This is an optimization exercise on Yosys and OpenROAD, whose aim is small area and a short achievable clock period, not a production implementation.
RTL that was checked went through simulation tests only; none was proved equivalent to the original.
The series may have gaps, and a smaller design here may also do less where the tests do not look.
Only the layout flow was run in runs 1 to 8; the RTL was not checked for function there.

--- design/flow/flow/run.sh ---
#!/bin/bash
# Standard synthesis, then full-adder polarity clean-up on its netlist, then the
# standard layout from that netlist. Each tool's output goes to its own log here.
set -euo pipefail
R=orfs/results/$FLOW_PLATFORM/HarmonicMean/base
bash standard.sh synth > synth.log 2>&1
cp $R/1_2_yosys.v 1_2_yosys.standard.v
python3 flow/fapol.py 1_2_yosys.standard.v $R/1_2_yosys.v > fapol.log 2>&1
bash standard.sh finish SETUP_SLACK_MARGIN=28 "BUFFER_PORTS_ARGS=-buffer_cell sky130_fd_sc_hd__buf_2" > layout.log 2>&1
--- design/flow/flow/fapol.py ---
#!/usr/bin/env python3
"""Flips the polarity of full-adder cells in a Yosys netlist to remove inverters.

A full adder is self-dual: fa(~a, ~b, ~c) = (~cout, ~sum). Flipping one takes the
complements of its inputs (reusing inverters already there) and complements its
outputs (absorbing the inverters on them). A flip is kept when it lowers the
inverter count. usage: fapol.py in.v out.v
"""
import re, sys
from collections import defaultdict

src = open(sys.argv[1]).read()
mod_m = re.search(r'^module\s+(\w+)\s*\((.*?)\);', src, re.S | re.M)
body_start = mod_m.end()
end_idx = src.rindex('endmodule')
body = src[body_start:end_idx]

inst_re = re.compile(r'^\s*(sky130_fd_sc_hd__\w+)\s+(\S+)\s*\((.*?)\);', re.S | re.M)
pin_re = re.compile(r'\.(\w+)\(([^()]*)\)')
insts = {}
order = []
for m in inst_re.finditer(body):
    typ, name, pins = m.group(1), m.group(2), m.group(3)
    insts[name] = {'type': typ, 'pins': {p: n.strip() for p, n in pin_re.findall(pins)}}
    order.append(name)
other = inst_re.sub('', body)  # declarations and assigns
assert 'assign' not in other or True
ports_out = set()
for m in re.finditer(r'^\s*output\s+(\[\d+:\d+\]\s+)?(\S+)\s*;', body, re.M):
    rng, nm = m.group(1), m.group(2)
    if rng:
        a, b = map(int, re.findall(r'\d+', rng))
        for i in range(min(a, b), max(a, b) + 1):
            ports_out.add(f'{nm}[{i}]')
    else:
        ports_out.add(nm)
assigns = re.findall(r'^\s*assign\s+(.*?)\s*=\s*(.*?);', other, re.M)
assign_nets = set()
for l, r in assigns:
    assign_nets.add(l.strip()); assign_nets.add(r.strip())

def is_inv(t): return re.fullmatch(r'sky130_fd_sc_hd__(clk)?inv_\d+', t) is not None
def is_fa(t): return re.fullmatch(r'sky130_fd_sc_hd__fa_\d+', t) is not None
OUTPINS = {'X', 'Y', 'Q', 'Q_N', 'COUT', 'SUM', 'HI', 'LO'}

def norm(n):
    return n.replace(' ', '')

def maps():
    drv, loads = {}, defaultdict(list)
    for nm, ins in insts.items():
        for p, n in ins['pins'].items():
            if not n: continue
            k = norm(n)
            if p in OUTPINS: drv[k] = (nm, p)
            else: loads[k].append((nm, p))
    return drv, loads

cnt = [0]
newwires = []
def fresh():
    cnt[0] += 1
    w = f'fapol_n{cnt[0]}'
    newwires.append(w)
    return w
def new_inv(a, y):
    cnt[0] += 1
    nm = f'fapol_i{cnt[0]}'
    insts[nm] = {'type': 'sky130_fd_sc_hd__inv_1', 'pins': {'A': a, 'Y': y}}
    return nm

def protected(n):
    return norm(n) in ports_out or norm(n) in assign_nets

def delta(f, drv, loads):
    ins = insts[f]['pins']
    d = 0
    seen = set()
    for p in ('A', 'B', 'CIN'):
        n = norm(ins[p])
        if n in seen: continue
        seen.add(n)
        dv = drv.get(n)
        if dv and is_inv(insts[dv[0]]['type']):
            ld = loads[n]
            if all(x[0] == f for x in ld) and not protected(n): d -= 1
        elif any(is_inv(insts[x[0]]['type']) for x in loads[n]):
            pass
        else:
            d += 1
    for p in ('SUM', 'COUT'):
        n = norm(ins.get(p, ''))
        if not n: continue
        ld = loads[n]
        k = [x for x in ld if is_inv(insts[x[0]]['type'])]
        rest = [x for x in ld if not is_inv(insts[x[0]]['type'])]
        d -= len([x for x in k if not protected(insts[x[0]]['pins']['Y'])])
        if rest or protected(n): d += 1
    return d

def flip(f, drv, loads):
    ins = insts[f]['pins']
    comp = {}
    for p in ('A', 'B', 'CIN'):
        n = norm(ins[p])
        if n in comp:
            ins[p] = comp[n]; continue
        dv = drv.get(n)
        if dv and is_inv(insts[dv[0]]['type']):
            c = insts[dv[0]]['pins']['A']
        else:
            invs = [x for x in loads[n] if is_inv(insts[x[0]]['type'])]
            if invs:
                c = insts[invs[0][0]]['pins']['Y']
            else:
                c = fresh(); new_inv(ins[p], c)
        comp[n] = c
        ins[p] = c
    for p in ('SUM', 'COUT'):
        n = ins.get(p, '')
        if not n or not n.strip(): continue
        nn = fresh()
        ins[p] = nn
        new_inv(nn, n)

def cleanup():
    changed = True
    while changed:
        changed = False
        drv, loads = maps()
        for nm in list(insts):
            ins = insts.get(nm)
            if ins is None or not is_inv(ins['type']): continue
            y = norm(ins['pins']['Y'])
            if not loads[y] and not protected(y):
                del insts[nm]; changed = True; continue
            a = norm(ins['pins']['A'])
            dv = drv.get(a)
            if dv and is_inv(insts[dv[0]]['type']) and not protected(y):
                m = insts[dv[0]]['pins']['A']
                for (ln, lp) in loads[y]:
                    insts[ln]['pins'][lp] = m
                del insts[nm]; changed = True
        if changed: continue
        # merge inverters on the same input
        byin = defaultdict(list)
        for nm, ins in insts.items():
            if is_inv(ins['type']): byin[norm(ins['pins']['A'])].append(nm)
        for a, lst in byin.items():
            if len(lst) < 2: continue
            keep = lst[0]
            ky = insts[keep]['pins']['Y']
            for nm in lst[1:]:
                y = norm(insts[nm]['pins']['Y'])
                if protected(y): continue
                for (ln, lp) in loads[y]:
                    insts[ln]['pins'][lp] = ky
                del insts[nm]; changed = True
            if changed: break

def ninv():
    return sum(1 for i in insts.values() if is_inv(i['type']))

cleanup()
before = ninv()
it = 0
while True:
    drv, loads = maps()
    best, bd = None, 0
    for nm, ins in insts.items():
        if is_fa(ins['type']):
            d = delta(nm, drv, loads)
            if d < bd: best, bd = nm, d
    if best is None: break
    flip(best, drv, loads)
    cleanup()
    it += 1
after = ninv()
print(f'fapol: {it} flips, inverters {before} -> {after}', file=sys.stderr)

# write out
def fmt(n):
    n = n.strip()
    return n + ' ' if n.startswith('\\') else n
used = set()
for ins in insts.values():
    for n in ins['pins'].values(): used.add(norm(n))
lines = []
decl = other
wires = ''.join(f'  wire {w};\n' for w in newwires if w in used)
out = src[:body_start] + decl.rstrip('\n') + '\n' + wires
for nm, ins in insts.items():
    pins = ',\n'.join(f'    .{p}({fmt(n)})' for p, n in ins['pins'].items())
    out += f'  {ins["type"]} {nm} (\n{pins}\n  );\n'
out += 'endmodule\n' + src[end_idx + len('endmodule'):].lstrip('\n')
open(sys.argv[2], 'w').write(out)
--- design/flow/standard.sh ---
#!/bin/bash
# synth_recipe.tcl (not shown) runs the flow's synth.tcl, then flattens the netlist and writes it again
# the make line also repeats each setting of config.mk as NAME=value (left out here)
make -C /OpenROAD-flow-scripts/flow DESIGN_CONFIG=/design/flow/config.mk WORK_HOME=/design/flow/orfs CLKGATE_MAP_FILE= SYNTH_SCRIPT=/design/flow/synth_recipe.tcl "${@:-finish}"
--- design/flow/config.mk ---
export PLATFORM = sky130hd
export DESIGN_NAME = HarmonicMean
export DESIGN_NICKNAME = HarmonicMean
export VERILOG_FILES = /design/flow/design.v
export SDC_FILE = /design/flow/constraint.sdc
export NUM_CORES = 4
export LEC_CHECK = 0
export ABC_AREA = 1
export CAP_MARGIN = 20
export CORE_MARGIN = 2
export CORE_UTILIZATION = 40
export SLEW_MARGIN = 20
--- design/flow/constraint.sdc ---
create_clock -name core_clock -period 56.0 [get_ports {clk}]
set_input_delay 11.2000 -clock core_clock [delete_from_list [all_inputs] [get_ports {clk}]]
set_output_delay 11.2000 -clock core_clock [all_outputs]
set_load 0.01 [all_outputs]
--- design/flow/design.v ---
module HarmonicMean (
    input wire clk,
    input wire reset,
    input wire [15:0] data1,
    input wire [15:0] data2,
    input wire [15:0] data3,
    input wire [15:0] data4,
    input wire data_valid1,
    input wire data_valid2,
    input wire data_valid3,
    input wire data_valid4,
    output wire [15:0] harmonic_mean,
    output reg data_ready
);
wire [15:0] p12, p34, hm_num, hm_den;
hm_mul16lo u_m12 (.a(data1), .b(data2), .p(p12));
hm_mul16lo u_m34 (.a(data3), .b(data4), .p(p34));
hm_mul16lo u_mn (.a(p12), .b(p34), .p(hm_num));
hm_sum4 u_sum (.a(data1), .b(data2), .c(data3), .d(data4), .s(hm_den));
wire all_valid = data_valid1 & data_valid2 & data_valid3 & data_valid4;
wire [15:12] qa;
wire [15:0] a_r15;
hm_divrow #(.I(15)) u_a_row15 (.r(hm_num), .d(hm_den), .q(qa[15]), .rn(a_r15));
wire [15:0] a_r14;
hm_divrow #(.I(14)) u_a_row14 (.r(a_r15), .d(hm_den), .q(qa[14]), .rn(a_r14));
wire [15:0] a_r13;
hm_divrow #(.I(13)) u_a_row13 (.r(a_r14), .d(hm_den), .q(qa[13]), .rn(a_r13));
wire [15:0] a_r12;
hm_divrow #(.I(12)) u_a_row12 (.r(a_r13), .d(hm_den), .q(qa[12]), .rn(a_r12));
reg [15:0] rem_q;
reg [15:0] den_q;
reg [15:12] qhi_q;
always @(posedge clk or posedge reset) begin
    if (reset) begin
        rem_q <= 16'd0;
        den_q <= 16'd1;
        qhi_q <= 0;
        data_ready <= 1'b0;
    end else begin
        if (all_valid) begin
            rem_q <= a_r12;
            den_q <= hm_den;
            qhi_q <= qa;
        end
        data_ready <= all_valid;
    end
end
wire [11:0] qb;
wire [17:0] d3b;
hm_times3 u_d3b (.d(den_q), .d3(d3b));
wire [15:0] b_r10;
hm_divpair10 u_b_pair10 (.r(rem_q), .d(den_q), .d3(d3b), .q1(qb[11]), .q0(qb[10]), .rn(b_r10));
wire [15:0] b_r8;
hm_divpair8 u_b_pair8 (.r(b_r10), .d(den_q), .d3(d3b), .q1(qb[9]), .q0(qb[8]), .rn(b_r8));
wire [15:0] b_r6;
hm_divpair6 u_b_pair6 (.r(b_r8), .d(den_q), .d3(d3b), .q1(qb[7]), .q0(qb[6]), .rn(b_r6));
wire [15:0] b_r4;
hm_divpair4 u_b_pair4 (.r(b_r6), .d(den_q), .d3(d3b), .q1(qb[5]), .q0(qb[4]), .rn(b_r4));
wire [15:0] b_r2;
hm_divpair2 u_b_pair2 (.r(b_r4), .d(den_q), .d3(d3b), .q1(qb[3]), .q0(qb[2]), .rn(b_r2));
wire [15:0] b_r0;
hm_divpair0 u_b_pair0 (.r(b_r2), .d(den_q), .d3(d3b), .q1(qb[1]), .q0(qb[0]), .rn(b_r0));
assign harmonic_mean = {qhi_q, qb};
endmodule
module hm_divrow #(parameter I = 0) (
    input wire [15:0] r,
    input wire [15:0] d,
    output wire q,
    output wire [15:0] rn
);
    wire hz;
    wire [15-I:0] df;
    wire bo;
    generate
        if (I == 0) begin : w16
            wire [15:0] a = r[15:0];
            wire [15:0] b = d[15:0];
            wire [15:0] g0 = ~a & b;
            wire [15:0] p0 = ~(a ^ b);
            wire g1_1 = g0[1] | (p0[1] & g0[0]);
            wire p1_1 = p0[1] & p0[0];
            wire g1_3 = g0[3] | (p0[3] & g0[2]);
            wire p1_3 = p0[3] & p0[2];
            wire g1_5 = g0[5] | (p0[5] & g0[4]);
            wire p1_5 = p0[5] & p0[4];
            wire g1_7 = g0[7] | (p0[7] & g0[6]);
            wire p1_7 = p0[7] & p0[6];
            wire g1_9 = g0[9] | (p0[9] & g0[8]);
            wire p1_9 = p0[9] & p0[8];
            wire g1_11 = g0[11] | (p0[11] & g0[10]);
            wire p1_11 = p0[11] & p0[10];
            wire g1_13 = g0[13] | (p0[13] & g0[12]);
            wire p1_13 = p0[13] & p0[12];
            wire g1_15 = g0[15] | (p0[15] & g0[14]);
            wire p1_15 = p0[15] & p0[14];
            wire g2_2 = g0[2] | (p0[2] & g1_1);
            wire p2_2 = p0[2] & p1_1;
            wire g2_3 = g1_3 | (p1_3 & g1_1);
            wire p2_3 = p1_3 & p1_1;
            wire g2_6 = g0[6] | (p0[6] & g1_5);
            wire p2_6 = p0[6] & p1_5;
            wire g2_7 = g1_7 | (p1_7 & g1_5);
            wire p2_7 = p1_7 & p1_5;
            wire g2_10 = g0[10] | (p0[10] & g1_9);
            wire p2_10 = p0[10] & p1_9;
            wire g2_11 = g1_11 | (p1_11 & g1_9);
            wire p2_11 = p1_11 & p1_9;
            wire g2_14 = g0[14] | (p0[14] & g1_13);
            wire p2_14 = p0[14] & p1_13;
            wire g2_15 = g1_15 | (p1_15 & g1_13);
            wire p2_15 = p1_15 & p1_13;
            wire g3_4 = g0[4] | (p0[4] & g2_3);
            wire p3_4 = p0[4] & p2_3;
            wire g3_5 = g1_5 | (p1_5 & g2_3);
            wire p3_5 = p1_5 & p2_3;
            wire g3_6 = g2_6 | (p2_6 & g2_3);
            wire p3_6 = p2_6 & p2_3;
            wire g3_7 = g2_7 | (p2_7 & g2_3);
            wire p3_7 = p2_7 & p2_3;
            wire g3_12 = g0[12] | (p0[12] & g2_11);
            wire p3_12 = p0[12] & p2_11;
            wire g3_13 = g1_13 | (p1_13 & g2_11);
            wire p3_13 = p1_13 & p2_11;
            wire g3_14 = g2_14 | (p2_14 & g2_11);
            wire p3_14 = p2_14 & p2_11;
            wire g3_15 = g2_15 | (p2_15 & g2_11);
            wire p3_15 = p2_15 & p2_11;
            wire g4_8 = g0[8] | (p0[8] & g3_7);
            wire p4_8 = p0[8] & p3_7;
            wire g4_9 = g1_9 | (p1_9 & g3_7);
            wire p4_9 = p1_9 & p3_7;
            wire g4_10 = g2_10 | (p2_10 & g3_7);
            wire p4_10 = p2_10 & p3_7;
            wire g4_11 = g2_11 | (p2_11 & g3_7);
            wire p4_11 = p2_11 & p3_7;
            wire g4_12 = g3_12 | (p3_12 & g3_7);
            wire p4_12 = p3_12 & p3_7;
            wire g4_13 = g3_13 | (p3_13 & g3_7);
            wire p4_13 = p3_13 & p3_7;
            wire g4_14 = g3_14 | (p3_14 & g3_7);
            wire p4_14 = p3_14 & p3_7;
            wire g4_15 = g3_15 | (p3_15 & g3_7);
            wire p4_15 = p3_15 & p3_7;
            assign df[0] = a[0] ^ b[0] ^ 1'b0;
            assign df[1] = a[1] ^ b[1] ^ g0[0];
            assign df[2] = a[2] ^ b[2] ^ g1_1;
            assign df[3] = a[3] ^ b[3] ^ g2_2;
            assign df[4] = a[4] ^ b[4] ^ g2_3;
            assign df[5] = a[5] ^ b[5] ^ g3_4;
            assign df[6] = a[6] ^ b[6] ^ g3_5;
            assign df[7] = a[7] ^ b[7] ^ g3_6;
            assign df[8] = a[8] ^ b[8] ^ g3_7;
            assign df[9] = a[9] ^ b[9] ^ g4_8;
            assign df[10] = a[10] ^ b[10] ^ g4_9;
            assign df[11] = a[11] ^ b[11] ^ g4_10;
            assign df[12] = a[12] ^ b[12] ^ g4_11;
            assign df[13] = a[13] ^ b[13] ^ g4_12;
            assign df[14] = a[14] ^ b[14] ^ g4_13;
            assign df[15] = a[15] ^ b[15] ^ g4_14;
            assign bo = g4_15;
        end
        else if (I == 1) begin : w15
            wire [14:0] a = r[15:1];
            wire [14:0] b = d[14:0];
            wire [14:0] g0 = ~a & b;
            wire [14:0] p0 = ~(a ^ b);
            wire g1_1 = g0[1] | (p0[1] & g0[0]);
            wire p1_1 = p0[1] & p0[0];
            wire g1_3 = g0[3] | (p0[3] & g0[2]);
            wire p1_3 = p0[3] & p0[2];
            wire g1_5 = g0[5] | (p0[5] & g0[4]);
            wire p1_5 = p0[5] & p0[4];
            wire g1_7 = g0[7] | (p0[7] & g0[6]);
            wire p1_7 = p0[7] & p0[6];
            wire g1_9 = g0[9] | (p0[9] & g0[8]);
            wire p1_9 = p0[9] & p0[8];
            wire g1_11 = g0[11] | (p0[11] & g0[10]);
            wire p1_11 = p0[11] & p0[10];
            wire g1_13 = g0[13] | (p0[13] & g0[12]);
            wire p1_13 = p0[13] & p0[12];
            wire g2_2 = g0[2] | (p0[2] & g1_1);
            wire p2_2 = p0[2] & p1_1;
            wire g2_3 = g1_3 | (p1_3 & g1_1);
            wire p2_3 = p1_3 & p1_1;
            wire g2_6 = g0[6] | (p0[6] & g1_5);
            wire p2_6 = p0[6] & p1_5;
            wire g2_7 = g1_7 | (p1_7 & g1_5);
            wire p2_7 = p1_7 & p1_5;
            wire g2_10 = g0[10] | (p0[10] & g1_9);
            wire p2_10 = p0[10] & p1_9;
            wire g2_11 = g1_11 | (p1_11 & g1_9);
            wire p2_11 = p1_11 & p1_9;
            wire g2_14 = g0[14] | (p0[14] & g1_13);
            wire p2_14 = p0[14] & p1_13;
            wire g3_4 = g0[4] | (p0[4] & g2_3);
            wire p3_4 = p0[4] & p2_3;
            wire g3_5 = g1_5 | (p1_5 & g2_3);
            wire p3_5 = p1_5 & p2_3;
            wire g3_6 = g2_6 | (p2_6 & g2_3);
            wire p3_6 = p2_6 & p2_3;
            wire g3_7 = g2_7 | (p2_7 & g2_3);
            wire p3_7 = p2_7 & p2_3;
            wire g3_12 = g0[12] | (p0[12] & g2_11);
            wire p3_12 = p0[12] & p2_11;
            wire g3_13 = g1_13 | (p1_13 & g2_11);
            wire p3_13 = p1_13 & p2_11;
            wire g3_14 = g2_14 | (p2_14 & g2_11);
            wire p3_14 = p2_14 & p2_11;
            wire g4_8 = g0[8] | (p0[8] & g3_7);
            wire p4_8 = p0[8] & p3_7;
            wire g4_9 = g1_9 | (p1_9 & g3_7);
            wire p4_9 = p1_9 & p3_7;
            wire g4_10 = g2_10 | (p2_10 & g3_7);
            wire p4_10 = p2_10 & p3_7;
            wire g4_11 = g2_11 | (p2_11 & g3_7);
            wire p4_11 = p2_11 & p3_7;
            wire g4_12 = g3_12 | (p3_12 & g3_7);
            wire p4_12 = p3_12 & p3_7;
            wire g4_13 = g3_13 | (p3_13 & g3_7);
            wire p4_13 = p3_13 & p3_7;
            wire g4_14 = g3_14 | (p3_14 & g3_7);
            wire p4_14 = p3_14 & p3_7;
            assign df[0] = a[0] ^ b[0] ^ 1'b0;
            assign df[1] = a[1] ^ b[1] ^ g0[0];
            assign df[2] = a[2] ^ b[2] ^ g1_1;
            assign df[3] = a[3] ^ b[3] ^ g2_2;
            assign df[4] = a[4] ^ b[4] ^ g2_3;
            assign df[5] = a[5] ^ b[5] ^ g3_4;
            assign df[6] = a[6] ^ b[6] ^ g3_5;
            assign df[7] = a[7] ^ b[7] ^ g3_6;
            assign df[8] = a[8] ^ b[8] ^ g3_7;
            assign df[9] = a[9] ^ b[9] ^ g4_8;
            assign df[10] = a[10] ^ b[10] ^ g4_9;
            assign df[11] = a[11] ^ b[11] ^ g4_10;
            assign df[12] = a[12] ^ b[12] ^ g4_11;
            assign df[13] = a[13] ^ b[13] ^ g4_12;
            assign df[14] = a[14] ^ b[14] ^ g4_13;
            assign bo = g4_14;
        end
        else if (I == 2) begin : w14
            wire [13:0] a = r[15:2];
            wire [13:0] b = d[13:0];
            wire [13:0] g0 = ~a & b;
            wire [13:0] p0 = ~(a ^ b);
            wire g1_1 = g0[1] | (p0[1] & g0[0]);
            wire p1_1 = p0[1] & p0[0];
            wire g1_3 = g0[3] | (p0[3] & g0[2]);
            wire p1_3 = p0[3] & p0[2];
            wire g1_5 = g0[5] | (p0[5] & g0[4]);
            wire p1_5 = p0[5] & p0[4];
            wire g1_7 = g0[7] | (p0[7] & g0[6]);
            wire p1_7 = p0[7] & p0[6];
            wire g1_9 = g0[9] | (p0[9] & g0[8]);
            wire p1_9 = p0[9] & p0[8];
            wire g1_11 = g0[11] | (p0[11] & g0[10]);
            wire p1_11 = p0[11] & p0[10];
            wire g1_13 = g0[13] | (p0[13] & g0[12]);
            wire p1_13 = p0[13] & p0[12];
            wire g2_2 = g0[2] | (p0[2] & g1_1);
            wire p2_2 = p0[2] & p1_1;
            wire g2_3 = g1_3 | (p1_3 & g1_1);
            wire p2_3 = p1_3 & p1_1;
            wire g2_6 = g0[6] | (p0[6] & g1_5);
            wire p2_6 = p0[6] & p1_5;
            wire g2_7 = g1_7 | (p1_7 & g1_5);
            wire p2_7 = p1_7 & p1_5;
            wire g2_10 = g0[10] | (p0[10] & g1_9);
            wire p2_10 = p0[10] & p1_9;
            wire g2_11 = g1_11 | (p1_11 & g1_9);
            wire p2_11 = p1_11 & p1_9;
            wire g3_4 = g0[4] | (p0[4] & g2_3);
            wire p3_4 = p0[4] & p2_3;
            wire g3_5 = g1_5 | (p1_5 & g2_3);
            wire p3_5 = p1_5 & p2_3;
            wire g3_6 = g2_6 | (p2_6 & g2_3);
            wire p3_6 = p2_6 & p2_3;
            wire g3_7 = g2_7 | (p2_7 & g2_3);
            wire p3_7 = p2_7 & p2_3;
            wire g3_12 = g0[12] | (p0[12] & g2_11);
            wire p3_12 = p0[12] & p2_11;
            wire g3_13 = g1_13 | (p1_13 & g2_11);
            wire p3_13 = p1_13 & p2_11;
            wire g4_8 = g0[8] | (p0[8] & g3_7);
            wire p4_8 = p0[8] & p3_7;
            wire g4_9 = g1_9 | (p1_9 & g3_7);
            wire p4_9 = p1_9 & p3_7;
            wire g4_10 = g2_10 | (p2_10 & g3_7);
            wire p4_10 = p2_10 & p3_7;
            wire g4_11 = g2_11 | (p2_11 & g3_7);
            wire p4_11 = p2_11 & p3_7;
            wire g4_12 = g3_12 | (p3_12 & g3_7);
            wire p4_12 = p3_12 & p3_7;
            wire g4_13 = g3_13 | (p3_13 & g3_7);
            wire p4_13 = p3_13 & p3_7;
            assign df[0] = a[0] ^ b[0] ^ 1'b0;
            assign df[1] = a[1] ^ b[1] ^ g0[0];
            assign df[2] = a[2] ^ b[2] ^ g1_1;
            assign df[3] = a[3] ^ b[3] ^ g2_2;
            assign df[4] = a[4] ^ b[4] ^ g2_3;
            assign df[5] = a[5] ^ b[5] ^ g3_4;
            assign df[6] = a[6] ^ b[6] ^ g3_5;
            assign df[7] = a[7] ^ b[7] ^ g3_6;
            assign df[8] = a[8] ^ b[8] ^ g3_7;
            assign df[9] = a[9] ^ b[9] ^ g4_8;
            assign df[10] = a[10] ^ b[10] ^ g4_9;
            assign df[11] = a[11] ^ b[11] ^ g4_10;
            assign df[12] = a[12] ^ b[12] ^ g4_11;
            assign df[13] = a[13] ^ b[13] ^ g4_12;
            assign bo = g4_13;
        end
        else if (I == 3) begin : w13
            wire [12:0] a = r[15:3];
            wire [12:0] b = d[12:0];
            wire [12:0] g0 = ~a & b;
            wire [12:0] p0 = ~(a ^ b);
            wire g1_1 = g0[1] | (p0[1] & g0[0]);
            wire p1_1 = p0[1] & p0[0];
            wire g1_3 = g0[3] | (p0[3] & g0[2]);
            wire p1_3 = p0[3] & p0[2];
            wire g1_5 = g0[5] | (p0[5] & g0[4]);
            wire p1_5 = p0[5] & p0[4];
            wire g1_7 = g0[7] | (p0[7] & g0[6]);
            wire p1_7 = p0[7] & p0[6];
            wire g1_9 = g0[9] | (p0[9] & g0[8]);
            wire p1_9 = p0[9] & p0[8];
            wire g1_11 = g0[11] | (p0[11] & g0[10]);
            wire p1_11 = p0[11] & p0[10];
            wire g2_2 = g0[2] | (p0[2] & g1_1);
            wire p2_2 = p0[2] & p1_1;
            wire g2_3 = g1_3 | (p1_3 & g1_1);
            wire p2_3 = p1_3 & p1_1;
            wire g2_6 = g0[6] | (p0[6] & g1_5);
            wire p2_6 = p0[6] & p1_5;
            wire g2_7 = g1_7 | (p1_7 & g1_5);
            wire p2_7 = p1_7 & p1_5;
            wire g2_10 = g0[10] | (p0[10] & g1_9);
            wire p2_10 = p0[10] & p1_9;
            wire g2_11 = g1_11 | (p1_11 & g1_9);
            wire p2_11 = p1_11 & p1_9;
            wire g3_4 = g0[4] | (p0[4] & g2_3);
            wire p3_4 = p0[4] & p2_3;
            wire g3_5 = g1_5 | (p1_5 & g2_3);
            wire p3_5 = p1_5 & p2_3;
            wire g3_6 = g2_6 | (p2_6 & g2_3);
            wire p3_6 = p2_6 & p2_3;
            wire g3_7 = g2_7 | (p2_7 & g2_3);
            wire p3_7 = p2_7 & p2_3;
            wire g3_12 = g0[12] | (p0[12] & g2_11);
            wire p3_12 = p0[12] & p2_11;
            wire g4_8 = g0[8] | (p0[8] & g3_7);
            wire p4_8 = p0[8] & p3_7;
            wire g4_9 = g1_9 | (p1_9 & g3_7);
            wire p4_9 = p1_9 & p3_7;
            wire g4_10 = g2_10 | (p2_10 & g3_7);
            wire p4_10 = p2_10 & p3_7;
            wire g4_11 = g2_11 | (p2_11 & g3_7);
            wire p4_11 = p2_11 & p3_7;
            wire g4_12 = g3_12 | (p3_12 & g3_7);
            wire p4_12 = p3_12 & p3_7;
            assign df[0] = a[0] ^ b[0] ^ 1'b0;
            assign df[1] = a[1] ^ b[1] ^ g0[0];
            assign df[2] = a[2] ^ b[2] ^ g1_1;
            assign df[3] = a[3] ^ b[3] ^ g2_2;
            assign df[4] = a[4] ^ b[4] ^ g2_3;
            assign df[5] = a[5] ^ b[5] ^ g3_4;
            assign df[6] = a[6] ^ b[6] ^ g3_5;
            assign df[7] = a[7] ^ b[7] ^ g3_6;
            assign df[8] = a[8] ^ b[8] ^ g3_7;
            assign df[9] = a[9] ^ b[9] ^ g4_8;
            assign df[10] = a[10] ^ b[10] ^ g4_9;
            assign df[11] = a[11] ^ b[11] ^ g4_10;
            assign df[12] = a[12] ^ b[12] ^ g4_11;
            assign bo = g4_12;
        end
        else if (I == 4) begin : w12
            wire [11:0] a = r[15:4];
            wire [11:0] b = d[11:0];
            wire [11:0] g0 = ~a & b;
            wire [11:0] p0 = ~(a ^ b);
            wire g1_1 = g0[1] | (p0[1] & g0[0]);
            wire p1_1 = p0[1] & p0[0];
            wire g1_3 = g0[3] | (p0[3] & g0[2]);
            wire p1_3 = p0[3] & p0[2];
            wire g1_5 = g0[5] | (p0[5] & g0[4]);
            wire p1_5 = p0[5] & p0[4];
            wire g1_7 = g0[7] | (p0[7] & g0[6]);
            wire p1_7 = p0[7] & p0[6];
            wire g1_9 = g0[9] | (p0[9] & g0[8]);
            wire p1_9 = p0[9] & p0[8];
            wire g1_11 = g0[11] | (p0[11] & g0[10]);
            wire p1_11 = p0[11] & p0[10];
            wire g2_2 = g0[2] | (p0[2] & g1_1);
            wire p2_2 = p0[2] & p1_1;
            wire g2_3 = g1_3 | (p1_3 & g1_1);
            wire p2_3 = p1_3 & p1_1;
            wire g2_6 = g0[6] | (p0[6] & g1_5);
            wire p2_6 = p0[6] & p1_5;
            wire g2_7 = g1_7 | (p1_7 & g1_5);
            wire p2_7 = p1_7 & p1_5;
            wire g2_10 = g0[10] | (p0[10] & g1_9);
            wire p2_10 = p0[10] & p1_9;
            wire g2_11 = g1_11 | (p1_11 & g1_9);
            wire p2_11 = p1_11 & p1_9;
            wire g3_4 = g0[4] | (p0[4] & g2_3);
            wire p3_4 = p0[4] & p2_3;
            wire g3_5 = g1_5 | (p1_5 & g2_3);
            wire p3_5 = p1_5 & p2_3;
            wire g3_6 = g2_6 | (p2_6 & g2_3);
            wire p3_6 = p2_6 & p2_3;
            wire g3_7 = g2_7 | (p2_7 & g2_3);
            wire p3_7 = p2_7 & p2_3;
            wire g4_8 = g0[8] | (p0[8] & g3_7);
            wire p4_8 = p0[8] & p3_7;
            wire g4_9 = g1_9 | (p1_9 & g3_7);
            wire p4_9 = p1_9 & p3_7;
            wire g4_10 = g2_10 | (p2_10 & g3_7);
            wire p4_10 = p2_10 & p3_7;
            wire g4_11 = g2_11 | (p2_11 & g3_7);
            wire p4_11 = p2_11 & p3_7;
            assign df[0] = a[0] ^ b[0] ^ 1'b0;
            assign df[1] = a[1] ^ b[1] ^ g0[0];
            assign df[2] = a[2] ^ b[2] ^ g1_1;
            assign df[3] = a[3] ^ b[3] ^ g2_2;
            assign df[4] = a[4] ^ b[4] ^ g2_3;
            assign df[5] = a[5] ^ b[5] ^ g3_4;
            assign df[6] = a[6] ^ b[6] ^ g3_5;
            assign df[7] = a[7] ^ b[7] ^ g3_6;
            assign df[8] = a[8] ^ b[8] ^ g3_7;
            assign df[9] = a[9] ^ b[9] ^ g4_8;
            assign df[10] = a[10] ^ b[10] ^ g4_9;
            assign df[11] = a[11] ^ b[11] ^ g4_10;
            assign bo = g4_11;
        end
        else if (I == 5) begin : w11
            wire [10:0] a = r[15:5];
            wire [10:0] b = d[10:0];
            wire [10:0] g0 = ~a & b;
            wire [10:0] p0 = ~(a ^ b);
            wire g1_1 = g0[1] | (p0[1] & g0[0]);
            wire p1_1 = p0[1] & p0[0];
            wire g1_3 = g0[3] | (p0[3] & g0[2]);
            wire p1_3 = p0[3] & p0[2];
            wire g1_5 = g0[5] | (p0[5] & g0[4]);
            wire p1_5 = p0[5] & p0[4];
            wire g1_7 = g0[7] | (p0[7] & g0[6]);
            wire p1_7 = p0[7] & p0[6];
            wire g1_9 = g0[9] | (p0[9] & g0[8]);
            wire p1_9 = p0[9] & p0[8];
            wire g2_2 = g0[2] | (p0[2] & g1_1);
            wire p2_2 = p0[2] & p1_1;
            wire g2_3 = g1_3 | (p1_3 & g1_1);
            wire p2_3 = p1_3 & p1_1;
            wire g2_6 = g0[6] | (p0[6] & g1_5);
            wire p2_6 = p0[6] & p1_5;
            wire g2_7 = g1_7 | (p1_7 & g1_5);
            wire p2_7 = p1_7 & p1_5;
            wire g2_10 = g0[10] | (p0[10] & g1_9);
            wire p2_10 = p0[10] & p1_9;
            wire g3_4 = g0[4] | (p0[4] & g2_3);
            wire p3_4 = p0[4] & p2_3;
            wire g3_5 = g1_5 | (p1_5 & g2_3);
            wire p3_5 = p1_5 & p2_3;
            wire g3_6 = g2_6 | (p2_6 & g2_3);
            wire p3_6 = p2_6 & p2_3;
            wire g3_7 = g2_7 | (p2_7 & g2_3);
            wire p3_7 = p2_7 & p2_3;
            wire g4_8 = g0[8] | (p0[8] & g3_7);
            wire p4_8 = p0[8] & p3_7;
            wire g4_9 = g1_9 | (p1_9 & g3_7);
            wire p4_9 = p1_9 & p3_7;
            wire g4_10 = g2_10 | (p2_10 & g3_7);
            wire p4_10 = p2_10 & p3_7;
            assign df[0] = a[0] ^ b[0] ^ 1'b0;
            assign df[1] = a[1] ^ b[1] ^ g0[0];
            assign df[2] = a[2] ^ b[2] ^ g1_1;
            assign df[3] = a[3] ^ b[3] ^ g2_2;
            assign df[4] = a[4] ^ b[4] ^ g2_3;
            assign df[5] = a[5] ^ b[5] ^ g3_4;
            assign df[6] = a[6] ^ b[6] ^ g3_5;
            assign df[7] = a[7] ^ b[7] ^ g3_6;
            assign df[8] = a[8] ^ b[8] ^ g3_7;
            assign df[9] = a[9] ^ b[9] ^ g4_8;
            assign df[10] = a[10] ^ b[10] ^ g4_9;
            assign bo = g4_10;
        end
        else if (I == 6) begin : w10
            wire [9:0] a = r[15:6];
            wire [9:0] b = d[9:0];
            wire [9:0] g0 = ~a & b;
            wire [9:0] p0 = ~(a ^ b);
            wire g1_1 = g0[1] | (p0[1] & g0[0]);
            wire p1_1 = p0[1] & p0[0];
            wire g1_3 = g0[3] | (p0[3] & g0[2]);
            wire p1_3 = p0[3] & p0[2];
            wire g1_5 = g0[5] | (p0[5] & g0[4]);
            wire p1_5 = p0[5] & p0[4];
            wire g1_7 = g0[7] | (p0[7] & g0[6]);
            wire p1_7 = p0[7] & p0[6];
            wire g1_9 = g0[9] | (p0[9] & g0[8]);
            wire p1_9 = p0[9] & p0[8];
            wire g2_2 = g0[2] | (p0[2] & g1_1);
            wire p2_2 = p0[2] & p1_1;
            wire g2_3 = g1_3 | (p1_3 & g1_1);
            wire p2_3 = p1_3 & p1_1;
            wire g2_6 = g0[6] | (p0[6] & g1_5);
            wire p2_6 = p0[6] & p1_5;
            wire g2_7 = g1_7 | (p1_7 & g1_5);
            wire p2_7 = p1_7 & p1_5;
            wire g3_4 = g0[4] | (p0[4] & g2_3);
            wire p3_4 = p0[4] & p2_3;
            wire g3_5 = g1_5 | (p1_5 & g2_3);
            wire p3_5 = p1_5 & p2_3;
            wire g3_6 = g2_6 | (p2_6 & g2_3);
            wire p3_6 = p2_6 & p2_3;
            wire g3_7 = g2_7 | (p2_7 & g2_3);
            wire p3_7 = p2_7 & p2_3;
            wire g4_8 = g0[8] | (p0[8] & g3_7);
            wire p4_8 = p0[8] & p3_7;
            wire g4_9 = g1_9 | (p1_9 & g3_7);
            wire p4_9 = p1_9 & p3_7;
            assign df[0] = a[0] ^ b[0] ^ 1'b0;
            assign df[1] = a[1] ^ b[1] ^ g0[0];
            assign df[2] = a[2] ^ b[2] ^ g1_1;
            assign df[3] = a[3] ^ b[3] ^ g2_2;
            assign df[4] = a[4] ^ b[4] ^ g2_3;
            assign df[5] = a[5] ^ b[5] ^ g3_4;
            assign df[6] = a[6] ^ b[6] ^ g3_5;
            assign df[7] = a[7] ^ b[7] ^ g3_6;
            assign df[8] = a[8] ^ b[8] ^ g3_7;
            assign df[9] = a[9] ^ b[9] ^ g4_8;
            assign bo = g4_9;
        end
        else if (I == 7) begin : w9
            wire [8:0] a = r[15:7];
            wire [8:0] b = d[8:0];
            wire [8:0] g0 = ~a & b;
            wire [8:0] p0 = ~(a ^ b);
            wire g1_1 = g0[1] | (p0[1] & g0[0]);
            wire p1_1 = p0[1] & p0[0];
            wire g1_3 = g0[3] | (p0[3] & g0[2]);
            wire p1_3 = p0[3] & p0[2];
            wire g1_5 = g0[5] | (p0[5] & g0[4]);
            wire p1_5 = p0[5] & p0[4];
            wire g1_7 = g0[7] | (p0[7] & g0[6]);
            wire p1_7 = p0[7] & p0[6];
            wire g2_2 = g0[2] | (p0[2] & g1_1);
            wire p2_2 = p0[2] & p1_1;
            wire g2_3 = g1_3 | (p1_3 & g1_1);
            wire p2_3 = p1_3 & p1_1;
            wire g2_6 = g0[6] | (p0[6] & g1_5);
            wire p2_6 = p0[6] & p1_5;
            wire g2_7 = g1_7 | (p1_7 & g1_5);
            wire p2_7 = p1_7 & p1_5;
            wire g3_4 = g0[4] | (p0[4] & g2_3);
            wire p3_4 = p0[4] & p2_3;
            wire g3_5 = g1_5 | (p1_5 & g2_3);
            wire p3_5 = p1_5 & p2_3;
            wire g3_6 = g2_6 | (p2_6 & g2_3);
            wire p3_6 = p2_6 & p2_3;
            wire g3_7 = g2_7 | (p2_7 & g2_3);
            wire p3_7 = p2_7 & p2_3;
            wire g4_8 = g0[8] | (p0[8] & g3_7);
            wire p4_8 = p0[8] & p3_7;
            assign df[0] = a[0] ^ b[0] ^ 1'b0;
            assign df[1] = a[1] ^ b[1] ^ g0[0];
            assign df[2] = a[2] ^ b[2] ^ g1_1;
            assign df[3] = a[3] ^ b[3] ^ g2_2;
            assign df[4] = a[4] ^ b[4] ^ g2_3;
            assign df[5] = a[5] ^ b[5] ^ g3_4;
            assign df[6] = a[6] ^ b[6] ^ g3_5;
            assign df[7] = a[7] ^ b[7] ^ g3_6;
            assign df[8] = a[8] ^ b[8] ^ g3_7;
            assign bo = g4_8;
        end
        else if (I == 8) begin : w8
            wire [7:0] a = r[15:8];
            wire [7:0] b = d[7:0];
            wire [7:0] g0 = ~a & b;
            wire [7:0] p0 = ~(a ^ b);
            wire g1_1 = g0[1] | (p0[1] & g0[0]);
            wire p1_1 = p0[1] & p0[0];
            wire g1_3 = g0[3] | (p0[3] & g0[2]);
            wire p1_3 = p0[3] & p0[2];
            wire g1_5 = g0[5] | (p0[5] & g0[4]);
            wire p1_5 = p0[5] & p0[4];
            wire g1_7 = g0[7] | (p0[7] & g0[6]);
            wire p1_7 = p0[7] & p0[6];
            wire g2_2 = g0[2] | (p0[2] & g1_1);
            wire p2_2 = p0[2] & p1_1;
            wire g2_3 = g1_3 | (p1_3 & g1_1);
            wire p2_3 = p1_3 & p1_1;
            wire g2_6 = g0[6] | (p0[6] & g1_5);
            wire p2_6 = p0[6] & p1_5;
            wire g2_7 = g1_7 | (p1_7 & g1_5);
            wire p2_7 = p1_7 & p1_5;
            wire g3_4 = g0[4] | (p0[4] & g2_3);
            wire p3_4 = p0[4] & p2_3;
            wire g3_5 = g1_5 | (p1_5 & g2_3);
            wire p3_5 = p1_5 & p2_3;
            wire g3_6 = g2_6 | (p2_6 & g2_3);
            wire p3_6 = p2_6 & p2_3;
            wire g3_7 = g2_7 | (p2_7 & g2_3);
            wire p3_7 = p2_7 & p2_3;
            assign df[0] = a[0] ^ b[0] ^ 1'b0;
            assign df[1] = a[1] ^ b[1] ^ g0[0];
            assign df[2] = a[2] ^ b[2] ^ g1_1;
            assign df[3] = a[3] ^ b[3] ^ g2_2;
            assign df[4] = a[4] ^ b[4] ^ g2_3;
            assign df[5] = a[5] ^ b[5] ^ g3_4;
            assign df[6] = a[6] ^ b[6] ^ g3_5;
            assign df[7] = a[7] ^ b[7] ^ g3_6;
            assign bo = g3_7;
        end
        else if (I == 9) begin : w7
            wire [6:0] a = r[15:9];
            wire [6:0] b = d[6:0];
            wire [6:0] g0 = ~a & b;
            wire [6:0] p0 = ~(a ^ b);
            wire g1_1 = g0[1] | (p0[1] & g0[0]);
            wire p1_1 = p0[1] & p0[0];
            wire g1_3 = g0[3] | (p0[3] & g0[2]);
            wire p1_3 = p0[3] & p0[2];
            wire g1_5 = g0[5] | (p0[5] & g0[4]);
            wire p1_5 = p0[5] & p0[4];
            wire g2_2 = g0[2] | (p0[2] & g1_1);
            wire p2_2 = p0[2] & p1_1;
            wire g2_3 = g1_3 | (p1_3 & g1_1);
            wire p2_3 = p1_3 & p1_1;
            wire g2_6 = g0[6] | (p0[6] & g1_5);
            wire p2_6 = p0[6] & p1_5;
            wire g3_4 = g0[4] | (p0[4] & g2_3);
            wire p3_4 = p0[4] & p2_3;
            wire g3_5 = g1_5 | (p1_5 & g2_3);
            wire p3_5 = p1_5 & p2_3;
            wire g3_6 = g2_6 | (p2_6 & g2_3);
            wire p3_6 = p2_6 & p2_3;
            assign df[0] = a[0] ^ b[0] ^ 1'b0;
            assign df[1] = a[1] ^ b[1] ^ g0[0];
            assign df[2] = a[2] ^ b[2] ^ g1_1;
            assign df[3] = a[3] ^ b[3] ^ g2_2;
            assign df[4] = a[4] ^ b[4] ^ g2_3;
            assign df[5] = a[5] ^ b[5] ^ g3_4;
            assign df[6] = a[6] ^ b[6] ^ g3_5;
            assign bo = g3_6;
        end
        else if (I == 10) begin : w6
            wire [5:0] a = r[15:10];
            wire [5:0] b = d[5:0];
            wire [5:0] g0 = ~a & b;
            wire [5:0] p0 = ~(a ^ b);
            wire g1_1 = g0[1] | (p0[1] & g0[0]);
            wire p1_1 = p0[1] & p0[0];
            wire g1_3 = g0[3] | (p0[3] & g0[2]);
            wire p1_3 = p0[3] & p0[2];
            wire g1_5 = g0[5] | (p0[5] & g0[4]);
            wire p1_5 = p0[5] & p0[4];
            wire g2_2 = g0[2] | (p0[2] & g1_1);
            wire p2_2 = p0[2] & p1_1;
            wire g2_3 = g1_3 | (p1_3 & g1_1);
            wire p2_3 = p1_3 & p1_1;
            wire g3_4 = g0[4] | (p0[4] & g2_3);
            wire p3_4 = p0[4] & p2_3;
            wire g3_5 = g1_5 | (p1_5 & g2_3);
            wire p3_5 = p1_5 & p2_3;
            assign df[0] = a[0] ^ b[0] ^ 1'b0;
            assign df[1] = a[1] ^ b[1] ^ g0[0];
            assign df[2] = a[2] ^ b[2] ^ g1_1;
            assign df[3] = a[3] ^ b[3] ^ g2_2;
            assign df[4] = a[4] ^ b[4] ^ g2_3;
            assign df[5] = a[5] ^ b[5] ^ g3_4;
            assign bo = g3_5;
        end
        else if (I == 11) begin : w5
            wire [4:0] a = r[15:11];
            wire [4:0] b = d[4:0];
            wire [4:0] g0 = ~a & b;
            wire [4:0] p0 = ~(a ^ b);
            wire g1_1 = g0[1] | (p0[1] & g0[0]);
            wire p1_1 = p0[1] & p0[0];
            wire g1_3 = g0[3] | (p0[3] & g0[2]);
            wire p1_3 = p0[3] & p0[2];
            wire g2_2 = g0[2] | (p0[2] & g1_1);
            wire p2_2 = p0[2] & p1_1;
            wire g2_3 = g1_3 | (p1_3 & g1_1);
            wire p2_3 = p1_3 & p1_1;
            wire g3_4 = g0[4] | (p0[4] & g2_3);
            wire p3_4 = p0[4] & p2_3;
            assign df[0] = a[0] ^ b[0] ^ 1'b0;
            assign df[1] = a[1] ^ b[1] ^ g0[0];
            assign df[2] = a[2] ^ b[2] ^ g1_1;
            assign df[3] = a[3] ^ b[3] ^ g2_2;
            assign df[4] = a[4] ^ b[4] ^ g2_3;
            assign bo = g3_4;
        end
        else if (I == 12) begin : w4
            wire [3:0] a = r[15:12];
            wire [3:0] b = d[3:0];
            wire [3:0] g0 = ~a & b;
            wire [3:0] p0 = ~(a ^ b);
            wire g1_1 = g0[1] | (p0[1] & g0[0]);
            wire p1_1 = p0[1] & p0[0];
            wire g1_3 = g0[3] | (p0[3] & g0[2]);
            wire p1_3 = p0[3] & p0[2];
            wire g2_2 = g0[2] | (p0[2] & g1_1);
            wire p2_2 = p0[2] & p1_1;
            wire g2_3 = g1_3 | (p1_3 & g1_1);
            wire p2_3 = p1_3 & p1_1;
            assign df[0] = a[0] ^ b[0] ^ 1'b0;
            assign df[1] = a[1] ^ b[1] ^ g0[0];
            assign df[2] = a[2] ^ b[2] ^ g1_1;
            assign df[3] = a[3] ^ b[3] ^ g2_2;
            assign bo = g2_3;
        end
        else if (I == 13) begin : w3
            wire [2:0] a = r[15:13];
            wire [2:0] b = d[2:0];
            wire [2:0] g0 = ~a & b;
            wire [2:0] p0 = ~(a ^ b);
            wire g1_1 = g0[1] | (p0[1] & g0[0]);
            wire p1_1 = p0[1] & p0[0];
            wire g2_2 = g0[2] | (p0[2] & g1_1);
            wire p2_2 = p0[2] & p1_1;
            assign df[0] = a[0] ^ b[0] ^ 1'b0;
            assign df[1] = a[1] ^ b[1] ^ g0[0];
            assign df[2] = a[2] ^ b[2] ^ g1_1;
            assign bo = g2_2;
        end
        else if (I == 14) begin : w2
            wire [1:0] a = r[15:14];
            wire [1:0] b = d[1:0];
            wire [1:0] g0 = ~a & b;
            wire [1:0] p0 = ~(a ^ b);
            wire g1_1 = g0[1] | (p0[1] & g0[0]);
            wire p1_1 = p0[1] & p0[0];
            assign df[0] = a[0] ^ b[0] ^ 1'b0;
            assign df[1] = a[1] ^ b[1] ^ g0[0];
            assign bo = g1_1;
        end
        else if (I == 15) begin : w1
            wire [0:0] a = r[15:15];
            wire [0:0] b = d[0:0];
            wire [0:0] g0 = ~a & b;
            wire [0:0] p0 = ~(a ^ b);
            assign df[0] = a[0] ^ b[0] ^ 1'b0;
            assign bo = g0[0];
        end
    endgenerate
    generate
        if (I == 0) begin : g0
            assign hz = 1'b1;
            assign rn = q ? df : r;
        end else begin : gn
            assign hz = ~|d[15:16-I];
            assign rn = q ? {df, r[I-1:0]} : r;
        end
    endgenerate
    assign q = hz & ~bo;
endmodule
module hm_mul16lo (input wire [15:0] a, input wire [15:0] b, output wire [15:0] p);
    wire pp_0_0 = a[0] & b[0];
    wire pp_0_1 = a[0] & b[1];
    wire pp_0_2 = a[0] & b[2];
    wire pp_0_3 = a[0] & b[3];
    wire pp_0_4 = a[0] & b[4];
    wire pp_0_5 = a[0] & b[5];
    wire pp_0_6 = a[0] & b[6];
    wire pp_0_7 = a[0] & b[7];
    wire pp_0_8 = a[0] & b[8];
    wire pp_0_9 = a[0] & b[9];
    wire pp_0_10 = a[0] & b[10];
    wire pp_0_11 = a[0] & b[11];
    wire pp_0_12 = a[0] & b[12];
    wire pp_0_13 = a[0] & b[13];
    wire pp_0_14 = a[0] & b[14];
    wire pp_0_15 = a[0] & b[15];
    wire pp_1_0 = a[1] & b[0];
    wire pp_1_1 = a[1] & b[1];
    wire pp_1_2 = a[1] & b[2];
    wire pp_1_3 = a[1] & b[3];
    wire pp_1_4 = a[1] & b[4];
    wire pp_1_5 = a[1] & b[5];
    wire pp_1_6 = a[1] & b[6];
    wire pp_1_7 = a[1] & b[7];
    wire pp_1_8 = a[1] & b[8];
    wire pp_1_9 = a[1] & b[9];
    wire pp_1_10 = a[1] & b[10];
    wire pp_1_11 = a[1] & b[11];
    wire pp_1_12 = a[1] & b[12];
    wire pp_1_13 = a[1] & b[13];
    wire pp_1_14 = a[1] & b[14];
    wire pp_2_0 = a[2] & b[0];
    wire pp_2_1 = a[2] & b[1];
    wire pp_2_2 = a[2] & b[2];
    wire pp_2_3 = a[2] & b[3];
    wire pp_2_4 = a[2] & b[4];
    wire pp_2_5 = a[2] & b[5];
    wire pp_2_6 = a[2] & b[6];
    wire pp_2_7 = a[2] & b[7];
    wire pp_2_8 = a[2] & b[8];
    wire pp_2_9 = a[2] & b[9];
    wire pp_2_10 = a[2] & b[10];
    wire pp_2_11 = a[2] & b[11];
    wire pp_2_12 = a[2] & b[12];
    wire pp_2_13 = a[2] & b[13];
    wire pp_3_0 = a[3] & b[0];
    wire pp_3_1 = a[3] & b[1];
    wire pp_3_2 = a[3] & b[2];
    wire pp_3_3 = a[3] & b[3];
    wire pp_3_4 = a[3] & b[4];
    wire pp_3_5 = a[3] & b[5];
    wire pp_3_6 = a[3] & b[6];
    wire pp_3_7 = a[3] & b[7];
    wire pp_3_8 = a[3] & b[8];
    wire pp_3_9 = a[3] & b[9];
    wire pp_3_10 = a[3] & b[10];
    wire pp_3_11 = a[3] & b[11];
    wire pp_3_12 = a[3] & b[12];
    wire pp_4_0 = a[4] & b[0];
    wire pp_4_1 = a[4] & b[1];
    wire pp_4_2 = a[4] & b[2];
    wire pp_4_3 = a[4] & b[3];
    wire pp_4_4 = a[4] & b[4];
    wire pp_4_5 = a[4] & b[5];
    wire pp_4_6 = a[4] & b[6];
    wire pp_4_7 = a[4] & b[7];
    wire pp_4_8 = a[4] & b[8];
    wire pp_4_9 = a[4] & b[9];
    wire pp_4_10 = a[4] & b[10];
    wire pp_4_11 = a[4] & b[11];
    wire pp_5_0 = a[5] & b[0];
    wire pp_5_1 = a[5] & b[1];
    wire pp_5_2 = a[5] & b[2];
    wire pp_5_3 = a[5] & b[3];
    wire pp_5_4 = a[5] & b[4];
    wire pp_5_5 = a[5] & b[5];
    wire pp_5_6 = a[5] & b[6];
    wire pp_5_7 = a[5] & b[7];
    wire pp_5_8 = a[5] & b[8];
    wire pp_5_9 = a[5] & b[9];
    wire pp_5_10 = a[5] & b[10];
    wire pp_6_0 = a[6] & b[0];
    wire pp_6_1 = a[6] & b[1];
    wire pp_6_2 = a[6] & b[2];
    wire pp_6_3 = a[6] & b[3];
    wire pp_6_4 = a[6] & b[4];
    wire pp_6_5 = a[6] & b[5];
    wire pp_6_6 = a[6] & b[6];
    wire pp_6_7 = a[6] & b[7];
    wire pp_6_8 = a[6] & b[8];
    wire pp_6_9 = a[6] & b[9];
    wire pp_7_0 = a[7] & b[0];
    wire pp_7_1 = a[7] & b[1];
    wire pp_7_2 = a[7] & b[2];
    wire pp_7_3 = a[7] & b[3];
    wire pp_7_4 = a[7] & b[4];
    wire pp_7_5 = a[7] & b[5];
    wire pp_7_6 = a[7] & b[6];
    wire pp_7_7 = a[7] & b[7];
    wire pp_7_8 = a[7] & b[8];
    wire pp_8_0 = a[8] & b[0];
    wire pp_8_1 = a[8] & b[1];
    wire pp_8_2 = a[8] & b[2];
    wire pp_8_3 = a[8] & b[3];
    wire pp_8_4 = a[8] & b[4];
    wire pp_8_5 = a[8] & b[5];
    wire pp_8_6 = a[8] & b[6];
    wire pp_8_7 = a[8] & b[7];
    wire pp_9_0 = a[9] & b[0];
    wire pp_9_1 = a[9] & b[1];
    wire pp_9_2 = a[9] & b[2];
    wire pp_9_3 = a[9] & b[3];
    wire pp_9_4 = a[9] & b[4];
    wire pp_9_5 = a[9] & b[5];
    wire pp_9_6 = a[9] & b[6];
    wire pp_10_0 = a[10] & b[0];
    wire pp_10_1 = a[10] & b[1];
    wire pp_10_2 = a[10] & b[2];
    wire pp_10_3 = a[10] & b[3];
    wire pp_10_4 = a[10] & b[4];
    wire pp_10_5 = a[10] & b[5];
    wire pp_11_0 = a[11] & b[0];
    wire pp_11_1 = a[11] & b[1];
    wire pp_11_2 = a[11] & b[2];
    wire pp_11_3 = a[11] & b[3];
    wire pp_11_4 = a[11] & b[4];
    wire pp_12_0 = a[12] & b[0];
    wire pp_12_1 = a[12] & b[1];
    wire pp_12_2 = a[12] & b[2];
    wire pp_12_3 = a[12] & b[3];
    wire pp_13_0 = a[13] & b[0];
    wire pp_13_1 = a[13] & b[1];
    wire pp_13_2 = a[13] & b[2];
    wire pp_14_0 = a[14] & b[0];
    wire pp_14_1 = a[14] & b[1];
    wire pp_15_0 = a[15] & b[0];
    wire s1 = pp_0_2 ^ pp_1_1 ^ pp_2_0;
    wire c2 = ~((~pp_0_2 & ~pp_1_1) | (~pp_2_0 & (pp_0_2 ^ pp_1_1)));
    wire s3 = pp_0_3 ^ pp_1_2 ^ pp_2_1;
    wire c4 = ~((~pp_0_3 & ~pp_1_2) | (~pp_2_1 & (pp_0_3 ^ pp_1_2)));
    wire s5 = pp_3_0 ^ c2 ^ s3;
    wire c6 = ~((~pp_3_0 & ~c2) | (~s3 & (pp_3_0 ^ c2)));
    wire s7 = pp_0_4 ^ pp_1_3 ^ pp_2_2;
    wire c8 = ~((~pp_0_4 & ~pp_1_3) | (~pp_2_2 & (pp_0_4 ^ pp_1_3)));
    wire s9 = pp_3_1 ^ pp_4_0 ^ c4;
    wire c10 = ~((~pp_3_1 & ~pp_4_0) | (~c4 & (pp_3_1 ^ pp_4_0)));
    wire s11 = s7 ^ c6 ^ s9;
    wire c12 = ~((~s7 & ~c6) | (~s9 & (s7 ^ c6)));
    wire s13 = pp_0_5 ^ pp_1_4 ^ pp_2_3;
    wire c14 = ~((~pp_0_5 & ~pp_1_4) | (~pp_2_3 & (pp_0_5 ^ pp_1_4)));
    wire s15 = pp_3_2 ^ pp_4_1 ^ pp_5_0;
    wire c16 = ~((~pp_3_2 & ~pp_4_1) | (~pp_5_0 & (pp_3_2 ^ pp_4_1)));
    wire s17 = c8 ^ s13 ^ s15;
    wire c18 = ~((~c8 & ~s13) | (~s15 & (c8 ^ s13)));
    wire s19 = c10 ^ s17 ^ c12;
    wire c20 = ~((~c10 & ~s17) | (~c12 & (c10 ^ s17)));
    wire s21 = pp_0_6 ^ pp_1_5 ^ pp_2_4;
    wire c22 = ~((~pp_0_6 & ~pp_1_5) | (~pp_2_4 & (pp_0_6 ^ pp_1_5)));
    wire s23 = pp_3_3 ^ pp_4_2 ^ pp_5_1;
    wire c24 = ~((~pp_3_3 & ~pp_4_2) | (~pp_5_1 & (pp_3_3 ^ pp_4_2)));
    wire s25 = pp_6_0 ^ c14 ^ c16;
    wire c26 = ~((~pp_6_0 & ~c14) | (~c16 & (pp_6_0 ^ c14)));
    wire s27 = s21 ^ s23 ^ c18;
    wire c28 = ~((~s21 & ~s23) | (~c18 & (s21 ^ s23)));
    wire s29 = s25 ^ s27 ^ c20;
    wire c30 = ~((~s25 & ~s27) | (~c20 & (s25 ^ s27)));
    wire s31 = pp_0_7 ^ pp_1_6 ^ pp_2_5;
    wire c32 = ~((~pp_0_7 & ~pp_1_6) | (~pp_2_5 & (pp_0_7 ^ pp_1_6)));
    wire s33 = pp_3_4 ^ pp_4_3 ^ pp_5_2;
    wire c34 = ~((~pp_3_4 & ~pp_4_3) | (~pp_5_2 & (pp_3_4 ^ pp_4_3)));
    wire s35 = pp_6_1 ^ pp_7_0 ^ c22;
    wire c36 = ~((~pp_6_1 & ~pp_7_0) | (~c22 & (pp_6_1 ^ pp_7_0)));
    wire s37 = c24 ^ s31 ^ s33;
    wire c38 = ~((~c24 & ~s31) | (~s33 & (c24 ^ s31)));
    wire s39 = c26 ^ s35 ^ s37;
    wire c40 = ~((~c26 & ~s35) | (~s37 & (c26 ^ s35)));
    wire s41 = c28 ^ s39 ^ c30;
    wire c42 = ~((~c28 & ~s39) | (~c30 & (c28 ^ s39)));
    wire s43 = pp_0_8 ^ pp_1_7 ^ pp_2_6;
    wire c44 = ~((~pp_0_8 & ~pp_1_7) | (~pp_2_6 & (pp_0_8 ^ pp_1_7)));
    wire s45 = pp_3_5 ^ pp_4_4 ^ pp_5_3;
    wire c46 = ~((~pp_3_5 & ~pp_4_4) | (~pp_5_3 & (pp_3_5 ^ pp_4_4)));
    wire s47 = pp_6_2 ^ pp_7_1 ^ pp_8_0;
    wire c48 = ~((~pp_6_2 & ~pp_7_1) | (~pp_8_0 & (pp_6_2 ^ pp_7_1)));
    wire s49 = c32 ^ c34 ^ s43;
    wire c50 = ~((~c32 & ~c34) | (~s43 & (c32 ^ c34)));
    wire s51 = s45 ^ s47 ^ c36;
    wire c52 = ~((~s45 & ~s47) | (~c36 & (s45 ^ s47)));
    wire s53 = c38 ^ s49 ^ s51;
    wire c54 = ~((~c38 & ~s49) | (~s51 & (c38 ^ s49)));
    wire s55 = c40 ^ s53 ^ c42;
    wire c56 = ~((~c40 & ~s53) | (~c42 & (c40 ^ s53)));
    wire s57 = pp_0_9 ^ pp_1_8 ^ pp_2_7;
    wire c58 = ~((~pp_0_9 & ~pp_1_8) | (~pp_2_7 & (pp_0_9 ^ pp_1_8)));
    wire s59 = pp_3_6 ^ pp_4_5 ^ pp_5_4;
    wire c60 = ~((~pp_3_6 & ~pp_4_5) | (~pp_5_4 & (pp_3_6 ^ pp_4_5)));
    wire s61 = pp_6_3 ^ pp_7_2 ^ pp_8_1;
    wire c62 = ~((~pp_6_3 & ~pp_7_2) | (~pp_8_1 & (pp_6_3 ^ pp_7_2)));
    wire s63 = pp_9_0 ^ c44 ^ c46;
    wire c64 = ~((~pp_9_0 & ~c44) | (~c46 & (pp_9_0 ^ c44)));
    wire s65 = c48 ^ s57 ^ s59;
    wire c66 = ~((~c48 & ~s57) | (~s59 & (c48 ^ s57)));
    wire s67 = s61 ^ c50 ^ s63;
    wire c68 = ~((~s61 & ~c50) | (~s63 & (s61 ^ c50)));
    wire s69 = s65 ^ c52 ^ s67;
    wire c70 = ~((~s65 & ~c52) | (~s67 & (s65 ^ c52)));
    wire s71 = c54 ^ s69 ^ c56;
    wire c72 = ~((~c54 & ~s69) | (~c56 & (c54 ^ s69)));
    wire s73 = pp_0_10 ^ pp_10_0 ^ pp_1_9;
    wire c74 = ~((~pp_0_10 & ~pp_10_0) | (~pp_1_9 & (pp_0_10 ^ pp_10_0)));
    wire s75 = pp_2_8 ^ pp_3_7 ^ pp_4_6;
    wire c76 = ~((~pp_2_8 & ~pp_3_7) | (~pp_4_6 & (pp_2_8 ^ pp_3_7)));
    wire s77 = pp_5_5 ^ pp_6_4 ^ pp_7_3;
    wire c78 = ~((~pp_5_5 & ~pp_6_4) | (~pp_7_3 & (pp_5_5 ^ pp_6_4)));
    wire s79 = pp_8_2 ^ pp_9_1 ^ c58;
    wire c80 = ~((~pp_8_2 & ~pp_9_1) | (~c58 & (pp_8_2 ^ pp_9_1)));
    wire s81 = c60 ^ c62 ^ s73;
    wire c82 = ~((~c60 & ~c62) | (~s73 & (c60 ^ c62)));
    wire s83 = s75 ^ s77 ^ c64;
    wire c84 = ~((~s75 & ~s77) | (~c64 & (s75 ^ s77)));
    wire s85 = c66 ^ s79 ^ s81;
    wire c86 = ~((~c66 & ~s79) | (~s81 & (c66 ^ s79)));
    wire s87 = s83 ^ c68 ^ s85;
    wire c88 = ~((~s83 & ~c68) | (~s85 & (s83 ^ c68)));
    wire s89 = c70 ^ s87 ^ c72;
    wire c90 = ~((~c70 & ~s87) | (~c72 & (c70 ^ s87)));
    wire s91 = pp_0_11 ^ pp_10_1 ^ pp_11_0;
    wire c92 = ~((~pp_0_11 & ~pp_10_1) | (~pp_11_0 & (pp_0_11 ^ pp_10_1)));
    wire s93 = pp_1_10 ^ pp_2_9 ^ pp_3_8;
    wire c94 = ~((~pp_1_10 & ~pp_2_9) | (~pp_3_8 & (pp_1_10 ^ pp_2_9)));
    wire s95 = pp_4_7 ^ pp_5_6 ^ pp_6_5;
    wire c96 = ~((~pp_4_7 & ~pp_5_6) | (~pp_6_5 & (pp_4_7 ^ pp_5_6)));
    wire s97 = pp_7_4 ^ pp_8_3 ^ pp_9_2;
    wire c98 = ~((~pp_7_4 & ~pp_8_3) | (~pp_9_2 & (pp_7_4 ^ pp_8_3)));
    wire s99 = c74 ^ c76 ^ c78;
    wire c100 = ~((~c74 & ~c76) | (~c78 & (c74 ^ c76)));
    wire s101 = s91 ^ s93 ^ s95;
    wire c102 = ~((~s91 & ~s93) | (~s95 & (s91 ^ s93)));
    wire s103 = s97 ^ c80 ^ c82;
    wire c104 = ~((~s97 & ~c80) | (~c82 & (s97 ^ c80)));
    wire s105 = s99 ^ s101 ^ c84;
    wire c106 = ~((~s99 & ~s101) | (~c84 & (s99 ^ s101)));
    wire s107 = c86 ^ s103 ^ s105;
    wire c108 = ~((~c86 & ~s103) | (~s105 & (c86 ^ s103)));
    wire s109 = c88 ^ s107 ^ c90;
    wire c110 = ~((~c88 & ~s107) | (~c90 & (c88 ^ s107)));
    wire s111 = pp_0_12 ^ pp_10_2 ^ pp_11_1;
    wire c112 = ~((~pp_0_12 & ~pp_10_2) | (~pp_11_1 & (pp_0_12 ^ pp_10_2)));
    wire s113 = pp_12_0 ^ pp_1_11 ^ pp_2_10;
    wire c114 = ~((~pp_12_0 & ~pp_1_11) | (~pp_2_10 & (pp_12_0 ^ pp_1_11)));
    wire s115 = pp_3_9 ^ pp_4_8 ^ pp_5_7;
    wire c116 = ~((~pp_3_9 & ~pp_4_8) | (~pp_5_7 & (pp_3_9 ^ pp_4_8)));
    wire s117 = pp_6_6 ^ pp_7_5 ^ pp_8_4;
    wire c118 = ~((~pp_6_6 & ~pp_7_5) | (~pp_8_4 & (pp_6_6 ^ pp_7_5)));
    wire s119 = pp_9_3 ^ c92 ^ c94;
    wire c120 = ~((~pp_9_3 & ~c92) | (~c94 & (pp_9_3 ^ c92)));
    wire s121 = c96 ^ c98 ^ s111;
    wire c122 = ~((~c96 & ~c98) | (~s111 & (c96 ^ c98)));
    wire s123 = s113 ^ s115 ^ s117;
    wire c124 = ~((~s113 & ~s115) | (~s117 & (s113 ^ s115)));
    wire s125 = c100 ^ c102 ^ s119;
    wire c126 = ~((~c100 & ~c102) | (~s119 & (c100 ^ c102)));
    wire s127 = s121 ^ s123 ^ c104;
    wire c128 = ~((~s121 & ~s123) | (~c104 & (s121 ^ s123)));
    wire s129 = s125 ^ c106 ^ s127;
    wire c130 = ~((~s125 & ~c106) | (~s127 & (s125 ^ c106)));
    wire s131 = c108 ^ s129 ^ c110;
    wire c132 = ~((~c108 & ~s129) | (~c110 & (c108 ^ s129)));
    wire s133 = pp_0_13 ^ pp_10_3 ^ pp_11_2;
    wire c134 = ~((~pp_0_13 & ~pp_10_3) | (~pp_11_2 & (pp_0_13 ^ pp_10_3)));
    wire s135 = pp_12_1 ^ pp_13_0 ^ pp_1_12;
    wire c136 = ~((~pp_12_1 & ~pp_13_0) | (~pp_1_12 & (pp_12_1 ^ pp_13_0)));
    wire s137 = pp_2_11 ^ pp_3_10 ^ pp_4_9;
    wire c138 = ~((~pp_2_11 & ~pp_3_10) | (~pp_4_9 & (pp_2_11 ^ pp_3_10)));
    wire s139 = pp_5_8 ^ pp_6_7 ^ pp_7_6;
    wire c140 = ~((~pp_5_8 & ~pp_6_7) | (~pp_7_6 & (pp_5_8 ^ pp_6_7)));
    wire s141 = pp_8_5 ^ pp_9_4 ^ c112;
    wire c142 = ~((~pp_8_5 & ~pp_9_4) | (~c112 & (pp_8_5 ^ pp_9_4)));
    wire s143 = c114 ^ c116 ^ c118;
    wire c144 = ~((~c114 & ~c116) | (~c118 & (c114 ^ c116)));
    wire s145 = s133 ^ s135 ^ s137;
    wire c146 = ~((~s133 & ~s135) | (~s137 & (s133 ^ s135)));
    wire s147 = s139 ^ c120 ^ c122;
    wire c148 = ~((~s139 & ~c120) | (~c122 & (s139 ^ c120)));
    wire s149 = c124 ^ s141 ^ s143;
    wire c150 = ~((~c124 & ~s141) | (~s143 & (c124 ^ s141)));
    wire s151 = s145 ^ c126 ^ s147;
    wire c152 = ~((~s145 & ~c126) | (~s147 & (s145 ^ c126)));
    wire s153 = s149 ^ c128 ^ s151;
    wire c154 = ~((~s149 & ~c128) | (~s151 & (s149 ^ c128)));
    wire s155 = c130 ^ s153 ^ c132;
    wire c156 = ~((~c130 & ~s153) | (~c132 & (c130 ^ s153)));
    wire s157 = pp_0_14 ^ pp_10_4 ^ pp_11_3;
    wire c158 = ~((~pp_0_14 & ~pp_10_4) | (~pp_11_3 & (pp_0_14 ^ pp_10_4)));
    wire s159 = pp_12_2 ^ pp_13_1 ^ pp_14_0;
    wire c160 = ~((~pp_12_2 & ~pp_13_1) | (~pp_14_0 & (pp_12_2 ^ pp_13_1)));
    wire s161 = pp_1_13 ^ pp_2_12 ^ pp_3_11;
    wire c162 = ~((~pp_1_13 & ~pp_2_12) | (~pp_3_11 & (pp_1_13 ^ pp_2_12)));
    wire s163 = pp_4_10 ^ pp_5_9 ^ pp_6_8;
    wire c164 = ~((~pp_4_10 & ~pp_5_9) | (~pp_6_8 & (pp_4_10 ^ pp_5_9)));
    wire s165 = pp_7_7 ^ pp_8_6 ^ pp_9_5;
    wire c166 = ~((~pp_7_7 & ~pp_8_6) | (~pp_9_5 & (pp_7_7 ^ pp_8_6)));
    wire s167 = c134 ^ c136 ^ c138;
    wire c168 = ~((~c134 & ~c136) | (~c138 & (c134 ^ c136)));
    wire s169 = c140 ^ s157 ^ s159;
    wire c170 = ~((~c140 & ~s157) | (~s159 & (c140 ^ s157)));
    wire s171 = s161 ^ s163 ^ s165;
    wire c172 = ~((~s161 & ~s163) | (~s165 & (s161 ^ s163)));
    wire s173 = c142 ^ c144 ^ c146;
    wire c174 = ~((~c142 & ~c144) | (~c146 & (c142 ^ c144)));
    wire s175 = s167 ^ s169 ^ s171;
    wire c176 = ~((~s167 & ~s169) | (~s171 & (s167 ^ s169)));
    wire s177 = c148 ^ c150 ^ s173;
    wire c178 = ~((~c148 & ~c150) | (~s173 & (c148 ^ c150)));
    wire s179 = s175 ^ c152 ^ s177;
    wire c180 = ~((~s175 & ~c152) | (~s177 & (s175 ^ c152)));
    wire s181 = c154 ^ s179 ^ c156;
    wire c182 = ~((~c154 & ~s179) | (~c156 & (c154 ^ s179)));
    wire s183 = pp_0_15 ^ pp_10_5 ^ pp_11_4;
    wire s184 = pp_12_3 ^ pp_13_2 ^ pp_14_1;
    wire s185 = pp_15_0 ^ pp_1_14 ^ pp_2_13;
    wire s186 = pp_3_12 ^ pp_4_11 ^ pp_5_10;
    wire s187 = pp_6_9 ^ pp_7_8 ^ pp_8_7;
    wire s188 = pp_9_6 ^ c158 ^ c160;
    wire s189 = c162 ^ c164 ^ c166;
    wire s190 = s183 ^ s184 ^ s185;
    wire s191 = s186 ^ s187 ^ c168;
    wire s192 = c170 ^ c172 ^ s188;
    wire s193 = s189 ^ s190 ^ s191;
    wire s194 = c174 ^ c176 ^ s192;
    wire s195 = c178 ^ s193 ^ s194;
    wire s196 = c180 ^ s195 ^ c182;
    wire [15:0] ra = {s196, s181, s155, s131, s109, s89, s71, s55, s41, s29, s19, s11, s5, s1, pp_0_1, pp_0_0};
    wire [15:0] rb = {1'b0, 1'b0, 1'b0, 1'b0, 1'b0, 1'b0, 1'b0, 1'b0, 1'b0, 1'b0, 1'b0, 1'b0, 1'b0, 1'b0, pp_1_0, 1'b0};
    wire [15:0] fg0 = ra & rb;
    wire [15:0] fp0 = ra ^ rb;
    wire fg1_1 = fg0[1] | (fp0[1] & fg0[0]);
    wire fp1_1 = fp0[1] & fp0[0];
    wire fg1_3 = fg0[3] | (fp0[3] & fg0[2]);
    wire fp1_3 = fp0[3] & fp0[2];
    wire fg1_5 = fg0[5] | (fp0[5] & fg0[4]);
    wire fp1_5 = fp0[5] & fp0[4];
    wire fg1_7 = fg0[7] | (fp0[7] & fg0[6]);
    wire fp1_7 = fp0[7] & fp0[6];
    wire fg1_9 = fg0[9] | (fp0[9] & fg0[8]);
    wire fp1_9 = fp0[9] & fp0[8];
    wire fg1_11 = fg0[11] | (fp0[11] & fg0[10]);
    wire fp1_11 = fp0[11] & fp0[10];
    wire fg1_13 = fg0[13] | (fp0[13] & fg0[12]);
    wire fp1_13 = fp0[13] & fp0[12];
    wire fg1_15 = fg0[15] | (fp0[15] & fg0[14]);
    wire fp1_15 = fp0[15] & fp0[14];
    wire fg2_2 = fg0[2] | (fp0[2] & fg1_1);
    wire fp2_2 = fp0[2] & fp1_1;
    wire fg2_3 = fg1_3 | (fp1_3 & fg1_1);
    wire fp2_3 = fp1_3 & fp1_1;
    wire fg2_6 = fg0[6] | (fp0[6] & fg1_5);
    wire fp2_6 = fp0[6] & fp1_5;
    wire fg2_7 = fg1_7 | (fp1_7 & fg1_5);
    wire fp2_7 = fp1_7 & fp1_5;
    wire fg2_10 = fg0[10] | (fp0[10] & fg1_9);
    wire fp2_10 = fp0[10] & fp1_9;
    wire fg2_11 = fg1_11 | (fp1_11 & fg1_9);
    wire fp2_11 = fp1_11 & fp1_9;
    wire fg2_14 = fg0[14] | (fp0[14] & fg1_13);
    wire fp2_14 = fp0[14] & fp1_13;
    wire fg2_15 = fg1_15 | (fp1_15 & fg1_13);
    wire fp2_15 = fp1_15 & fp1_13;
    wire fg3_4 = fg0[4] | (fp0[4] & fg2_3);
    wire fp3_4 = fp0[4] & fp2_3;
    wire fg3_5 = fg1_5 | (fp1_5 & fg2_3);
    wire fp3_5 = fp1_5 & fp2_3;
    wire fg3_6 = fg2_6 | (fp2_6 & fg2_3);
    wire fp3_6 = fp2_6 & fp2_3;
    wire fg3_7 = fg2_7 | (fp2_7 & fg2_3);
    wire fp3_7 = fp2_7 & fp2_3;
    wire fg3_12 = fg0[12] | (fp0[12] & fg2_11);
    wire fp3_12 = fp0[12] & fp2_11;
    wire fg3_13 = fg1_13 | (fp1_13 & fg2_11);
    wire fp3_13 = fp1_13 & fp2_11;
    wire fg3_14 = fg2_14 | (fp2_14 & fg2_11);
    wire fp3_14 = fp2_14 & fp2_11;
    wire fg3_15 = fg2_15 | (fp2_15 & fg2_11);
    wire fp3_15 = fp2_15 & fp2_11;
    wire fg4_8 = fg0[8] | (fp0[8] & fg3_7);
    wire fp4_8 = fp0[8] & fp3_7;
    wire fg4_9 = fg1_9 | (fp1_9 & fg3_7);
    wire fp4_9 = fp1_9 & fp3_7;
    wire fg4_10 = fg2_10 | (fp2_10 & fg3_7);
    wire fp4_10 = fp2_10 & fp3_7;
    wire fg4_11 = fg2_11 | (fp2_11 & fg3_7);
    wire fp4_11 = fp2_11 & fp3_7;
    wire fg4_12 = fg3_12 | (fp3_12 & fg3_7);
    wire fp4_12 = fp3_12 & fp3_7;
    wire fg4_13 = fg3_13 | (fp3_13 & fg3_7);
    wire fp4_13 = fp3_13 & fp3_7;
    wire fg4_14 = fg3_14 | (fp3_14 & fg3_7);
    wire fp4_14 = fp3_14 & fp3_7;
    wire fg4_15 = fg3_15 | (fp3_15 & fg3_7);
    wire fp4_15 = fp3_15 & fp3_7;
    assign p[0] = fp0[0] ^ 1'b0;
    assign p[1] = fp0[1] ^ fg0[0];
    assign p[2] = fp0[2] ^ fg1_1;
    assign p[3] = fp0[3] ^ fg2_2;
    assign p[4] = fp0[4] ^ fg2_3;
    assign p[5] = fp0[5] ^ fg3_4;
    assign p[6] = fp0[6] ^ fg3_5;
    assign p[7] = fp0[7] ^ fg3_6;
    assign p[8] = fp0[8] ^ fg3_7;
    assign p[9] = fp0[9] ^ fg4_8;
    assign p[10] = fp0[10] ^ fg4_9;
    assign p[11] = fp0[11] ^ fg4_10;
    assign p[12] = fp0[12] ^ fg4_11;
    assign p[13] = fp0[13] ^ fg4_12;
    assign p[14] = fp0[14] ^ fg4_13;
    assign p[15] = fp0[15] ^ fg4_14;
endmodule
module hm_sum4 (input wire [15:0] a, input wire [15:0] b, input wire [15:0] c, input wire [15:0] d, output wire [15:0] s);
    wire [15:0] s1 = a ^ b ^ c;
    wire [15:0] c1 = {(a[14:0] & b[14:0]) | (c[14:0] & (a[14:0] ^ b[14:0])), 1'b0};
    wire [15:0] s2 = s1 ^ c1 ^ d;
    wire [15:0] c2 = {(s1[14:0] & c1[14:0]) | (d[14:0] & (s1[14:0] ^ c1[14:0])), 1'b0};
    wire [16:0] cy;
    assign cy[0] = 1'b0;
    genvar i;
    generate
        for (i = 0; i < 16; i = i + 1) begin : rc
            assign s[i] = s2[i] ^ c2[i] ^ cy[i];
            assign cy[i+1] = (s2[i] & c2[i]) | (cy[i] & (s2[i] ^ c2[i]));
        end
    endgenerate
endmodule
module hm_divpair0 (
    input wire [15:0] r,
    input wire [15:0] d,
    input wire [17:0] d3,
    output wire q1,
    output wire q0,
    output wire [15:0] rn
);
    wire [15:0] a = r[15:0];
    wire [15:0] b1 = d[15:0];
    wire [14:0] a2 = r[15:1];
    wire [14:0] b2 = d[14:0];
    wire [15:0] b3 = d3[15:0];
    wire [15:0] xg0 = ~a & b1;
    wire [15:0] xp0 = ~(a ^ b1);
    wire xg1_1 = xg0[1] | (xp0[1] & xg0[0]);
    wire xp1_1 = xp0[1] & xp0[0];
    wire xg1_3 = xg0[3] | (xp0[3] & xg0[2]);
    wire xp1_3 = xp0[3] & xp0[2];
    wire xg1_5 = xg0[5] | (xp0[5] & xg0[4]);
    wire xp1_5 = xp0[5] & xp0[4];
    wire xg1_7 = xg0[7] | (xp0[7] & xg0[6]);
    wire xp1_7 = xp0[7] & xp0[6];
    wire xg1_9 = xg0[9] | (xp0[9] & xg0[8]);
    wire xp1_9 = xp0[9] & xp0[8];
    wire xg1_11 = xg0[11] | (xp0[11] & xg0[10]);
    wire xp1_11 = xp0[11] & xp0[10];
    wire xg1_13 = xg0[13] | (xp0[13] & xg0[12]);
    wire xp1_13 = xp0[13] & xp0[12];
    wire xg1_15 = xg0[15] | (xp0[15] & xg0[14]);
    wire xp1_15 = xp0[15] & xp0[14];
    wire xg2_2 = xg0[2] | (xp0[2] & xg1_1);
    wire xp2_2 = xp0[2] & xp1_1;
    wire xg2_3 = xg1_3 | (xp1_3 & xg1_1);
    wire xp2_3 = xp1_3 & xp1_1;
    wire xg2_6 = xg0[6] | (xp0[6] & xg1_5);
    wire xp2_6 = xp0[6] & xp1_5;
    wire xg2_7 = xg1_7 | (xp1_7 & xg1_5);
    wire xp2_7 = xp1_7 & xp1_5;
    wire xg2_10 = xg0[10] | (xp0[10] & xg1_9);
    wire xp2_10 = xp0[10] & xp1_9;
    wire xg2_11 = xg1_11 | (xp1_11 & xg1_9);
    wire xp2_11 = xp1_11 & xp1_9;
    wire xg2_14 = xg0[14] | (xp0[14] & xg1_13);
    wire xp2_14 = xp0[14] & xp1_13;
    wire xg2_15 = xg1_15 | (xp1_15 & xg1_13);
    wire xp2_15 = xp1_15 & xp1_13;
    wire xg3_4 = xg0[4] | (xp0[4] & xg2_3);
    wire xp3_4 = xp0[4] & xp2_3;
    wire xg3_5 = xg1_5 | (xp1_5 & xg2_3);
    wire xp3_5 = xp1_5 & xp2_3;
    wire xg3_6 = xg2_6 | (xp2_6 & xg2_3);
    wire xp3_6 = xp2_6 & xp2_3;
    wire xg3_7 = xg2_7 | (xp2_7 & xg2_3);
    wire xp3_7 = xp2_7 & xp2_3;
    wire xg3_12 = xg0[12] | (xp0[12] & xg2_11);
    wire xp3_12 = xp0[12] & xp2_11;
    wire xg3_13 = xg1_13 | (xp1_13 & xg2_11);
    wire xp3_13 = xp1_13 & xp2_11;
    wire xg3_14 = xg2_14 | (xp2_14 & xg2_11);
    wire xp3_14 = xp2_14 & xp2_11;
    wire xg3_15 = xg2_15 | (xp2_15 & xg2_11);
    wire xp3_15 = xp2_15 & xp2_11;
    wire xg4_8 = xg0[8] | (xp0[8] & xg3_7);
    wire xp4_8 = xp0[8] & xp3_7;
    wire xg4_9 = xg1_9 | (xp1_9 & xg3_7);
    wire xp4_9 = xp1_9 & xp3_7;
    wire xg4_10 = xg2_10 | (xp2_10 & xg3_7);
    wire xp4_10 = xp2_10 & xp3_7;
    wire xg4_11 = xg2_11 | (xp2_11 & xg3_7);
    wire xp4_11 = xp2_11 & xp3_7;
    wire xg4_12 = xg3_12 | (xp3_12 & xg3_7);
    wire xp4_12 = xp3_12 & xp3_7;
    wire xg4_13 = xg3_13 | (xp3_13 & xg3_7);
    wire xp4_13 = xp3_13 & xp3_7;
    wire xg4_14 = xg3_14 | (xp3_14 & xg3_7);
    wire xp4_14 = xp3_14 & xp3_7;
    wire xg4_15 = xg3_15 | (xp3_15 & xg3_7);
    wire xp4_15 = xp3_15 & xp3_7;
    wire [15:0] e1;
    assign e1[0] = a[0] ^ b1[0] ^ 1'b0;
    assign e1[1] = a[1] ^ b1[1] ^ xg0[0];
    assign e1[2] = a[2] ^ b1[2] ^ xg1_1;
    assign e1[3] = a[3] ^ b1[3] ^ xg2_2;
    assign e1[4] = a[4] ^ b1[4] ^ xg2_3;
    assign e1[5] = a[5] ^ b1[5] ^ xg3_4;
    assign e1[6] = a[6] ^ b1[6] ^ xg3_5;
    assign e1[7] = a[7] ^ b1[7] ^ xg3_6;
    assign e1[8] = a[8] ^ b1[8] ^ xg3_7;
    assign e1[9] = a[9] ^ b1[9] ^ xg4_8;
    assign e1[10] = a[10] ^ b1[10] ^ xg4_9;
    assign e1[11] = a[11] ^ b1[11] ^ xg4_10;
    assign e1[12] = a[12] ^ b1[12] ^ xg4_11;
    assign e1[13] = a[13] ^ b1[13] ^ xg4_12;
    assign e1[14] = a[14] ^ b1[14] ^ xg4_13;
    assign e1[15] = a[15] ^ b1[15] ^ xg4_14;
    wire [14:0] yg0 = ~a2 & b2;
    wire [14:0] yp0 = ~(a2 ^ b2);
    wire yg1_1 = yg0[1] | (yp0[1] & yg0[0]);
    wire yp1_1 = yp0[1] & yp0[0];
    wire yg1_3 = yg0[3] | (yp0[3] & yg0[2]);
    wire yp1_3 = yp0[3] & yp0[2];
    wire yg1_5 = yg0[5] | (yp0[5] & yg0[4]);
    wire yp1_5 = yp0[5] & yp0[4];
    wire yg1_7 = yg0[7] | (yp0[7] & yg0[6]);
    wire yp1_7 = yp0[7] & yp0[6];
    wire yg1_9 = yg0[9] | (yp0[9] & yg0[8]);
    wire yp1_9 = yp0[9] & yp0[8];
    wire yg1_11 = yg0[11] | (yp0[11] & yg0[10]);
    wire yp1_11 = yp0[11] & yp0[10];
    wire yg1_13 = yg0[13] | (yp0[13] & yg0[12]);
    wire yp1_13 = yp0[13] & yp0[12];
    wire yg2_2 = yg0[2] | (yp0[2] & yg1_1);
    wire yp2_2 = yp0[2] & yp1_1;
    wire yg2_3 = yg1_3 | (yp1_3 & yg1_1);
    wire yp2_3 = yp1_3 & yp1_1;
    wire yg2_6 = yg0[6] | (yp0[6] & yg1_5);
    wire yp2_6 = yp0[6] & yp1_5;
    wire yg2_7 = yg1_7 | (yp1_7 & yg1_5);
    wire yp2_7 = yp1_7 & yp1_5;
    wire yg2_10 = yg0[10] | (yp0[10] & yg1_9);
    wire yp2_10 = yp0[10] & yp1_9;
    wire yg2_11 = yg1_11 | (yp1_11 & yg1_9);
    wire yp2_11 = yp1_11 & yp1_9;
    wire yg2_14 = yg0[14] | (yp0[14] & yg1_13);
    wire yp2_14 = yp0[14] & yp1_13;
    wire yg3_4 = yg0[4] | (yp0[4] & yg2_3);
    wire yp3_4 = yp0[4] & yp2_3;
    wire yg3_5 = yg1_5 | (yp1_5 & yg2_3);
    wire yp3_5 = yp1_5 & yp2_3;
    wire yg3_6 = yg2_6 | (yp2_6 & yg2_3);
    wire yp3_6 = yp2_6 & yp2_3;
    wire yg3_7 = yg2_7 | (yp2_7 & yg2_3);
    wire yp3_7 = yp2_7 & yp2_3;
    wire yg3_12 = yg0[12] | (yp0[12] & yg2_11);
    wire yp3_12 = yp0[12] & yp2_11;
    wire yg3_13 = yg1_13 | (yp1_13 & yg2_11);
    wire yp3_13 = yp1_13 & yp2_11;
    wire yg3_14 = yg2_14 | (yp2_14 & yg2_11);
    wire yp3_14 = yp2_14 & yp2_11;
    wire yg4_8 = yg0[8] | (yp0[8] & yg3_7);
    wire yp4_8 = yp0[8] & yp3_7;
    wire yg4_9 = yg1_9 | (yp1_9 & yg3_7);
    wire yp4_9 = yp1_9 & yp3_7;
    wire yg4_10 = yg2_10 | (yp2_10 & yg3_7);
    wire yp4_10 = yp2_10 & yp3_7;
    wire yg4_11 = yg2_11 | (yp2_11 & yg3_7);
    wire yp4_11 = yp2_11 & yp3_7;
    wire yg4_12 = yg3_12 | (yp3_12 & yg3_7);
    wire yp4_12 = yp3_12 & yp3_7;
    wire yg4_13 = yg3_13 | (yp3_13 & yg3_7);
    wire yp4_13 = yp3_13 & yp3_7;
    wire yg4_14 = yg3_14 | (yp3_14 & yg3_7);
    wire yp4_14 = yp3_14 & yp3_7;
    wire [14:0] e2h;
    assign e2h[0] = a2[0] ^ b2[0] ^ 1'b0;
    assign e2h[1] = a2[1] ^ b2[1] ^ yg0[0];
    assign e2h[2] = a2[2] ^ b2[2] ^ yg1_1;
    assign e2h[3] = a2[3] ^ b2[3] ^ yg2_2;
    assign e2h[4] = a2[4] ^ b2[4] ^ yg2_3;
    assign e2h[5] = a2[5] ^ b2[5] ^ yg3_4;
    assign e2h[6] = a2[6] ^ b2[6] ^ yg3_5;
    assign e2h[7] = a2[7] ^ b2[7] ^ yg3_6;
    assign e2h[8] = a2[8] ^ b2[8] ^ yg3_7;
    assign e2h[9] = a2[9] ^ b2[9] ^ yg4_8;
    assign e2h[10] = a2[10] ^ b2[10] ^ yg4_9;
    assign e2h[11] = a2[11] ^ b2[11] ^ yg4_10;
    assign e2h[12] = a2[12] ^ b2[12] ^ yg4_11;
    assign e2h[13] = a2[13] ^ b2[13] ^ yg4_12;
    assign e2h[14] = a2[14] ^ b2[14] ^ yg4_13;
    wire [15:0] zg0 = ~a & b3;
    wire [15:0] zp0 = ~(a ^ b3);
    wire zg1_1 = zg0[1] | (zp0[1] & zg0[0]);
    wire zp1_1 = zp0[1] & zp0[0];
    wire zg1_3 = zg0[3] | (zp0[3] & zg0[2]);
    wire zp1_3 = zp0[3] & zp0[2];
    wire zg1_5 = zg0[5] | (zp0[5] & zg0[4]);
    wire zp1_5 = zp0[5] & zp0[4];
    wire zg1_7 = zg0[7] | (zp0[7] & zg0[6]);
    wire zp1_7 = zp0[7] & zp0[6];
    wire zg1_9 = zg0[9] | (zp0[9] & zg0[8]);
    wire zp1_9 = zp0[9] & zp0[8];
    wire zg1_11 = zg0[11] | (zp0[11] & zg0[10]);
    wire zp1_11 = zp0[11] & zp0[10];
    wire zg1_13 = zg0[13] | (zp0[13] & zg0[12]);
    wire zp1_13 = zp0[13] & zp0[12];
    wire zg1_15 = zg0[15] | (zp0[15] & zg0[14]);
    wire zp1_15 = zp0[15] & zp0[14];
    wire zg2_2 = zg0[2] | (zp0[2] & zg1_1);
    wire zp2_2 = zp0[2] & zp1_1;
    wire zg2_3 = zg1_3 | (zp1_3 & zg1_1);
    wire zp2_3 = zp1_3 & zp1_1;
    wire zg2_6 = zg0[6] | (zp0[6] & zg1_5);
    wire zp2_6 = zp0[6] & zp1_5;
    wire zg2_7 = zg1_7 | (zp1_7 & zg1_5);
    wire zp2_7 = zp1_7 & zp1_5;
    wire zg2_10 = zg0[10] | (zp0[10] & zg1_9);
    wire zp2_10 = zp0[10] & zp1_9;
    wire zg2_11 = zg1_11 | (zp1_11 & zg1_9);
    wire zp2_11 = zp1_11 & zp1_9;
    wire zg2_14 = zg0[14] | (zp0[14] & zg1_13);
    wire zp2_14 = zp0[14] & zp1_13;
    wire zg2_15 = zg1_15 | (zp1_15 & zg1_13);
    wire zp2_15 = zp1_15 & zp1_13;
    wire zg3_4 = zg0[4] | (zp0[4] & zg2_3);
    wire zp3_4 = zp0[4] & zp2_3;
    wire zg3_5 = zg1_5 | (zp1_5 & zg2_3);
    wire zp3_5 = zp1_5 & zp2_3;
    wire zg3_6 = zg2_6 | (zp2_6 & zg2_3);
    wire zp3_6 = zp2_6 & zp2_3;
    wire zg3_7 = zg2_7 | (zp2_7 & zg2_3);
    wire zp3_7 = zp2_7 & zp2_3;
    wire zg3_12 = zg0[12] | (zp0[12] & zg2_11);
    wire zp3_12 = zp0[12] & zp2_11;
    wire zg3_13 = zg1_13 | (zp1_13 & zg2_11);
    wire zp3_13 = zp1_13 & zp2_11;
    wire zg3_14 = zg2_14 | (zp2_14 & zg2_11);
    wire zp3_14 = zp2_14 & zp2_11;
    wire zg3_15 = zg2_15 | (zp2_15 & zg2_11);
    wire zp3_15 = zp2_15 & zp2_11;
    wire zg4_8 = zg0[8] | (zp0[8] & zg3_7);
    wire zp4_8 = zp0[8] & zp3_7;
    wire zg4_9 = zg1_9 | (zp1_9 & zg3_7);
    wire zp4_9 = zp1_9 & zp3_7;
    wire zg4_10 = zg2_10 | (zp2_10 & zg3_7);
    wire zp4_10 = zp2_10 & zp3_7;
    wire zg4_11 = zg2_11 | (zp2_11 & zg3_7);
    wire zp4_11 = zp2_11 & zp3_7;
    wire zg4_12 = zg3_12 | (zp3_12 & zg3_7);
    wire zp4_12 = zp3_12 & zp3_7;
    wire zg4_13 = zg3_13 | (zp3_13 & zg3_7);
    wire zp4_13 = zp3_13 & zp3_7;
    wire zg4_14 = zg3_14 | (zp3_14 & zg3_7);
    wire zp4_14 = zp3_14 & zp3_7;
    wire zg4_15 = zg3_15 | (zp3_15 & zg3_7);
    wire zp4_15 = zp3_15 & zp3_7;
    wire [15:0] e3;
    assign e3[0] = a[0] ^ b3[0] ^ 1'b0;
    assign e3[1] = a[1] ^ b3[1] ^ zg0[0];
    assign e3[2] = a[2] ^ b3[2] ^ zg1_1;
    assign e3[3] = a[3] ^ b3[3] ^ zg2_2;
    assign e3[4] = a[4] ^ b3[4] ^ zg2_3;
    assign e3[5] = a[5] ^ b3[5] ^ zg3_4;
    assign e3[6] = a[6] ^ b3[6] ^ zg3_5;
    assign e3[7] = a[7] ^ b3[7] ^ zg3_6;
    assign e3[8] = a[8] ^ b3[8] ^ zg3_7;
    assign e3[9] = a[9] ^ b3[9] ^ zg4_8;
    assign e3[10] = a[10] ^ b3[10] ^ zg4_9;
    assign e3[11] = a[11] ^ b3[11] ^ zg4_10;
    assign e3[12] = a[12] ^ b3[12] ^ zg4_11;
    assign e3[13] = a[13] ^ b3[13] ^ zg4_12;
    assign e3[14] = a[14] ^ b3[14] ^ zg4_13;
    assign e3[15] = a[15] ^ b3[15] ^ zg4_14;
    wire c1 = ~xg4_15;
    wire c2 = ~|d[15:15] & ~yg4_14;
    wire c3 = ~|d3[17:16] & ~zg4_15;
    assign q1 = c2;
    assign q0 = c2 ? c3 : c1;
    wire [15:0] e2 = {e2h, a[0]};
    wire [15:0] m = q1 ? (q0 ? e3 : e2) : (q0 ? e1 : a);
    assign rn = m;
endmodule
module hm_divpair2 (
    input wire [15:0] r,
    input wire [15:0] d,
    input wire [17:0] d3,
    output wire q1,
    output wire q0,
    output wire [15:0] rn
);
    wire [13:0] a = r[15:2];
    wire [13:0] b1 = d[13:0];
    wire [12:0] a2 = r[15:3];
    wire [12:0] b2 = d[12:0];
    wire [13:0] b3 = d3[13:0];
    wire [13:0] xg0 = ~a & b1;
    wire [13:0] xp0 = ~(a ^ b1);
    wire xg1_1 = xg0[1] | (xp0[1] & xg0[0]);
    wire xp1_1 = xp0[1] & xp0[0];
    wire xg1_3 = xg0[3] | (xp0[3] & xg0[2]);
    wire xp1_3 = xp0[3] & xp0[2];
    wire xg1_5 = xg0[5] | (xp0[5] & xg0[4]);
    wire xp1_5 = xp0[5] & xp0[4];
    wire xg1_7 = xg0[7] | (xp0[7] & xg0[6]);
    wire xp1_7 = xp0[7] & xp0[6];
    wire xg1_9 = xg0[9] | (xp0[9] & xg0[8]);
    wire xp1_9 = xp0[9] & xp0[8];
    wire xg1_11 = xg0[11] | (xp0[11] & xg0[10]);
    wire xp1_11 = xp0[11] & xp0[10];
    wire xg1_13 = xg0[13] | (xp0[13] & xg0[12]);
    wire xp1_13 = xp0[13] & xp0[12];
    wire xg2_2 = xg0[2] | (xp0[2] & xg1_1);
    wire xp2_2 = xp0[2] & xp1_1;
    wire xg2_3 = xg1_3 | (xp1_3 & xg1_1);
    wire xp2_3 = xp1_3 & xp1_1;
    wire xg2_6 = xg0[6] | (xp0[6] & xg1_5);
    wire xp2_6 = xp0[6] & xp1_5;
    wire xg2_7 = xg1_7 | (xp1_7 & xg1_5);
    wire xp2_7 = xp1_7 & xp1_5;
    wire xg2_10 = xg0[10] | (xp0[10] & xg1_9);
    wire xp2_10 = xp0[10] & xp1_9;
    wire xg2_11 = xg1_11 | (xp1_11 & xg1_9);
    wire xp2_11 = xp1_11 & xp1_9;
    wire xg3_4 = xg0[4] | (xp0[4] & xg2_3);
    wire xp3_4 = xp0[4] & xp2_3;
    wire xg3_5 = xg1_5 | (xp1_5 & xg2_3);
    wire xp3_5 = xp1_5 & xp2_3;
    wire xg3_6 = xg2_6 | (xp2_6 & xg2_3);
    wire xp3_6 = xp2_6 & xp2_3;
    wire xg3_7 = xg2_7 | (xp2_7 & xg2_3);
    wire xp3_7 = xp2_7 & xp2_3;
    wire xg3_12 = xg0[12] | (xp0[12] & xg2_11);
    wire xp3_12 = xp0[12] & xp2_11;
    wire xg3_13 = xg1_13 | (xp1_13 & xg2_11);
    wire xp3_13 = xp1_13 & xp2_11;
    wire xg4_8 = xg0[8] | (xp0[8] & xg3_7);
    wire xp4_8 = xp0[8] & xp3_7;
    wire xg4_9 = xg1_9 | (xp1_9 & xg3_7);
    wire xp4_9 = xp1_9 & xp3_7;
    wire xg4_10 = xg2_10 | (xp2_10 & xg3_7);
    wire xp4_10 = xp2_10 & xp3_7;
    wire xg4_11 = xg2_11 | (xp2_11 & xg3_7);
    wire xp4_11 = xp2_11 & xp3_7;
    wire xg4_12 = xg3_12 | (xp3_12 & xg3_7);
    wire xp4_12 = xp3_12 & xp3_7;
    wire xg4_13 = xg3_13 | (xp3_13 & xg3_7);
    wire xp4_13 = xp3_13 & xp3_7;
    wire [13:0] e1;
    assign e1[0] = a[0] ^ b1[0] ^ 1'b0;
    assign e1[1] = a[1] ^ b1[1] ^ xg0[0];
    assign e1[2] = a[2] ^ b1[2] ^ xg1_1;
    assign e1[3] = a[3] ^ b1[3] ^ xg2_2;
    assign e1[4] = a[4] ^ b1[4] ^ xg2_3;
    assign e1[5] = a[5] ^ b1[5] ^ xg3_4;
    assign e1[6] = a[6] ^ b1[6] ^ xg3_5;
    assign e1[7] = a[7] ^ b1[7] ^ xg3_6;
    assign e1[8] = a[8] ^ b1[8] ^ xg3_7;
    assign e1[9] = a[9] ^ b1[9] ^ xg4_8;
    assign e1[10] = a[10] ^ b1[10] ^ xg4_9;
    assign e1[11] = a[11] ^ b1[11] ^ xg4_10;
    assign e1[12] = a[12] ^ b1[12] ^ xg4_11;
    assign e1[13] = a[13] ^ b1[13] ^ xg4_12;
    wire [12:0] yg0 = ~a2 & b2;
    wire [12:0] yp0 = ~(a2 ^ b2);
    wire yg1_1 = yg0[1] | (yp0[1] & yg0[0]);
    wire yp1_1 = yp0[1] & yp0[0];
    wire yg1_3 = yg0[3] | (yp0[3] & yg0[2]);
    wire yp1_3 = yp0[3] & yp0[2];
    wire yg1_5 = yg0[5] | (yp0[5] & yg0[4]);
    wire yp1_5 = yp0[5] & yp0[4];
    wire yg1_7 = yg0[7] | (yp0[7] & yg0[6]);
    wire yp1_7 = yp0[7] & yp0[6];
    wire yg1_9 = yg0[9] | (yp0[9] & yg0[8]);
    wire yp1_9 = yp0[9] & yp0[8];
    wire yg1_11 = yg0[11] | (yp0[11] & yg0[10]);
    wire yp1_11 = yp0[11] & yp0[10];
    wire yg2_2 = yg0[2] | (yp0[2] & yg1_1);
    wire yp2_2 = yp0[2] & yp1_1;
    wire yg2_3 = yg1_3 | (yp1_3 & yg1_1);
    wire yp2_3 = yp1_3 & yp1_1;
    wire yg2_6 = yg0[6] | (yp0[6] & yg1_5);
    wire yp2_6 = yp0[6] & yp1_5;
    wire yg2_7 = yg1_7 | (yp1_7 & yg1_5);
    wire yp2_7 = yp1_7 & yp1_5;
    wire yg2_10 = yg0[10] | (yp0[10] & yg1_9);
    wire yp2_10 = yp0[10] & yp1_9;
    wire yg2_11 = yg1_11 | (yp1_11 & yg1_9);
    wire yp2_11 = yp1_11 & yp1_9;
    wire yg3_4 = yg0[4] | (yp0[4] & yg2_3);
    wire yp3_4 = yp0[4] & yp2_3;
    wire yg3_5 = yg1_5 | (yp1_5 & yg2_3);
    wire yp3_5 = yp1_5 & yp2_3;
    wire yg3_6 = yg2_6 | (yp2_6 & yg2_3);
    wire yp3_6 = yp2_6 & yp2_3;
    wire yg3_7 = yg2_7 | (yp2_7 & yg2_3);
    wire yp3_7 = yp2_7 & yp2_3;
    wire yg3_12 = yg0[12] | (yp0[12] & yg2_11);
    wire yp3_12 = yp0[12] & yp2_11;
    wire yg4_8 = yg0[8] | (yp0[8] & yg3_7);
    wire yp4_8 = yp0[8] & yp3_7;
    wire yg4_9 = yg1_9 | (yp1_9 & yg3_7);
    wire yp4_9 = yp1_9 & yp3_7;
    wire yg4_10 = yg2_10 | (yp2_10 & yg3_7);
    wire yp4_10 = yp2_10 & yp3_7;
    wire yg4_11 = yg2_11 | (yp2_11 & yg3_7);
    wire yp4_11 = yp2_11 & yp3_7;
    wire yg4_12 = yg3_12 | (yp3_12 & yg3_7);
    wire yp4_12 = yp3_12 & yp3_7;
    wire [12:0] e2h;
    assign e2h[0] = a2[0] ^ b2[0] ^ 1'b0;
    assign e2h[1] = a2[1] ^ b2[1] ^ yg0[0];
    assign e2h[2] = a2[2] ^ b2[2] ^ yg1_1;
    assign e2h[3] = a2[3] ^ b2[3] ^ yg2_2;
    assign e2h[4] = a2[4] ^ b2[4] ^ yg2_3;
    assign e2h[5] = a2[5] ^ b2[5] ^ yg3_4;
    assign e2h[6] = a2[6] ^ b2[6] ^ yg3_5;
    assign e2h[7] = a2[7] ^ b2[7] ^ yg3_6;
    assign e2h[8] = a2[8] ^ b2[8] ^ yg3_7;
    assign e2h[9] = a2[9] ^ b2[9] ^ yg4_8;
    assign e2h[10] = a2[10] ^ b2[10] ^ yg4_9;
    assign e2h[11] = a2[11] ^ b2[11] ^ yg4_10;
    assign e2h[12] = a2[12] ^ b2[12] ^ yg4_11;
    wire [13:0] zg0 = ~a & b3;
    wire [13:0] zp0 = ~(a ^ b3);
    wire zg1_1 = zg0[1] | (zp0[1] & zg0[0]);
    wire zp1_1 = zp0[1] & zp0[0];
    wire zg1_3 = zg0[3] | (zp0[3] & zg0[2]);
    wire zp1_3 = zp0[3] & zp0[2];
    wire zg1_5 = zg0[5] | (zp0[5] & zg0[4]);
    wire zp1_5 = zp0[5] & zp0[4];
    wire zg1_7 = zg0[7] | (zp0[7] & zg0[6]);
    wire zp1_7 = zp0[7] & zp0[6];
    wire zg1_9 = zg0[9] | (zp0[9] & zg0[8]);
    wire zp1_9 = zp0[9] & zp0[8];
    wire zg1_11 = zg0[11] | (zp0[11] & zg0[10]);
    wire zp1_11 = zp0[11] & zp0[10];
    wire zg1_13 = zg0[13] | (zp0[13] & zg0[12]);
    wire zp1_13 = zp0[13] & zp0[12];
    wire zg2_2 = zg0[2] | (zp0[2] & zg1_1);
    wire zp2_2 = zp0[2] & zp1_1;
    wire zg2_3 = zg1_3 | (zp1_3 & zg1_1);
    wire zp2_3 = zp1_3 & zp1_1;
    wire zg2_6 = zg0[6] | (zp0[6] & zg1_5);
    wire zp2_6 = zp0[6] & zp1_5;
    wire zg2_7 = zg1_7 | (zp1_7 & zg1_5);
    wire zp2_7 = zp1_7 & zp1_5;
    wire zg2_10 = zg0[10] | (zp0[10] & zg1_9);
    wire zp2_10 = zp0[10] & zp1_9;
    wire zg2_11 = zg1_11 | (zp1_11 & zg1_9);
    wire zp2_11 = zp1_11 & zp1_9;
    wire zg3_4 = zg0[4] | (zp0[4] & zg2_3);
    wire zp3_4 = zp0[4] & zp2_3;
    wire zg3_5 = zg1_5 | (zp1_5 & zg2_3);
    wire zp3_5 = zp1_5 & zp2_3;
    wire zg3_6 = zg2_6 | (zp2_6 & zg2_3);
    wire zp3_6 = zp2_6 & zp2_3;
    wire zg3_7 = zg2_7 | (zp2_7 & zg2_3);
    wire zp3_7 = zp2_7 & zp2_3;
    wire zg3_12 = zg0[12] | (zp0[12] & zg2_11);
    wire zp3_12 = zp0[12] & zp2_11;
    wire zg3_13 = zg1_13 | (zp1_13 & zg2_11);
    wire zp3_13 = zp1_13 & zp2_11;
    wire zg4_8 = zg0[8] | (zp0[8] & zg3_7);
    wire zp4_8 = zp0[8] & zp3_7;
    wire zg4_9 = zg1_9 | (zp1_9 & zg3_7);
    wire zp4_9 = zp1_9 & zp3_7;
    wire zg4_10 = zg2_10 | (zp2_10 & zg3_7);
    wire zp4_10 = zp2_10 & zp3_7;
    wire zg4_11 = zg2_11 | (zp2_11 & zg3_7);
    wire zp4_11 = zp2_11 & zp3_7;
    wire zg4_12 = zg3_12 | (zp3_12 & zg3_7);
    wire zp4_12 = zp3_12 & zp3_7;
    wire zg4_13 = zg3_13 | (zp3_13 & zg3_7);
    wire zp4_13 = zp3_13 & zp3_7;
    wire [13:0] e3;
    assign e3[0] = a[0] ^ b3[0] ^ 1'b0;
    assign e3[1] = a[1] ^ b3[1] ^ zg0[0];
    assign e3[2] = a[2] ^ b3[2] ^ zg1_1;
    assign e3[3] = a[3] ^ b3[3] ^ zg2_2;
    assign e3[4] = a[4] ^ b3[4] ^ zg2_3;
    assign e3[5] = a[5] ^ b3[5] ^ zg3_4;
    assign e3[6] = a[6] ^ b3[6] ^ zg3_5;
    assign e3[7] = a[7] ^ b3[7] ^ zg3_6;
    assign e3[8] = a[8] ^ b3[8] ^ zg3_7;
    assign e3[9] = a[9] ^ b3[9] ^ zg4_8;
    assign e3[10] = a[10] ^ b3[10] ^ zg4_9;
    assign e3[11] = a[11] ^ b3[11] ^ zg4_10;
    assign e3[12] = a[12] ^ b3[12] ^ zg4_11;
    assign e3[13] = a[13] ^ b3[13] ^ zg4_12;
    wire c1 = ~|d[15:14] & ~xg4_13;
    wire c2 = ~|d[15:13] & ~yg4_12;
    wire c3 = ~|d3[17:14] & ~zg4_13;
    assign q1 = c2;
    assign q0 = c2 ? c3 : c1;
    wire [13:0] e2 = {e2h, a[0]};
    wire [13:0] m = q1 ? (q0 ? e3 : e2) : (q0 ? e1 : a);
    assign rn = {m, r[1:0]};
endmodule
module hm_divpair4 (
    input wire [15:0] r,
    input wire [15:0] d,
    input wire [17:0] d3,
    output wire q1,
    output wire q0,
    output wire [15:0] rn
);
    wire [11:0] a = r[15:4];
    wire [11:0] b1 = d[11:0];
    wire [10:0] a2 = r[15:5];
    wire [10:0] b2 = d[10:0];
    wire [11:0] b3 = d3[11:0];
    wire [11:0] xg0 = ~a & b1;
    wire [11:0] xp0 = ~(a ^ b1);
    wire xg1_1 = xg0[1] | (xp0[1] & xg0[0]);
    wire xp1_1 = xp0[1] & xp0[0];
    wire xg1_3 = xg0[3] | (xp0[3] & xg0[2]);
    wire xp1_3 = xp0[3] & xp0[2];
    wire xg1_5 = xg0[5] | (xp0[5] & xg0[4]);
    wire xp1_5 = xp0[5] & xp0[4];
    wire xg1_7 = xg0[7] | (xp0[7] & xg0[6]);
    wire xp1_7 = xp0[7] & xp0[6];
    wire xg1_9 = xg0[9] | (xp0[9] & xg0[8]);
    wire xp1_9 = xp0[9] & xp0[8];
    wire xg1_11 = xg0[11] | (xp0[11] & xg0[10]);
    wire xp1_11 = xp0[11] & xp0[10];
    wire xg2_2 = xg0[2] | (xp0[2] & xg1_1);
    wire xp2_2 = xp0[2] & xp1_1;
    wire xg2_3 = xg1_3 | (xp1_3 & xg1_1);
    wire xp2_3 = xp1_3 & xp1_1;
    wire xg2_6 = xg0[6] | (xp0[6] & xg1_5);
    wire xp2_6 = xp0[6] & xp1_5;
    wire xg2_7 = xg1_7 | (xp1_7 & xg1_5);
    wire xp2_7 = xp1_7 & xp1_5;
    wire xg2_10 = xg0[10] | (xp0[10] & xg1_9);
    wire xp2_10 = xp0[10] & xp1_9;
    wire xg2_11 = xg1_11 | (xp1_11 & xg1_9);
    wire xp2_11 = xp1_11 & xp1_9;
    wire xg3_4 = xg0[4] | (xp0[4] & xg2_3);
    wire xp3_4 = xp0[4] & xp2_3;
    wire xg3_5 = xg1_5 | (xp1_5 & xg2_3);
    wire xp3_5 = xp1_5 & xp2_3;
    wire xg3_6 = xg2_6 | (xp2_6 & xg2_3);
    wire xp3_6 = xp2_6 & xp2_3;
    wire xg3_7 = xg2_7 | (xp2_7 & xg2_3);
    wire xp3_7 = xp2_7 & xp2_3;
    wire xg4_8 = xg0[8] | (xp0[8] & xg3_7);
    wire xp4_8 = xp0[8] & xp3_7;
    wire xg4_9 = xg1_9 | (xp1_9 & xg3_7);
    wire xp4_9 = xp1_9 & xp3_7;
    wire xg4_10 = xg2_10 | (xp2_10 & xg3_7);
    wire xp4_10 = xp2_10 & xp3_7;
    wire xg4_11 = xg2_11 | (xp2_11 & xg3_7);
    wire xp4_11 = xp2_11 & xp3_7;
    wire [11:0] e1;
    assign e1[0] = a[0] ^ b1[0] ^ 1'b0;
    assign e1[1] = a[1] ^ b1[1] ^ xg0[0];
    assign e1[2] = a[2] ^ b1[2] ^ xg1_1;
    assign e1[3] = a[3] ^ b1[3] ^ xg2_2;
    assign e1[4] = a[4] ^ b1[4] ^ xg2_3;
    assign e1[5] = a[5] ^ b1[5] ^ xg3_4;
    assign e1[6] = a[6] ^ b1[6] ^ xg3_5;
    assign e1[7] = a[7] ^ b1[7] ^ xg3_6;
    assign e1[8] = a[8] ^ b1[8] ^ xg3_7;
    assign e1[9] = a[9] ^ b1[9] ^ xg4_8;
    assign e1[10] = a[10] ^ b1[10] ^ xg4_9;
    assign e1[11] = a[11] ^ b1[11] ^ xg4_10;
    wire [10:0] yg0 = ~a2 & b2;
    wire [10:0] yp0 = ~(a2 ^ b2);
    wire yg1_1 = yg0[1] | (yp0[1] & yg0[0]);
    wire yp1_1 = yp0[1] & yp0[0];
    wire yg1_3 = yg0[3] | (yp0[3] & yg0[2]);
    wire yp1_3 = yp0[3] & yp0[2];
    wire yg1_5 = yg0[5] | (yp0[5] & yg0[4]);
    wire yp1_5 = yp0[5] & yp0[4];
    wire yg1_7 = yg0[7] | (yp0[7] & yg0[6]);
    wire yp1_7 = yp0[7] & yp0[6];
    wire yg1_9 = yg0[9] | (yp0[9] & yg0[8]);
    wire yp1_9 = yp0[9] & yp0[8];
    wire yg2_2 = yg0[2] | (yp0[2] & yg1_1);
    wire yp2_2 = yp0[2] & yp1_1;
    wire yg2_3 = yg1_3 | (yp1_3 & yg1_1);
    wire yp2_3 = yp1_3 & yp1_1;
    wire yg2_6 = yg0[6] | (yp0[6] & yg1_5);
    wire yp2_6 = yp0[6] & yp1_5;
    wire yg2_7 = yg1_7 | (yp1_7 & yg1_5);
    wire yp2_7 = yp1_7 & yp1_5;
    wire yg2_10 = yg0[10] | (yp0[10] & yg1_9);
    wire yp2_10 = yp0[10] & yp1_9;
    wire yg3_4 = yg0[4] | (yp0[4] & yg2_3);
    wire yp3_4 = yp0[4] & yp2_3;
    wire yg3_5 = yg1_5 | (yp1_5 & yg2_3);
    wire yp3_5 = yp1_5 & yp2_3;
    wire yg3_6 = yg2_6 | (yp2_6 & yg2_3);
    wire yp3_6 = yp2_6 & yp2_3;
    wire yg3_7 = yg2_7 | (yp2_7 & yg2_3);
    wire yp3_7 = yp2_7 & yp2_3;
    wire yg4_8 = yg0[8] | (yp0[8] & yg3_7);
    wire yp4_8 = yp0[8] & yp3_7;
    wire yg4_9 = yg1_9 | (yp1_9 & yg3_7);
    wire yp4_9 = yp1_9 & yp3_7;
    wire yg4_10 = yg2_10 | (yp2_10 & yg3_7);
    wire yp4_10 = yp2_10 & yp3_7;
    wire [10:0] e2h;
    assign e2h[0] = a2[0] ^ b2[0] ^ 1'b0;
    assign e2h[1] = a2[1] ^ b2[1] ^ yg0[0];
    assign e2h[2] = a2[2] ^ b2[2] ^ yg1_1;
    assign e2h[3] = a2[3] ^ b2[3] ^ yg2_2;
    assign e2h[4] = a2[4] ^ b2[4] ^ yg2_3;
    assign e2h[5] = a2[5] ^ b2[5] ^ yg3_4;
    assign e2h[6] = a2[6] ^ b2[6] ^ yg3_5;
    assign e2h[7] = a2[7] ^ b2[7] ^ yg3_6;
    assign e2h[8] = a2[8] ^ b2[8] ^ yg3_7;
    assign e2h[9] = a2[9] ^ b2[9] ^ yg4_8;
    assign e2h[10] = a2[10] ^ b2[10] ^ yg4_9;
    wire [11:0] zg0 = ~a & b3;
    wire [11:0] zp0 = ~(a ^ b3);
    wire zg1_1 = zg0[1] | (zp0[1] & zg0[0]);
    wire zp1_1 = zp0[1] & zp0[0];
    wire zg1_3 = zg0[3] | (zp0[3] & zg0[2]);
    wire zp1_3 = zp0[3] & zp0[2];
    wire zg1_5 = zg0[5] | (zp0[5] & zg0[4]);
    wire zp1_5 = zp0[5] & zp0[4];
    wire zg1_7 = zg0[7] | (zp0[7] & zg0[6]);
    wire zp1_7 = zp0[7] & zp0[6];
    wire zg1_9 = zg0[9] | (zp0[9] & zg0[8]);
    wire zp1_9 = zp0[9] & zp0[8];
    wire zg1_11 = zg0[11] | (zp0[11] & zg0[10]);
    wire zp1_11 = zp0[11] & zp0[10];
    wire zg2_2 = zg0[2] | (zp0[2] & zg1_1);
    wire zp2_2 = zp0[2] & zp1_1;
    wire zg2_3 = zg1_3 | (zp1_3 & zg1_1);
    wire zp2_3 = zp1_3 & zp1_1;
    wire zg2_6 = zg0[6] | (zp0[6] & zg1_5);
    wire zp2_6 = zp0[6] & zp1_5;
    wire zg2_7 = zg1_7 | (zp1_7 & zg1_5);
    wire zp2_7 = zp1_7 & zp1_5;
    wire zg2_10 = zg0[10] | (zp0[10] & zg1_9);
    wire zp2_10 = zp0[10] & zp1_9;
    wire zg2_11 = zg1_11 | (zp1_11 & zg1_9);
    wire zp2_11 = zp1_11 & zp1_9;
    wire zg3_4 = zg0[4] | (zp0[4] & zg2_3);
    wire zp3_4 = zp0[4] & zp2_3;
    wire zg3_5 = zg1_5 | (zp1_5 & zg2_3);
    wire zp3_5 = zp1_5 & zp2_3;
    wire zg3_6 = zg2_6 | (zp2_6 & zg2_3);
    wire zp3_6 = zp2_6 & zp2_3;
    wire zg3_7 = zg2_7 | (zp2_7 & zg2_3);
    wire zp3_7 = zp2_7 & zp2_3;
    wire zg4_8 = zg0[8] | (zp0[8] & zg3_7);
    wire zp4_8 = zp0[8] & zp3_7;
    wire zg4_9 = zg1_9 | (zp1_9 & zg3_7);
    wire zp4_9 = zp1_9 & zp3_7;
    wire zg4_10 = zg2_10 | (zp2_10 & zg3_7);
    wire zp4_10 = zp2_10 & zp3_7;
    wire zg4_11 = zg2_11 | (zp2_11 & zg3_7);
    wire zp4_11 = zp2_11 & zp3_7;
    wire [11:0] e3;
    assign e3[0] = a[0] ^ b3[0] ^ 1'b0;
    assign e3[1] = a[1] ^ b3[1] ^ zg0[0];
    assign e3[2] = a[2] ^ b3[2] ^ zg1_1;
    assign e3[3] = a[3] ^ b3[3] ^ zg2_2;
    assign e3[4] = a[4] ^ b3[4] ^ zg2_3;
    assign e3[5] = a[5] ^ b3[5] ^ zg3_4;
    assign e3[6] = a[6] ^ b3[6] ^ zg3_5;
    assign e3[7] = a[7] ^ b3[7] ^ zg3_6;
    assign e3[8] = a[8] ^ b3[8] ^ zg3_7;
    assign e3[9] = a[9] ^ b3[9] ^ zg4_8;
    assign e3[10] = a[10] ^ b3[10] ^ zg4_9;
    assign e3[11] = a[11] ^ b3[11] ^ zg4_10;
    wire c1 = ~|d[15:12] & ~xg4_11;
    wire c2 = ~|d[15:11] & ~yg4_10;
    wire c3 = ~|d3[17:12] & ~zg4_11;
    assign q1 = c2;
    assign q0 = c2 ? c3 : c1;
    wire [11:0] e2 = {e2h, a[0]};
    wire [11:0] m = q1 ? (q0 ? e3 : e2) : (q0 ? e1 : a);
    assign rn = {m, r[3:0]};
endmodule
module hm_divpair6 (
    input wire [15:0] r,
    input wire [15:0] d,
    input wire [17:0] d3,
    output wire q1,
    output wire q0,
    output wire [15:0] rn
);
    wire [9:0] a = r[15:6];
    wire [9:0] b1 = d[9:0];
    wire [8:0] a2 = r[15:7];
    wire [8:0] b2 = d[8:0];
    wire [9:0] b3 = d3[9:0];
    wire [9:0] xg0 = ~a & b1;
    wire [9:0] xp0 = ~(a ^ b1);
    wire xg1_1 = xg0[1] | (xp0[1] & xg0[0]);
    wire xp1_1 = xp0[1] & xp0[0];
    wire xg1_3 = xg0[3] | (xp0[3] & xg0[2]);
    wire xp1_3 = xp0[3] & xp0[2];
    wire xg1_5 = xg0[5] | (xp0[5] & xg0[4]);
    wire xp1_5 = xp0[5] & xp0[4];
    wire xg1_7 = xg0[7] | (xp0[7] & xg0[6]);
    wire xp1_7 = xp0[7] & xp0[6];
    wire xg1_9 = xg0[9] | (xp0[9] & xg0[8]);
    wire xp1_9 = xp0[9] & xp0[8];
    wire xg2_2 = xg0[2] | (xp0[2] & xg1_1);
    wire xp2_2 = xp0[2] & xp1_1;
    wire xg2_3 = xg1_3 | (xp1_3 & xg1_1);
    wire xp2_3 = xp1_3 & xp1_1;
    wire xg2_6 = xg0[6] | (xp0[6] & xg1_5);
    wire xp2_6 = xp0[6] & xp1_5;
    wire xg2_7 = xg1_7 | (xp1_7 & xg1_5);
    wire xp2_7 = xp1_7 & xp1_5;
    wire xg3_4 = xg0[4] | (xp0[4] & xg2_3);
    wire xp3_4 = xp0[4] & xp2_3;
    wire xg3_5 = xg1_5 | (xp1_5 & xg2_3);
    wire xp3_5 = xp1_5 & xp2_3;
    wire xg3_6 = xg2_6 | (xp2_6 & xg2_3);
    wire xp3_6 = xp2_6 & xp2_3;
    wire xg3_7 = xg2_7 | (xp2_7 & xg2_3);
    wire xp3_7 = xp2_7 & xp2_3;
    wire xg4_8 = xg0[8] | (xp0[8] & xg3_7);
    wire xp4_8 = xp0[8] & xp3_7;
    wire xg4_9 = xg1_9 | (xp1_9 & xg3_7);
    wire xp4_9 = xp1_9 & xp3_7;
    wire [9:0] e1;
    assign e1[0] = a[0] ^ b1[0] ^ 1'b0;
    assign e1[1] = a[1] ^ b1[1] ^ xg0[0];
    assign e1[2] = a[2] ^ b1[2] ^ xg1_1;
    assign e1[3] = a[3] ^ b1[3] ^ xg2_2;
    assign e1[4] = a[4] ^ b1[4] ^ xg2_3;
    assign e1[5] = a[5] ^ b1[5] ^ xg3_4;
    assign e1[6] = a[6] ^ b1[6] ^ xg3_5;
    assign e1[7] = a[7] ^ b1[7] ^ xg3_6;
    assign e1[8] = a[8] ^ b1[8] ^ xg3_7;
    assign e1[9] = a[9] ^ b1[9] ^ xg4_8;
    wire [8:0] yg0 = ~a2 & b2;
    wire [8:0] yp0 = ~(a2 ^ b2);
    wire yg1_1 = yg0[1] | (yp0[1] & yg0[0]);
    wire yp1_1 = yp0[1] & yp0[0];
    wire yg1_3 = yg0[3] | (yp0[3] & yg0[2]);
    wire yp1_3 = yp0[3] & yp0[2];
    wire yg1_5 = yg0[5] | (yp0[5] & yg0[4]);
    wire yp1_5 = yp0[5] & yp0[4];
    wire yg1_7 = yg0[7] | (yp0[7] & yg0[6]);
    wire yp1_7 = yp0[7] & yp0[6];
    wire yg2_2 = yg0[2] | (yp0[2] & yg1_1);
    wire yp2_2 = yp0[2] & yp1_1;
    wire yg2_3 = yg1_3 | (yp1_3 & yg1_1);
    wire yp2_3 = yp1_3 & yp1_1;
    wire yg2_6 = yg0[6] | (yp0[6] & yg1_5);
    wire yp2_6 = yp0[6] & yp1_5;
    wire yg2_7 = yg1_7 | (yp1_7 & yg1_5);
    wire yp2_7 = yp1_7 & yp1_5;
    wire yg3_4 = yg0[4] | (yp0[4] & yg2_3);
    wire yp3_4 = yp0[4] & yp2_3;
    wire yg3_5 = yg1_5 | (yp1_5 & yg2_3);
    wire yp3_5 = yp1_5 & yp2_3;
    wire yg3_6 = yg2_6 | (yp2_6 & yg2_3);
    wire yp3_6 = yp2_6 & yp2_3;
    wire yg3_7 = yg2_7 | (yp2_7 & yg2_3);
    wire yp3_7 = yp2_7 & yp2_3;
    wire yg4_8 = yg0[8] | (yp0[8] & yg3_7);
    wire yp4_8 = yp0[8] & yp3_7;
    wire [8:0] e2h;
    assign e2h[0] = a2[0] ^ b2[0] ^ 1'b0;
    assign e2h[1] = a2[1] ^ b2[1] ^ yg0[0];
    assign e2h[2] = a2[2] ^ b2[2] ^ yg1_1;
    assign e2h[3] = a2[3] ^ b2[3] ^ yg2_2;
    assign e2h[4] = a2[4] ^ b2[4] ^ yg2_3;
    assign e2h[5] = a2[5] ^ b2[5] ^ yg3_4;
    assign e2h[6] = a2[6] ^ b2[6] ^ yg3_5;
    assign e2h[7] = a2[7] ^ b2[7] ^ yg3_6;
    assign e2h[8] = a2[8] ^ b2[8] ^ yg3_7;
    wire [9:0] zg0 = ~a & b3;
    wire [9:0] zp0 = ~(a ^ b3);
    wire zg1_1 = zg0[1] | (zp0[1] & zg0[0]);
    wire zp1_1 = zp0[1] & zp0[0];
    wire zg1_3 = zg0[3] | (zp0[3] & zg0[2]);
    wire zp1_3 = zp0[3] & zp0[2];
    wire zg1_5 = zg0[5] | (zp0[5] & zg0[4]);
    wire zp1_5 = zp0[5] & zp0[4];
    wire zg1_7 = zg0[7] | (zp0[7] & zg0[6]);
    wire zp1_7 = zp0[7] & zp0[6];
    wire zg1_9 = zg0[9] | (zp0[9] & zg0[8]);
    wire zp1_9 = zp0[9] & zp0[8];
    wire zg2_2 = zg0[2] | (zp0[2] & zg1_1);
    wire zp2_2 = zp0[2] & zp1_1;
    wire zg2_3 = zg1_3 | (zp1_3 & zg1_1);
    wire zp2_3 = zp1_3 & zp1_1;
    wire zg2_6 = zg0[6] | (zp0[6] & zg1_5);
    wire zp2_6 = zp0[6] & zp1_5;
    wire zg2_7 = zg1_7 | (zp1_7 & zg1_5);
    wire zp2_7 = zp1_7 & zp1_5;
    wire zg3_4 = zg0[4] | (zp0[4] & zg2_3);
    wire zp3_4 = zp0[4] & zp2_3;
    wire zg3_5 = zg1_5 | (zp1_5 & zg2_3);
    wire zp3_5 = zp1_5 & zp2_3;
    wire zg3_6 = zg2_6 | (zp2_6 & zg2_3);
    wire zp3_6 = zp2_6 & zp2_3;
    wire zg3_7 = zg2_7 | (zp2_7 & zg2_3);
    wire zp3_7 = zp2_7 & zp2_3;
    wire zg4_8 = zg0[8] | (zp0[8] & zg3_7);
    wire zp4_8 = zp0[8] & zp3_7;
    wire zg4_9 = zg1_9 | (zp1_9 & zg3_7);
    wire zp4_9 = zp1_9 & zp3_7;
    wire [9:0] e3;
    assign e3[0] = a[0] ^ b3[0] ^ 1'b0;
    assign e3[1] = a[1] ^ b3[1] ^ zg0[0];
    assign e3[2] = a[2] ^ b3[2] ^ zg1_1;
    assign e3[3] = a[3] ^ b3[3] ^ zg2_2;
    assign e3[4] = a[4] ^ b3[4] ^ zg2_3;
    assign e3[5] = a[5] ^ b3[5] ^ zg3_4;
    assign e3[6] = a[6] ^ b3[6] ^ zg3_5;
    assign e3[7] = a[7] ^ b3[7] ^ zg3_6;
    assign e3[8] = a[8] ^ b3[8] ^ zg3_7;
    assign e3[9] = a[9] ^ b3[9] ^ zg4_8;
    wire c1 = ~|d[15:10] & ~xg4_9;
    wire c2 = ~|d[15:9] & ~yg4_8;
    wire c3 = ~|d3[17:10] & ~zg4_9;
    assign q1 = c2;
    assign q0 = c2 ? c3 : c1;
    wire [9:0] e2 = {e2h, a[0]};
    wire [9:0] m = q1 ? (q0 ? e3 : e2) : (q0 ? e1 : a);
    assign rn = {m, r[5:0]};
endmodule
module hm_divpair8 (
    input wire [15:0] r,
    input wire [15:0] d,
    input wire [17:0] d3,
    output wire q1,
    output wire q0,
    output wire [15:0] rn
);
    wire [7:0] a = r[15:8];
    wire [7:0] b1 = d[7:0];
    wire [6:0] a2 = r[15:9];
    wire [6:0] b2 = d[6:0];
    wire [7:0] b3 = d3[7:0];
    wire [7:0] xg0 = ~a & b1;
    wire [7:0] xp0 = ~(a ^ b1);
    wire xg1_1 = xg0[1] | (xp0[1] & xg0[0]);
    wire xp1_1 = xp0[1] & xp0[0];
    wire xg1_3 = xg0[3] | (xp0[3] & xg0[2]);
    wire xp1_3 = xp0[3] & xp0[2];
    wire xg1_5 = xg0[5] | (xp0[5] & xg0[4]);
    wire xp1_5 = xp0[5] & xp0[4];
    wire xg1_7 = xg0[7] | (xp0[7] & xg0[6]);
    wire xp1_7 = xp0[7] & xp0[6];
    wire xg2_2 = xg0[2] | (xp0[2] & xg1_1);
    wire xp2_2 = xp0[2] & xp1_1;
    wire xg2_3 = xg1_3 | (xp1_3 & xg1_1);
    wire xp2_3 = xp1_3 & xp1_1;
    wire xg2_6 = xg0[6] | (xp0[6] & xg1_5);
    wire xp2_6 = xp0[6] & xp1_5;
    wire xg2_7 = xg1_7 | (xp1_7 & xg1_5);
    wire xp2_7 = xp1_7 & xp1_5;
    wire xg3_4 = xg0[4] | (xp0[4] & xg2_3);
    wire xp3_4 = xp0[4] & xp2_3;
    wire xg3_5 = xg1_5 | (xp1_5 & xg2_3);
    wire xp3_5 = xp1_5 & xp2_3;
    wire xg3_6 = xg2_6 | (xp2_6 & xg2_3);
    wire xp3_6 = xp2_6 & xp2_3;
    wire xg3_7 = xg2_7 | (xp2_7 & xg2_3);
    wire xp3_7 = xp2_7 & xp2_3;
    wire [7:0] e1;
    assign e1[0] = a[0] ^ b1[0] ^ 1'b0;
    assign e1[1] = a[1] ^ b1[1] ^ xg0[0];
    assign e1[2] = a[2] ^ b1[2] ^ xg1_1;
    assign e1[3] = a[3] ^ b1[3] ^ xg2_2;
    assign e1[4] = a[4] ^ b1[4] ^ xg2_3;
    assign e1[5] = a[5] ^ b1[5] ^ xg3_4;
    assign e1[6] = a[6] ^ b1[6] ^ xg3_5;
    assign e1[7] = a[7] ^ b1[7] ^ xg3_6;
    wire [6:0] yg0 = ~a2 & b2;
    wire [6:0] yp0 = ~(a2 ^ b2);
    wire yg1_1 = yg0[1] | (yp0[1] & yg0[0]);
    wire yp1_1 = yp0[1] & yp0[0];
    wire yg1_3 = yg0[3] | (yp0[3] & yg0[2]);
    wire yp1_3 = yp0[3] & yp0[2];
    wire yg1_5 = yg0[5] | (yp0[5] & yg0[4]);
    wire yp1_5 = yp0[5] & yp0[4];
    wire yg2_2 = yg0[2] | (yp0[2] & yg1_1);
    wire yp2_2 = yp0[2] & yp1_1;
    wire yg2_3 = yg1_3 | (yp1_3 & yg1_1);
    wire yp2_3 = yp1_3 & yp1_1;
    wire yg2_6 = yg0[6] | (yp0[6] & yg1_5);
    wire yp2_6 = yp0[6] & yp1_5;
    wire yg3_4 = yg0[4] | (yp0[4] & yg2_3);
    wire yp3_4 = yp0[4] & yp2_3;
    wire yg3_5 = yg1_5 | (yp1_5 & yg2_3);
    wire yp3_5 = yp1_5 & yp2_3;
    wire yg3_6 = yg2_6 | (yp2_6 & yg2_3);
    wire yp3_6 = yp2_6 & yp2_3;
    wire [6:0] e2h;
    assign e2h[0] = a2[0] ^ b2[0] ^ 1'b0;
    assign e2h[1] = a2[1] ^ b2[1] ^ yg0[0];
    assign e2h[2] = a2[2] ^ b2[2] ^ yg1_1;
    assign e2h[3] = a2[3] ^ b2[3] ^ yg2_2;
    assign e2h[4] = a2[4] ^ b2[4] ^ yg2_3;
    assign e2h[5] = a2[5] ^ b2[5] ^ yg3_4;
    assign e2h[6] = a2[6] ^ b2[6] ^ yg3_5;
    wire [7:0] zg0 = ~a & b3;
    wire [7:0] zp0 = ~(a ^ b3);
    wire zg1_1 = zg0[1] | (zp0[1] & zg0[0]);
    wire zp1_1 = zp0[1] & zp0[0];
    wire zg1_3 = zg0[3] | (zp0[3] & zg0[2]);
    wire zp1_3 = zp0[3] & zp0[2];
    wire zg1_5 = zg0[5] | (zp0[5] & zg0[4]);
    wire zp1_5 = zp0[5] & zp0[4];
    wire zg1_7 = zg0[7] | (zp0[7] & zg0[6]);
    wire zp1_7 = zp0[7] & zp0[6];
    wire zg2_2 = zg0[2] | (zp0[2] & zg1_1);
    wire zp2_2 = zp0[2] & zp1_1;
    wire zg2_3 = zg1_3 | (zp1_3 & zg1_1);
    wire zp2_3 = zp1_3 & zp1_1;
    wire zg2_6 = zg0[6] | (zp0[6] & zg1_5);
    wire zp2_6 = zp0[6] & zp1_5;
    wire zg2_7 = zg1_7 | (zp1_7 & zg1_5);
    wire zp2_7 = zp1_7 & zp1_5;
    wire zg3_4 = zg0[4] | (zp0[4] & zg2_3);
    wire zp3_4 = zp0[4] & zp2_3;
    wire zg3_5 = zg1_5 | (zp1_5 & zg2_3);
    wire zp3_5 = zp1_5 & zp2_3;
    wire zg3_6 = zg2_6 | (zp2_6 & zg2_3);
    wire zp3_6 = zp2_6 & zp2_3;
    wire zg3_7 = zg2_7 | (zp2_7 & zg2_3);
    wire zp3_7 = zp2_7 & zp2_3;
    wire [7:0] e3;
    assign e3[0] = a[0] ^ b3[0] ^ 1'b0;
    assign e3[1] = a[1] ^ b3[1] ^ zg0[0];
    assign e3[2] = a[2] ^ b3[2] ^ zg1_1;
    assign e3[3] = a[3] ^ b3[3] ^ zg2_2;
    assign e3[4] = a[4] ^ b3[4] ^ zg2_3;
    assign e3[5] = a[5] ^ b3[5] ^ zg3_4;
    assign e3[6] = a[6] ^ b3[6] ^ zg3_5;
    assign e3[7] = a[7] ^ b3[7] ^ zg3_6;
    wire c1 = ~|d[15:8] & ~xg3_7;
    wire c2 = ~|d[15:7] & ~yg3_6;
    wire c3 = ~|d3[17:8] & ~zg3_7;
    assign q1 = c2;
    assign q0 = c2 ? c3 : c1;
    wire [7:0] e2 = {e2h, a[0]};
    wire [7:0] m = q1 ? (q0 ? e3 : e2) : (q0 ? e1 : a);
    assign rn = {m, r[7:0]};
endmodule
module hm_divpair10 (
    input wire [15:0] r,
    input wire [15:0] d,
    input wire [17:0] d3,
    output wire q1,
    output wire q0,
    output wire [15:0] rn
);
    wire [5:0] a = r[15:10];
    wire [5:0] b1 = d[5:0];
    wire [4:0] a2 = r[15:11];
    wire [4:0] b2 = d[4:0];
    wire [5:0] b3 = d3[5:0];
    wire [5:0] xg0 = ~a & b1;
    wire [5:0] xp0 = ~(a ^ b1);
    wire xg1_1 = xg0[1] | (xp0[1] & xg0[0]);
    wire xp1_1 = xp0[1] & xp0[0];
    wire xg1_3 = xg0[3] | (xp0[3] & xg0[2]);
    wire xp1_3 = xp0[3] & xp0[2];
    wire xg1_5 = xg0[5] | (xp0[5] & xg0[4]);
    wire xp1_5 = xp0[5] & xp0[4];
    wire xg2_2 = xg0[2] | (xp0[2] & xg1_1);
    wire xp2_2 = xp0[2] & xp1_1;
    wire xg2_3 = xg1_3 | (xp1_3 & xg1_1);
    wire xp2_3 = xp1_3 & xp1_1;
    wire xg3_4 = xg0[4] | (xp0[4] & xg2_3);
    wire xp3_4 = xp0[4] & xp2_3;
    wire xg3_5 = xg1_5 | (xp1_5 & xg2_3);
    wire xp3_5 = xp1_5 & xp2_3;
    wire [5:0] e1;
    assign e1[0] = a[0] ^ b1[0] ^ 1'b0;
    assign e1[1] = a[1] ^ b1[1] ^ xg0[0];
    assign e1[2] = a[2] ^ b1[2] ^ xg1_1;
    assign e1[3] = a[3] ^ b1[3] ^ xg2_2;
    assign e1[4] = a[4] ^ b1[4] ^ xg2_3;
    assign e1[5] = a[5] ^ b1[5] ^ xg3_4;
    wire [4:0] yg0 = ~a2 & b2;
    wire [4:0] yp0 = ~(a2 ^ b2);
    wire yg1_1 = yg0[1] | (yp0[1] & yg0[0]);
    wire yp1_1 = yp0[1] & yp0[0];
    wire yg1_3 = yg0[3] | (yp0[3] & yg0[2]);
    wire yp1_3 = yp0[3] & yp0[2];
    wire yg2_2 = yg0[2] | (yp0[2] & yg1_1);
    wire yp2_2 = yp0[2] & yp1_1;
    wire yg2_3 = yg1_3 | (yp1_3 & yg1_1);
    wire yp2_3 = yp1_3 & yp1_1;
    wire yg3_4 = yg0[4] | (yp0[4] & yg2_3);
    wire yp3_4 = yp0[4] & yp2_3;
    wire [4:0] e2h;
    assign e2h[0] = a2[0] ^ b2[0] ^ 1'b0;
    assign e2h[1] = a2[1] ^ b2[1] ^ yg0[0];
    assign e2h[2] = a2[2] ^ b2[2] ^ yg1_1;
    assign e2h[3] = a2[3] ^ b2[3] ^ yg2_2;
    assign e2h[4] = a2[4] ^ b2[4] ^ yg2_3;
    wire [5:0] zg0 = ~a & b3;
    wire [5:0] zp0 = ~(a ^ b3);
    wire zg1_1 = zg0[1] | (zp0[1] & zg0[0]);
    wire zp1_1 = zp0[1] & zp0[0];
    wire zg1_3 = zg0[3] | (zp0[3] & zg0[2]);
    wire zp1_3 = zp0[3] & zp0[2];
    wire zg1_5 = zg0[5] | (zp0[5] & zg0[4]);
    wire zp1_5 = zp0[5] & zp0[4];
    wire zg2_2 = zg0[2] | (zp0[2] & zg1_1);
    wire zp2_2 = zp0[2] & zp1_1;
    wire zg2_3 = zg1_3 | (zp1_3 & zg1_1);
    wire zp2_3 = zp1_3 & zp1_1;
    wire zg3_4 = zg0[4] | (zp0[4] & zg2_3);
    wire zp3_4 = zp0[4] & zp2_3;
    wire zg3_5 = zg1_5 | (zp1_5 & zg2_3);
    wire zp3_5 = zp1_5 & zp2_3;
    wire [5:0] e3;
    assign e3[0] = a[0] ^ b3[0] ^ 1'b0;
    assign e3[1] = a[1] ^ b3[1] ^ zg0[0];
    assign e3[2] = a[2] ^ b3[2] ^ zg1_1;
    assign e3[3] = a[3] ^ b3[3] ^ zg2_2;
    assign e3[4] = a[4] ^ b3[4] ^ zg2_3;
    assign e3[5] = a[5] ^ b3[5] ^ zg3_4;
    wire c1 = ~|d[15:6] & ~xg3_5;
    wire c2 = ~|d[15:5] & ~yg3_4;
    wire c3 = ~|d3[17:6] & ~zg3_5;
    assign q1 = c2;
    assign q0 = c2 ? c3 : c1;
    wire [5:0] e2 = {e2h, a[0]};
    wire [5:0] m = q1 ? (q0 ? e3 : e2) : (q0 ? e1 : a);
    assign rn = {m, r[9:0]};
endmodule
module hm_times3 (input wire [15:0] d, output wire [17:0] d3);
    wire [17:0] x = {2'b00, d};
    wire [17:0] y = {1'b0, d, 1'b0};
    wire [17:0] tg0 = x & y;
    wire [17:0] tp0 = x ^ y;
    wire tg1_1 = tg0[1] | (tp0[1] & tg0[0]);
    wire tp1_1 = tp0[1] & tp0[0];
    wire tg1_3 = tg0[3] | (tp0[3] & tg0[2]);
    wire tp1_3 = tp0[3] & tp0[2];
    wire tg1_5 = tg0[5] | (tp0[5] & tg0[4]);
    wire tp1_5 = tp0[5] & tp0[4];
    wire tg1_7 = tg0[7] | (tp0[7] & tg0[6]);
    wire tp1_7 = tp0[7] & tp0[6];
    wire tg1_9 = tg0[9] | (tp0[9] & tg0[8]);
    wire tp1_9 = tp0[9] & tp0[8];
    wire tg1_11 = tg0[11] | (tp0[11] & tg0[10]);
    wire tp1_11 = tp0[11] & tp0[10];
    wire tg1_13 = tg0[13] | (tp0[13] & tg0[12]);
    wire tp1_13 = tp0[13] & tp0[12];
    wire tg1_15 = tg0[15] | (tp0[15] & tg0[14]);
    wire tp1_15 = tp0[15] & tp0[14];
    wire tg1_17 = tg0[17] | (tp0[17] & tg0[16]);
    wire tp1_17 = tp0[17] & tp0[16];
    wire tg2_2 = tg0[2] | (tp0[2] & tg1_1);
    wire tp2_2 = tp0[2] & tp1_1;
    wire tg2_3 = tg1_3 | (tp1_3 & tg1_1);
    wire tp2_3 = tp1_3 & tp1_1;
    wire tg2_6 = tg0[6] | (tp0[6] & tg1_5);
    wire tp2_6 = tp0[6] & tp1_5;
    wire tg2_7 = tg1_7 | (tp1_7 & tg1_5);
    wire tp2_7 = tp1_7 & tp1_5;
    wire tg2_10 = tg0[10] | (tp0[10] & tg1_9);
    wire tp2_10 = tp0[10] & tp1_9;
    wire tg2_11 = tg1_11 | (tp1_11 & tg1_9);
    wire tp2_11 = tp1_11 & tp1_9;
    wire tg2_14 = tg0[14] | (tp0[14] & tg1_13);
    wire tp2_14 = tp0[14] & tp1_13;
    wire tg2_15 = tg1_15 | (tp1_15 & tg1_13);
    wire tp2_15 = tp1_15 & tp1_13;
    wire tg3_4 = tg0[4] | (tp0[4] & tg2_3);
    wire tp3_4 = tp0[4] & tp2_3;
    wire tg3_5 = tg1_5 | (tp1_5 & tg2_3);
    wire tp3_5 = tp1_5 & tp2_3;
    wire tg3_6 = tg2_6 | (tp2_6 & tg2_3);
    wire tp3_6 = tp2_6 & tp2_3;
    wire tg3_7 = tg2_7 | (tp2_7 & tg2_3);
    wire tp3_7 = tp2_7 & tp2_3;
    wire tg3_12 = tg0[12] | (tp0[12] & tg2_11);
    wire tp3_12 = tp0[12] & tp2_11;
    wire tg3_13 = tg1_13 | (tp1_13 & tg2_11);
    wire tp3_13 = tp1_13 & tp2_11;
    wire tg3_14 = tg2_14 | (tp2_14 & tg2_11);
    wire tp3_14 = tp2_14 & tp2_11;
    wire tg3_15 = tg2_15 | (tp2_15 & tg2_11);
    wire tp3_15 = tp2_15 & tp2_11;
    wire tg4_8 = tg0[8] | (tp0[8] & tg3_7);
    wire tp4_8 = tp0[8] & tp3_7;
    wire tg4_9 = tg1_9 | (tp1_9 & tg3_7);
    wire tp4_9 = tp1_9 & tp3_7;
    wire tg4_10 = tg2_10 | (tp2_10 & tg3_7);
    wire tp4_10 = tp2_10 & tp3_7;
    wire tg4_11 = tg2_11 | (tp2_11 & tg3_7);
    wire tp4_11 = tp2_11 & tp3_7;
    wire tg4_12 = tg3_12 | (tp3_12 & tg3_7);
    wire tp4_12 = tp3_12 & tp3_7;
    wire tg4_13 = tg3_13 | (tp3_13 & tg3_7);
    wire tp4_13 = tp3_13 & tp3_7;
    wire tg4_14 = tg3_14 | (tp3_14 & tg3_7);
    wire tp4_14 = tp3_14 & tp3_7;
    wire tg4_15 = tg3_15 | (tp3_15 & tg3_7);
    wire tp4_15 = tp3_15 & tp3_7;
    wire tg5_16 = tg0[16] | (tp0[16] & tg4_15);
    wire tp5_16 = tp0[16] & tp4_15;
    wire tg5_17 = tg1_17 | (tp1_17 & tg4_15);
    wire tp5_17 = tp1_17 & tp4_15;
    assign d3[0] = tp0[0] ^ 1'b0;
    assign d3[1] = tp0[1] ^ tg0[0];
    assign d3[2] = tp0[2] ^ tg1_1;
    assign d3[3] = tp0[3] ^ tg2_2;
    assign d3[4] = tp0[4] ^ tg2_3;
    assign d3[5] = tp0[5] ^ tg3_4;
    assign d3[6] = tp0[6] ^ tg3_5;
    assign d3[7] = tp0[7] ^ tg3_6;
    assign d3[8] = tp0[8] ^ tg3_7;
    assign d3[9] = tp0[9] ^ tg4_8;
    assign d3[10] = tp0[10] ^ tg4_9;
    assign d3[11] = tp0[11] ^ tg4_10;
    assign d3[12] = tp0[12] ^ tg4_11;
    assign d3[13] = tp0[13] ^ tg4_12;
    assign d3[14] = tp0[14] ^ tg4_13;
    assign d3[15] = tp0[15] ^ tg4_14;
    assign d3[16] = tp0[16] ^ tg4_15;
    assign d3[17] = tp0[17] ^ tg5_16;
endmodule
==> flow_metrics.env, run 1 <==
export IMPL_crit_start="den_q[2]$_DFFE_PP0P_"
export IMPL_clk_pin_slew_ps=60
export IMPL_finalMaxSlewViolations=0
export IMPL_cpPeakStageDelay_ps=570
export IMPL_grt_usage_pct=24.2
export IMPL_fp_row_count=83
export IMPL_timing_final_crit_period_ps=26770
export IMPL_syn_instance_count=2720
export IMPL_cp_common_cell="nand2_1"
export IMPL_post_drt_wl_per_cell_um=18.6
export IMPL_routed_wl_mm=64.4
export IMPL_die_w_um=232
export IMPL_r2r_setup_slack_ps=54820
export IMPL_dr_pass1_iters=7
export IMPL_core_area_um2=51300
export IMPL_startpoint_type="register"
export IMPL_synth_yosys_warnings=1
export IMPL_clock_sinks=37
export IMPL_hold_end="rem_q[12]$_DFFE_PP0P_"
export IMPL_final_setup_skew_ps=0
export IMPL_layout_common_cells="833 x nand2_1, 373 x fa_1, 330 x inv_1"
export IMPL_num_vias=18700
export IMPL_critPathSlowestCell="xor2_1"
export IMPL_grt_pass1_vias=19100
export IMPL_start_util_pct=40.5
export IMPL_place_hpwl_mm=51.6
export IMPL_status="timing/DRC/antenna clean"
export IMPL_drc_errors=0
export IMPL_grt_max_degree=38
export IMPL_cts_root_buffer="clkbuf_16"
-- run 1: routing by layer --
layer	vias to the layer above	part of all wire (%)	global-route usage, %
li1	8672	-	-
met1	9160	42	31.5
met2	688	48	41.5
met3	131	5.8	2.23
met4	0	4.1	9.25
met5	-	0	0
-- run 1: state kept, by name, indices dropped and copies added, names as in the netlist --
register    flops
rem_q          16
data_ready      1
den_q          16
qhi_q           4
-- run 1: layout make-up --
cell class              instances  area [µm²]
fillers                      5145       28700
multi-input cells            2249       18400
inverters                     352        1330
flip-flops and latches         37         947
repair buffers                145         912
well taps                     680         851
clock buffers                   5         125
clock inverters                 3        68.8
-- run 1: through the flow --
step / instances / hold slack [ps] / cell area, µm² / setup WS [ps]
finish: 3471 / 526 / 22600 / 29230
global route: 3471 / 558 / 22600 / 27960
CTS: 3435 / 535 / 22200 / 28040
detailed placement: 3415 / 515 / 21700 / 25330
global placement: 3415 / 522 / 21700 / 25990
floorplan: 2720 / 459 / 20800 / 30640
-- run 1: critical path, delay by kind of cell, from the launching register on --
kind            cells  cell delay (ps)
xor+xnor            1              570
simple gates       60             7010
flops               1              470
fa+ha+maj           8             2600
compound gates     14             2750
buf+inv            14             1840
-- run 1: how the worst max path moves through the flow --
| stage | slack [ps] | end |
|---|---|---|
| after global routing | 27960 | harmonic_mean[0] |
| final | 29230 | harmonic_mean[0] |
| after global placement | 25990 | harmonic_mean[0] |
| after detailed placement | 25330 | harmonic_mean[0] |
| after floorplan | 30640 | harmonic_mean[0] |
| after CTS | 28040 | harmonic_mean[0] |
-- run 1: repair_timing --
action / 4_1_cts / 5_1_grt
endpoints found under the setup margin: 3 / 2
setup buffers: 10 / 31
cloned: 2 / 5
gates resized for setup: 34 / 42
pin swaps: 6 / 19
Figure 1. Path with the least slack (run 1).
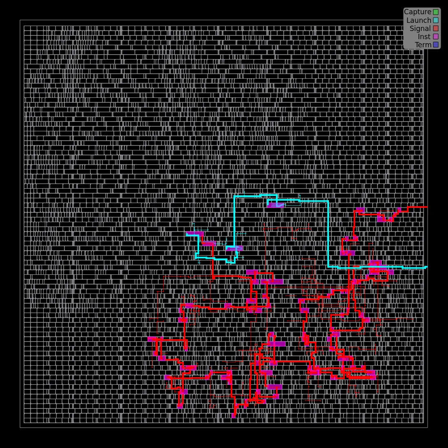
setup_tns: 0 ps
final core utilization: 44.1%

Figure 2. Cell area per tile (run 1).
(1.5 px per µm) The die is cut into 23 by 23 equal tiles; black is low, pale yellow is high, 0 to 100% covered.
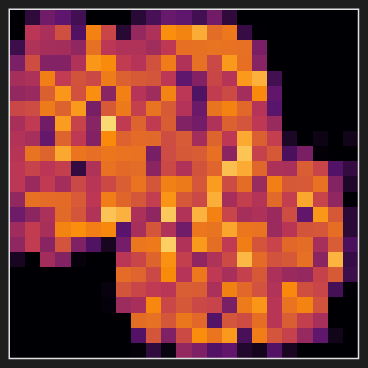
6.6% of the tiles are over 75% full. The emptiest ninth of the die: south-west. The fullest tile reaches 92%. 22% of the tiles are nearly empty. The densest ninth of the die: center.

Figure 3. Wiring heat map (run 1).
(1.5 px per µm) The die is cut into 23 by 23 equal tiles; black is low, pale yellow is high, scaled to the fullest tile. Values are wire area over tile area, all layers added.
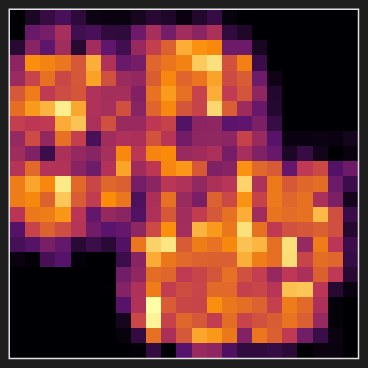
20% of the tiles are nearly empty. The fullest tile reaches 0.51. The mean over all tiles is 0.19. The emptiest ninth of the die: south-west. 40% of the tiles are over half the peak.

Figure 4. Signal wires on met3 (run 1).
(3 px per µm)
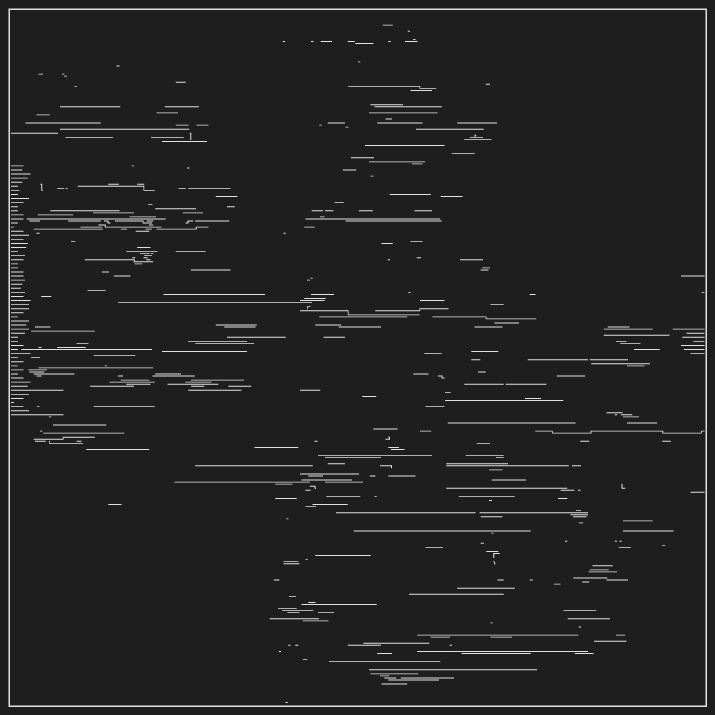

==> run 1 -> run 2 <==
--- a/design/flow/flow/run.sh
+++ b/design/flow/flow/run.sh
@@ -6,4 +6,4 @@
 bash standard.sh synth > synth.log 2>&1
 cp $R/1_2_yosys.v 1_2_yosys.standard.v
 python3 flow/fapol.py 1_2_yosys.standard.v $R/1_2_yosys.v > fapol.log 2>&1
-bash standard.sh finish SETUP_SLACK_MARGIN=28 "BUFFER_PORTS_ARGS=-buffer_cell sky130_fd_sc_hd__buf_2" > layout.log 2>&1
+bash standard.sh finish SETUP_SLACK_MARGIN=30 "BUFFER_PORTS_ARGS=-buffer_cell sky130_fd_sc_hd__buf_2" > layout.log 2>&1
Figure 5. Signal wires on met3 (run 2).
(3 px per µm)
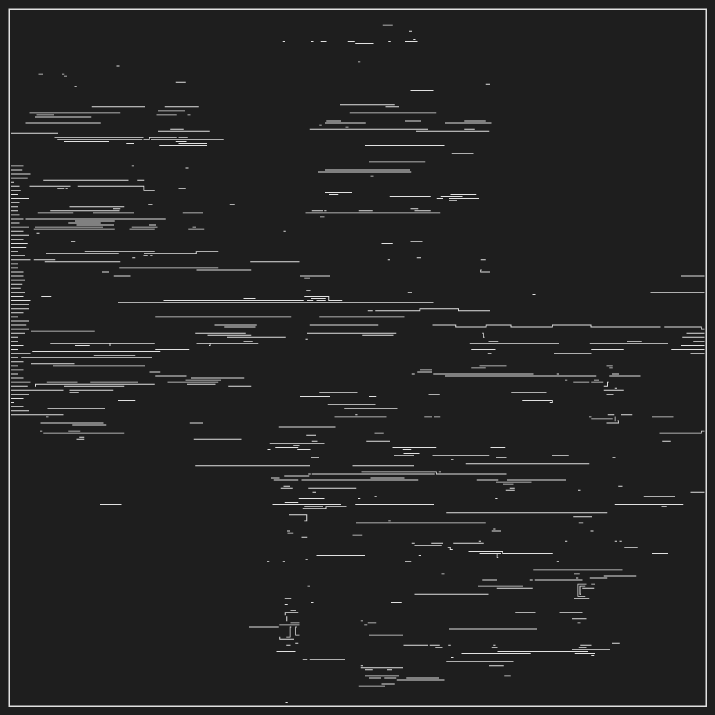
The layer holds 6.4% of the routed length. 332 nets have wire on it. The layer carries 4280 µm of wire. The longest straight run is 105 µm. The wires run mostly horizontal.

Figure 6. Path with the least slack (run 2).
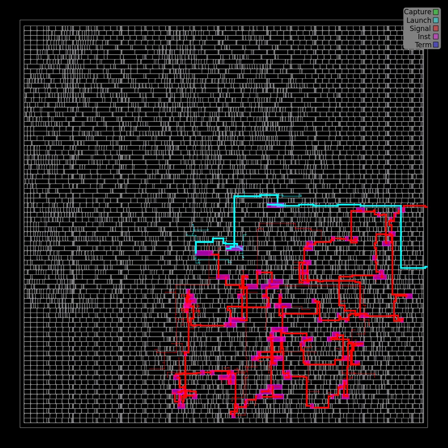
post-layout minimum cycle time: 25560 ps
post-route insts no fill: 3564
final core utilization: 47.3%
final setup margin: 30440 ps

==> flow_metrics.env, run 2 <==
export IMPL_status="timing/DRC/antenna clean"
export IMPL_dr_wl_met3_mm=4.28
export IMPL_drtIter0Drc=1327
export IMPL_setup_viol=0
export IMPL_r2r_start="den_q[2]$_DFFE_PP0P_"
export IMPL_htree_levels=2
export IMPL_post_drt_wl_per_cell_um=18.9
export IMPL_reg_top3="den_q x16, rem_q x16, qhi_q x4"
export IMPL_wl_met1_mm=27.4
export IMPL_place_hpwl_mm=51.6
export IMPL_post_place_ws_ps=25330
export IMPL_relSlewSlack_pct=46.8
export IMPL_grt_max_degree=38
export IMPL_synthToLayoutAreaGrowth_pct=16.9
export IMPL_die_w_um=232
export IMPL_dr_max_layer_used="met4"
export IMPL_startpoint_type="register"
export IMPL_clkLatencyLatePin_ps=290
export IMPL_min_path_type="reg -> reg"
export IMPL_tns_ps=0
export IMPL_dr_wl_met2_mm=32.3
export IMPL_dr_pass1_iters=5
export IMPL_clockBufferDepth=2
export IMPL_clock_sinks=37
export IMPL_gr_total_overflow=0
export IMPL_fp_row_count=83
export IMPL_ant_nets=0
export IMPL_final_layout_size_suffix_gt1_share_pct=16.7
export IMPL_io_pins=87
export IMPL_cts_root_buffer="clkbuf_16"
export IMPL_drt_vias_per_instance=5.41
export IMPL_drc_errors=0
export IMPL_endpoint_kind="output pin"
export IMPL_clk_pin_slew_ps=60
export IMPL_syn_instance_count=2720
export IMPL_antenna_found_initial=0
export IMPL_crit_start="den_q[4]$_DFFE_PP0P_"
export IMPL_syn_cell_area_um2=20800
export IMPL_num_vias=19300
export IMPL_n_fill_cell=4977
export IMPL_port_buffers=86
export IMPL_cpPeakStageDelay_ps=490
export IMPL_layout_commonest_cell="nand2_1"
export IMPL_cp_required_ps=44800
export IMPL_finalMaxSlewViolations=0
export IMPL_cp_common_cell="nand2_1"
export IMPL_critPathSlowestCell="a2111o_1"
export IMPL_cts_buffers=5
export IMPL_grt_pass1_vias=19500
export IMPL_cp_max_fo=13
export IMPL_finalCritPeriodShare_pct=45.7
export IMPL_final_setup_skew_ps=0
export IMPL_tightest_slew_ps=792
export IMPL_crit_arrival_ps=14360
export IMPL_layout_common_cells="800 x nand2_1, 368 x fa_1, 320 x inv_1"
export IMPL_synth_yosys_warnings=1
Figure 7. Wiring heat map (run 2).
(1.5 px per µm) The die is cut into 23 by 23 equal tiles; black is low, pale yellow is high, scaled to the fullest tile. Values are wire area over tile area, all layers added.
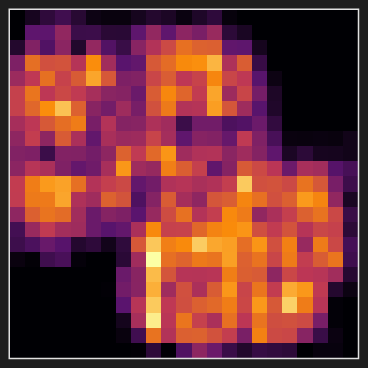
Overall Global Routing Usage: 24.8%
DRT Wirelength: 67.4 mm

Figure 8. Cell area per tile (run 2).
(1.5 px per µm) The die is cut into 23 by 23 equal tiles; black is low, pale yellow is high, 0 to 100% covered.
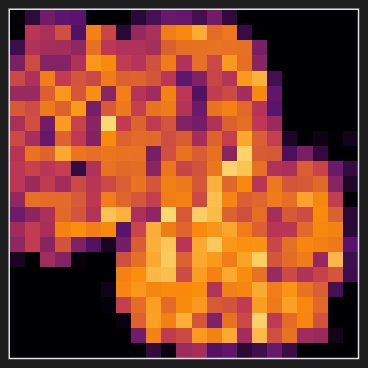
core area: 51300 µm²
initial core utilization: 40.5%

-- run 2: changes by cell type in the layout (fill, tap and decap cells not counted), sizes merged --
cell      previous run  this run
buf                144       236
bufbuf               0         1
clkinv               8         9
clkinvlp             1         2
inv                344       343
nand3              184       183
-- run 2: through the flow --
step,area [µm²],instances,util [%],hold slack (ps)
final,24300,3564,47.3,544
after global routing,24300,3564,47.3,558
after CTS,22800,3485,44.5,535
after detailed placement,21700,3415,42.4,515
after global placement,21700,3415,42.4,522
after floorplan,20800,2720,-,459
-- run 2: routing by layer --
metal	GRT usage, %	vias up
li1	-	8865
met1	32.2	9480
met2	42.4	778
met3	2.11	174
met4	10.3	0
met5	0	-
-- run 2: critical path, delay by kind of cell, from the launching register on --
kind | cells | cell delay [ps]
flip-flops | 1 | 430
XOR/XNOR | 1 | 200
AO/OA/AOI/OAI | 21 | 3780
AND/OR/NAND/NOR | 46 | 5100
buffers and inverters | 17 | 2270
adder cells (fa/ha/maj) | 8 | 2230
-- run 2: repair_timing --
action / 4_1_cts / 5_1_grt
hold buffers: 0 / 0
resized for setup: 99 / 185
cloned: 6 / 3
setup buffers: 56 / 76
pin swaps: 29 / 80
endpoints found under the setup margin: 4 / 7
-- run 2: final timing paths --
kind	to	slack [ps]	cells after the start
max in group asynchronous	den_q[6]$_DFFE_PP0P_	44600	3
hold / removal	rem_q[12]$_DFFE_PP0P_	540	2
min in group asynchronous	rem_q[5]$_DFFE_PP0P_	11040	3
setup reg to reg	den_q[2]$_DFFE_PP0P_	54850	4
setup / recovery	harmonic_mean[0]	30440	93
hold reg to reg	rem_q[12]$_DFFE_PP0P_	540	2
-- run 2: area by class of cell --
type | instances | area (µm²) | share of cell area (%)
Multi-Input combinational cell | 2248 | 19200 | 78.9
Timing Repair Buffer | 238 | 1750 | 7.21
Inverter | 352 | 1370 | 5.64
Sequential cell | 37 | 953 | 3.93
Tap cell | 680 | 851 | 3.50
Clock buffer | 5 | 125 | 0.515
Clock inverter | 3 | 68.8 | 0.283
Timing Repair inverter | 1 | 8.76 | 0.0361
Figure 9. I/O nets highlighted (run 2).
(2 px per µm)
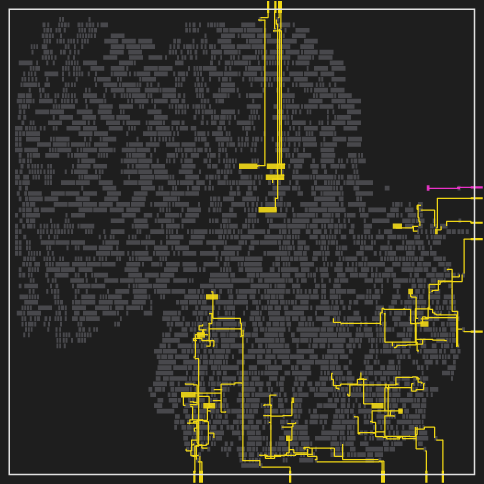

==> run 3: too many edits to list; what changed since run 2 <==
design/flow/design.v: 2295 -> 1184 lines; modules unchanged: 2
  HarmonicMean: edited, 64 -> 57 lines
  hm_mul16lo: edited, 418 -> 418 lines
  removed: hm_divpair0, hm_divpair2, hm_divpair4, hm_divpair6, hm_divpair8, hm_divpair10, hm_times3
==> module HarmonicMean as of run 3 <==
module HarmonicMean (
    input wire clk,
    input wire reset,
    input wire [15:0] data1,
    input wire [15:0] data2,
    input wire [15:0] data3,
    input wire [15:0] data4,
    input wire data_valid1,
    input wire data_valid2,
    input wire data_valid3,
    input wire data_valid4,
    output wire [15:0] harmonic_mean,
    output reg data_ready
);
wire [15:0] p12, p34, hm_num, hm_den;
hm_mul16lo u_m12 (.a(data1), .b(data2), .p(p12));
hm_mul16lo u_m34 (.a(data3), .b(data4), .p(p34));
hm_mul16lo u_mn (.a(p12), .b(p34), .p(hm_num));
hm_sum4 u_sum (.a(data1), .b(data2), .c(data3), .d(data4), .s(hm_den));
wire all_valid = data_valid1 & data_valid2 & data_valid3 & data_valid4;
wire [15:0] ra [11:16];
wire [15:11] qa;
assign ra[16] = hm_num;
genvar i;
generate
    for (i = 15; i >= 11; i = i - 1) begin : rowa
        hm_divrow #(.I(i)) u (.r(ra[i+1]), .d(hm_den), .q(qa[i]), .rn(ra[i]));
    end
endgenerate
reg [15:0] rem_q;
reg [15:0] den_q;
reg [15:11] qhi_q;
always @(posedge clk or posedge reset) begin
    if (reset) begin
        rem_q <= 16'd0;
        den_q <= 16'd1;
        qhi_q <= 0;
        data_ready <= 1'b0;
    end else begin
        if (all_valid) begin
            rem_q <= ra[11];
            den_q <= hm_den;
            qhi_q <= qa;
        end
        data_ready <= all_valid;
    end
end
wire [15:0] rb [0:11];
wire [10:0] qb;
assign rb[11] = rem_q;
generate
    for (i = 10; i >= 0; i = i - 1) begin : rowb
        hm_divrow #(.I(i)) u (.r(rb[i+1]), .d(den_q), .q(qb[i]), .rn(rb[i]));
    end
endgenerate
assign harmonic_mean = {qhi_q, qb};
endmodule
--- a/design/flow/flow/run.sh
+++ b/design/flow/flow/run.sh
@@ -7,3 +7,3 @@
 cp $R/1_2_yosys.v 1_2_yosys.standard.v
 python3 flow/fapol.py 1_2_yosys.standard.v $R/1_2_yosys.v > fapol.log 2>&1
-bash standard.sh finish SETUP_SLACK_MARGIN=30 "BUFFER_PORTS_ARGS=-buffer_cell sky130_fd_sc_hd__buf_2" > layout.log 2>&1
+bash standard.sh finish SETUP_SLACK_MARGIN=26 > layout.log 2>&1
--- a/design/flow/config.mk
+++ b/design/flow/config.mk
@@ -7,6 +7,6 @@
 export LEC_CHECK = 0
 export ABC_AREA = 1
-export CAP_MARGIN = 20
+export CAP_MARGIN = 70
 export CORE_MARGIN = 2
 export CORE_UTILIZATION = 40
-export SLEW_MARGIN = 20
+export SLEW_MARGIN = 70
Figure 10. I/O nets highlighted (run 3).
(2 px per µm)
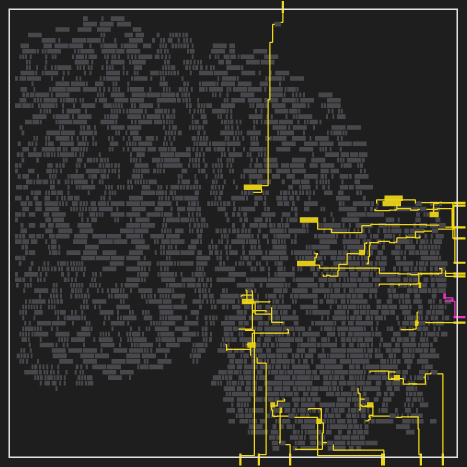
`harmonic_mean`: in yellow, bits 16, direction output, edge 8 east, 7 south, 1 north, end cells 16, buffers 20, wire 1230 µm. `reset`: in magenta, bits 1, direction input, edge east, end cells 1, buffers 1, wire 20.3 µm.

Figure 11. Path with the least slack (run 3).
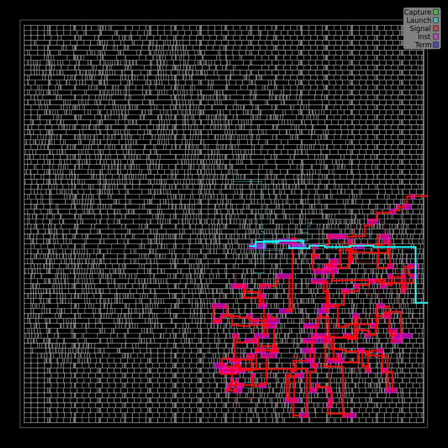
final core utilization: 47.3%
final setup margin: 26660 ps
post-layout minimum cycle time: 29340 ps
post-route insts no fill: 3305

==> flow_metrics.env, run 3 <==
export IMPL_grt_max_degree=43
export IMPL_relSlewSlack_pct=68.9
export IMPL_grt_pass1_vias=17900
export IMPL_io_pins=87
export IMPL_synth_yosys_warnings=1
export IMPL_critical_path_n_buffers_inverters=18
export IMPL_antenna_found_initial=1
export IMPL_core_area_um2=47600
export IMPL_syn_instance_count=2546
export IMPL_cp_max_fo=8
export IMPL_drt_vias_per_instance=5.21
export IMPL_routed_wl_mm=56.5
export IMPL_min_path_type="reg -> reg"
export IMPL_layout_commonest_cell="nand2_1"
export IMPL_reg_top3="den_q x16, rem_q x16, qhi_q x5"
export IMPL_cts_hold_buffers=0
export IMPL_clockBufferDepth=2
export IMPL_tightest_slew_ps=466
export IMPL_fp_row_count=80
export IMPL_num_vias=17200
export IMPL_status="timing/DRC/antenna clean"
export IMPL_clk_pin_slew_ps=60
export IMPL_final_setup_skew_ps=0
export IMPL_dr_pass1_iters=5
export IMPL_endpoint_kind="output pin"
Figure 12. Cell area per tile (run 3).
(1.5 px per µm) The die is cut into 22 by 22 equal tiles; black is low, pale yellow is high, 0 to 100% covered.
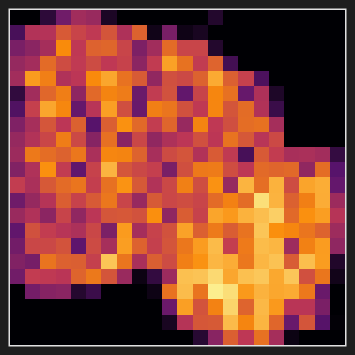
13% of the tiles are over 75% full. The mean over all tiles is 44%. The emptiest ninth of the die: north-east. 21% of the tiles are nearly empty. The fullest tile reaches 96%.

Figure 13. Wiring heat map (run 3).
(1.5 px per µm) The die is cut into 22 by 22 equal tiles; black is low, pale yellow is high, scaled to the fullest tile. Values are wire area over tile area, all layers added.
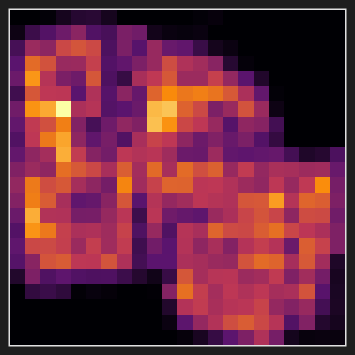
The mean over all tiles is 0.18. 22% of the tiles are over half the peak. The fullest tile reaches 0.56.

-- run 3: cell type report --
class	count	area, µm²
Fill cell	4618	25100
Multi-Input combinational cell	2012	17400
Timing Repair Buffer	210	1690
Inverter	420	1610
Sequential cell	38	970
Tap cell	615	769
Clock buffer	6	129
Clock inverter	2	13.8
Timing Repair inverter	1	5.00
Antenna cell	1	2.50
-- run 3: worst paths after layout --
path / from / endpoint / slack (ps) / cells after the start
worst max register to register: den_q[8]$_DFFE_PP0P_ / den_q[8]$_DFFE_PP0P_ / 54780 / 2
max in group asynchronous: reset / den_q[0]$_DFFE_PP1P_ / 44380 / 3
min in group asynchronous: reset / rem_q[7]$_DFFE_PP0P_ / 11320 / 3
worst max-delay path: den_q[0]$_DFFE_PP1P_ / harmonic_mean[0] / 26660 / 123
worst min-delay path: qhi_q[14]$_DFFE_PP0P_ / qhi_q[14]$_DFFE_PP0P_ / 520 / 2
worst min register to register: qhi_q[14]$_DFFE_PP0P_ / qhi_q[14]$_DFFE_PP0P_ / 520 / 2
-- run 3: per-stage QoR --
stage               hold WS (ps)  std cells  instance area [µm²]  setup WS [ps]
floorplan                    475       2546                19200          26430
global placement             516       3182                20600          22470
detailed placement           509       3185                20500          22810
CTS                          524       3256                21500          26020
global route                 536       3305                22500          25620
finish                       521       3305                22500          26660
-- run 3: timing repair --
item,CTS,global route
gates resized for setup,93,129
pin swaps,41,83
endpoints found under the setup margin,2,2
setup buffers,58,44
cloned,5,3
-- run 3: worst reg2reg max path, stage by stage, from the launching register on --
cell     delay (ps)
dfrtp_2         560
inv_2           370
o21ai_0         160
-- run 3: layer usage --
metal / up-vias / track usage (%) / routed length (µm)
met5: - / 0 / 0
met4: 0 / 6.32 / 1640
met3: 113 / 1.00 / 2580
met2: 531 / 40.5 / 28200
met1: 8459 / 29.5 / 24000
li1: 8104 / - / -
Figure 14. Signal wires on met3 (run 3).
(3 px per µm)
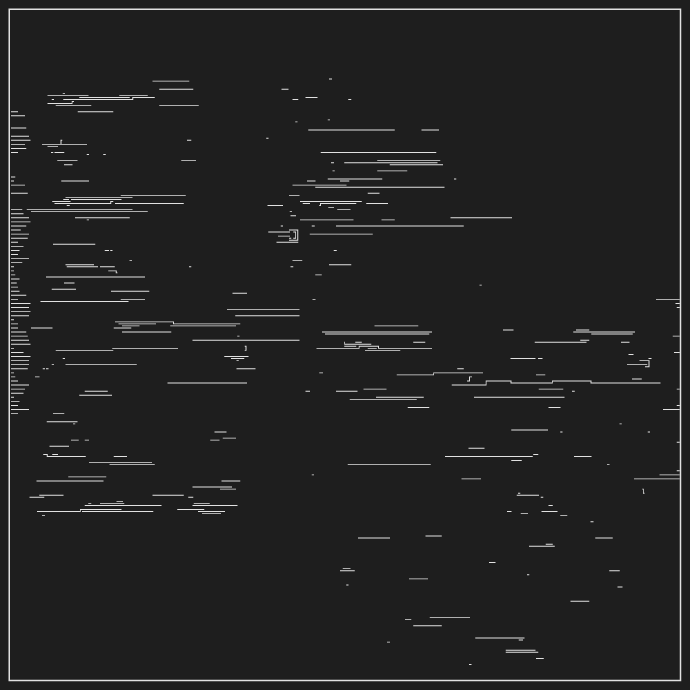

==> run 3 -> run 4 <==
--- a/design/flow/design.v
+++ b/design/flow/design.v
@@ -18,18 +18,18 @@
 hm_mul16lo u_mn (.a(p12), .b(p34), .p(hm_num));
 hm_sum4 u_sum (.a(data1), .b(data2), .c(data3), .d(data4), .s(hm_den));
 wire all_valid = data_valid1 & data_valid2 & data_valid3 & data_valid4;
-wire [15:0] ra [11:16];
-wire [15:11] qa;
+wire [15:0] ra [12:16];
+wire [15:12] qa;
 assign ra[16] = hm_num;
 genvar i;
 generate
-    for (i = 15; i >= 11; i = i - 1) begin : rowa
+    for (i = 15; i >= 12; i = i - 1) begin : rowa
         hm_divrow #(.I(i)) u (.r(ra[i+1]), .d(hm_den), .q(qa[i]), .rn(ra[i]));
     end
 endgenerate
 reg [15:0] rem_q;
 reg [15:0] den_q;
-reg [15:11] qhi_q;
+reg [15:12] qhi_q;
 always @(posedge clk or posedge reset) begin
     if (reset) begin
         rem_q <= 16'd0;
@@ -38,18 +38,18 @@
         data_ready <= 1'b0;
     end else begin
         if (all_valid) begin
-            rem_q <= ra[11];
+            rem_q <= ra[12];
             den_q <= hm_den;
             qhi_q <= qa;
         end
         data_ready <= all_valid;
     end
 end
-wire [15:0] rb [0:11];
-wire [10:0] qb;
-assign rb[11] = rem_q;
+wire [15:0] rb [0:12];
+wire [11:0] qb;
+assign rb[12] = rem_q;
 generate
-    for (i = 10; i >= 0; i = i - 1) begin : rowb
+    for (i = 11; i >= 0; i = i - 1) begin : rowb
         hm_divrow #(.I(i)) u (.r(rb[i+1]), .d(den_q), .q(qb[i]), .rn(rb[i]));
     end
 endgenerate
Figure 15. Signal wires on met3 (run 4).
(3 px per µm)
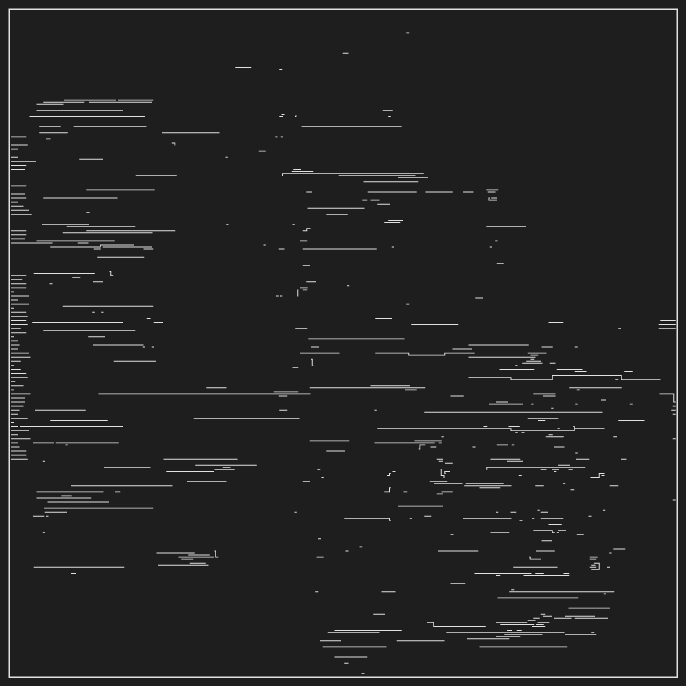
The wires run mostly horizontal. The layer carries 3110 µm of wire. The layer holds 5.1% of the routed length.

Figure 16. Wiring heat map (run 4).
(1.5 px per µm) The die is cut into 22 by 22 equal tiles; black is low, pale yellow is high, scaled to the fullest tile. Values are wire area over tile area, all layers added.
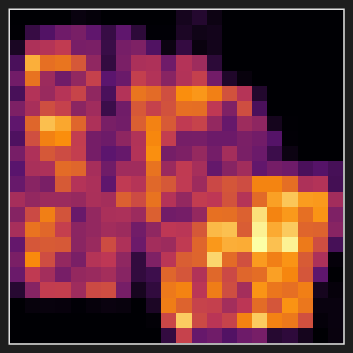
33% of the tiles are over half the peak. The mean over all tiles is 0.20. 21% of the tiles are nearly empty. The fullest tile reaches 0.55.

Figure 17. I/O nets highlighted (run 4).
(2 px per µm)
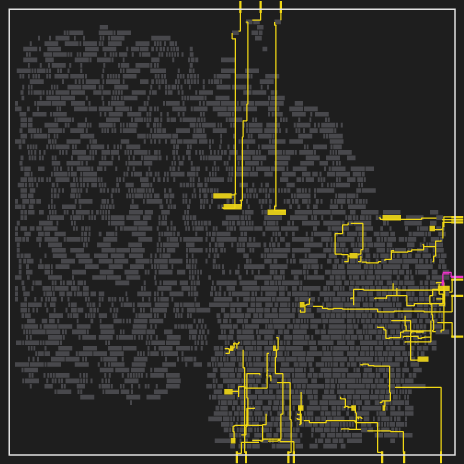
`harmonic_mean`: in yellow, bits 16, direction output, edge 7 south, 6 east, 3 north, end cells 16, buffers 27, wire 1570 µm. `reset`: in magenta, bits 1, direction input, edge east, end cells 1, buffers 1, wire 15.6 µm.

Figure 18. Path with the least slack (run 4).
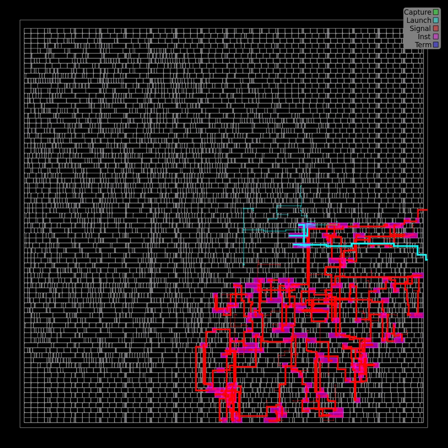
final setup margin: 25010 ps
final core utilization: 50.2%
post-route insts no fill: 3333
post-layout minimum cycle time: 30990 ps

==> flow_metrics.env, run 4 <==
export IMPL_place_hpwl_mm=43.1
export IMPL_relSlewSlack_pct=68.8
export IMPL_tightest_slew_ps=464
export IMPL_port_buffers=86
export IMPL_cpPeakStageDelay_ps=550
export IMPL_clk_pin_slew_ps=60
export IMPL_reg2regPathDepth=3
export IMPL_setup_viol=0
export IMPL_grt_usage_pct=23.7
export IMPL_finalMaxSlewViolations=0
export IMPL_tns_ps=0
export IMPL_reg_top3="den_q x16, rem_q x16, qhi_q x4"
export IMPL_cp_max_fo=8
export IMPL_syn_cell_area_um2=19000
export IMPL_min_path_type="reg -> reg"
export IMPL_status="timing/DRC/antenna clean"
export IMPL_die_w_um=222
export IMPL_cp_required_ps=44800
export IMPL_hold_path_depth=2
export IMPL_syn_instance_count=2495
export IMPL_layout_commonest_cell="nand2_1"
export IMPL_io_pins=87
export IMPL_clkLatencyLatePin_ps=280
export IMPL_ant_nets=0
export IMPL_cp_common_cell="buf_4"
export IMPL_htree_levels=2
export IMPL_crit_arrival_ps=19790
export IMPL_post_drt_wl_per_cell_um=18.1
export IMPL_antenna_found_initial=0
export IMPL_grt_max_degree=42
export IMPL_drtIter0Drc=1154
export IMPL_cts_hold_buffers=0
export IMPL_hold_ws_ps=516
export IMPL_drc_errors=0
export IMPL_clock_sinks=37
export IMPL_fp_row_count=79
export IMPL_drt_vias_per_instance=5.23
export IMPL_layout_common_cells="674 x nand2_1, 376 x inv_1, 314 x fa_1"
export IMPL_antenna_cells=0
run 4: cell types whose count changed in the layout (fill, tap and decap cells not counted), moves of 12 or more:
cell,delta
buf_4,+90
nand3_1,-20
inv_2,+14
nand2_1,-65
nand2_2,+12
inv_1,-16
run 4: stage by stage:
stage	std cells	util (%)	setup WS, ps	cell area [µm²]
finish	3333	50.2	25010	23500
global route	3333	50.2	23930	23500
CTS	3288	48.4	25480	22600
detailed placement	3121	43.5	21900	20400
global placement	3118	43.7	22440	20400
floorplan	2495	-	26010	19100
run 4: layout make-up:
cell class              instances  area (µm²)  share of cell area [%]
multi-input cells            1957       17500                    74.7
repair buffers                303        2430                    10.4
inverters                     419        1630                    6.95
flip-flops and latches         37         950                    4.05
well taps                     607         759                    3.24
clock buffers                   5         125                   0.533
clock inverters                 3        17.5                  0.0747
repair inverters                2        15.0                  0.0640
run 4: path summary, 6_finish.rpt:
path	start	endpoint	slack (ps)
setup / recovery	den_q[0]$_DFFE_PP1P_	harmonic_mean[0]	25010
hold / removal	rem_q[15]$_DFFE_PP0P_	rem_q[15]$_DFFE_PP0P_	520
setup reg to reg	den_q[4]$_DFFE_PP0P_	den_q[4]$_DFFE_PP0P_	54300
hold reg to reg	rem_q[15]$_DFFE_PP0P_	rem_q[15]$_DFFE_PP0P_	520
max in group asynchronous	reset	den_q[0]$_DFFE_PP1P_	44380
min in group asynchronous	reset	den_q[15]$_DFFE_PP0P_	11310
run 4: worst max-delay path, delay by kind of cell, from the launching register on:
| kind | cells | cell delay [ps] |
|---|---|---|
| DFF | 1 | 550 |
| and+or+nand+nor | 50 | 4310 |
| AOI/OAI and AO/OA | 39 | 6680 |
| buffers and inverters | 37 | 3990 |
| adders and majority gates | 14 | 3760 |
| xor gates and xnor gates | 1 | 120 |
run 4: repair_timing:
action                                 4_1_cts  5_1_grt
gates resized for setup                    194      107
gates cloned                                 5        1
setup endpoints to repair                    3        2
pin swaps                                  113      115
endpoints found under the hold margin        0        0
buffers inserted                           154       44
run 4: routing by layer:
metal  vias to the layer above  wire [µm]  track usage (%)
met5                         -          0                0
met4                         0       2640             9.42
met3                       169       3110             2.09
met2                       615      30400             42.9
met1                      8561      24300             29.0
li1                       8103          -                -
Figure 19. Cell area per tile (run 4).
(1.5 px per µm) The die is cut into 22 by 22 equal tiles; black is low, pale yellow is high, 0 to 100% covered.
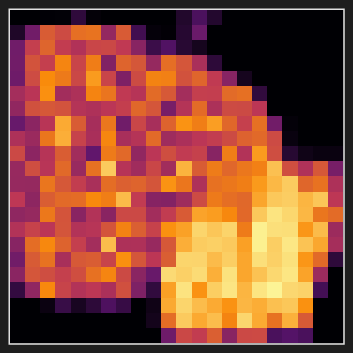

--- run 5: outline of the changes from run 4 ---
design/flow/design.v: 1184 -> 1147 lines; modules unchanged: 2
  HarmonicMean: edited, 57 -> 74 lines
  hm_divrow: edited, 694 -> 640 lines
==> module HarmonicMean as of run 5 <==
module HarmonicMean (
    input wire clk,
    input wire reset,
    input wire [15:0] data1,
    input wire [15:0] data2,
    input wire [15:0] data3,
    input wire [15:0] data4,
    input wire data_valid1,
    input wire data_valid2,
    input wire data_valid3,
    input wire data_valid4,
    output wire [15:0] harmonic_mean,
    output reg data_ready
);
wire [15:0] p12, p34, hm_num, hm_den;
hm_mul16lo u_m12 (.a(data1), .b(data2), .p(p12));
hm_mul16lo u_m34 (.a(data3), .b(data4), .p(p34));
hm_mul16lo u_mn (.a(p12), .b(p34), .p(hm_num));
hm_sum4 u_sum (.a(data1), .b(data2), .c(data3), .d(data4), .s(hm_den));
wire all_valid = data_valid1 & data_valid2 & data_valid3 & data_valid4;
wire [15:12] qa;
wire [15:0] a_r15;
hm_divrow #(.I(15)) u_a_row15 (.r(hm_num), .d(hm_den), .q(qa[15]), .rn(a_r15));
wire [15:0] a_r14;
hm_divrow #(.I(14)) u_a_row14 (.r(a_r15), .d(hm_den), .q(qa[14]), .rn(a_r14));
wire [15:0] a_r13;
hm_divrow #(.I(13)) u_a_row13 (.r(a_r14), .d(hm_den), .q(qa[13]), .rn(a_r13));
wire [15:0] a_r12;
hm_divrow #(.I(12)) u_a_row12 (.r(a_r13), .d(hm_den), .q(qa[12]), .rn(a_r12));
reg [15:0] rem_q;
reg [15:0] den_q;
reg [15:12] qhi_q;
always @(posedge clk or posedge reset) begin
    if (reset) begin
        rem_q <= 16'd0;
        den_q <= 16'd1;
        qhi_q <= 0;
        data_ready <= 1'b0;
    end else begin
        if (all_valid) begin
            rem_q <= a_r12;
            den_q <= hm_den;
            qhi_q <= qa;
        end
        data_ready <= all_valid;
    end
end
wire [11:0] qb;
wire [15:0] b_r11;
hm_divrow #(.I(11)) u_b_row11 (.r(rem_q), .d(den_q), .q(qb[11]), .rn(b_r11));
wire [15:0] b_r10;
hm_divrow #(.I(10)) u_b_row10 (.r(b_r11), .d(den_q), .q(qb[10]), .rn(b_r10));
wire [15:0] b_r9;
hm_divrow #(.I(9)) u_b_row9 (.r(b_r10), .d(den_q), .q(qb[9]), .rn(b_r9));
wire [15:0] b_r8;
hm_divrow #(.I(8)) u_b_row8 (.r(b_r9), .d(den_q), .q(qb[8]), .rn(b_r8));
wire [15:0] b_r7;
hm_divrow #(.I(7)) u_b_row7 (.r(b_r8), .d(den_q), .q(qb[7]), .rn(b_r7));
wire [15:0] b_r6;
hm_divrow #(.I(6)) u_b_row6 (.r(b_r7), .d(den_q), .q(qb[6]), .rn(b_r6));
wire [15:0] b_r5;
hm_divrow #(.I(5)) u_b_row5 (.r(b_r6), .d(den_q), .q(qb[5]), .rn(b_r5));
wire [15:0] b_r4;
hm_divrow #(.I(4)) u_b_row4 (.r(b_r5), .d(den_q), .q(qb[4]), .rn(b_r4));
wire [15:0] b_r3;
hm_divrow #(.I(3)) u_b_row3 (.r(b_r4), .d(den_q), .q(qb[3]), .rn(b_r3));
wire [15:0] b_r2;
hm_divrow #(.I(2)) u_b_row2 (.r(b_r3), .d(den_q), .q(qb[2]), .rn(b_r2));
wire [15:0] b_r1;
hm_divrow #(.I(1)) u_b_row1 (.r(b_r2), .d(den_q), .q(qb[1]), .rn(b_r1));
wire [15:0] b_r0;
hm_divrow #(.I(0)) u_b_row0 (.r(b_r1), .d(den_q), .q(qb[0]), .rn(b_r0));
assign harmonic_mean = {qhi_q, qb};
endmodule
--- a/design/flow/flow/run.sh
+++ b/design/flow/flow/run.sh
@@ -7,3 +7,3 @@
 cp $R/1_2_yosys.v 1_2_yosys.standard.v
 python3 flow/fapol.py 1_2_yosys.standard.v $R/1_2_yosys.v > fapol.log 2>&1
-bash standard.sh finish SETUP_SLACK_MARGIN=26 > layout.log 2>&1
+bash standard.sh finish SETUP_SLACK_MARGIN=30 "BUFFER_PORTS_ARGS=-buffer_cell sky130_fd_sc_hd__buf_2" > layout.log 2>&1
--- a/design/flow/config.mk
+++ b/design/flow/config.mk
@@ -7,6 +7,6 @@
 export LEC_CHECK = 0
 export ABC_AREA = 1
-export CAP_MARGIN = 70
+export CAP_MARGIN = 20
 export CORE_MARGIN = 2
 export CORE_UTILIZATION = 40
-export SLEW_MARGIN = 70
+export SLEW_MARGIN = 20
Figure 20. Cell area per tile (run 5).
(1.5 px per µm) The die is cut into 23 by 23 equal tiles; black is low, pale yellow is high, 0 to 100% covered.
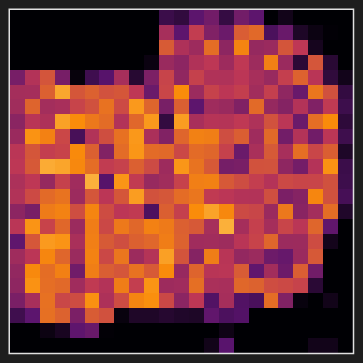
final core utilization: 42.4%
initial core utilization: 40.4%
core area: 50000 µm²

Figure 21. Path with the least slack (run 5).
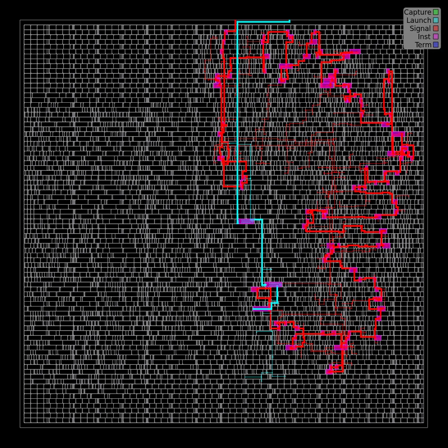
post-route insts no fill: 3690
post-layout minimum cycle time: 24360 ps

Figure 22. I/O nets highlighted (run 5).
(2 px per µm)
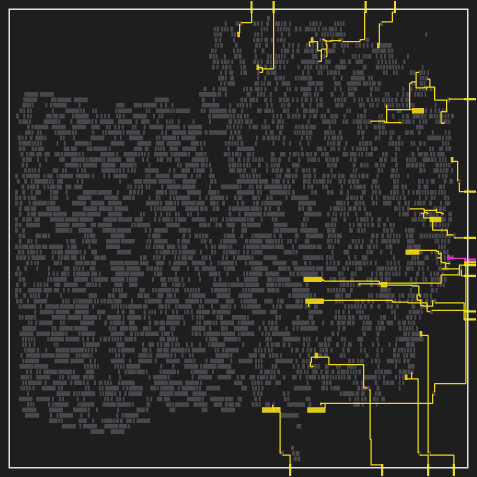
Buffers on Ports: 86
num ports: 87

Figure 23. Signal wires on met3 (run 5).
(3 px per µm)
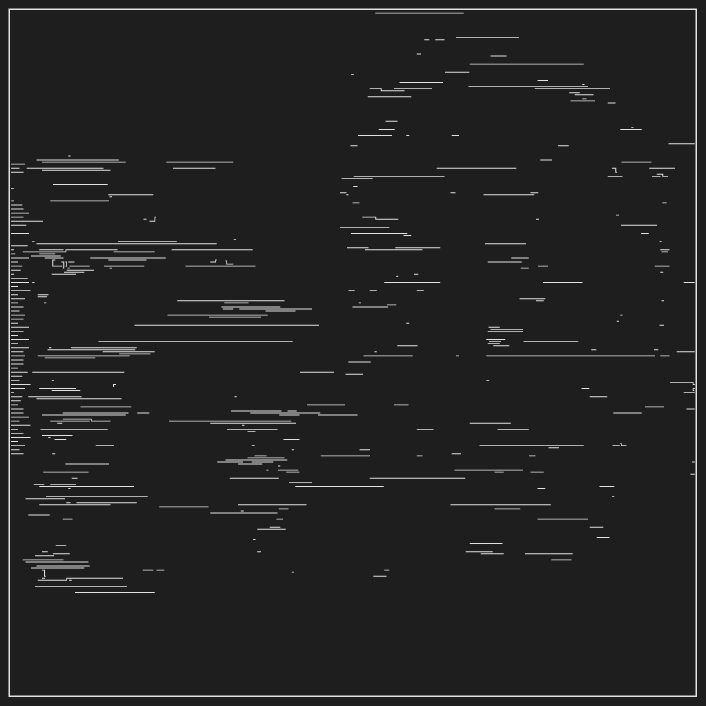
The layer holds 5.5% of the routed length. The wires run mostly horizontal.

==> flow_metrics.env, run 5 <==
export IMPL_tightest_slew_ps=940
export IMPL_place_hpwl_mm=46.8
export IMPL_critPathSlowestCell="dfrtp_2"
export IMPL_clock_sinks=37
export IMPL_hp_start="qhi_q[15]$_DFFE_PP0P_"
export IMPL_clkLatencyLatePin_ps=280
export IMPL_cts_tree="yes"
export IMPL_relSlewSlack_pct=36.9
export IMPL_cp_common_cell="nand2_1"
export IMPL_num_vias=19200
export IMPL_ant_nets=0
export IMPL_die_w_um=229
export IMPL_endpoint_kind="output pin"
export IMPL_crit_start="den_q[3]$_DFFE_PP0P_"
export IMPL_dieArea_um2=52200
export IMPL_tns_ps=0
export IMPL_r2r_start="den_q[10]$_DFFE_PP0P_"
export IMPL_final_setup_skew_ps=0
export IMPL_crit_arrival_ps=13160
export IMPL_cts_buffers=5
export IMPL_synthToLayoutAreaGrowth_pct=5.08
export IMPL_cts_root_buffer="clkbuf_16"
export IMPL_setup_ws_ps=31640
export IMPL_cpPeakStageDelay_ps=630
export IMPL_syn_cell_area_um2=20200
export IMPL_syn_instance_count=3027
export IMPL_numPlacedInstances=3679
export IMPL_htree_levels=2
export IMPL_antenna_cells=0
export IMPL_startpoint_type="register"
export IMPL_layout_common_cells="972 x nand2_1, 433 x inv_1, 318 x nand3_1"
export IMPL_post_drt_wl_per_cell_um=16.1
export IMPL_synth_yosys_warnings=1
export IMPL_antenna_found_initial=0
export IMPL_gr_total_overflow=0
export IMPL_drt_vias_per_instance=5.22
export IMPL_cp_max_fo=23
export IMPL_final_layout_size_suffix_gt1_share_pct=9.64
export IMPL_grt_usage_pct=22.9
export IMPL_clk_pin_slew_ps=60
export IMPL_setup_viol=0
export IMPL_finalCritPeriodShare_pct=43.5
export IMPL_r2r_setup_slack_ps=54150
export IMPL_dr_pass1_iters=5
export IMPL_clockBufferDepth=2
export IMPL_min_path_type="reg -> reg"
export IMPL_status="timing/DRC/antenna clean"
export IMPL_routed_wl_mm=59.2
export IMPL_cp_required_ps=44800
export IMPL_drc_errors=0
export IMPL_grt_pass1_vias=19500
export IMPL_fp_row_count=82
export IMPL_post_place_ws_ps=31000
export IMPL_reg_top3="den_q x16, rem_q x16, qhi_q x4"
-- run 5: cell count changes in the layout (fill, tap and decap cells not counted), sizes merged, moves of 47 or more --
cell / delta
nand2: +269
nand3: +216
ha: -118
nor2: +47
nand4: +94
inv: +51
buf: -147
-- run 5: path summary, 6_finish.rpt --
path / endpoint / cells after the start
hold reg to reg: qhi_q[15]$_DFFE_PP0P_ / 2
min in group asynchronous: rem_q[5]$_DFFE_PP0P_ / 3
hold / removal: qhi_q[15]$_DFFE_PP0P_ / 2
setup reg to reg: den_q[10]$_DFFE_PP0P_ / 2
max in group asynchronous: den_q[3]$_DFFE_PP0P_ / 3
setup / recovery: harmonic_mean[0] / 106
-- run 5: final cells by class --
cell class | instances | area [µm²]
clock buffer | 7 | 143
clock inverter | 1 | 30.0
inverter | 483 | 1830
multi-input combinational | 2382 | 16800
fill | 5298 | 28800
tap | 672 | 841
timing repair buffer | 108 | 599
sequential | 37 | 932
-- run 5: repair_timing --
action / in CTS / in global routing
setup endpoints to repair: 0 / 2
hold buffers: 0 / 0
gates resized for setup: 0 / 14
buffers inserted: 0 / 3
-- run 5: critical path, delay by kind of cell (launching register included) --
family,cells,cell delay [ps]
simple gates,94,10350
compound gates,6,1080
flops,1,630
buf+inv,5,540
xor+xnor,1,250
-- run 5: layer usage --
layer  track usage, %  wire length [µm]  vias to the layer above
met3             1.42              3250                      101
li1                 -                 -                     9304
met1             30.2             26100                     9218
met4             7.37              1590                        0
met5                0                 0                        -
met2             40.0             28300                      622
-- run 5: stage by stage --
step | hold slack, ps | area [µm²] | util (%)
detailed placement | 498 | 20900 | 41.9
CTS | 513 | 21100 | 42.3
finish | 495 | 21200 | 42.4
global placement | 500 | 20900 | 41.9
global route | 527 | 21200 | 42.4
floorplan | 465 | 20200 | -
Figure 24. Wiring heat map (run 5).
(1.5 px per µm) The die is cut into 23 by 23 equal tiles; black is low, pale yellow is high, scaled to the fullest tile. Values are wire area over tile area, all layers added.
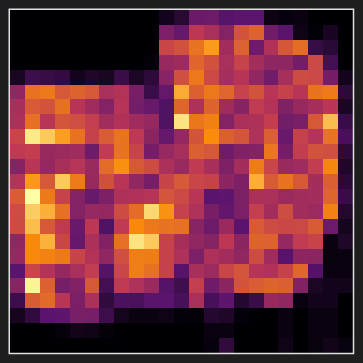

==> run 5 -> run 6 <==
--- a/design/flow/design.v
+++ b/design/flow/design.v
@@ -18,18 +18,16 @@
 hm_mul16lo u_mn (.a(p12), .b(p34), .p(hm_num));
 hm_sum4 u_sum (.a(data1), .b(data2), .c(data3), .d(data4), .s(hm_den));
 wire all_valid = data_valid1 & data_valid2 & data_valid3 & data_valid4;
-wire [15:12] qa;
+wire [15:13] qa;
 wire [15:0] a_r15;
 hm_divrow #(.I(15)) u_a_row15 (.r(hm_num), .d(hm_den), .q(qa[15]), .rn(a_r15));
 wire [15:0] a_r14;
 hm_divrow #(.I(14)) u_a_row14 (.r(a_r15), .d(hm_den), .q(qa[14]), .rn(a_r14));
 wire [15:0] a_r13;
 hm_divrow #(.I(13)) u_a_row13 (.r(a_r14), .d(hm_den), .q(qa[13]), .rn(a_r13));
-wire [15:0] a_r12;
-hm_divrow #(.I(12)) u_a_row12 (.r(a_r13), .d(hm_den), .q(qa[12]), .rn(a_r12));
 reg [15:0] rem_q;
 reg [15:0] den_q;
-reg [15:12] qhi_q;
+reg [15:13] qhi_q;
 always @(posedge clk or posedge reset) begin
     if (reset) begin
         rem_q <= 16'd0;
@@ -38,16 +36,18 @@
         data_ready <= 1'b0;
     end else begin
         if (all_valid) begin
-            rem_q <= a_r12;
+            rem_q <= a_r13;
             den_q <= hm_den;
             qhi_q <= qa;
         end
         data_ready <= all_valid;
     end
 end
-wire [11:0] qb;
+wire [12:0] qb;
+wire [15:0] b_r12;
+hm_divrow #(.I(12)) u_b_row12 (.r(rem_q), .d(den_q), .q(qb[12]), .rn(b_r12));
 wire [15:0] b_r11;
-hm_divrow #(.I(11)) u_b_row11 (.r(rem_q), .d(den_q), .q(qb[11]), .rn(b_r11));
+hm_divrow #(.I(11)) u_b_row11 (.r(b_r12), .d(den_q), .q(qb[11]), .rn(b_r11));
 wire [15:0] b_r10;
 hm_divrow #(.I(10)) u_b_row10 (.r(b_r11), .d(den_q), .q(qb[10]), .rn(b_r10));
 wire [15:0] b_r9;
Figure 25. Wiring heat map (run 6).
(1.5 px per µm) The die is cut into 23 by 23 equal tiles; black is low, pale yellow is high, scaled to the fullest tile. Values are wire area over tile area, all layers added.
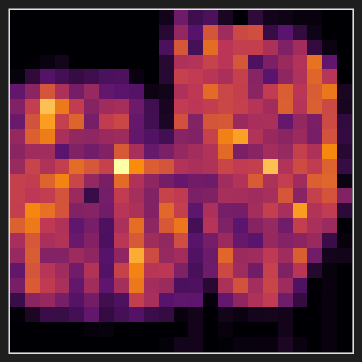
The fullest tile reaches 0.57. The mean over all tiles is 0.18. 18% of the tiles are nearly empty.

Figure 26. I/O nets highlighted (run 6).
(2 px per µm)
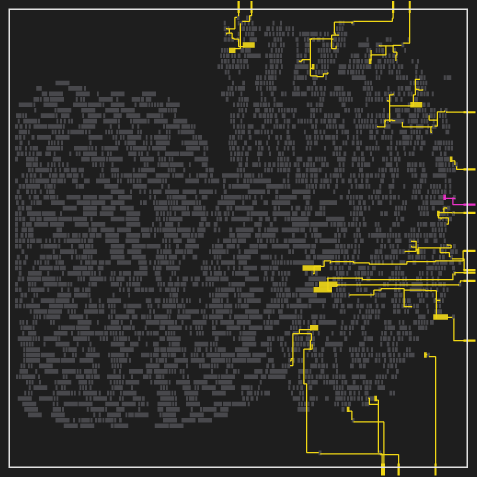

Figure 27. Cell area per tile (run 6).
(1.5 px per µm) The die is cut into 23 by 23 equal tiles; black is low, pale yellow is high, 0 to 100% covered.
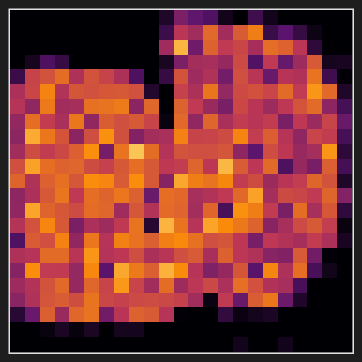
final core utilization: 42.6%
initial core utilization: 40.3%
core area: 49900 µm²

Figure 28. Path with the least slack (run 6).
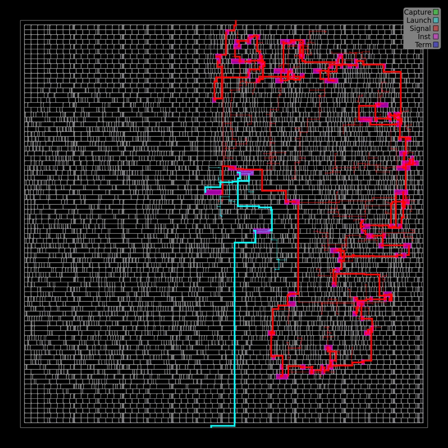
final setup margin: 31400 ps
post-layout minimum cycle time: 24600 ps
post-route insts no fill: 3703

==> flow_metrics.env, run 6 <==
export IMPL_relSlewSlack_pct=36.6
export IMPL_tns_ps=0
export IMPL_ant_nets=0
export IMPL_final_layout_size_suffix_gt1_share_pct=10.4
export IMPL_cts_buffers=5
export IMPL_gr_total_overflow=0
export IMPL_fp_row_count=82
export IMPL_status="timing/DRC/antenna clean"
export IMPL_reg_top3="den_q x16, rem_q x16, qhi_q x3"
export IMPL_layout_commonest_cell="nand2_1"
export IMPL_cts_hold_buffers=0
export IMPL_finalCritPeriodShare_pct=43.9
export IMPL_critical_path_n_buffers_inverters=13
export IMPL_place_hpwl_mm=45.8
export IMPL_grt_util_met3_pct=1.78
export IMPL_clock_sinks=36
export IMPL_endpoint_kind="output pin"
export IMPL_routed_wl_mm=58.9
export IMPL_tightest_slew_ps=951
export IMPL_clk_pin_slew_ps=50
export IMPL_cp_common_cell="nand2_1"
export IMPL_cts_tree="yes"
==> run 6: cell count changes in the layout (fill, tap and decap cells not counted), sizes merged, moves of 4 or more <==
cell / before / now
nand2: 1024 / 1033
xor2: 97 / 88
inv: 467 / 474
buf: 108 / 114
xnor2: 53 / 59
nand3b: 11 / 6
clkinvlp: 1 / 5
nand3: 340 / 336
nand4: 103 / 99
o21a: 0 / 4
o21ai: 83 / 87
==> run 6: worst min-delay path, delay by kind of cell (launching register included) <==
| family | cells | cell delay (ps) |
|---|---|---|
| AOI/OAI and AO/OA | 1 | 100 |
| DFF | 1 | 350 |
| and+or+nand+nor | 1 | 50 |
==> run 6: area by class of cell <==
cell class                 count  area share [%]
clock buffer                   7           0.671
clock inverter                 1          0.0353
inverter                     488            8.87
multi-input combinational   2382            79.0
sequential                    36            4.29
tap                          672            3.96
timing repair buffer         114            3.11
timing repair inverter         3           0.100
==> run 6: worst paths after layout <==
path	start	endpoint	slack (ps)	cells after the start
worst max-delay path	den_q[14]$_DFFE_PP0P_	harmonic_mean[0]	31400	112
worst max register to register	den_q[9]$_DFFE_PP0P_	den_q[9]$_DFFE_PP0P_	54520	3
max in group asynchronous	reset	den_q[12]$_DFFE_PP0P_	44600	3
min in group asynchronous	reset	rem_q[4]$_DFFE_PP0P_	11040	3
worst min-delay path	qhi_q[14]$_DFFE_PP0P_	qhi_q[14]$_DFFE_PP0P_	530	2
worst min register to register	qhi_q[14]$_DFFE_PP0P_	qhi_q[14]$_DFFE_PP0P_	530	2
==> run 6: per-layer routing <==
layer / part of all wire [%] / wire length (µm) / vias up
met1: 44 / 25700 / 9307
li1: - / - / 9338
met5: 0 / 0 / -
met2: 48 / 28500 / 571
met3: 5.5 / 3210 / 88
met4: 2.5 / 1460 / 0
==> run 6: through the flow <==
| step | std cells | hold slack (ps) | area (µm²) |
|---|---|---|---|
| floorplan | 3031 | 491 | 20100 |
| CTS | 3689 | 535 | 21000 |
| detailed placement | 3681 | 523 | 20800 |
| global route | 3703 | 573 | 21200 |
| global placement | 3681 | 516 | 20800 |
| finish | 3703 | 535 | 21200 |
==> run 6: what timing repair did <==
action | CTS | global route
setup endpoints to repair | 0 | 2
setup buffers | 0 | 9
resized for setup | 0 | 46
Figure 29. Signal wires on met3 (run 6).
(3 px per µm)
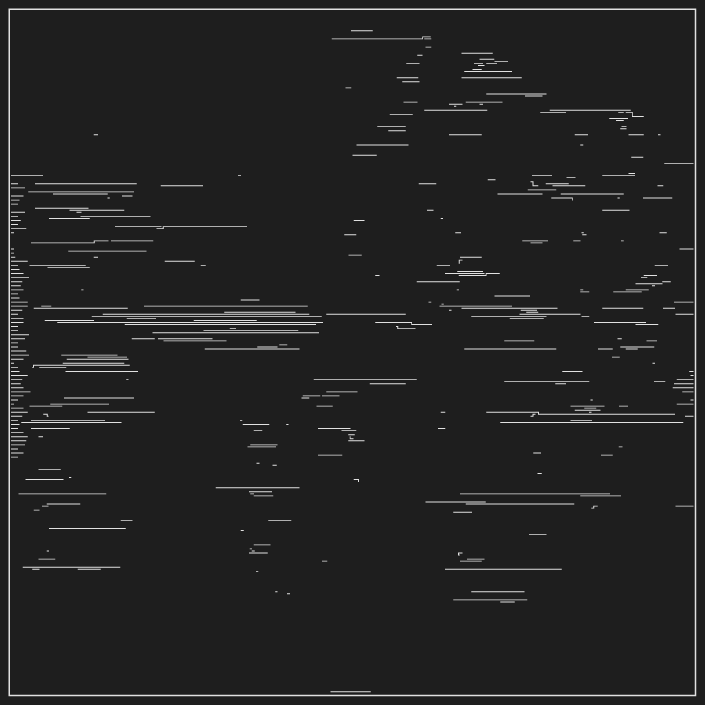

==> run 6 -> run 7 <==
--- a/design/flow/design.v
+++ b/design/flow/design.v
@@ -18,16 +18,22 @@
 hm_mul16lo u_mn (.a(p12), .b(p34), .p(hm_num));
 hm_sum4 u_sum (.a(data1), .b(data2), .c(data3), .d(data4), .s(hm_den));
 wire all_valid = data_valid1 & data_valid2 & data_valid3 & data_valid4;
-wire [15:13] qa;
+wire [15:10] qa;
 wire [15:0] a_r15;
 hm_divrow #(.I(15)) u_a_row15 (.r(hm_num), .d(hm_den), .q(qa[15]), .rn(a_r15));
 wire [15:0] a_r14;
 hm_divrow #(.I(14)) u_a_row14 (.r(a_r15), .d(hm_den), .q(qa[14]), .rn(a_r14));
 wire [15:0] a_r13;
 hm_divrow #(.I(13)) u_a_row13 (.r(a_r14), .d(hm_den), .q(qa[13]), .rn(a_r13));
+wire [15:0] a_r12;
+hm_divrow #(.I(12)) u_a_row12 (.r(a_r13), .d(hm_den), .q(qa[12]), .rn(a_r12));
+wire [15:0] a_r11;
+hm_divrow #(.I(11)) u_a_row11 (.r(a_r12), .d(hm_den), .q(qa[11]), .rn(a_r11));
+wire [15:0] a_r10;
+hm_divrow #(.I(10)) u_a_row10 (.r(a_r11), .d(hm_den), .q(qa[10]), .rn(a_r10));
 reg [15:0] rem_q;
 reg [15:0] den_q;
-reg [15:13] qhi_q;
+reg [15:10] qhi_q;
 always @(posedge clk or posedge reset) begin
     if (reset) begin
         rem_q <= 16'd0;
@@ -36,22 +42,16 @@
         data_ready <= 1'b0;
     end else begin
         if (all_valid) begin
-            rem_q <= a_r13;
+            rem_q <= a_r10;
             den_q <= hm_den;
             qhi_q <= qa;
         end
         data_ready <= all_valid;
     end
 end
-wire [12:0] qb;
-wire [15:0] b_r12;
-hm_divrow #(.I(12)) u_b_row12 (.r(rem_q), .d(den_q), .q(qb[12]), .rn(b_r12));
-wire [15:0] b_r11;
-hm_divrow #(.I(11)) u_b_row11 (.r(b_r12), .d(den_q), .q(qb[11]), .rn(b_r11));
-wire [15:0] b_r10;
-hm_divrow #(.I(10)) u_b_row10 (.r(b_r11), .d(den_q), .q(qb[10]), .rn(b_r10));
+wire [9:0] qb;
 wire [15:0] b_r9;
-hm_divrow #(.I(9)) u_b_row9 (.r(b_r10), .d(den_q), .q(qb[9]), .rn(b_r9));
+hm_divrow #(.I(9)) u_b_row9 (.r(rem_q), .d(den_q), .q(qb[9]), .rn(b_r9));
 wire [15:0] b_r8;
 hm_divrow #(.I(8)) u_b_row8 (.r(b_r9), .d(den_q), .q(qb[8]), .rn(b_r8));
 wire [15:0] b_r7;
Figure 30. Signal wires on met3 (run 7).
(3 px per µm)
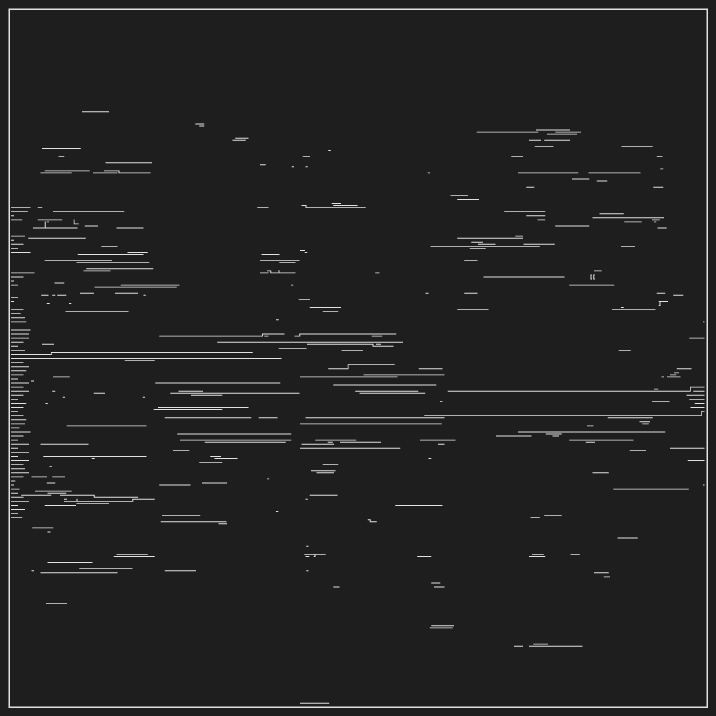
The layer holds 5.2% of the routed length. The wires run mostly horizontal. The layer carries 3060 µm of wire.

Figure 31. I/O nets highlighted (run 7).
(2 px per µm)
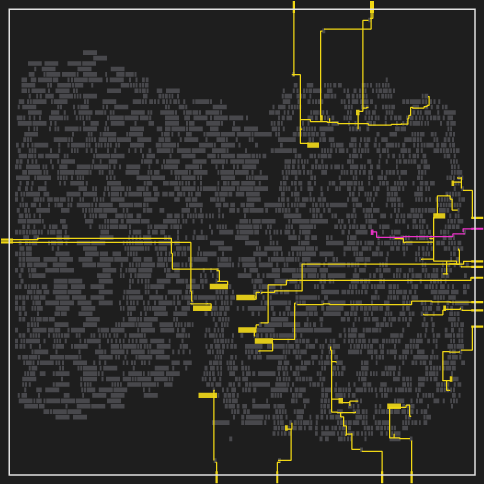
`harmonic_mean`: in yellow, bits 16, direction output, edge 7 east, 4 south, 3 north, 2 west, end cells 16, buffers 16, wire 1450 µm. `reset`: in magenta, bits 1, direction input, edge east, end cells 1, buffers 1, wire 57.7 µm.

==> flow_metrics.env, run 7 <==
export IMPL_clockBufferDepth=2
export IMPL_cts_buffers=5
export IMPL_htree_levels=2
export IMPL_num_vias=18700
export IMPL_antenna_cells=0
export IMPL_min_path_type="reg -> reg"
export IMPL_syn_instance_count=2963
export IMPL_layout_commonest_cell="nand2_1"
export IMPL_status="timing/DRC/antenna clean"
export IMPL_grt_usage_pct=22.3
export IMPL_cp_common_cell="fa_1"
export IMPL_crit_arrival_ps=24950
export IMPL_fp_row_count=83
export IMPL_clkLatencyLatePin_ps=290
export IMPL_endpoint_kind="register"
export IMPL_drt_vias_per_instance=5.15
export IMPL_cp_required_ps=56170
export IMPL_hold_ws_ps=494
export IMPL_io_pins=87
export IMPL_reg_top3="den_q x16, rem_q x16, qhi_q x6"
export IMPL_design_area_um2=21400
export IMPL_final_layout_size_suffix_gt1_share_pct=13.7
export IMPL_finalMaxSlewViolations=0
export IMPL_tns_ps=0
export IMPL_startpoint_type="primary input"
export IMPL_routed_wl_mm=58.7
export IMPL_antenna_found_initial=0
export IMPL_finalCritPeriodShare_pct=44.3
export IMPL_start_util_pct=40.5
export IMPL_post_cts_buffers=0
export IMPL_core_area_um2=51400
export IMPL_tightest_slew_ps=1100
export IMPL_critPathSlowestCell="fa_1"
export IMPL_dr_max_layer_used="met4"
export IMPL_cts_hold_buffers=0
export IMPL_post_drt_wl_per_cell_um=16.2
export IMPL_die_w_um=232
export IMPL_cts_tree="yes"
export IMPL_relSlewSlack_pct=26.2
export IMPL_clock_sinks=39
export IMPL_drtIter0Drc=1166
export IMPL_cpPeakStageDelay_ps=530
export IMPL_dr_wl_met3_mm=3.06
export IMPL_dr_wl_met2_mm=29.2
Figure 32. Wiring heat map (run 7).
(1.5 px per µm) The die is cut into 23 by 23 equal tiles; black is low, pale yellow is high, scaled to the fullest tile. Values are wire area over tile area, all layers added.
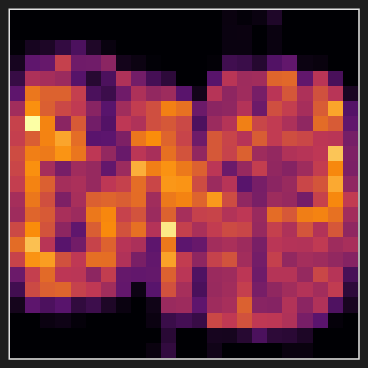
20% of the tiles are nearly empty. 31% of the tiles are over half the peak. The mean over all tiles is 0.17. The emptiest ninth of the die: north. The fullest tile reaches 0.50.

Figure 33. Path with the least slack (run 7).
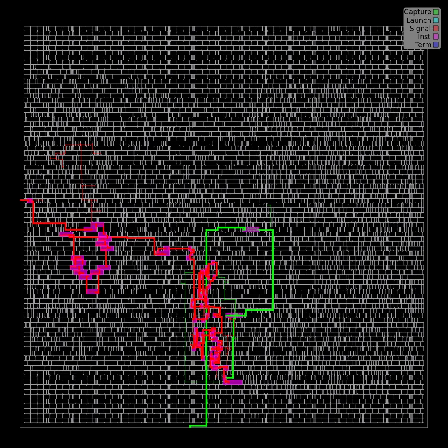
post-layout minimum cycle time: 24780 ps
final core utilization: 41.7%

run 7: per-layer routing:
layer | up-vias | GRT usage, %
met4 | 0 | 6.65
met1 | 8970 | 28.3
met2 | 544 | 40.3
met5 | - | 0
li1 | 9087 | -
met3 | 84 | 1.65
run 7: per-stage QoR:
step	instances	setup slack, ps	util (%)
final	3630	31220	41.7
after global routing	3630	30040	41.7
after CTS	3630	30990	41.6
after detailed placement	3622	30710	41.3
after global placement	3622	31240	41.3
after floorplan	2963	32440	-
run 7: layout make-up:
cell class,instances,area [µm²],area share (%)
multi-input combinational,2339,17100,79.8
inverter,464,1770,8.28
sequential,39,977,4.56
tap,680,851,3.97
timing repair buffer,100,543,2.54
clock buffer,5,125,0.584
clock inverter,3,47.5,0.222
run 7: final timing paths:
path                                       start               endpoint  slack [ps]  depth (start not counted)
max                                     data1[1]  rem_q[13]$_DFFE_PP0P_       31220                         67
min                        qhi_q[15]$_DFFE_PP0P_  qhi_q[15]$_DFFE_PP0P_         490                          2
max reg2reg                 den_q[7]$_DFFE_PP0P_   den_q[7]$_DFFE_PP0P_       54210                          2
min reg2reg                qhi_q[15]$_DFFE_PP0P_  qhi_q[15]$_DFFE_PP0P_         490                          2
max in group asynchronous                  reset  rem_q[15]$_DFFE_PP0P_       44330                          2
min in group asynchronous                  reset  den_q[11]$_DFFE_PP0P_       11120                          2
run 7: critical path: cells and delay by family:
kind | cells | cell delay [ps]
adders and majority gates | 16 | 6410
AOI/OAI and AO/OA | 18 | 2900
and+or+nand+nor | 24 | 3320
buffers and inverters | 7 | 690
xor gates and xnor gates | 2 | 400
Figure 34. Cell area per tile (run 7).
(1.5 px per µm) The die is cut into 23 by 23 equal tiles; black is low, pale yellow is high, 0 to 100% covered.
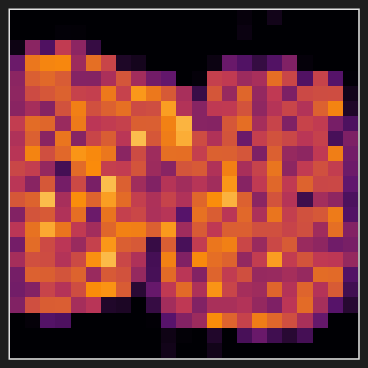

==> run 7 -> run 8 <==
--- a/design/flow/design.v
+++ b/design/flow/design.v
@@ -18,7 +18,7 @@
 hm_mul16lo u_mn (.a(p12), .b(p34), .p(hm_num));
 hm_sum4 u_sum (.a(data1), .b(data2), .c(data3), .d(data4), .s(hm_den));
 wire all_valid = data_valid1 & data_valid2 & data_valid3 & data_valid4;
-wire [15:10] qa;
+wire [15:9] qa;
 wire [15:0] a_r15;
 hm_divrow #(.I(15)) u_a_row15 (.r(hm_num), .d(hm_den), .q(qa[15]), .rn(a_r15));
 wire [15:0] a_r14;
@@ -31,9 +31,11 @@
 hm_divrow #(.I(11)) u_a_row11 (.r(a_r12), .d(hm_den), .q(qa[11]), .rn(a_r11));
 wire [15:0] a_r10;
 hm_divrow #(.I(10)) u_a_row10 (.r(a_r11), .d(hm_den), .q(qa[10]), .rn(a_r10));
+wire [15:0] a_r9;
+hm_divrow #(.I(9)) u_a_row9 (.r(a_r10), .d(hm_den), .q(qa[9]), .rn(a_r9));
 reg [15:0] rem_q;
 reg [15:0] den_q;
-reg [15:10] qhi_q;
+reg [15:9] qhi_q;
 always @(posedge clk or posedge reset) begin
     if (reset) begin
         rem_q <= 16'd0;
@@ -42,18 +44,16 @@
         data_ready <= 1'b0;
     end else begin
         if (all_valid) begin
-            rem_q <= a_r10;
+            rem_q <= a_r9;
             den_q <= hm_den;
             qhi_q <= qa;
         end
         data_ready <= all_valid;
     end
 end
-wire [9:0] qb;
-wire [15:0] b_r9;
-hm_divrow #(.I(9)) u_b_row9 (.r(rem_q), .d(den_q), .q(qb[9]), .rn(b_r9));
+wire [8:0] qb;
 wire [15:0] b_r8;
-hm_divrow #(.I(8)) u_b_row8 (.r(b_r9), .d(den_q), .q(qb[8]), .rn(b_r8));
+hm_divrow #(.I(8)) u_b_row8 (.r(rem_q), .d(den_q), .q(qb[8]), .rn(b_r8));
 wire [15:0] b_r7;
 hm_divrow #(.I(7)) u_b_row7 (.r(b_r8), .d(den_q), .q(qb[7]), .rn(b_r7));
 wire [15:0] b_r6;
Figure 35. Cell area per tile (run 8).
(1.5 px per µm) The die is cut into 23 by 23 equal tiles; black is low, pale yellow is high, 0 to 100% covered.
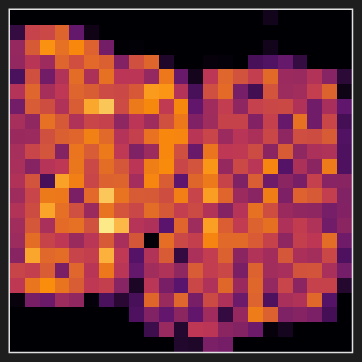
The emptiest ninth of the die: north-east. The fullest tile reaches 95%. The mean over all tiles is 39%. 3.0% of the tiles are over 75% full.

Figure 36. Path with the least slack (run 8).
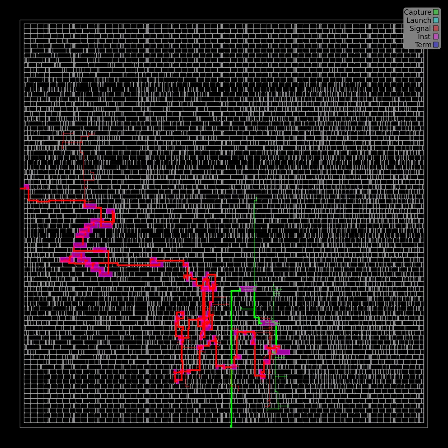
post-route insts no fill: 3685
final setup margin: 31190 ps

Figure 37. Wiring heat map (run 8).
(1.5 px per µm) The die is cut into 23 by 23 equal tiles; black is low, pale yellow is high, scaled to the fullest tile. Values are wire area over tile area, all layers added.
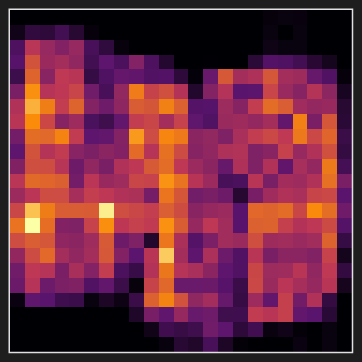
25% of the tiles are over half the peak. The fullest tile reaches 0.55. 18% of the tiles are nearly empty.

Figure 38. Signal wires on met3 (run 8).
(3 px per µm)
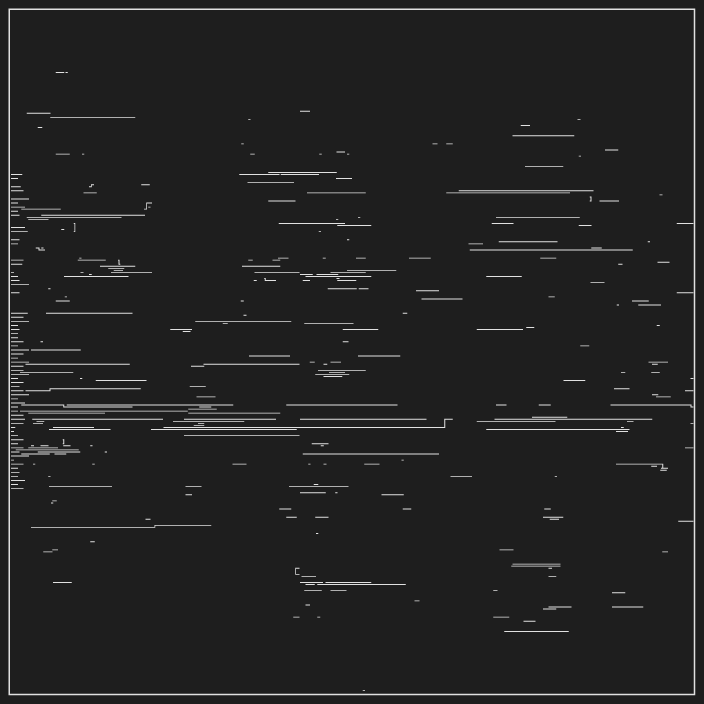
The longest straight run is 93.6 µm. The wires run mostly horizontal.

==> flow_metrics.env, run 8 <==
export IMPL_tightest_slew_ps=936
export IMPL_critPathCapture="rem_q[12]$_DFFE_PP0P_"
export IMPL_relSlewSlack_pct=37.6
export IMPL_antenna_cells=0
export IMPL_r2r_start="den_q[8]$_DFFE_PP0P_"
export IMPL_port_buffers=86
export IMPL_startpoint_type="primary input"
export IMPL_numPlacedInstances=3675
export IMPL_drt_vias_per_instance=5.17
export IMPL_synthToLayoutAreaGrowth_pct=4.90
export IMPL_clk_pin_slew_ps=70
export IMPL_grt_util_met3_pct=1.44
export IMPL_dr_pass1_iters=5
export IMPL_hp_start="qhi_q[10]$_DFFE_PP0P_"
export IMPL_endpoint_kind="register"
export IMPL_cp_required_ps=56180
export IMPL_cts_tree="yes"
export IMPL_cts_buffers=5
export IMPL_io_pins=87
export IMPL_finalMaxSlewViolations=0
export IMPL_dieArea_um2=51900
export IMPL_antenna_found_initial=0
export IMPL_start_util_pct=40.2
export IMPL_status="timing/DRC/antenna clean"
export IMPL_fp_row_count=82
export IMPL_cp_common_cell="nand2_1"
export IMPL_num_vias=19100
export IMPL_reg_top3="den_q x16, rem_q x16, qhi_q x7"
export IMPL_final_layout_size_suffix_gt1_share_pct=8.99
export IMPL_gr_total_overflow=0
export IMPL_synth_yosys_warnings=1
export IMPL_syn_instance_count=3021
export IMPL_reg2regPathDepth=4
export IMPL_post_drt_wl_per_cell_um=15.9
export IMPL_min_path_type="reg -> reg"
export IMPL_drtIter0Drc=1183
export IMPL_syn_cell_area_um2=20100
export IMPL_routed_wl_mm=58.7
[run 8: changes by cell type in the layout (fill, tap and decap cells not counted), moves of 12 or more]
cell / delta
inv_1: +31
nand2_2: -43
nand2_1: +74
nand2_4: -17
nand3_1: +54
nand3_2: -55
nor2_1: +23
inv_2: +12
nand4_1: +13
[run 8: critical path: cells and delay by family]
kind                       cells  cell delay [ps]
adders and majority gates     16             6410
xor gates and xnor gates       2              410
buffers and inverters          7              810
AOI/OAI and AO/OA              8             1490
and+or+nand+nor               41             4650
[run 8: per-layer routing]
metal  share of wire (%)  wire length (µm)
met5                   0                 0
met4                 3.4              1970
met3                 4.7              2730
met2                  49             29000
met1                  43             25000
[run 8: worst min-delay path by stage]
stage	end	slack [ps]	cells past startpoint
floorplan	rem_q[3]$_DFFE_PP0P_	490	2
global placement	qhi_q[15]$_DFFE_PP0P_	470	2
detailed placement	qhi_q[10]$_DFFE_PP0P_	470	2
CTS	qhi_q[10]$_DFFE_PP0P_	490	2
global route	qhi_q[9]$_DFFE_PP0P_	520	2
finish	qhi_q[10]$_DFFE_PP0P_	480	2
[run 8: cell type report]
| cell class | count | area [µm²] |
|---|---|---|
| fillers | 5295 | 28800 |
| clock buffers | 5 | 125 |
| clock inverters | 3 | 46.3 |
| repair buffers | 103 | 566 |
| flip-flops and latches | 40 | 1000 |
| inverters | 494 | 1860 |
| multi-input cells | 2368 | 16600 |
| well taps | 672 | 841 |
[run 8: stage by stage]
step / cell area [µm²] / util, %
floorplan: 20100 / -
CTS: 21000 / 42.1
detailed placement: 20800 / 41.7
global placement: 20800 / 41.7
finish: 21000 / 42.2
global route: 21000 / 42.2
[run 8: what timing repair did]
action / in CTS / in global routing
setup endpoints to repair: 0 / 8
hold buffers: 0 / 0
setup buffers: 0 / 2
gates resized for setup: 0 / 12
Figure 39. I/O nets highlighted (run 8).
(2 px per µm)
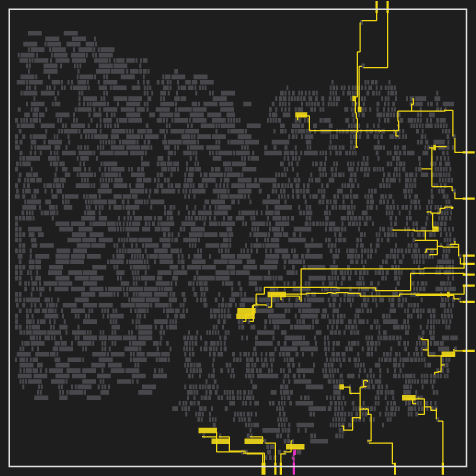

==> run 8 -> run 9 <==
--- a/design/flow/design.v
+++ b/design/flow/design.v
@@ -18,7 +18,7 @@
 hm_mul16lo u_mn (.a(p12), .b(p34), .p(hm_num));
 hm_sum4 u_sum (.a(data1), .b(data2), .c(data3), .d(data4), .s(hm_den));
 wire all_valid = data_valid1 & data_valid2 & data_valid3 & data_valid4;
-wire [15:9] qa;
+wire [15:11] qa;
 wire [15:0] a_r15;
 hm_divrow #(.I(15)) u_a_row15 (.r(hm_num), .d(hm_den), .q(qa[15]), .rn(a_r15));
 wire [15:0] a_r14;
@@ -29,13 +29,9 @@
 hm_divrow #(.I(12)) u_a_row12 (.r(a_r13), .d(hm_den), .q(qa[12]), .rn(a_r12));
 wire [15:0] a_r11;
 hm_divrow #(.I(11)) u_a_row11 (.r(a_r12), .d(hm_den), .q(qa[11]), .rn(a_r11));
-wire [15:0] a_r10;
-hm_divrow #(.I(10)) u_a_row10 (.r(a_r11), .d(hm_den), .q(qa[10]), .rn(a_r10));
-wire [15:0] a_r9;
-hm_divrow #(.I(9)) u_a_row9 (.r(a_r10), .d(hm_den), .q(qa[9]), .rn(a_r9));
 reg [15:0] rem_q;
 reg [15:0] den_q;
-reg [15:9] qhi_q;
+reg [15:11] qhi_q;
 always @(posedge clk or posedge reset) begin
     if (reset) begin
         rem_q <= 16'd0;
@@ -44,16 +40,20 @@
         data_ready <= 1'b0;
     end else begin
         if (all_valid) begin
-            rem_q <= a_r9;
+            rem_q <= a_r11;
             den_q <= hm_den;
             qhi_q <= qa;
         end
         data_ready <= all_valid;
     end
 end
-wire [8:0] qb;
+wire [10:0] qb;
+wire [15:0] b_r10;
+hm_divrow #(.I(10)) u_b_row10 (.r(rem_q), .d(den_q), .q(qb[10]), .rn(b_r10));
+wire [15:0] b_r9;
+hm_divrow #(.I(9)) u_b_row9 (.r(b_r10), .d(den_q), .q(qb[9]), .rn(b_r9));
 wire [15:0] b_r8;
-hm_divrow #(.I(8)) u_b_row8 (.r(rem_q), .d(den_q), .q(qb[8]), .rn(b_r8));
+hm_divrow #(.I(8)) u_b_row8 (.r(b_r9), .d(den_q), .q(qb[8]), .rn(b_r8));
 wire [15:0] b_r7;
 hm_divrow #(.I(7)) u_b_row7 (.r(b_r8), .d(den_q), .q(qb[7]), .rn(b_r7));
 wire [15:0] b_r6;
--- a/design/flow/config.mk
+++ b/design/flow/config.mk
@@ -8,5 +8,6 @@
 export ABC_AREA = 1
 export CAP_MARGIN = 20
 export CORE_MARGIN = 2
-export CORE_UTILIZATION = 40
+export CORE_UTILIZATION = 60
+export PLACE_DENSITY = 0.7
 export SLEW_MARGIN = 20
Figure 40. I/O nets highlighted (run 9).
(2 px per µm)
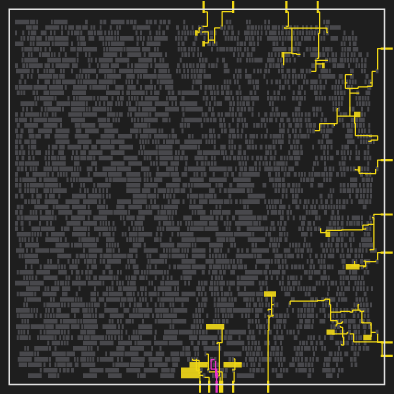
`harmonic_mean`: in yellow, bits 16, direction output, edge 6 south, 6 east, 4 north, end cells 16, buffers 16, wire 696 µm. `reset`: in magenta, bits 1, direction input, edge south, end cells 1, buffers 1, wire 23.9 µm.

Figure 41. Signal wires on met3 (run 9).
(4 px per µm)
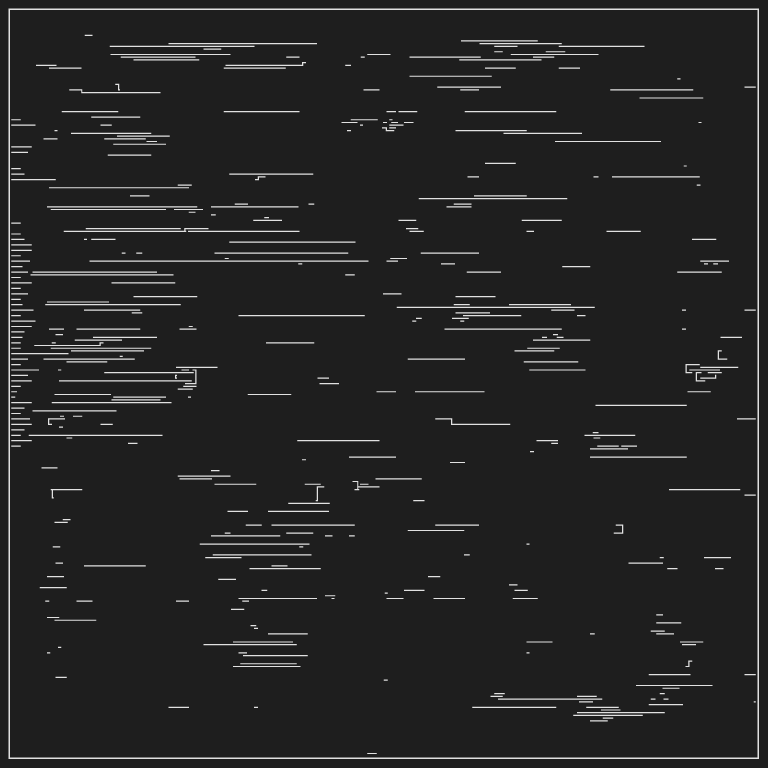
DRT Wirelength: 56.7 mm
via count: 19200

==> flow_metrics.env, run 9 <==
export IMPL_relSlewSlack_pct=33.8
export IMPL_grt_max_degree=40
export IMPL_cts_root_buffer="clkbuf_16"
export IMPL_cp_required_ps=44800
export IMPL_tns_ps=0
export IMPL_final_layout_size_suffix_gt1_share_pct=10.4
export IMPL_final_setup_skew_ps=0
export IMPL_dr_pass1_iters=6
export IMPL_cp_common_cell="nand2_1"
export IMPL_clock_sinks=38
export IMPL_finalMaxSlewViolations=0
export IMPL_post_drt_wl_per_cell_um=16.6
export IMPL_start_util_pct=61.4
export IMPL_cp_max_fo=26
export IMPL_antenna_found_initial=0
export IMPL_endpoint_kind="output pin"
export IMPL_gr_total_overflow=0
export IMPL_cts_buffers=5
export IMPL_die_w_um=187
export IMPL_status="timing/DRC/antenna clean"
export IMPL_syn_instance_count=2986
export IMPL_cts_repair_resized=0
export IMPL_timing_final_crit_period_ps=24450
export IMPL_synthToLayoutAreaGrowth_pct=3.10
export IMPL_fp_row_count=66
export IMPL_cts_tree="yes"
export IMPL_cp_top_family="simple AND/OR/NAND/NOR gates"
export IMPL_place_hpwl_mm=45.3
export IMPL_io_pins=87
export IMPL_layout_commonest_cell="nand2_1"
export IMPL_setup_viol=0
export IMPL_layout_common_cells="961 x nand2_1, 417 x inv_1, 285 x fa_1"
export IMPL_drtIter0Drc=1312
export IMPL_critPathSlowestCell="dfstp_2"
export IMPL_grt_usage_pct=33.0
export IMPL_clkLatencyLatePin_ps=280
export IMPL_tightest_slew_ps=986
export IMPL_core_area_um2=32700
export IMPL_port_buffers=86
export IMPL_ant_nets=0
export IMPL_htree_levels=2
export IMPL_dieArea_um2=34900
export IMPL_min_path_type="reg -> reg"
export IMPL_finalCritPeriodShare_pct=43.7
export IMPL_dpl_cell_area_um2=20500
export IMPL_critical_path_n_buffers_inverters=8
export IMPL_reg_top3="den_q x16, rem_q x16, qhi_q x5"
export IMPL_crit_arrival_ps=13250
export IMPL_synth_yosys_warnings=1
Figure 42. Wiring heat map (run 9).
(2 px per µm) The die is cut into 37 by 37 equal tiles; black is low, pale yellow is high, scaled to the fullest tile. Values are wire area over tile area, all layers added.
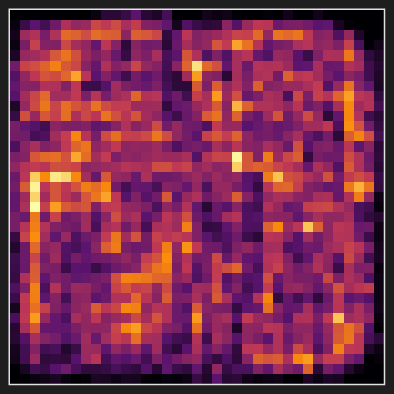
3.7% of the tiles are nearly empty. 22% of the tiles are over half the peak. The densest ninth of the die: west. The fullest tile reaches 0.71.

Figure 43. Path with the least slack (run 9).
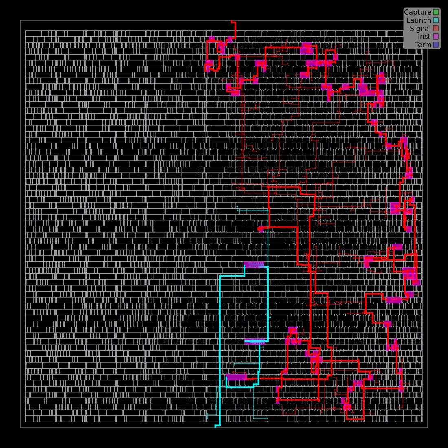
final core utilization: 63.3%
final setup margin: 31550 ps
post-route insts no fill: 3420

run 9: cell types whose count changed in the layout (fill, tap and decap cells not counted), moves of 5 or more:
| cell | change |
|---|---|
| nand2_1 | -8 |
| nand3b_1 | -5 |
| nand3_2 | +21 |
| inv_1 | -36 |
| inv_2 | +8 |
| nand2_2 | +8 |
| o21ai_0 | -6 |
| nand3_1 | -10 |
| nor2_2 | -5 |
| nand4_1 | -7 |
run 9: worst register-to-register path: stages, from the launching register on:
cell and delay, ps:
dfrtp_1 620, clkinv_1 730, o21ai_0 370
run 9: final timing paths:
kind                                  startpoint                     to  slack, ps  cells after the start
setup / recovery            den_q[0]$_DFFE_PP1P_       harmonic_mean[0]      31550                     95
hold reg to reg            qhi_q[15]$_DFFE_PP0P_  qhi_q[15]$_DFFE_PP0P_        480                      2
min in group asynchronous                  reset  rem_q[10]$_DFFE_PP0P_      11020                      3
max in group asynchronous                  reset   den_q[0]$_DFFE_PP1P_      44630                      3
hold / removal             qhi_q[15]$_DFFE_PP0P_  qhi_q[15]$_DFFE_PP0P_        480                      2
setup reg to reg           den_q[10]$_DFFE_PP0P_  den_q[10]$_DFFE_PP0P_      54190                      2
run 9: cell type report:
type                            instances  area [µm²]
Timing Repair Buffer                  103         558
Fill cell                            3072       12000
Sequential cell                        38         952
Inverter                              468        1760
Clock buffer                            6         139
Clock inverter                          2        12.5
Tap cell                              442         553
Multi-Input combinational cell       2361       16700
run 9: per-stage QoR:
| step | hold slack [ps] | instances | setup slack, ps |
|---|---|---|---|
| CTS | 486 | 3420 | 31340 |
| global route | 519 | 3420 | 30130 |
| floorplan | 484 | 2986 | 34020 |
| global placement | 461 | 3412 | 32190 |
| detailed placement | 470 | 3412 | 31670 |
| finish | 479 | 3420 | 31550 |
run 9: per-layer routing:
metal  up-vias  global-route usage, %  routed length (µm)
met2       678                   60.2               28700
met3       133                   2.21                3240
met1      9206                   41.1               22800
met5         -                      0                   0
met4         0                   12.3                1970
li1       9163                      -                   -
Figure 44. Cell area per tile (run 9).
(2 px per µm) The die is cut into 19 by 19 equal tiles; black is low, pale yellow is high, 0 to 100% covered.
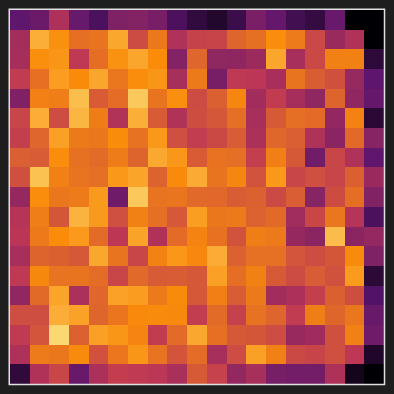

==> run 9 -> run 10 <==
--- a/design/flow/config.mk
+++ b/design/flow/config.mk
@@ -8,6 +8,6 @@
 export ABC_AREA = 1
 export CAP_MARGIN = 20
 export CORE_MARGIN = 2
-export CORE_UTILIZATION = 60
-export PLACE_DENSITY = 0.7
+export CORE_UTILIZATION = 50
+export PLACE_DENSITY = 0.6
 export SLEW_MARGIN = 20
Figure 45. Cell area per tile (run 10).
(2 px per µm) The die is cut into 20 by 20 equal tiles; black is low, pale yellow is high, 0 to 100% covered.
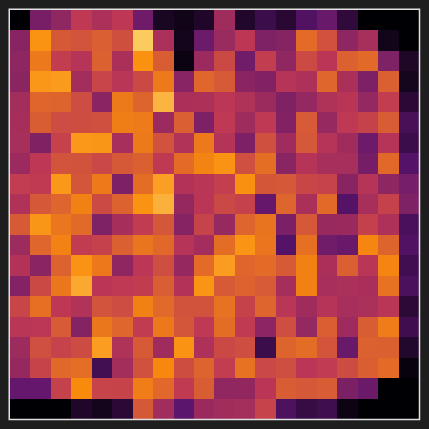
final core utilization: 52.5%
initial core utilization: 50.6%
core area: 39600 µm²

Figure 46. Wiring heat map (run 10).
(2 px per µm) The die is cut into 20 by 20 equal tiles; black is low, pale yellow is high, scaled to the fullest tile. Values are wire area over tile area, all layers added.
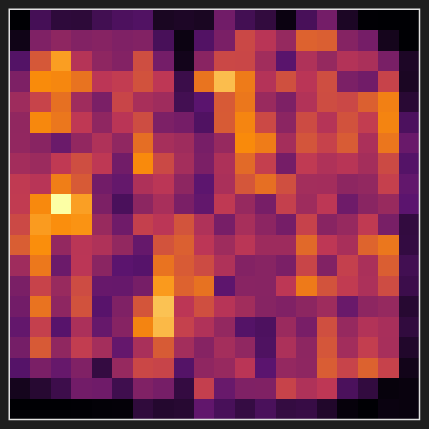
via count: 18900
Overall Global Routing Usage: 29.1%
DRT Wirelength: 58.2 mm
routed len/inst: 16.6 µm

==> flow_metrics.env, run 10 <==
export IMPL_finalCritPeriodShare_pct=43.1
export IMPL_cts_buffers=5
export IMPL_antenna_found_initial=0
export IMPL_synth_yosys_warnings=1
export IMPL_htree_levels=2
export IMPL_gr_total_overflow=0
export IMPL_cp_max_fo=22
export IMPL_clk_pin_slew_ps=60
export IMPL_cts_tree="yes"
export IMPL_tightest_slew_ps=902
export IMPL_port_buffers=86
export IMPL_grt_pass1_vias=19100
export IMPL_crit_arrival_ps=12920
export IMPL_numPlacedInstances=3497
export IMPL_place_hpwl_mm=46.4
export IMPL_status="timing/DRC/antenna clean"
export IMPL_finalMaxSlewViolations=0
export IMPL_clkLatencyLatePin_ps=280
export IMPL_drt_vias_per_instance=5.38
export IMPL_clockBufferDepth=2
export IMPL_setup_viol=0
export IMPL_cp_common_cell="nand2_1"
export IMPL_antenna_cells=0
export IMPL_startpoint_type="register"
export IMPL_cts_root_buffer="clkbuf_16"
export IMPL_die_w_um=204
Figure 47. Path with the least slack (run 10).
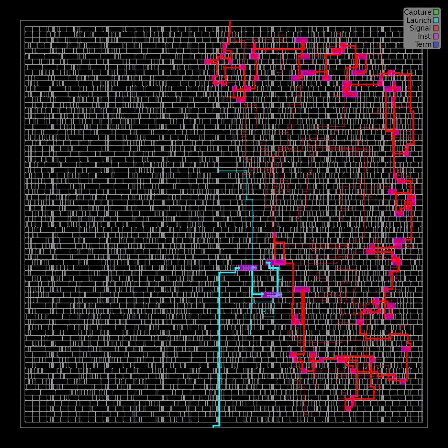
post-layout minimum cycle time: 24120 ps
post-route insts no fill: 3505
final setup margin: 31880 ps

Figure 48. I/O nets highlighted (run 10).
(2 px per µm)
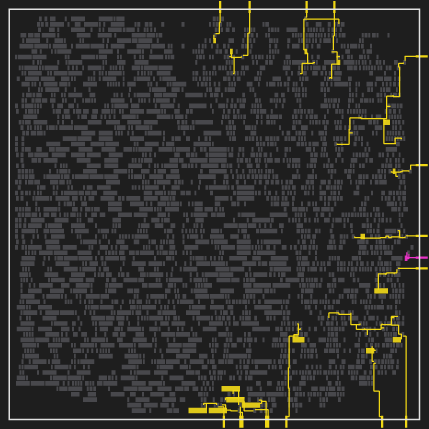
`harmonic_mean`: in yellow, bits 16, direction output, edge 8 south, 4 north, 4 east, end cells 16, buffers 16, wire 676 µm. `reset`: in magenta, bits 1, direction input, edge east, end cells 1, buffers 1, wire 11.4 µm.

## run 10: cell count changes in the layout (fill, tap and decap cells not counted), sizes merged
cell / previous run / this run
buf: 103 / 105
clkinv: 10 / 9
clkbuf: 6 / 7
## run 10: per-layer routing
layer	GRT usage, %	up-vias	wire [µm]
met4	10.6	0	1910
li1	-	9166	-
met3	2.17	119	3040
met5	0	-	0
met1	36.2	9001	24000
met2	52.6	576	29300
## run 10: cell type report
cell class,instances,area (µm²)
fillers,4085,18800
clock buffers,7,133
inverters,468,1760
multi-input cells,2361,16700
repair buffers,105,573
flip-flops and latches,38,953
well taps,525,657
clock inverters,1,7.51
## run 10: timing repair
item / 4_1_cts / 5_1_grt
hold buffers: 0 / 0
gates resized for setup: 0 / 4
setup endpoints to repair: 0 / 1
## run 10: path summary, 6_finish.rpt
check / cells after the start / startpoint / slack [ps] / to
setup / recovery: 91 / den_q[4]$_DFFE_PP0P_ / 31880 / harmonic_mean[0]
hold / removal: 2 / qhi_q[15]$_DFFE_PP0P_ / 490 / qhi_q[15]$_DFFE_PP0P_
setup reg to reg: 2 / den_q[10]$_DFFE_PP0P_ / 54210 / den_q[10]$_DFFE_PP0P_
hold reg to reg: 2 / qhi_q[15]$_DFFE_PP0P_ / 490 / qhi_q[15]$_DFFE_PP0P_
max in group asynchronous: 3 / reset / 44570 / den_q[4]$_DFFE_PP0P_
min in group asynchronous: 3 / reset / 11050 / rem_q[8]$_DFFE_PP0P_
## run 10: stage by stage
stage          hold slack (ps)  area (µm²)
2_1_floorplan              484       20100
3_3_place_gp               461       20700
3_5_place_dp               469       20700
4_1_cts                    485       20800
5_1_grt                    537       20800
6_report                   486       20800
## run 10: critical path: cells and delay by family (launching register included)
family | cells | cell delay (ps)
AO/OA/AOI/OAI | 8 | 1860
XOR/XNOR | 3 | 660
buffers and inverters | 6 | 1020
flip-flops | 1 | 610
AND/OR/NAND/NOR | 74 | 8420
Figure 49. Signal wires on met3 (run 10).
(3 px per µm)
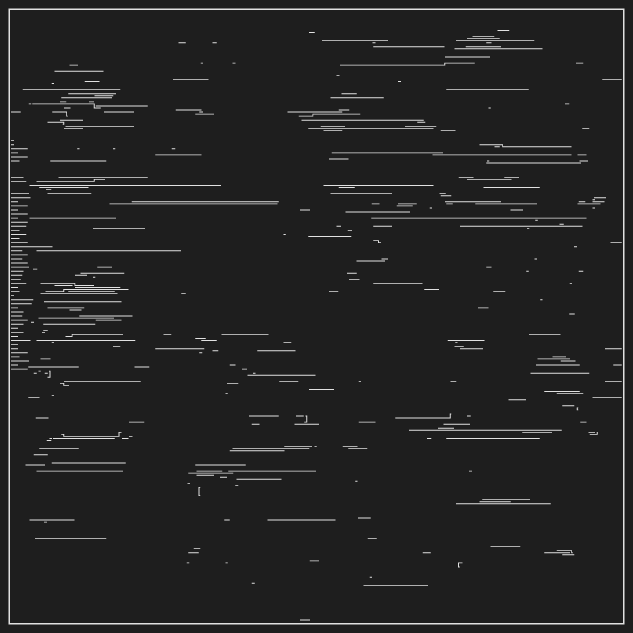

==> run 10 -> run 11 <==
--- a/design/flow/config.mk
+++ b/design/flow/config.mk
@@ -8,6 +8,5 @@
 export ABC_AREA = 1
 export CAP_MARGIN = 20
 export CORE_MARGIN = 2
-export CORE_UTILIZATION = 50
-export PLACE_DENSITY = 0.6
+export CORE_UTILIZATION = 40
 export SLEW_MARGIN = 20
Figure 50. Signal wires on met3 (run 11).
(3 px per µm)
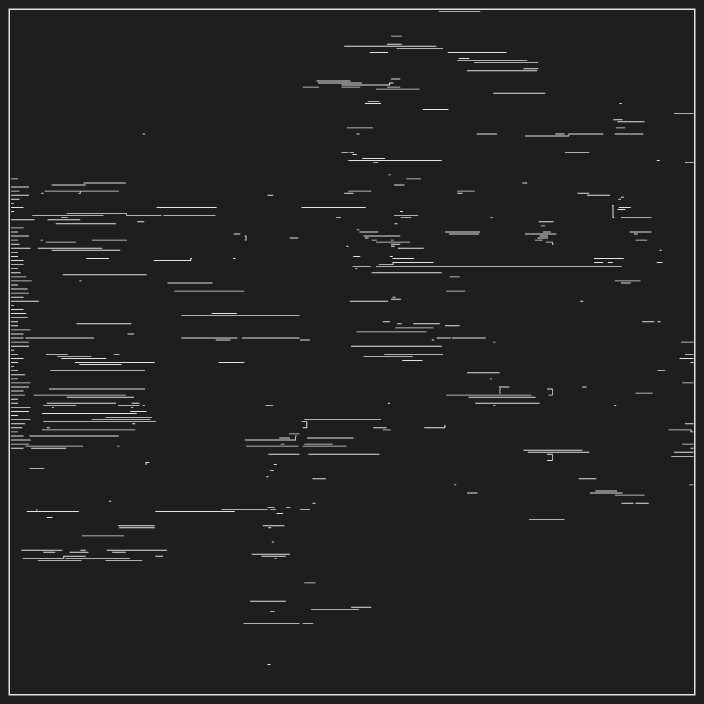
The wires run mostly horizontal. 247 nets have wire on it. The layer holds 4.8% of the routed length. The longest straight run is 81.7 µm. The layer carries 2840 µm of wire.

Figure 51. Cell area per tile (run 11).
(1.5 px per µm) The die is cut into 23 by 23 equal tiles; black is low, pale yellow is high, 0 to 100% covered.
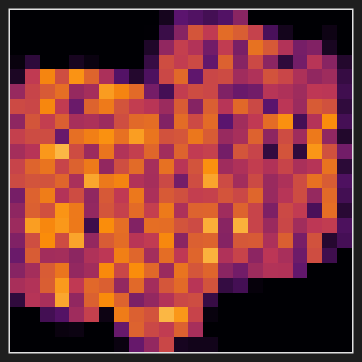
The mean over all tiles is 39%. The fullest tile reaches 85%. 20% of the tiles are nearly empty.

==> flow_metrics.env, run 11 <==
export IMPL_cp_required_ps=44800
export IMPL_core_area_um2=49900
export IMPL_die_w_um=228
export IMPL_clock_sinks=38
export IMPL_start_util_pct=40.3
export IMPL_ant_nets=0
export IMPL_drtIter0Drc=1286
export IMPL_clk_pin_slew_ps=60
export IMPL_cts_tree="yes"
export IMPL_drc_errors=0
export IMPL_post_drt_wl_per_cell_um=16.3
export IMPL_hold_path_depth=2
export IMPL_finalCritPeriodShare_pct=43.6
export IMPL_layout_commonest_cell="nand2_1"
export IMPL_hp_start="rem_q[4]$_DFFE_PP0P_"
export IMPL_reg2regPathDepth=2
export IMPL_critPathSlowestCell="dfrtp_2"
export IMPL_antenna_cells=0
export IMPL_grt_pass1_vias=19200
export IMPL_crit_arrival_ps=13190
export IMPL_final_setup_skew_ps=0
export IMPL_hold_end="rem_q[4]$_DFFE_PP0P_"
export IMPL_cpPeakStageDelay_ps=630
export IMPL_cp_common_cell="nand2_1"
export IMPL_drt_vias_per_instance=5.22
export IMPL_r2r_setup_slack_ps=54260
export IMPL_port_buffers=86
export IMPL_status="timing/DRC/antenna clean"
export IMPL_min_path_type="reg -> reg"
export IMPL_grt_max_degree=40
export IMPL_clockBufferDepth=2
export IMPL_timing_final_crit_period_ps=24390
export IMPL_fp_row_count=82
export IMPL_r2r_start="den_q[10]$_DFFE_PP0P_"
export IMPL_io_pins=87
export IMPL_tightest_slew_ps=1130
export IMPL_clkLatencyLatePin_ps=280
export IMPL_grt_usage_pct=22.9
export IMPL_gr_total_overflow=0
export IMPL_hold_ws_ps=540
export IMPL_syn_cell_area_um2=20100
export IMPL_synth_nets=3432
export IMPL_syn_instance_count=2986
export IMPL_dr_pass1_iters=6
export IMPL_synthToLayoutAreaGrowth_pct=4.48
export IMPL_reg_top3="den_q x16, rem_q x16, qhi_q x5"
export IMPL_cp_max_fo=22
export IMPL_place_hpwl_mm=47.3
export IMPL_num_vias=19100
export IMPL_critical_path_n_buffers_inverters=7
export IMPL_layout_common_cells="961 x nand2_1, 416 x inv_1, 285 x fa_1"
export IMPL_setup_viol=0
Figure 52. Wiring heat map (run 11).
(1.5 px per µm) The die is cut into 23 by 23 equal tiles; black is low, pale yellow is high, scaled to the fullest tile. Values are wire area over tile area, all layers added.
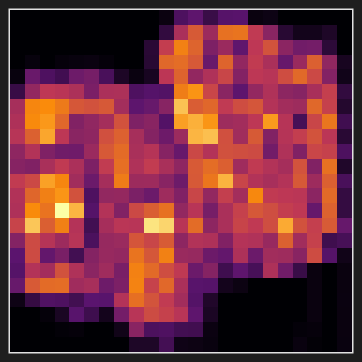
18% of the tiles are nearly empty. The mean over all tiles is 0.18. The fullest tile reaches 0.53.

Figure 53. I/O nets highlighted (run 11).
(2 px per µm)
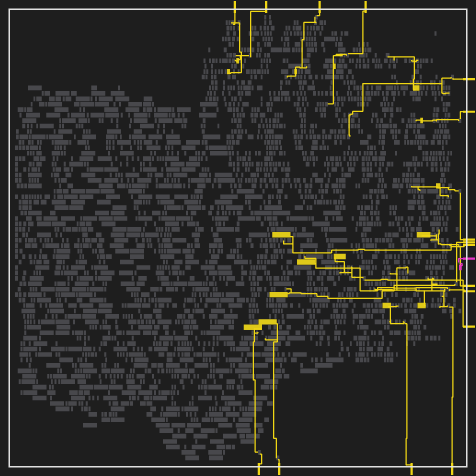

==> run 11: area by class of cell <==
type | count | area, µm²
Sequential cell | 38 | 953
Timing Repair Buffer | 102 | 551
Clock buffer | 7 | 143
Tap cell | 672 | 841
Multi-Input combinational cell | 2361 | 16700
Fill cell | 5265 | 28900
Clock inverter | 1 | 5.00
Inverter | 468 | 1760
==> run 11: metal layers <==
| metal | track usage (%) | vias up | routed length (µm) |
|---|---|---|---|
| met3 | 1.21 | 88 | 2840 |
| met4 | 7.05 | 0 | 1510 |
| li1 | - | 9145 | - |
| met2 | 41.1 | 605 | 29200 |
| met5 | 0 | - | 0 |
| met1 | 29.6 | 9220 | 26000 |
==> run 11: through the flow <==
| stage | std cells | setup slack, ps | util [%] |
|---|---|---|---|
| after floorplan | 2986 | 34020 | - |
| after global placement | 3640 | 31890 | 41.7 |
| after detailed placement | 3641 | 31450 | 41.7 |
| after CTS | 3649 | 31130 | 42.0 |
| after global routing | 3649 | 30240 | 42.1 |
| final | 3649 | 31610 | 42.1 |
==> run 11: repair_timing <==
| action | in CTS | in global routing |
|---|---|---|
| hold endpoints to repair | 0 | 0 |
| setup endpoints to repair | 0 | 1 |
| gates resized for setup | 0 | 3 |
| hold buffers | 0 | 0 |
==> run 11: worst max path at each step <==
stage	startpoint	endpoint	slack [ps]	cells past startpoint
after detailed placement	den_q[4]$_DFFE_PP0P_	harmonic_mean[0]	31450	86
after global routing	den_q[4]$_DFFE_PP0P_	harmonic_mean[0]	30240	94
after global placement	den_q[4]$_DFFE_PP0P_	harmonic_mean[0]	31890	87
after CTS	den_q[4]$_DFFE_PP0P_	harmonic_mean[0]	31130	86
final	den_q[4]$_DFFE_PP0P_	harmonic_mean[0]	31610	92
after floorplan	data3[0]	rem_q[14]$_DFFE_PP0P_	34020	65
==> run 11: worst reg2reg max path, delay by kind of cell (launching register included) <==
kind,cells,cell delay [ps]
AOI/OAI and AO/OA,1,340
buffers and inverters,1,680
DFF,1,620

==> re-timing with driven ports <==
Ports are ideal in the flow. The routed layouts listed here were re-timed in OpenROAD.
Step 1: set_driving_cell puts a clkbuf_16 on clk and a buf_2 on each other input, an assumption about the parent block.
Step 2 moves the port delays by t, midway between the first and last clock arrival at a register: inputs arrive t later, outputs are due t later. That takes back most of the time a late clock gives input paths.
Slacks: ideal ports / drivers / drivers and shift; pairs: ideal ports / drivers.
run	t, ns	setup WS [ns]	hold WS [ns]	clock arrival spread, ns	worst register clock-pin slew, ns
run 1	0.328	29.233 / 29.185 / 29.513	0.526 / 0.526 / 0.526	0.009 / 0.009	0.06 / 0.06
run 2	0.328	30.435 / 30.389 / 30.456	0.544 / 0.544 / 0.544	0.009 / 0.009	0.06 / 0.06
run 3	0.319	26.665 / 26.621 / 26.940	0.521 / 0.521 / 0.521	0.004 / 0.004	0.06 / 0.06
run 4	0.321	25.014 / 24.975 / 25.296	0.516 / 0.516 / 0.516	0.008 / 0.008	0.06 / 0.06
run 5	0.328	31.637 / 31.591 / 31.918	0.495 / 0.495 / 0.495	0.007 / 0.007	0.06 / 0.06
run 6	0.319	31.396 / 31.353 / 31.672	0.535 / 0.535 / 0.535	0.004 / 0.004	0.06 / 0.06
run 7	0.336	31.216 / 31.243 / 30.907	0.494 / 0.494 / 0.494	0.011 / 0.012	0.07 / 0.07
run 8	0.321	31.190 / 31.207 / 30.886	0.481 / 0.481 / 0.481	0.007 / 0.008	0.07 / 0.07
run 9	0.317	31.547 / 31.509 / 31.826	0.479 / 0.479 / 0.479	0.006 / 0.006	0.06 / 0.06
run 10	0.323	31.883 / 31.842 / 32.165	0.486 / 0.486 / 0.486	0.005 / 0.004	0.06 / 0.06
run 11	0.329	31.605 / 31.558 / 31.887	0.540 / 0.540 / 0.540	0.003 / 0.004	0.06 / 0.06
After both steps setup and hold are still met in every run listed. The setup slack of run 7, which loses most, moves by +0.027 ns with the drivers and by -0.309 ns with both steps.
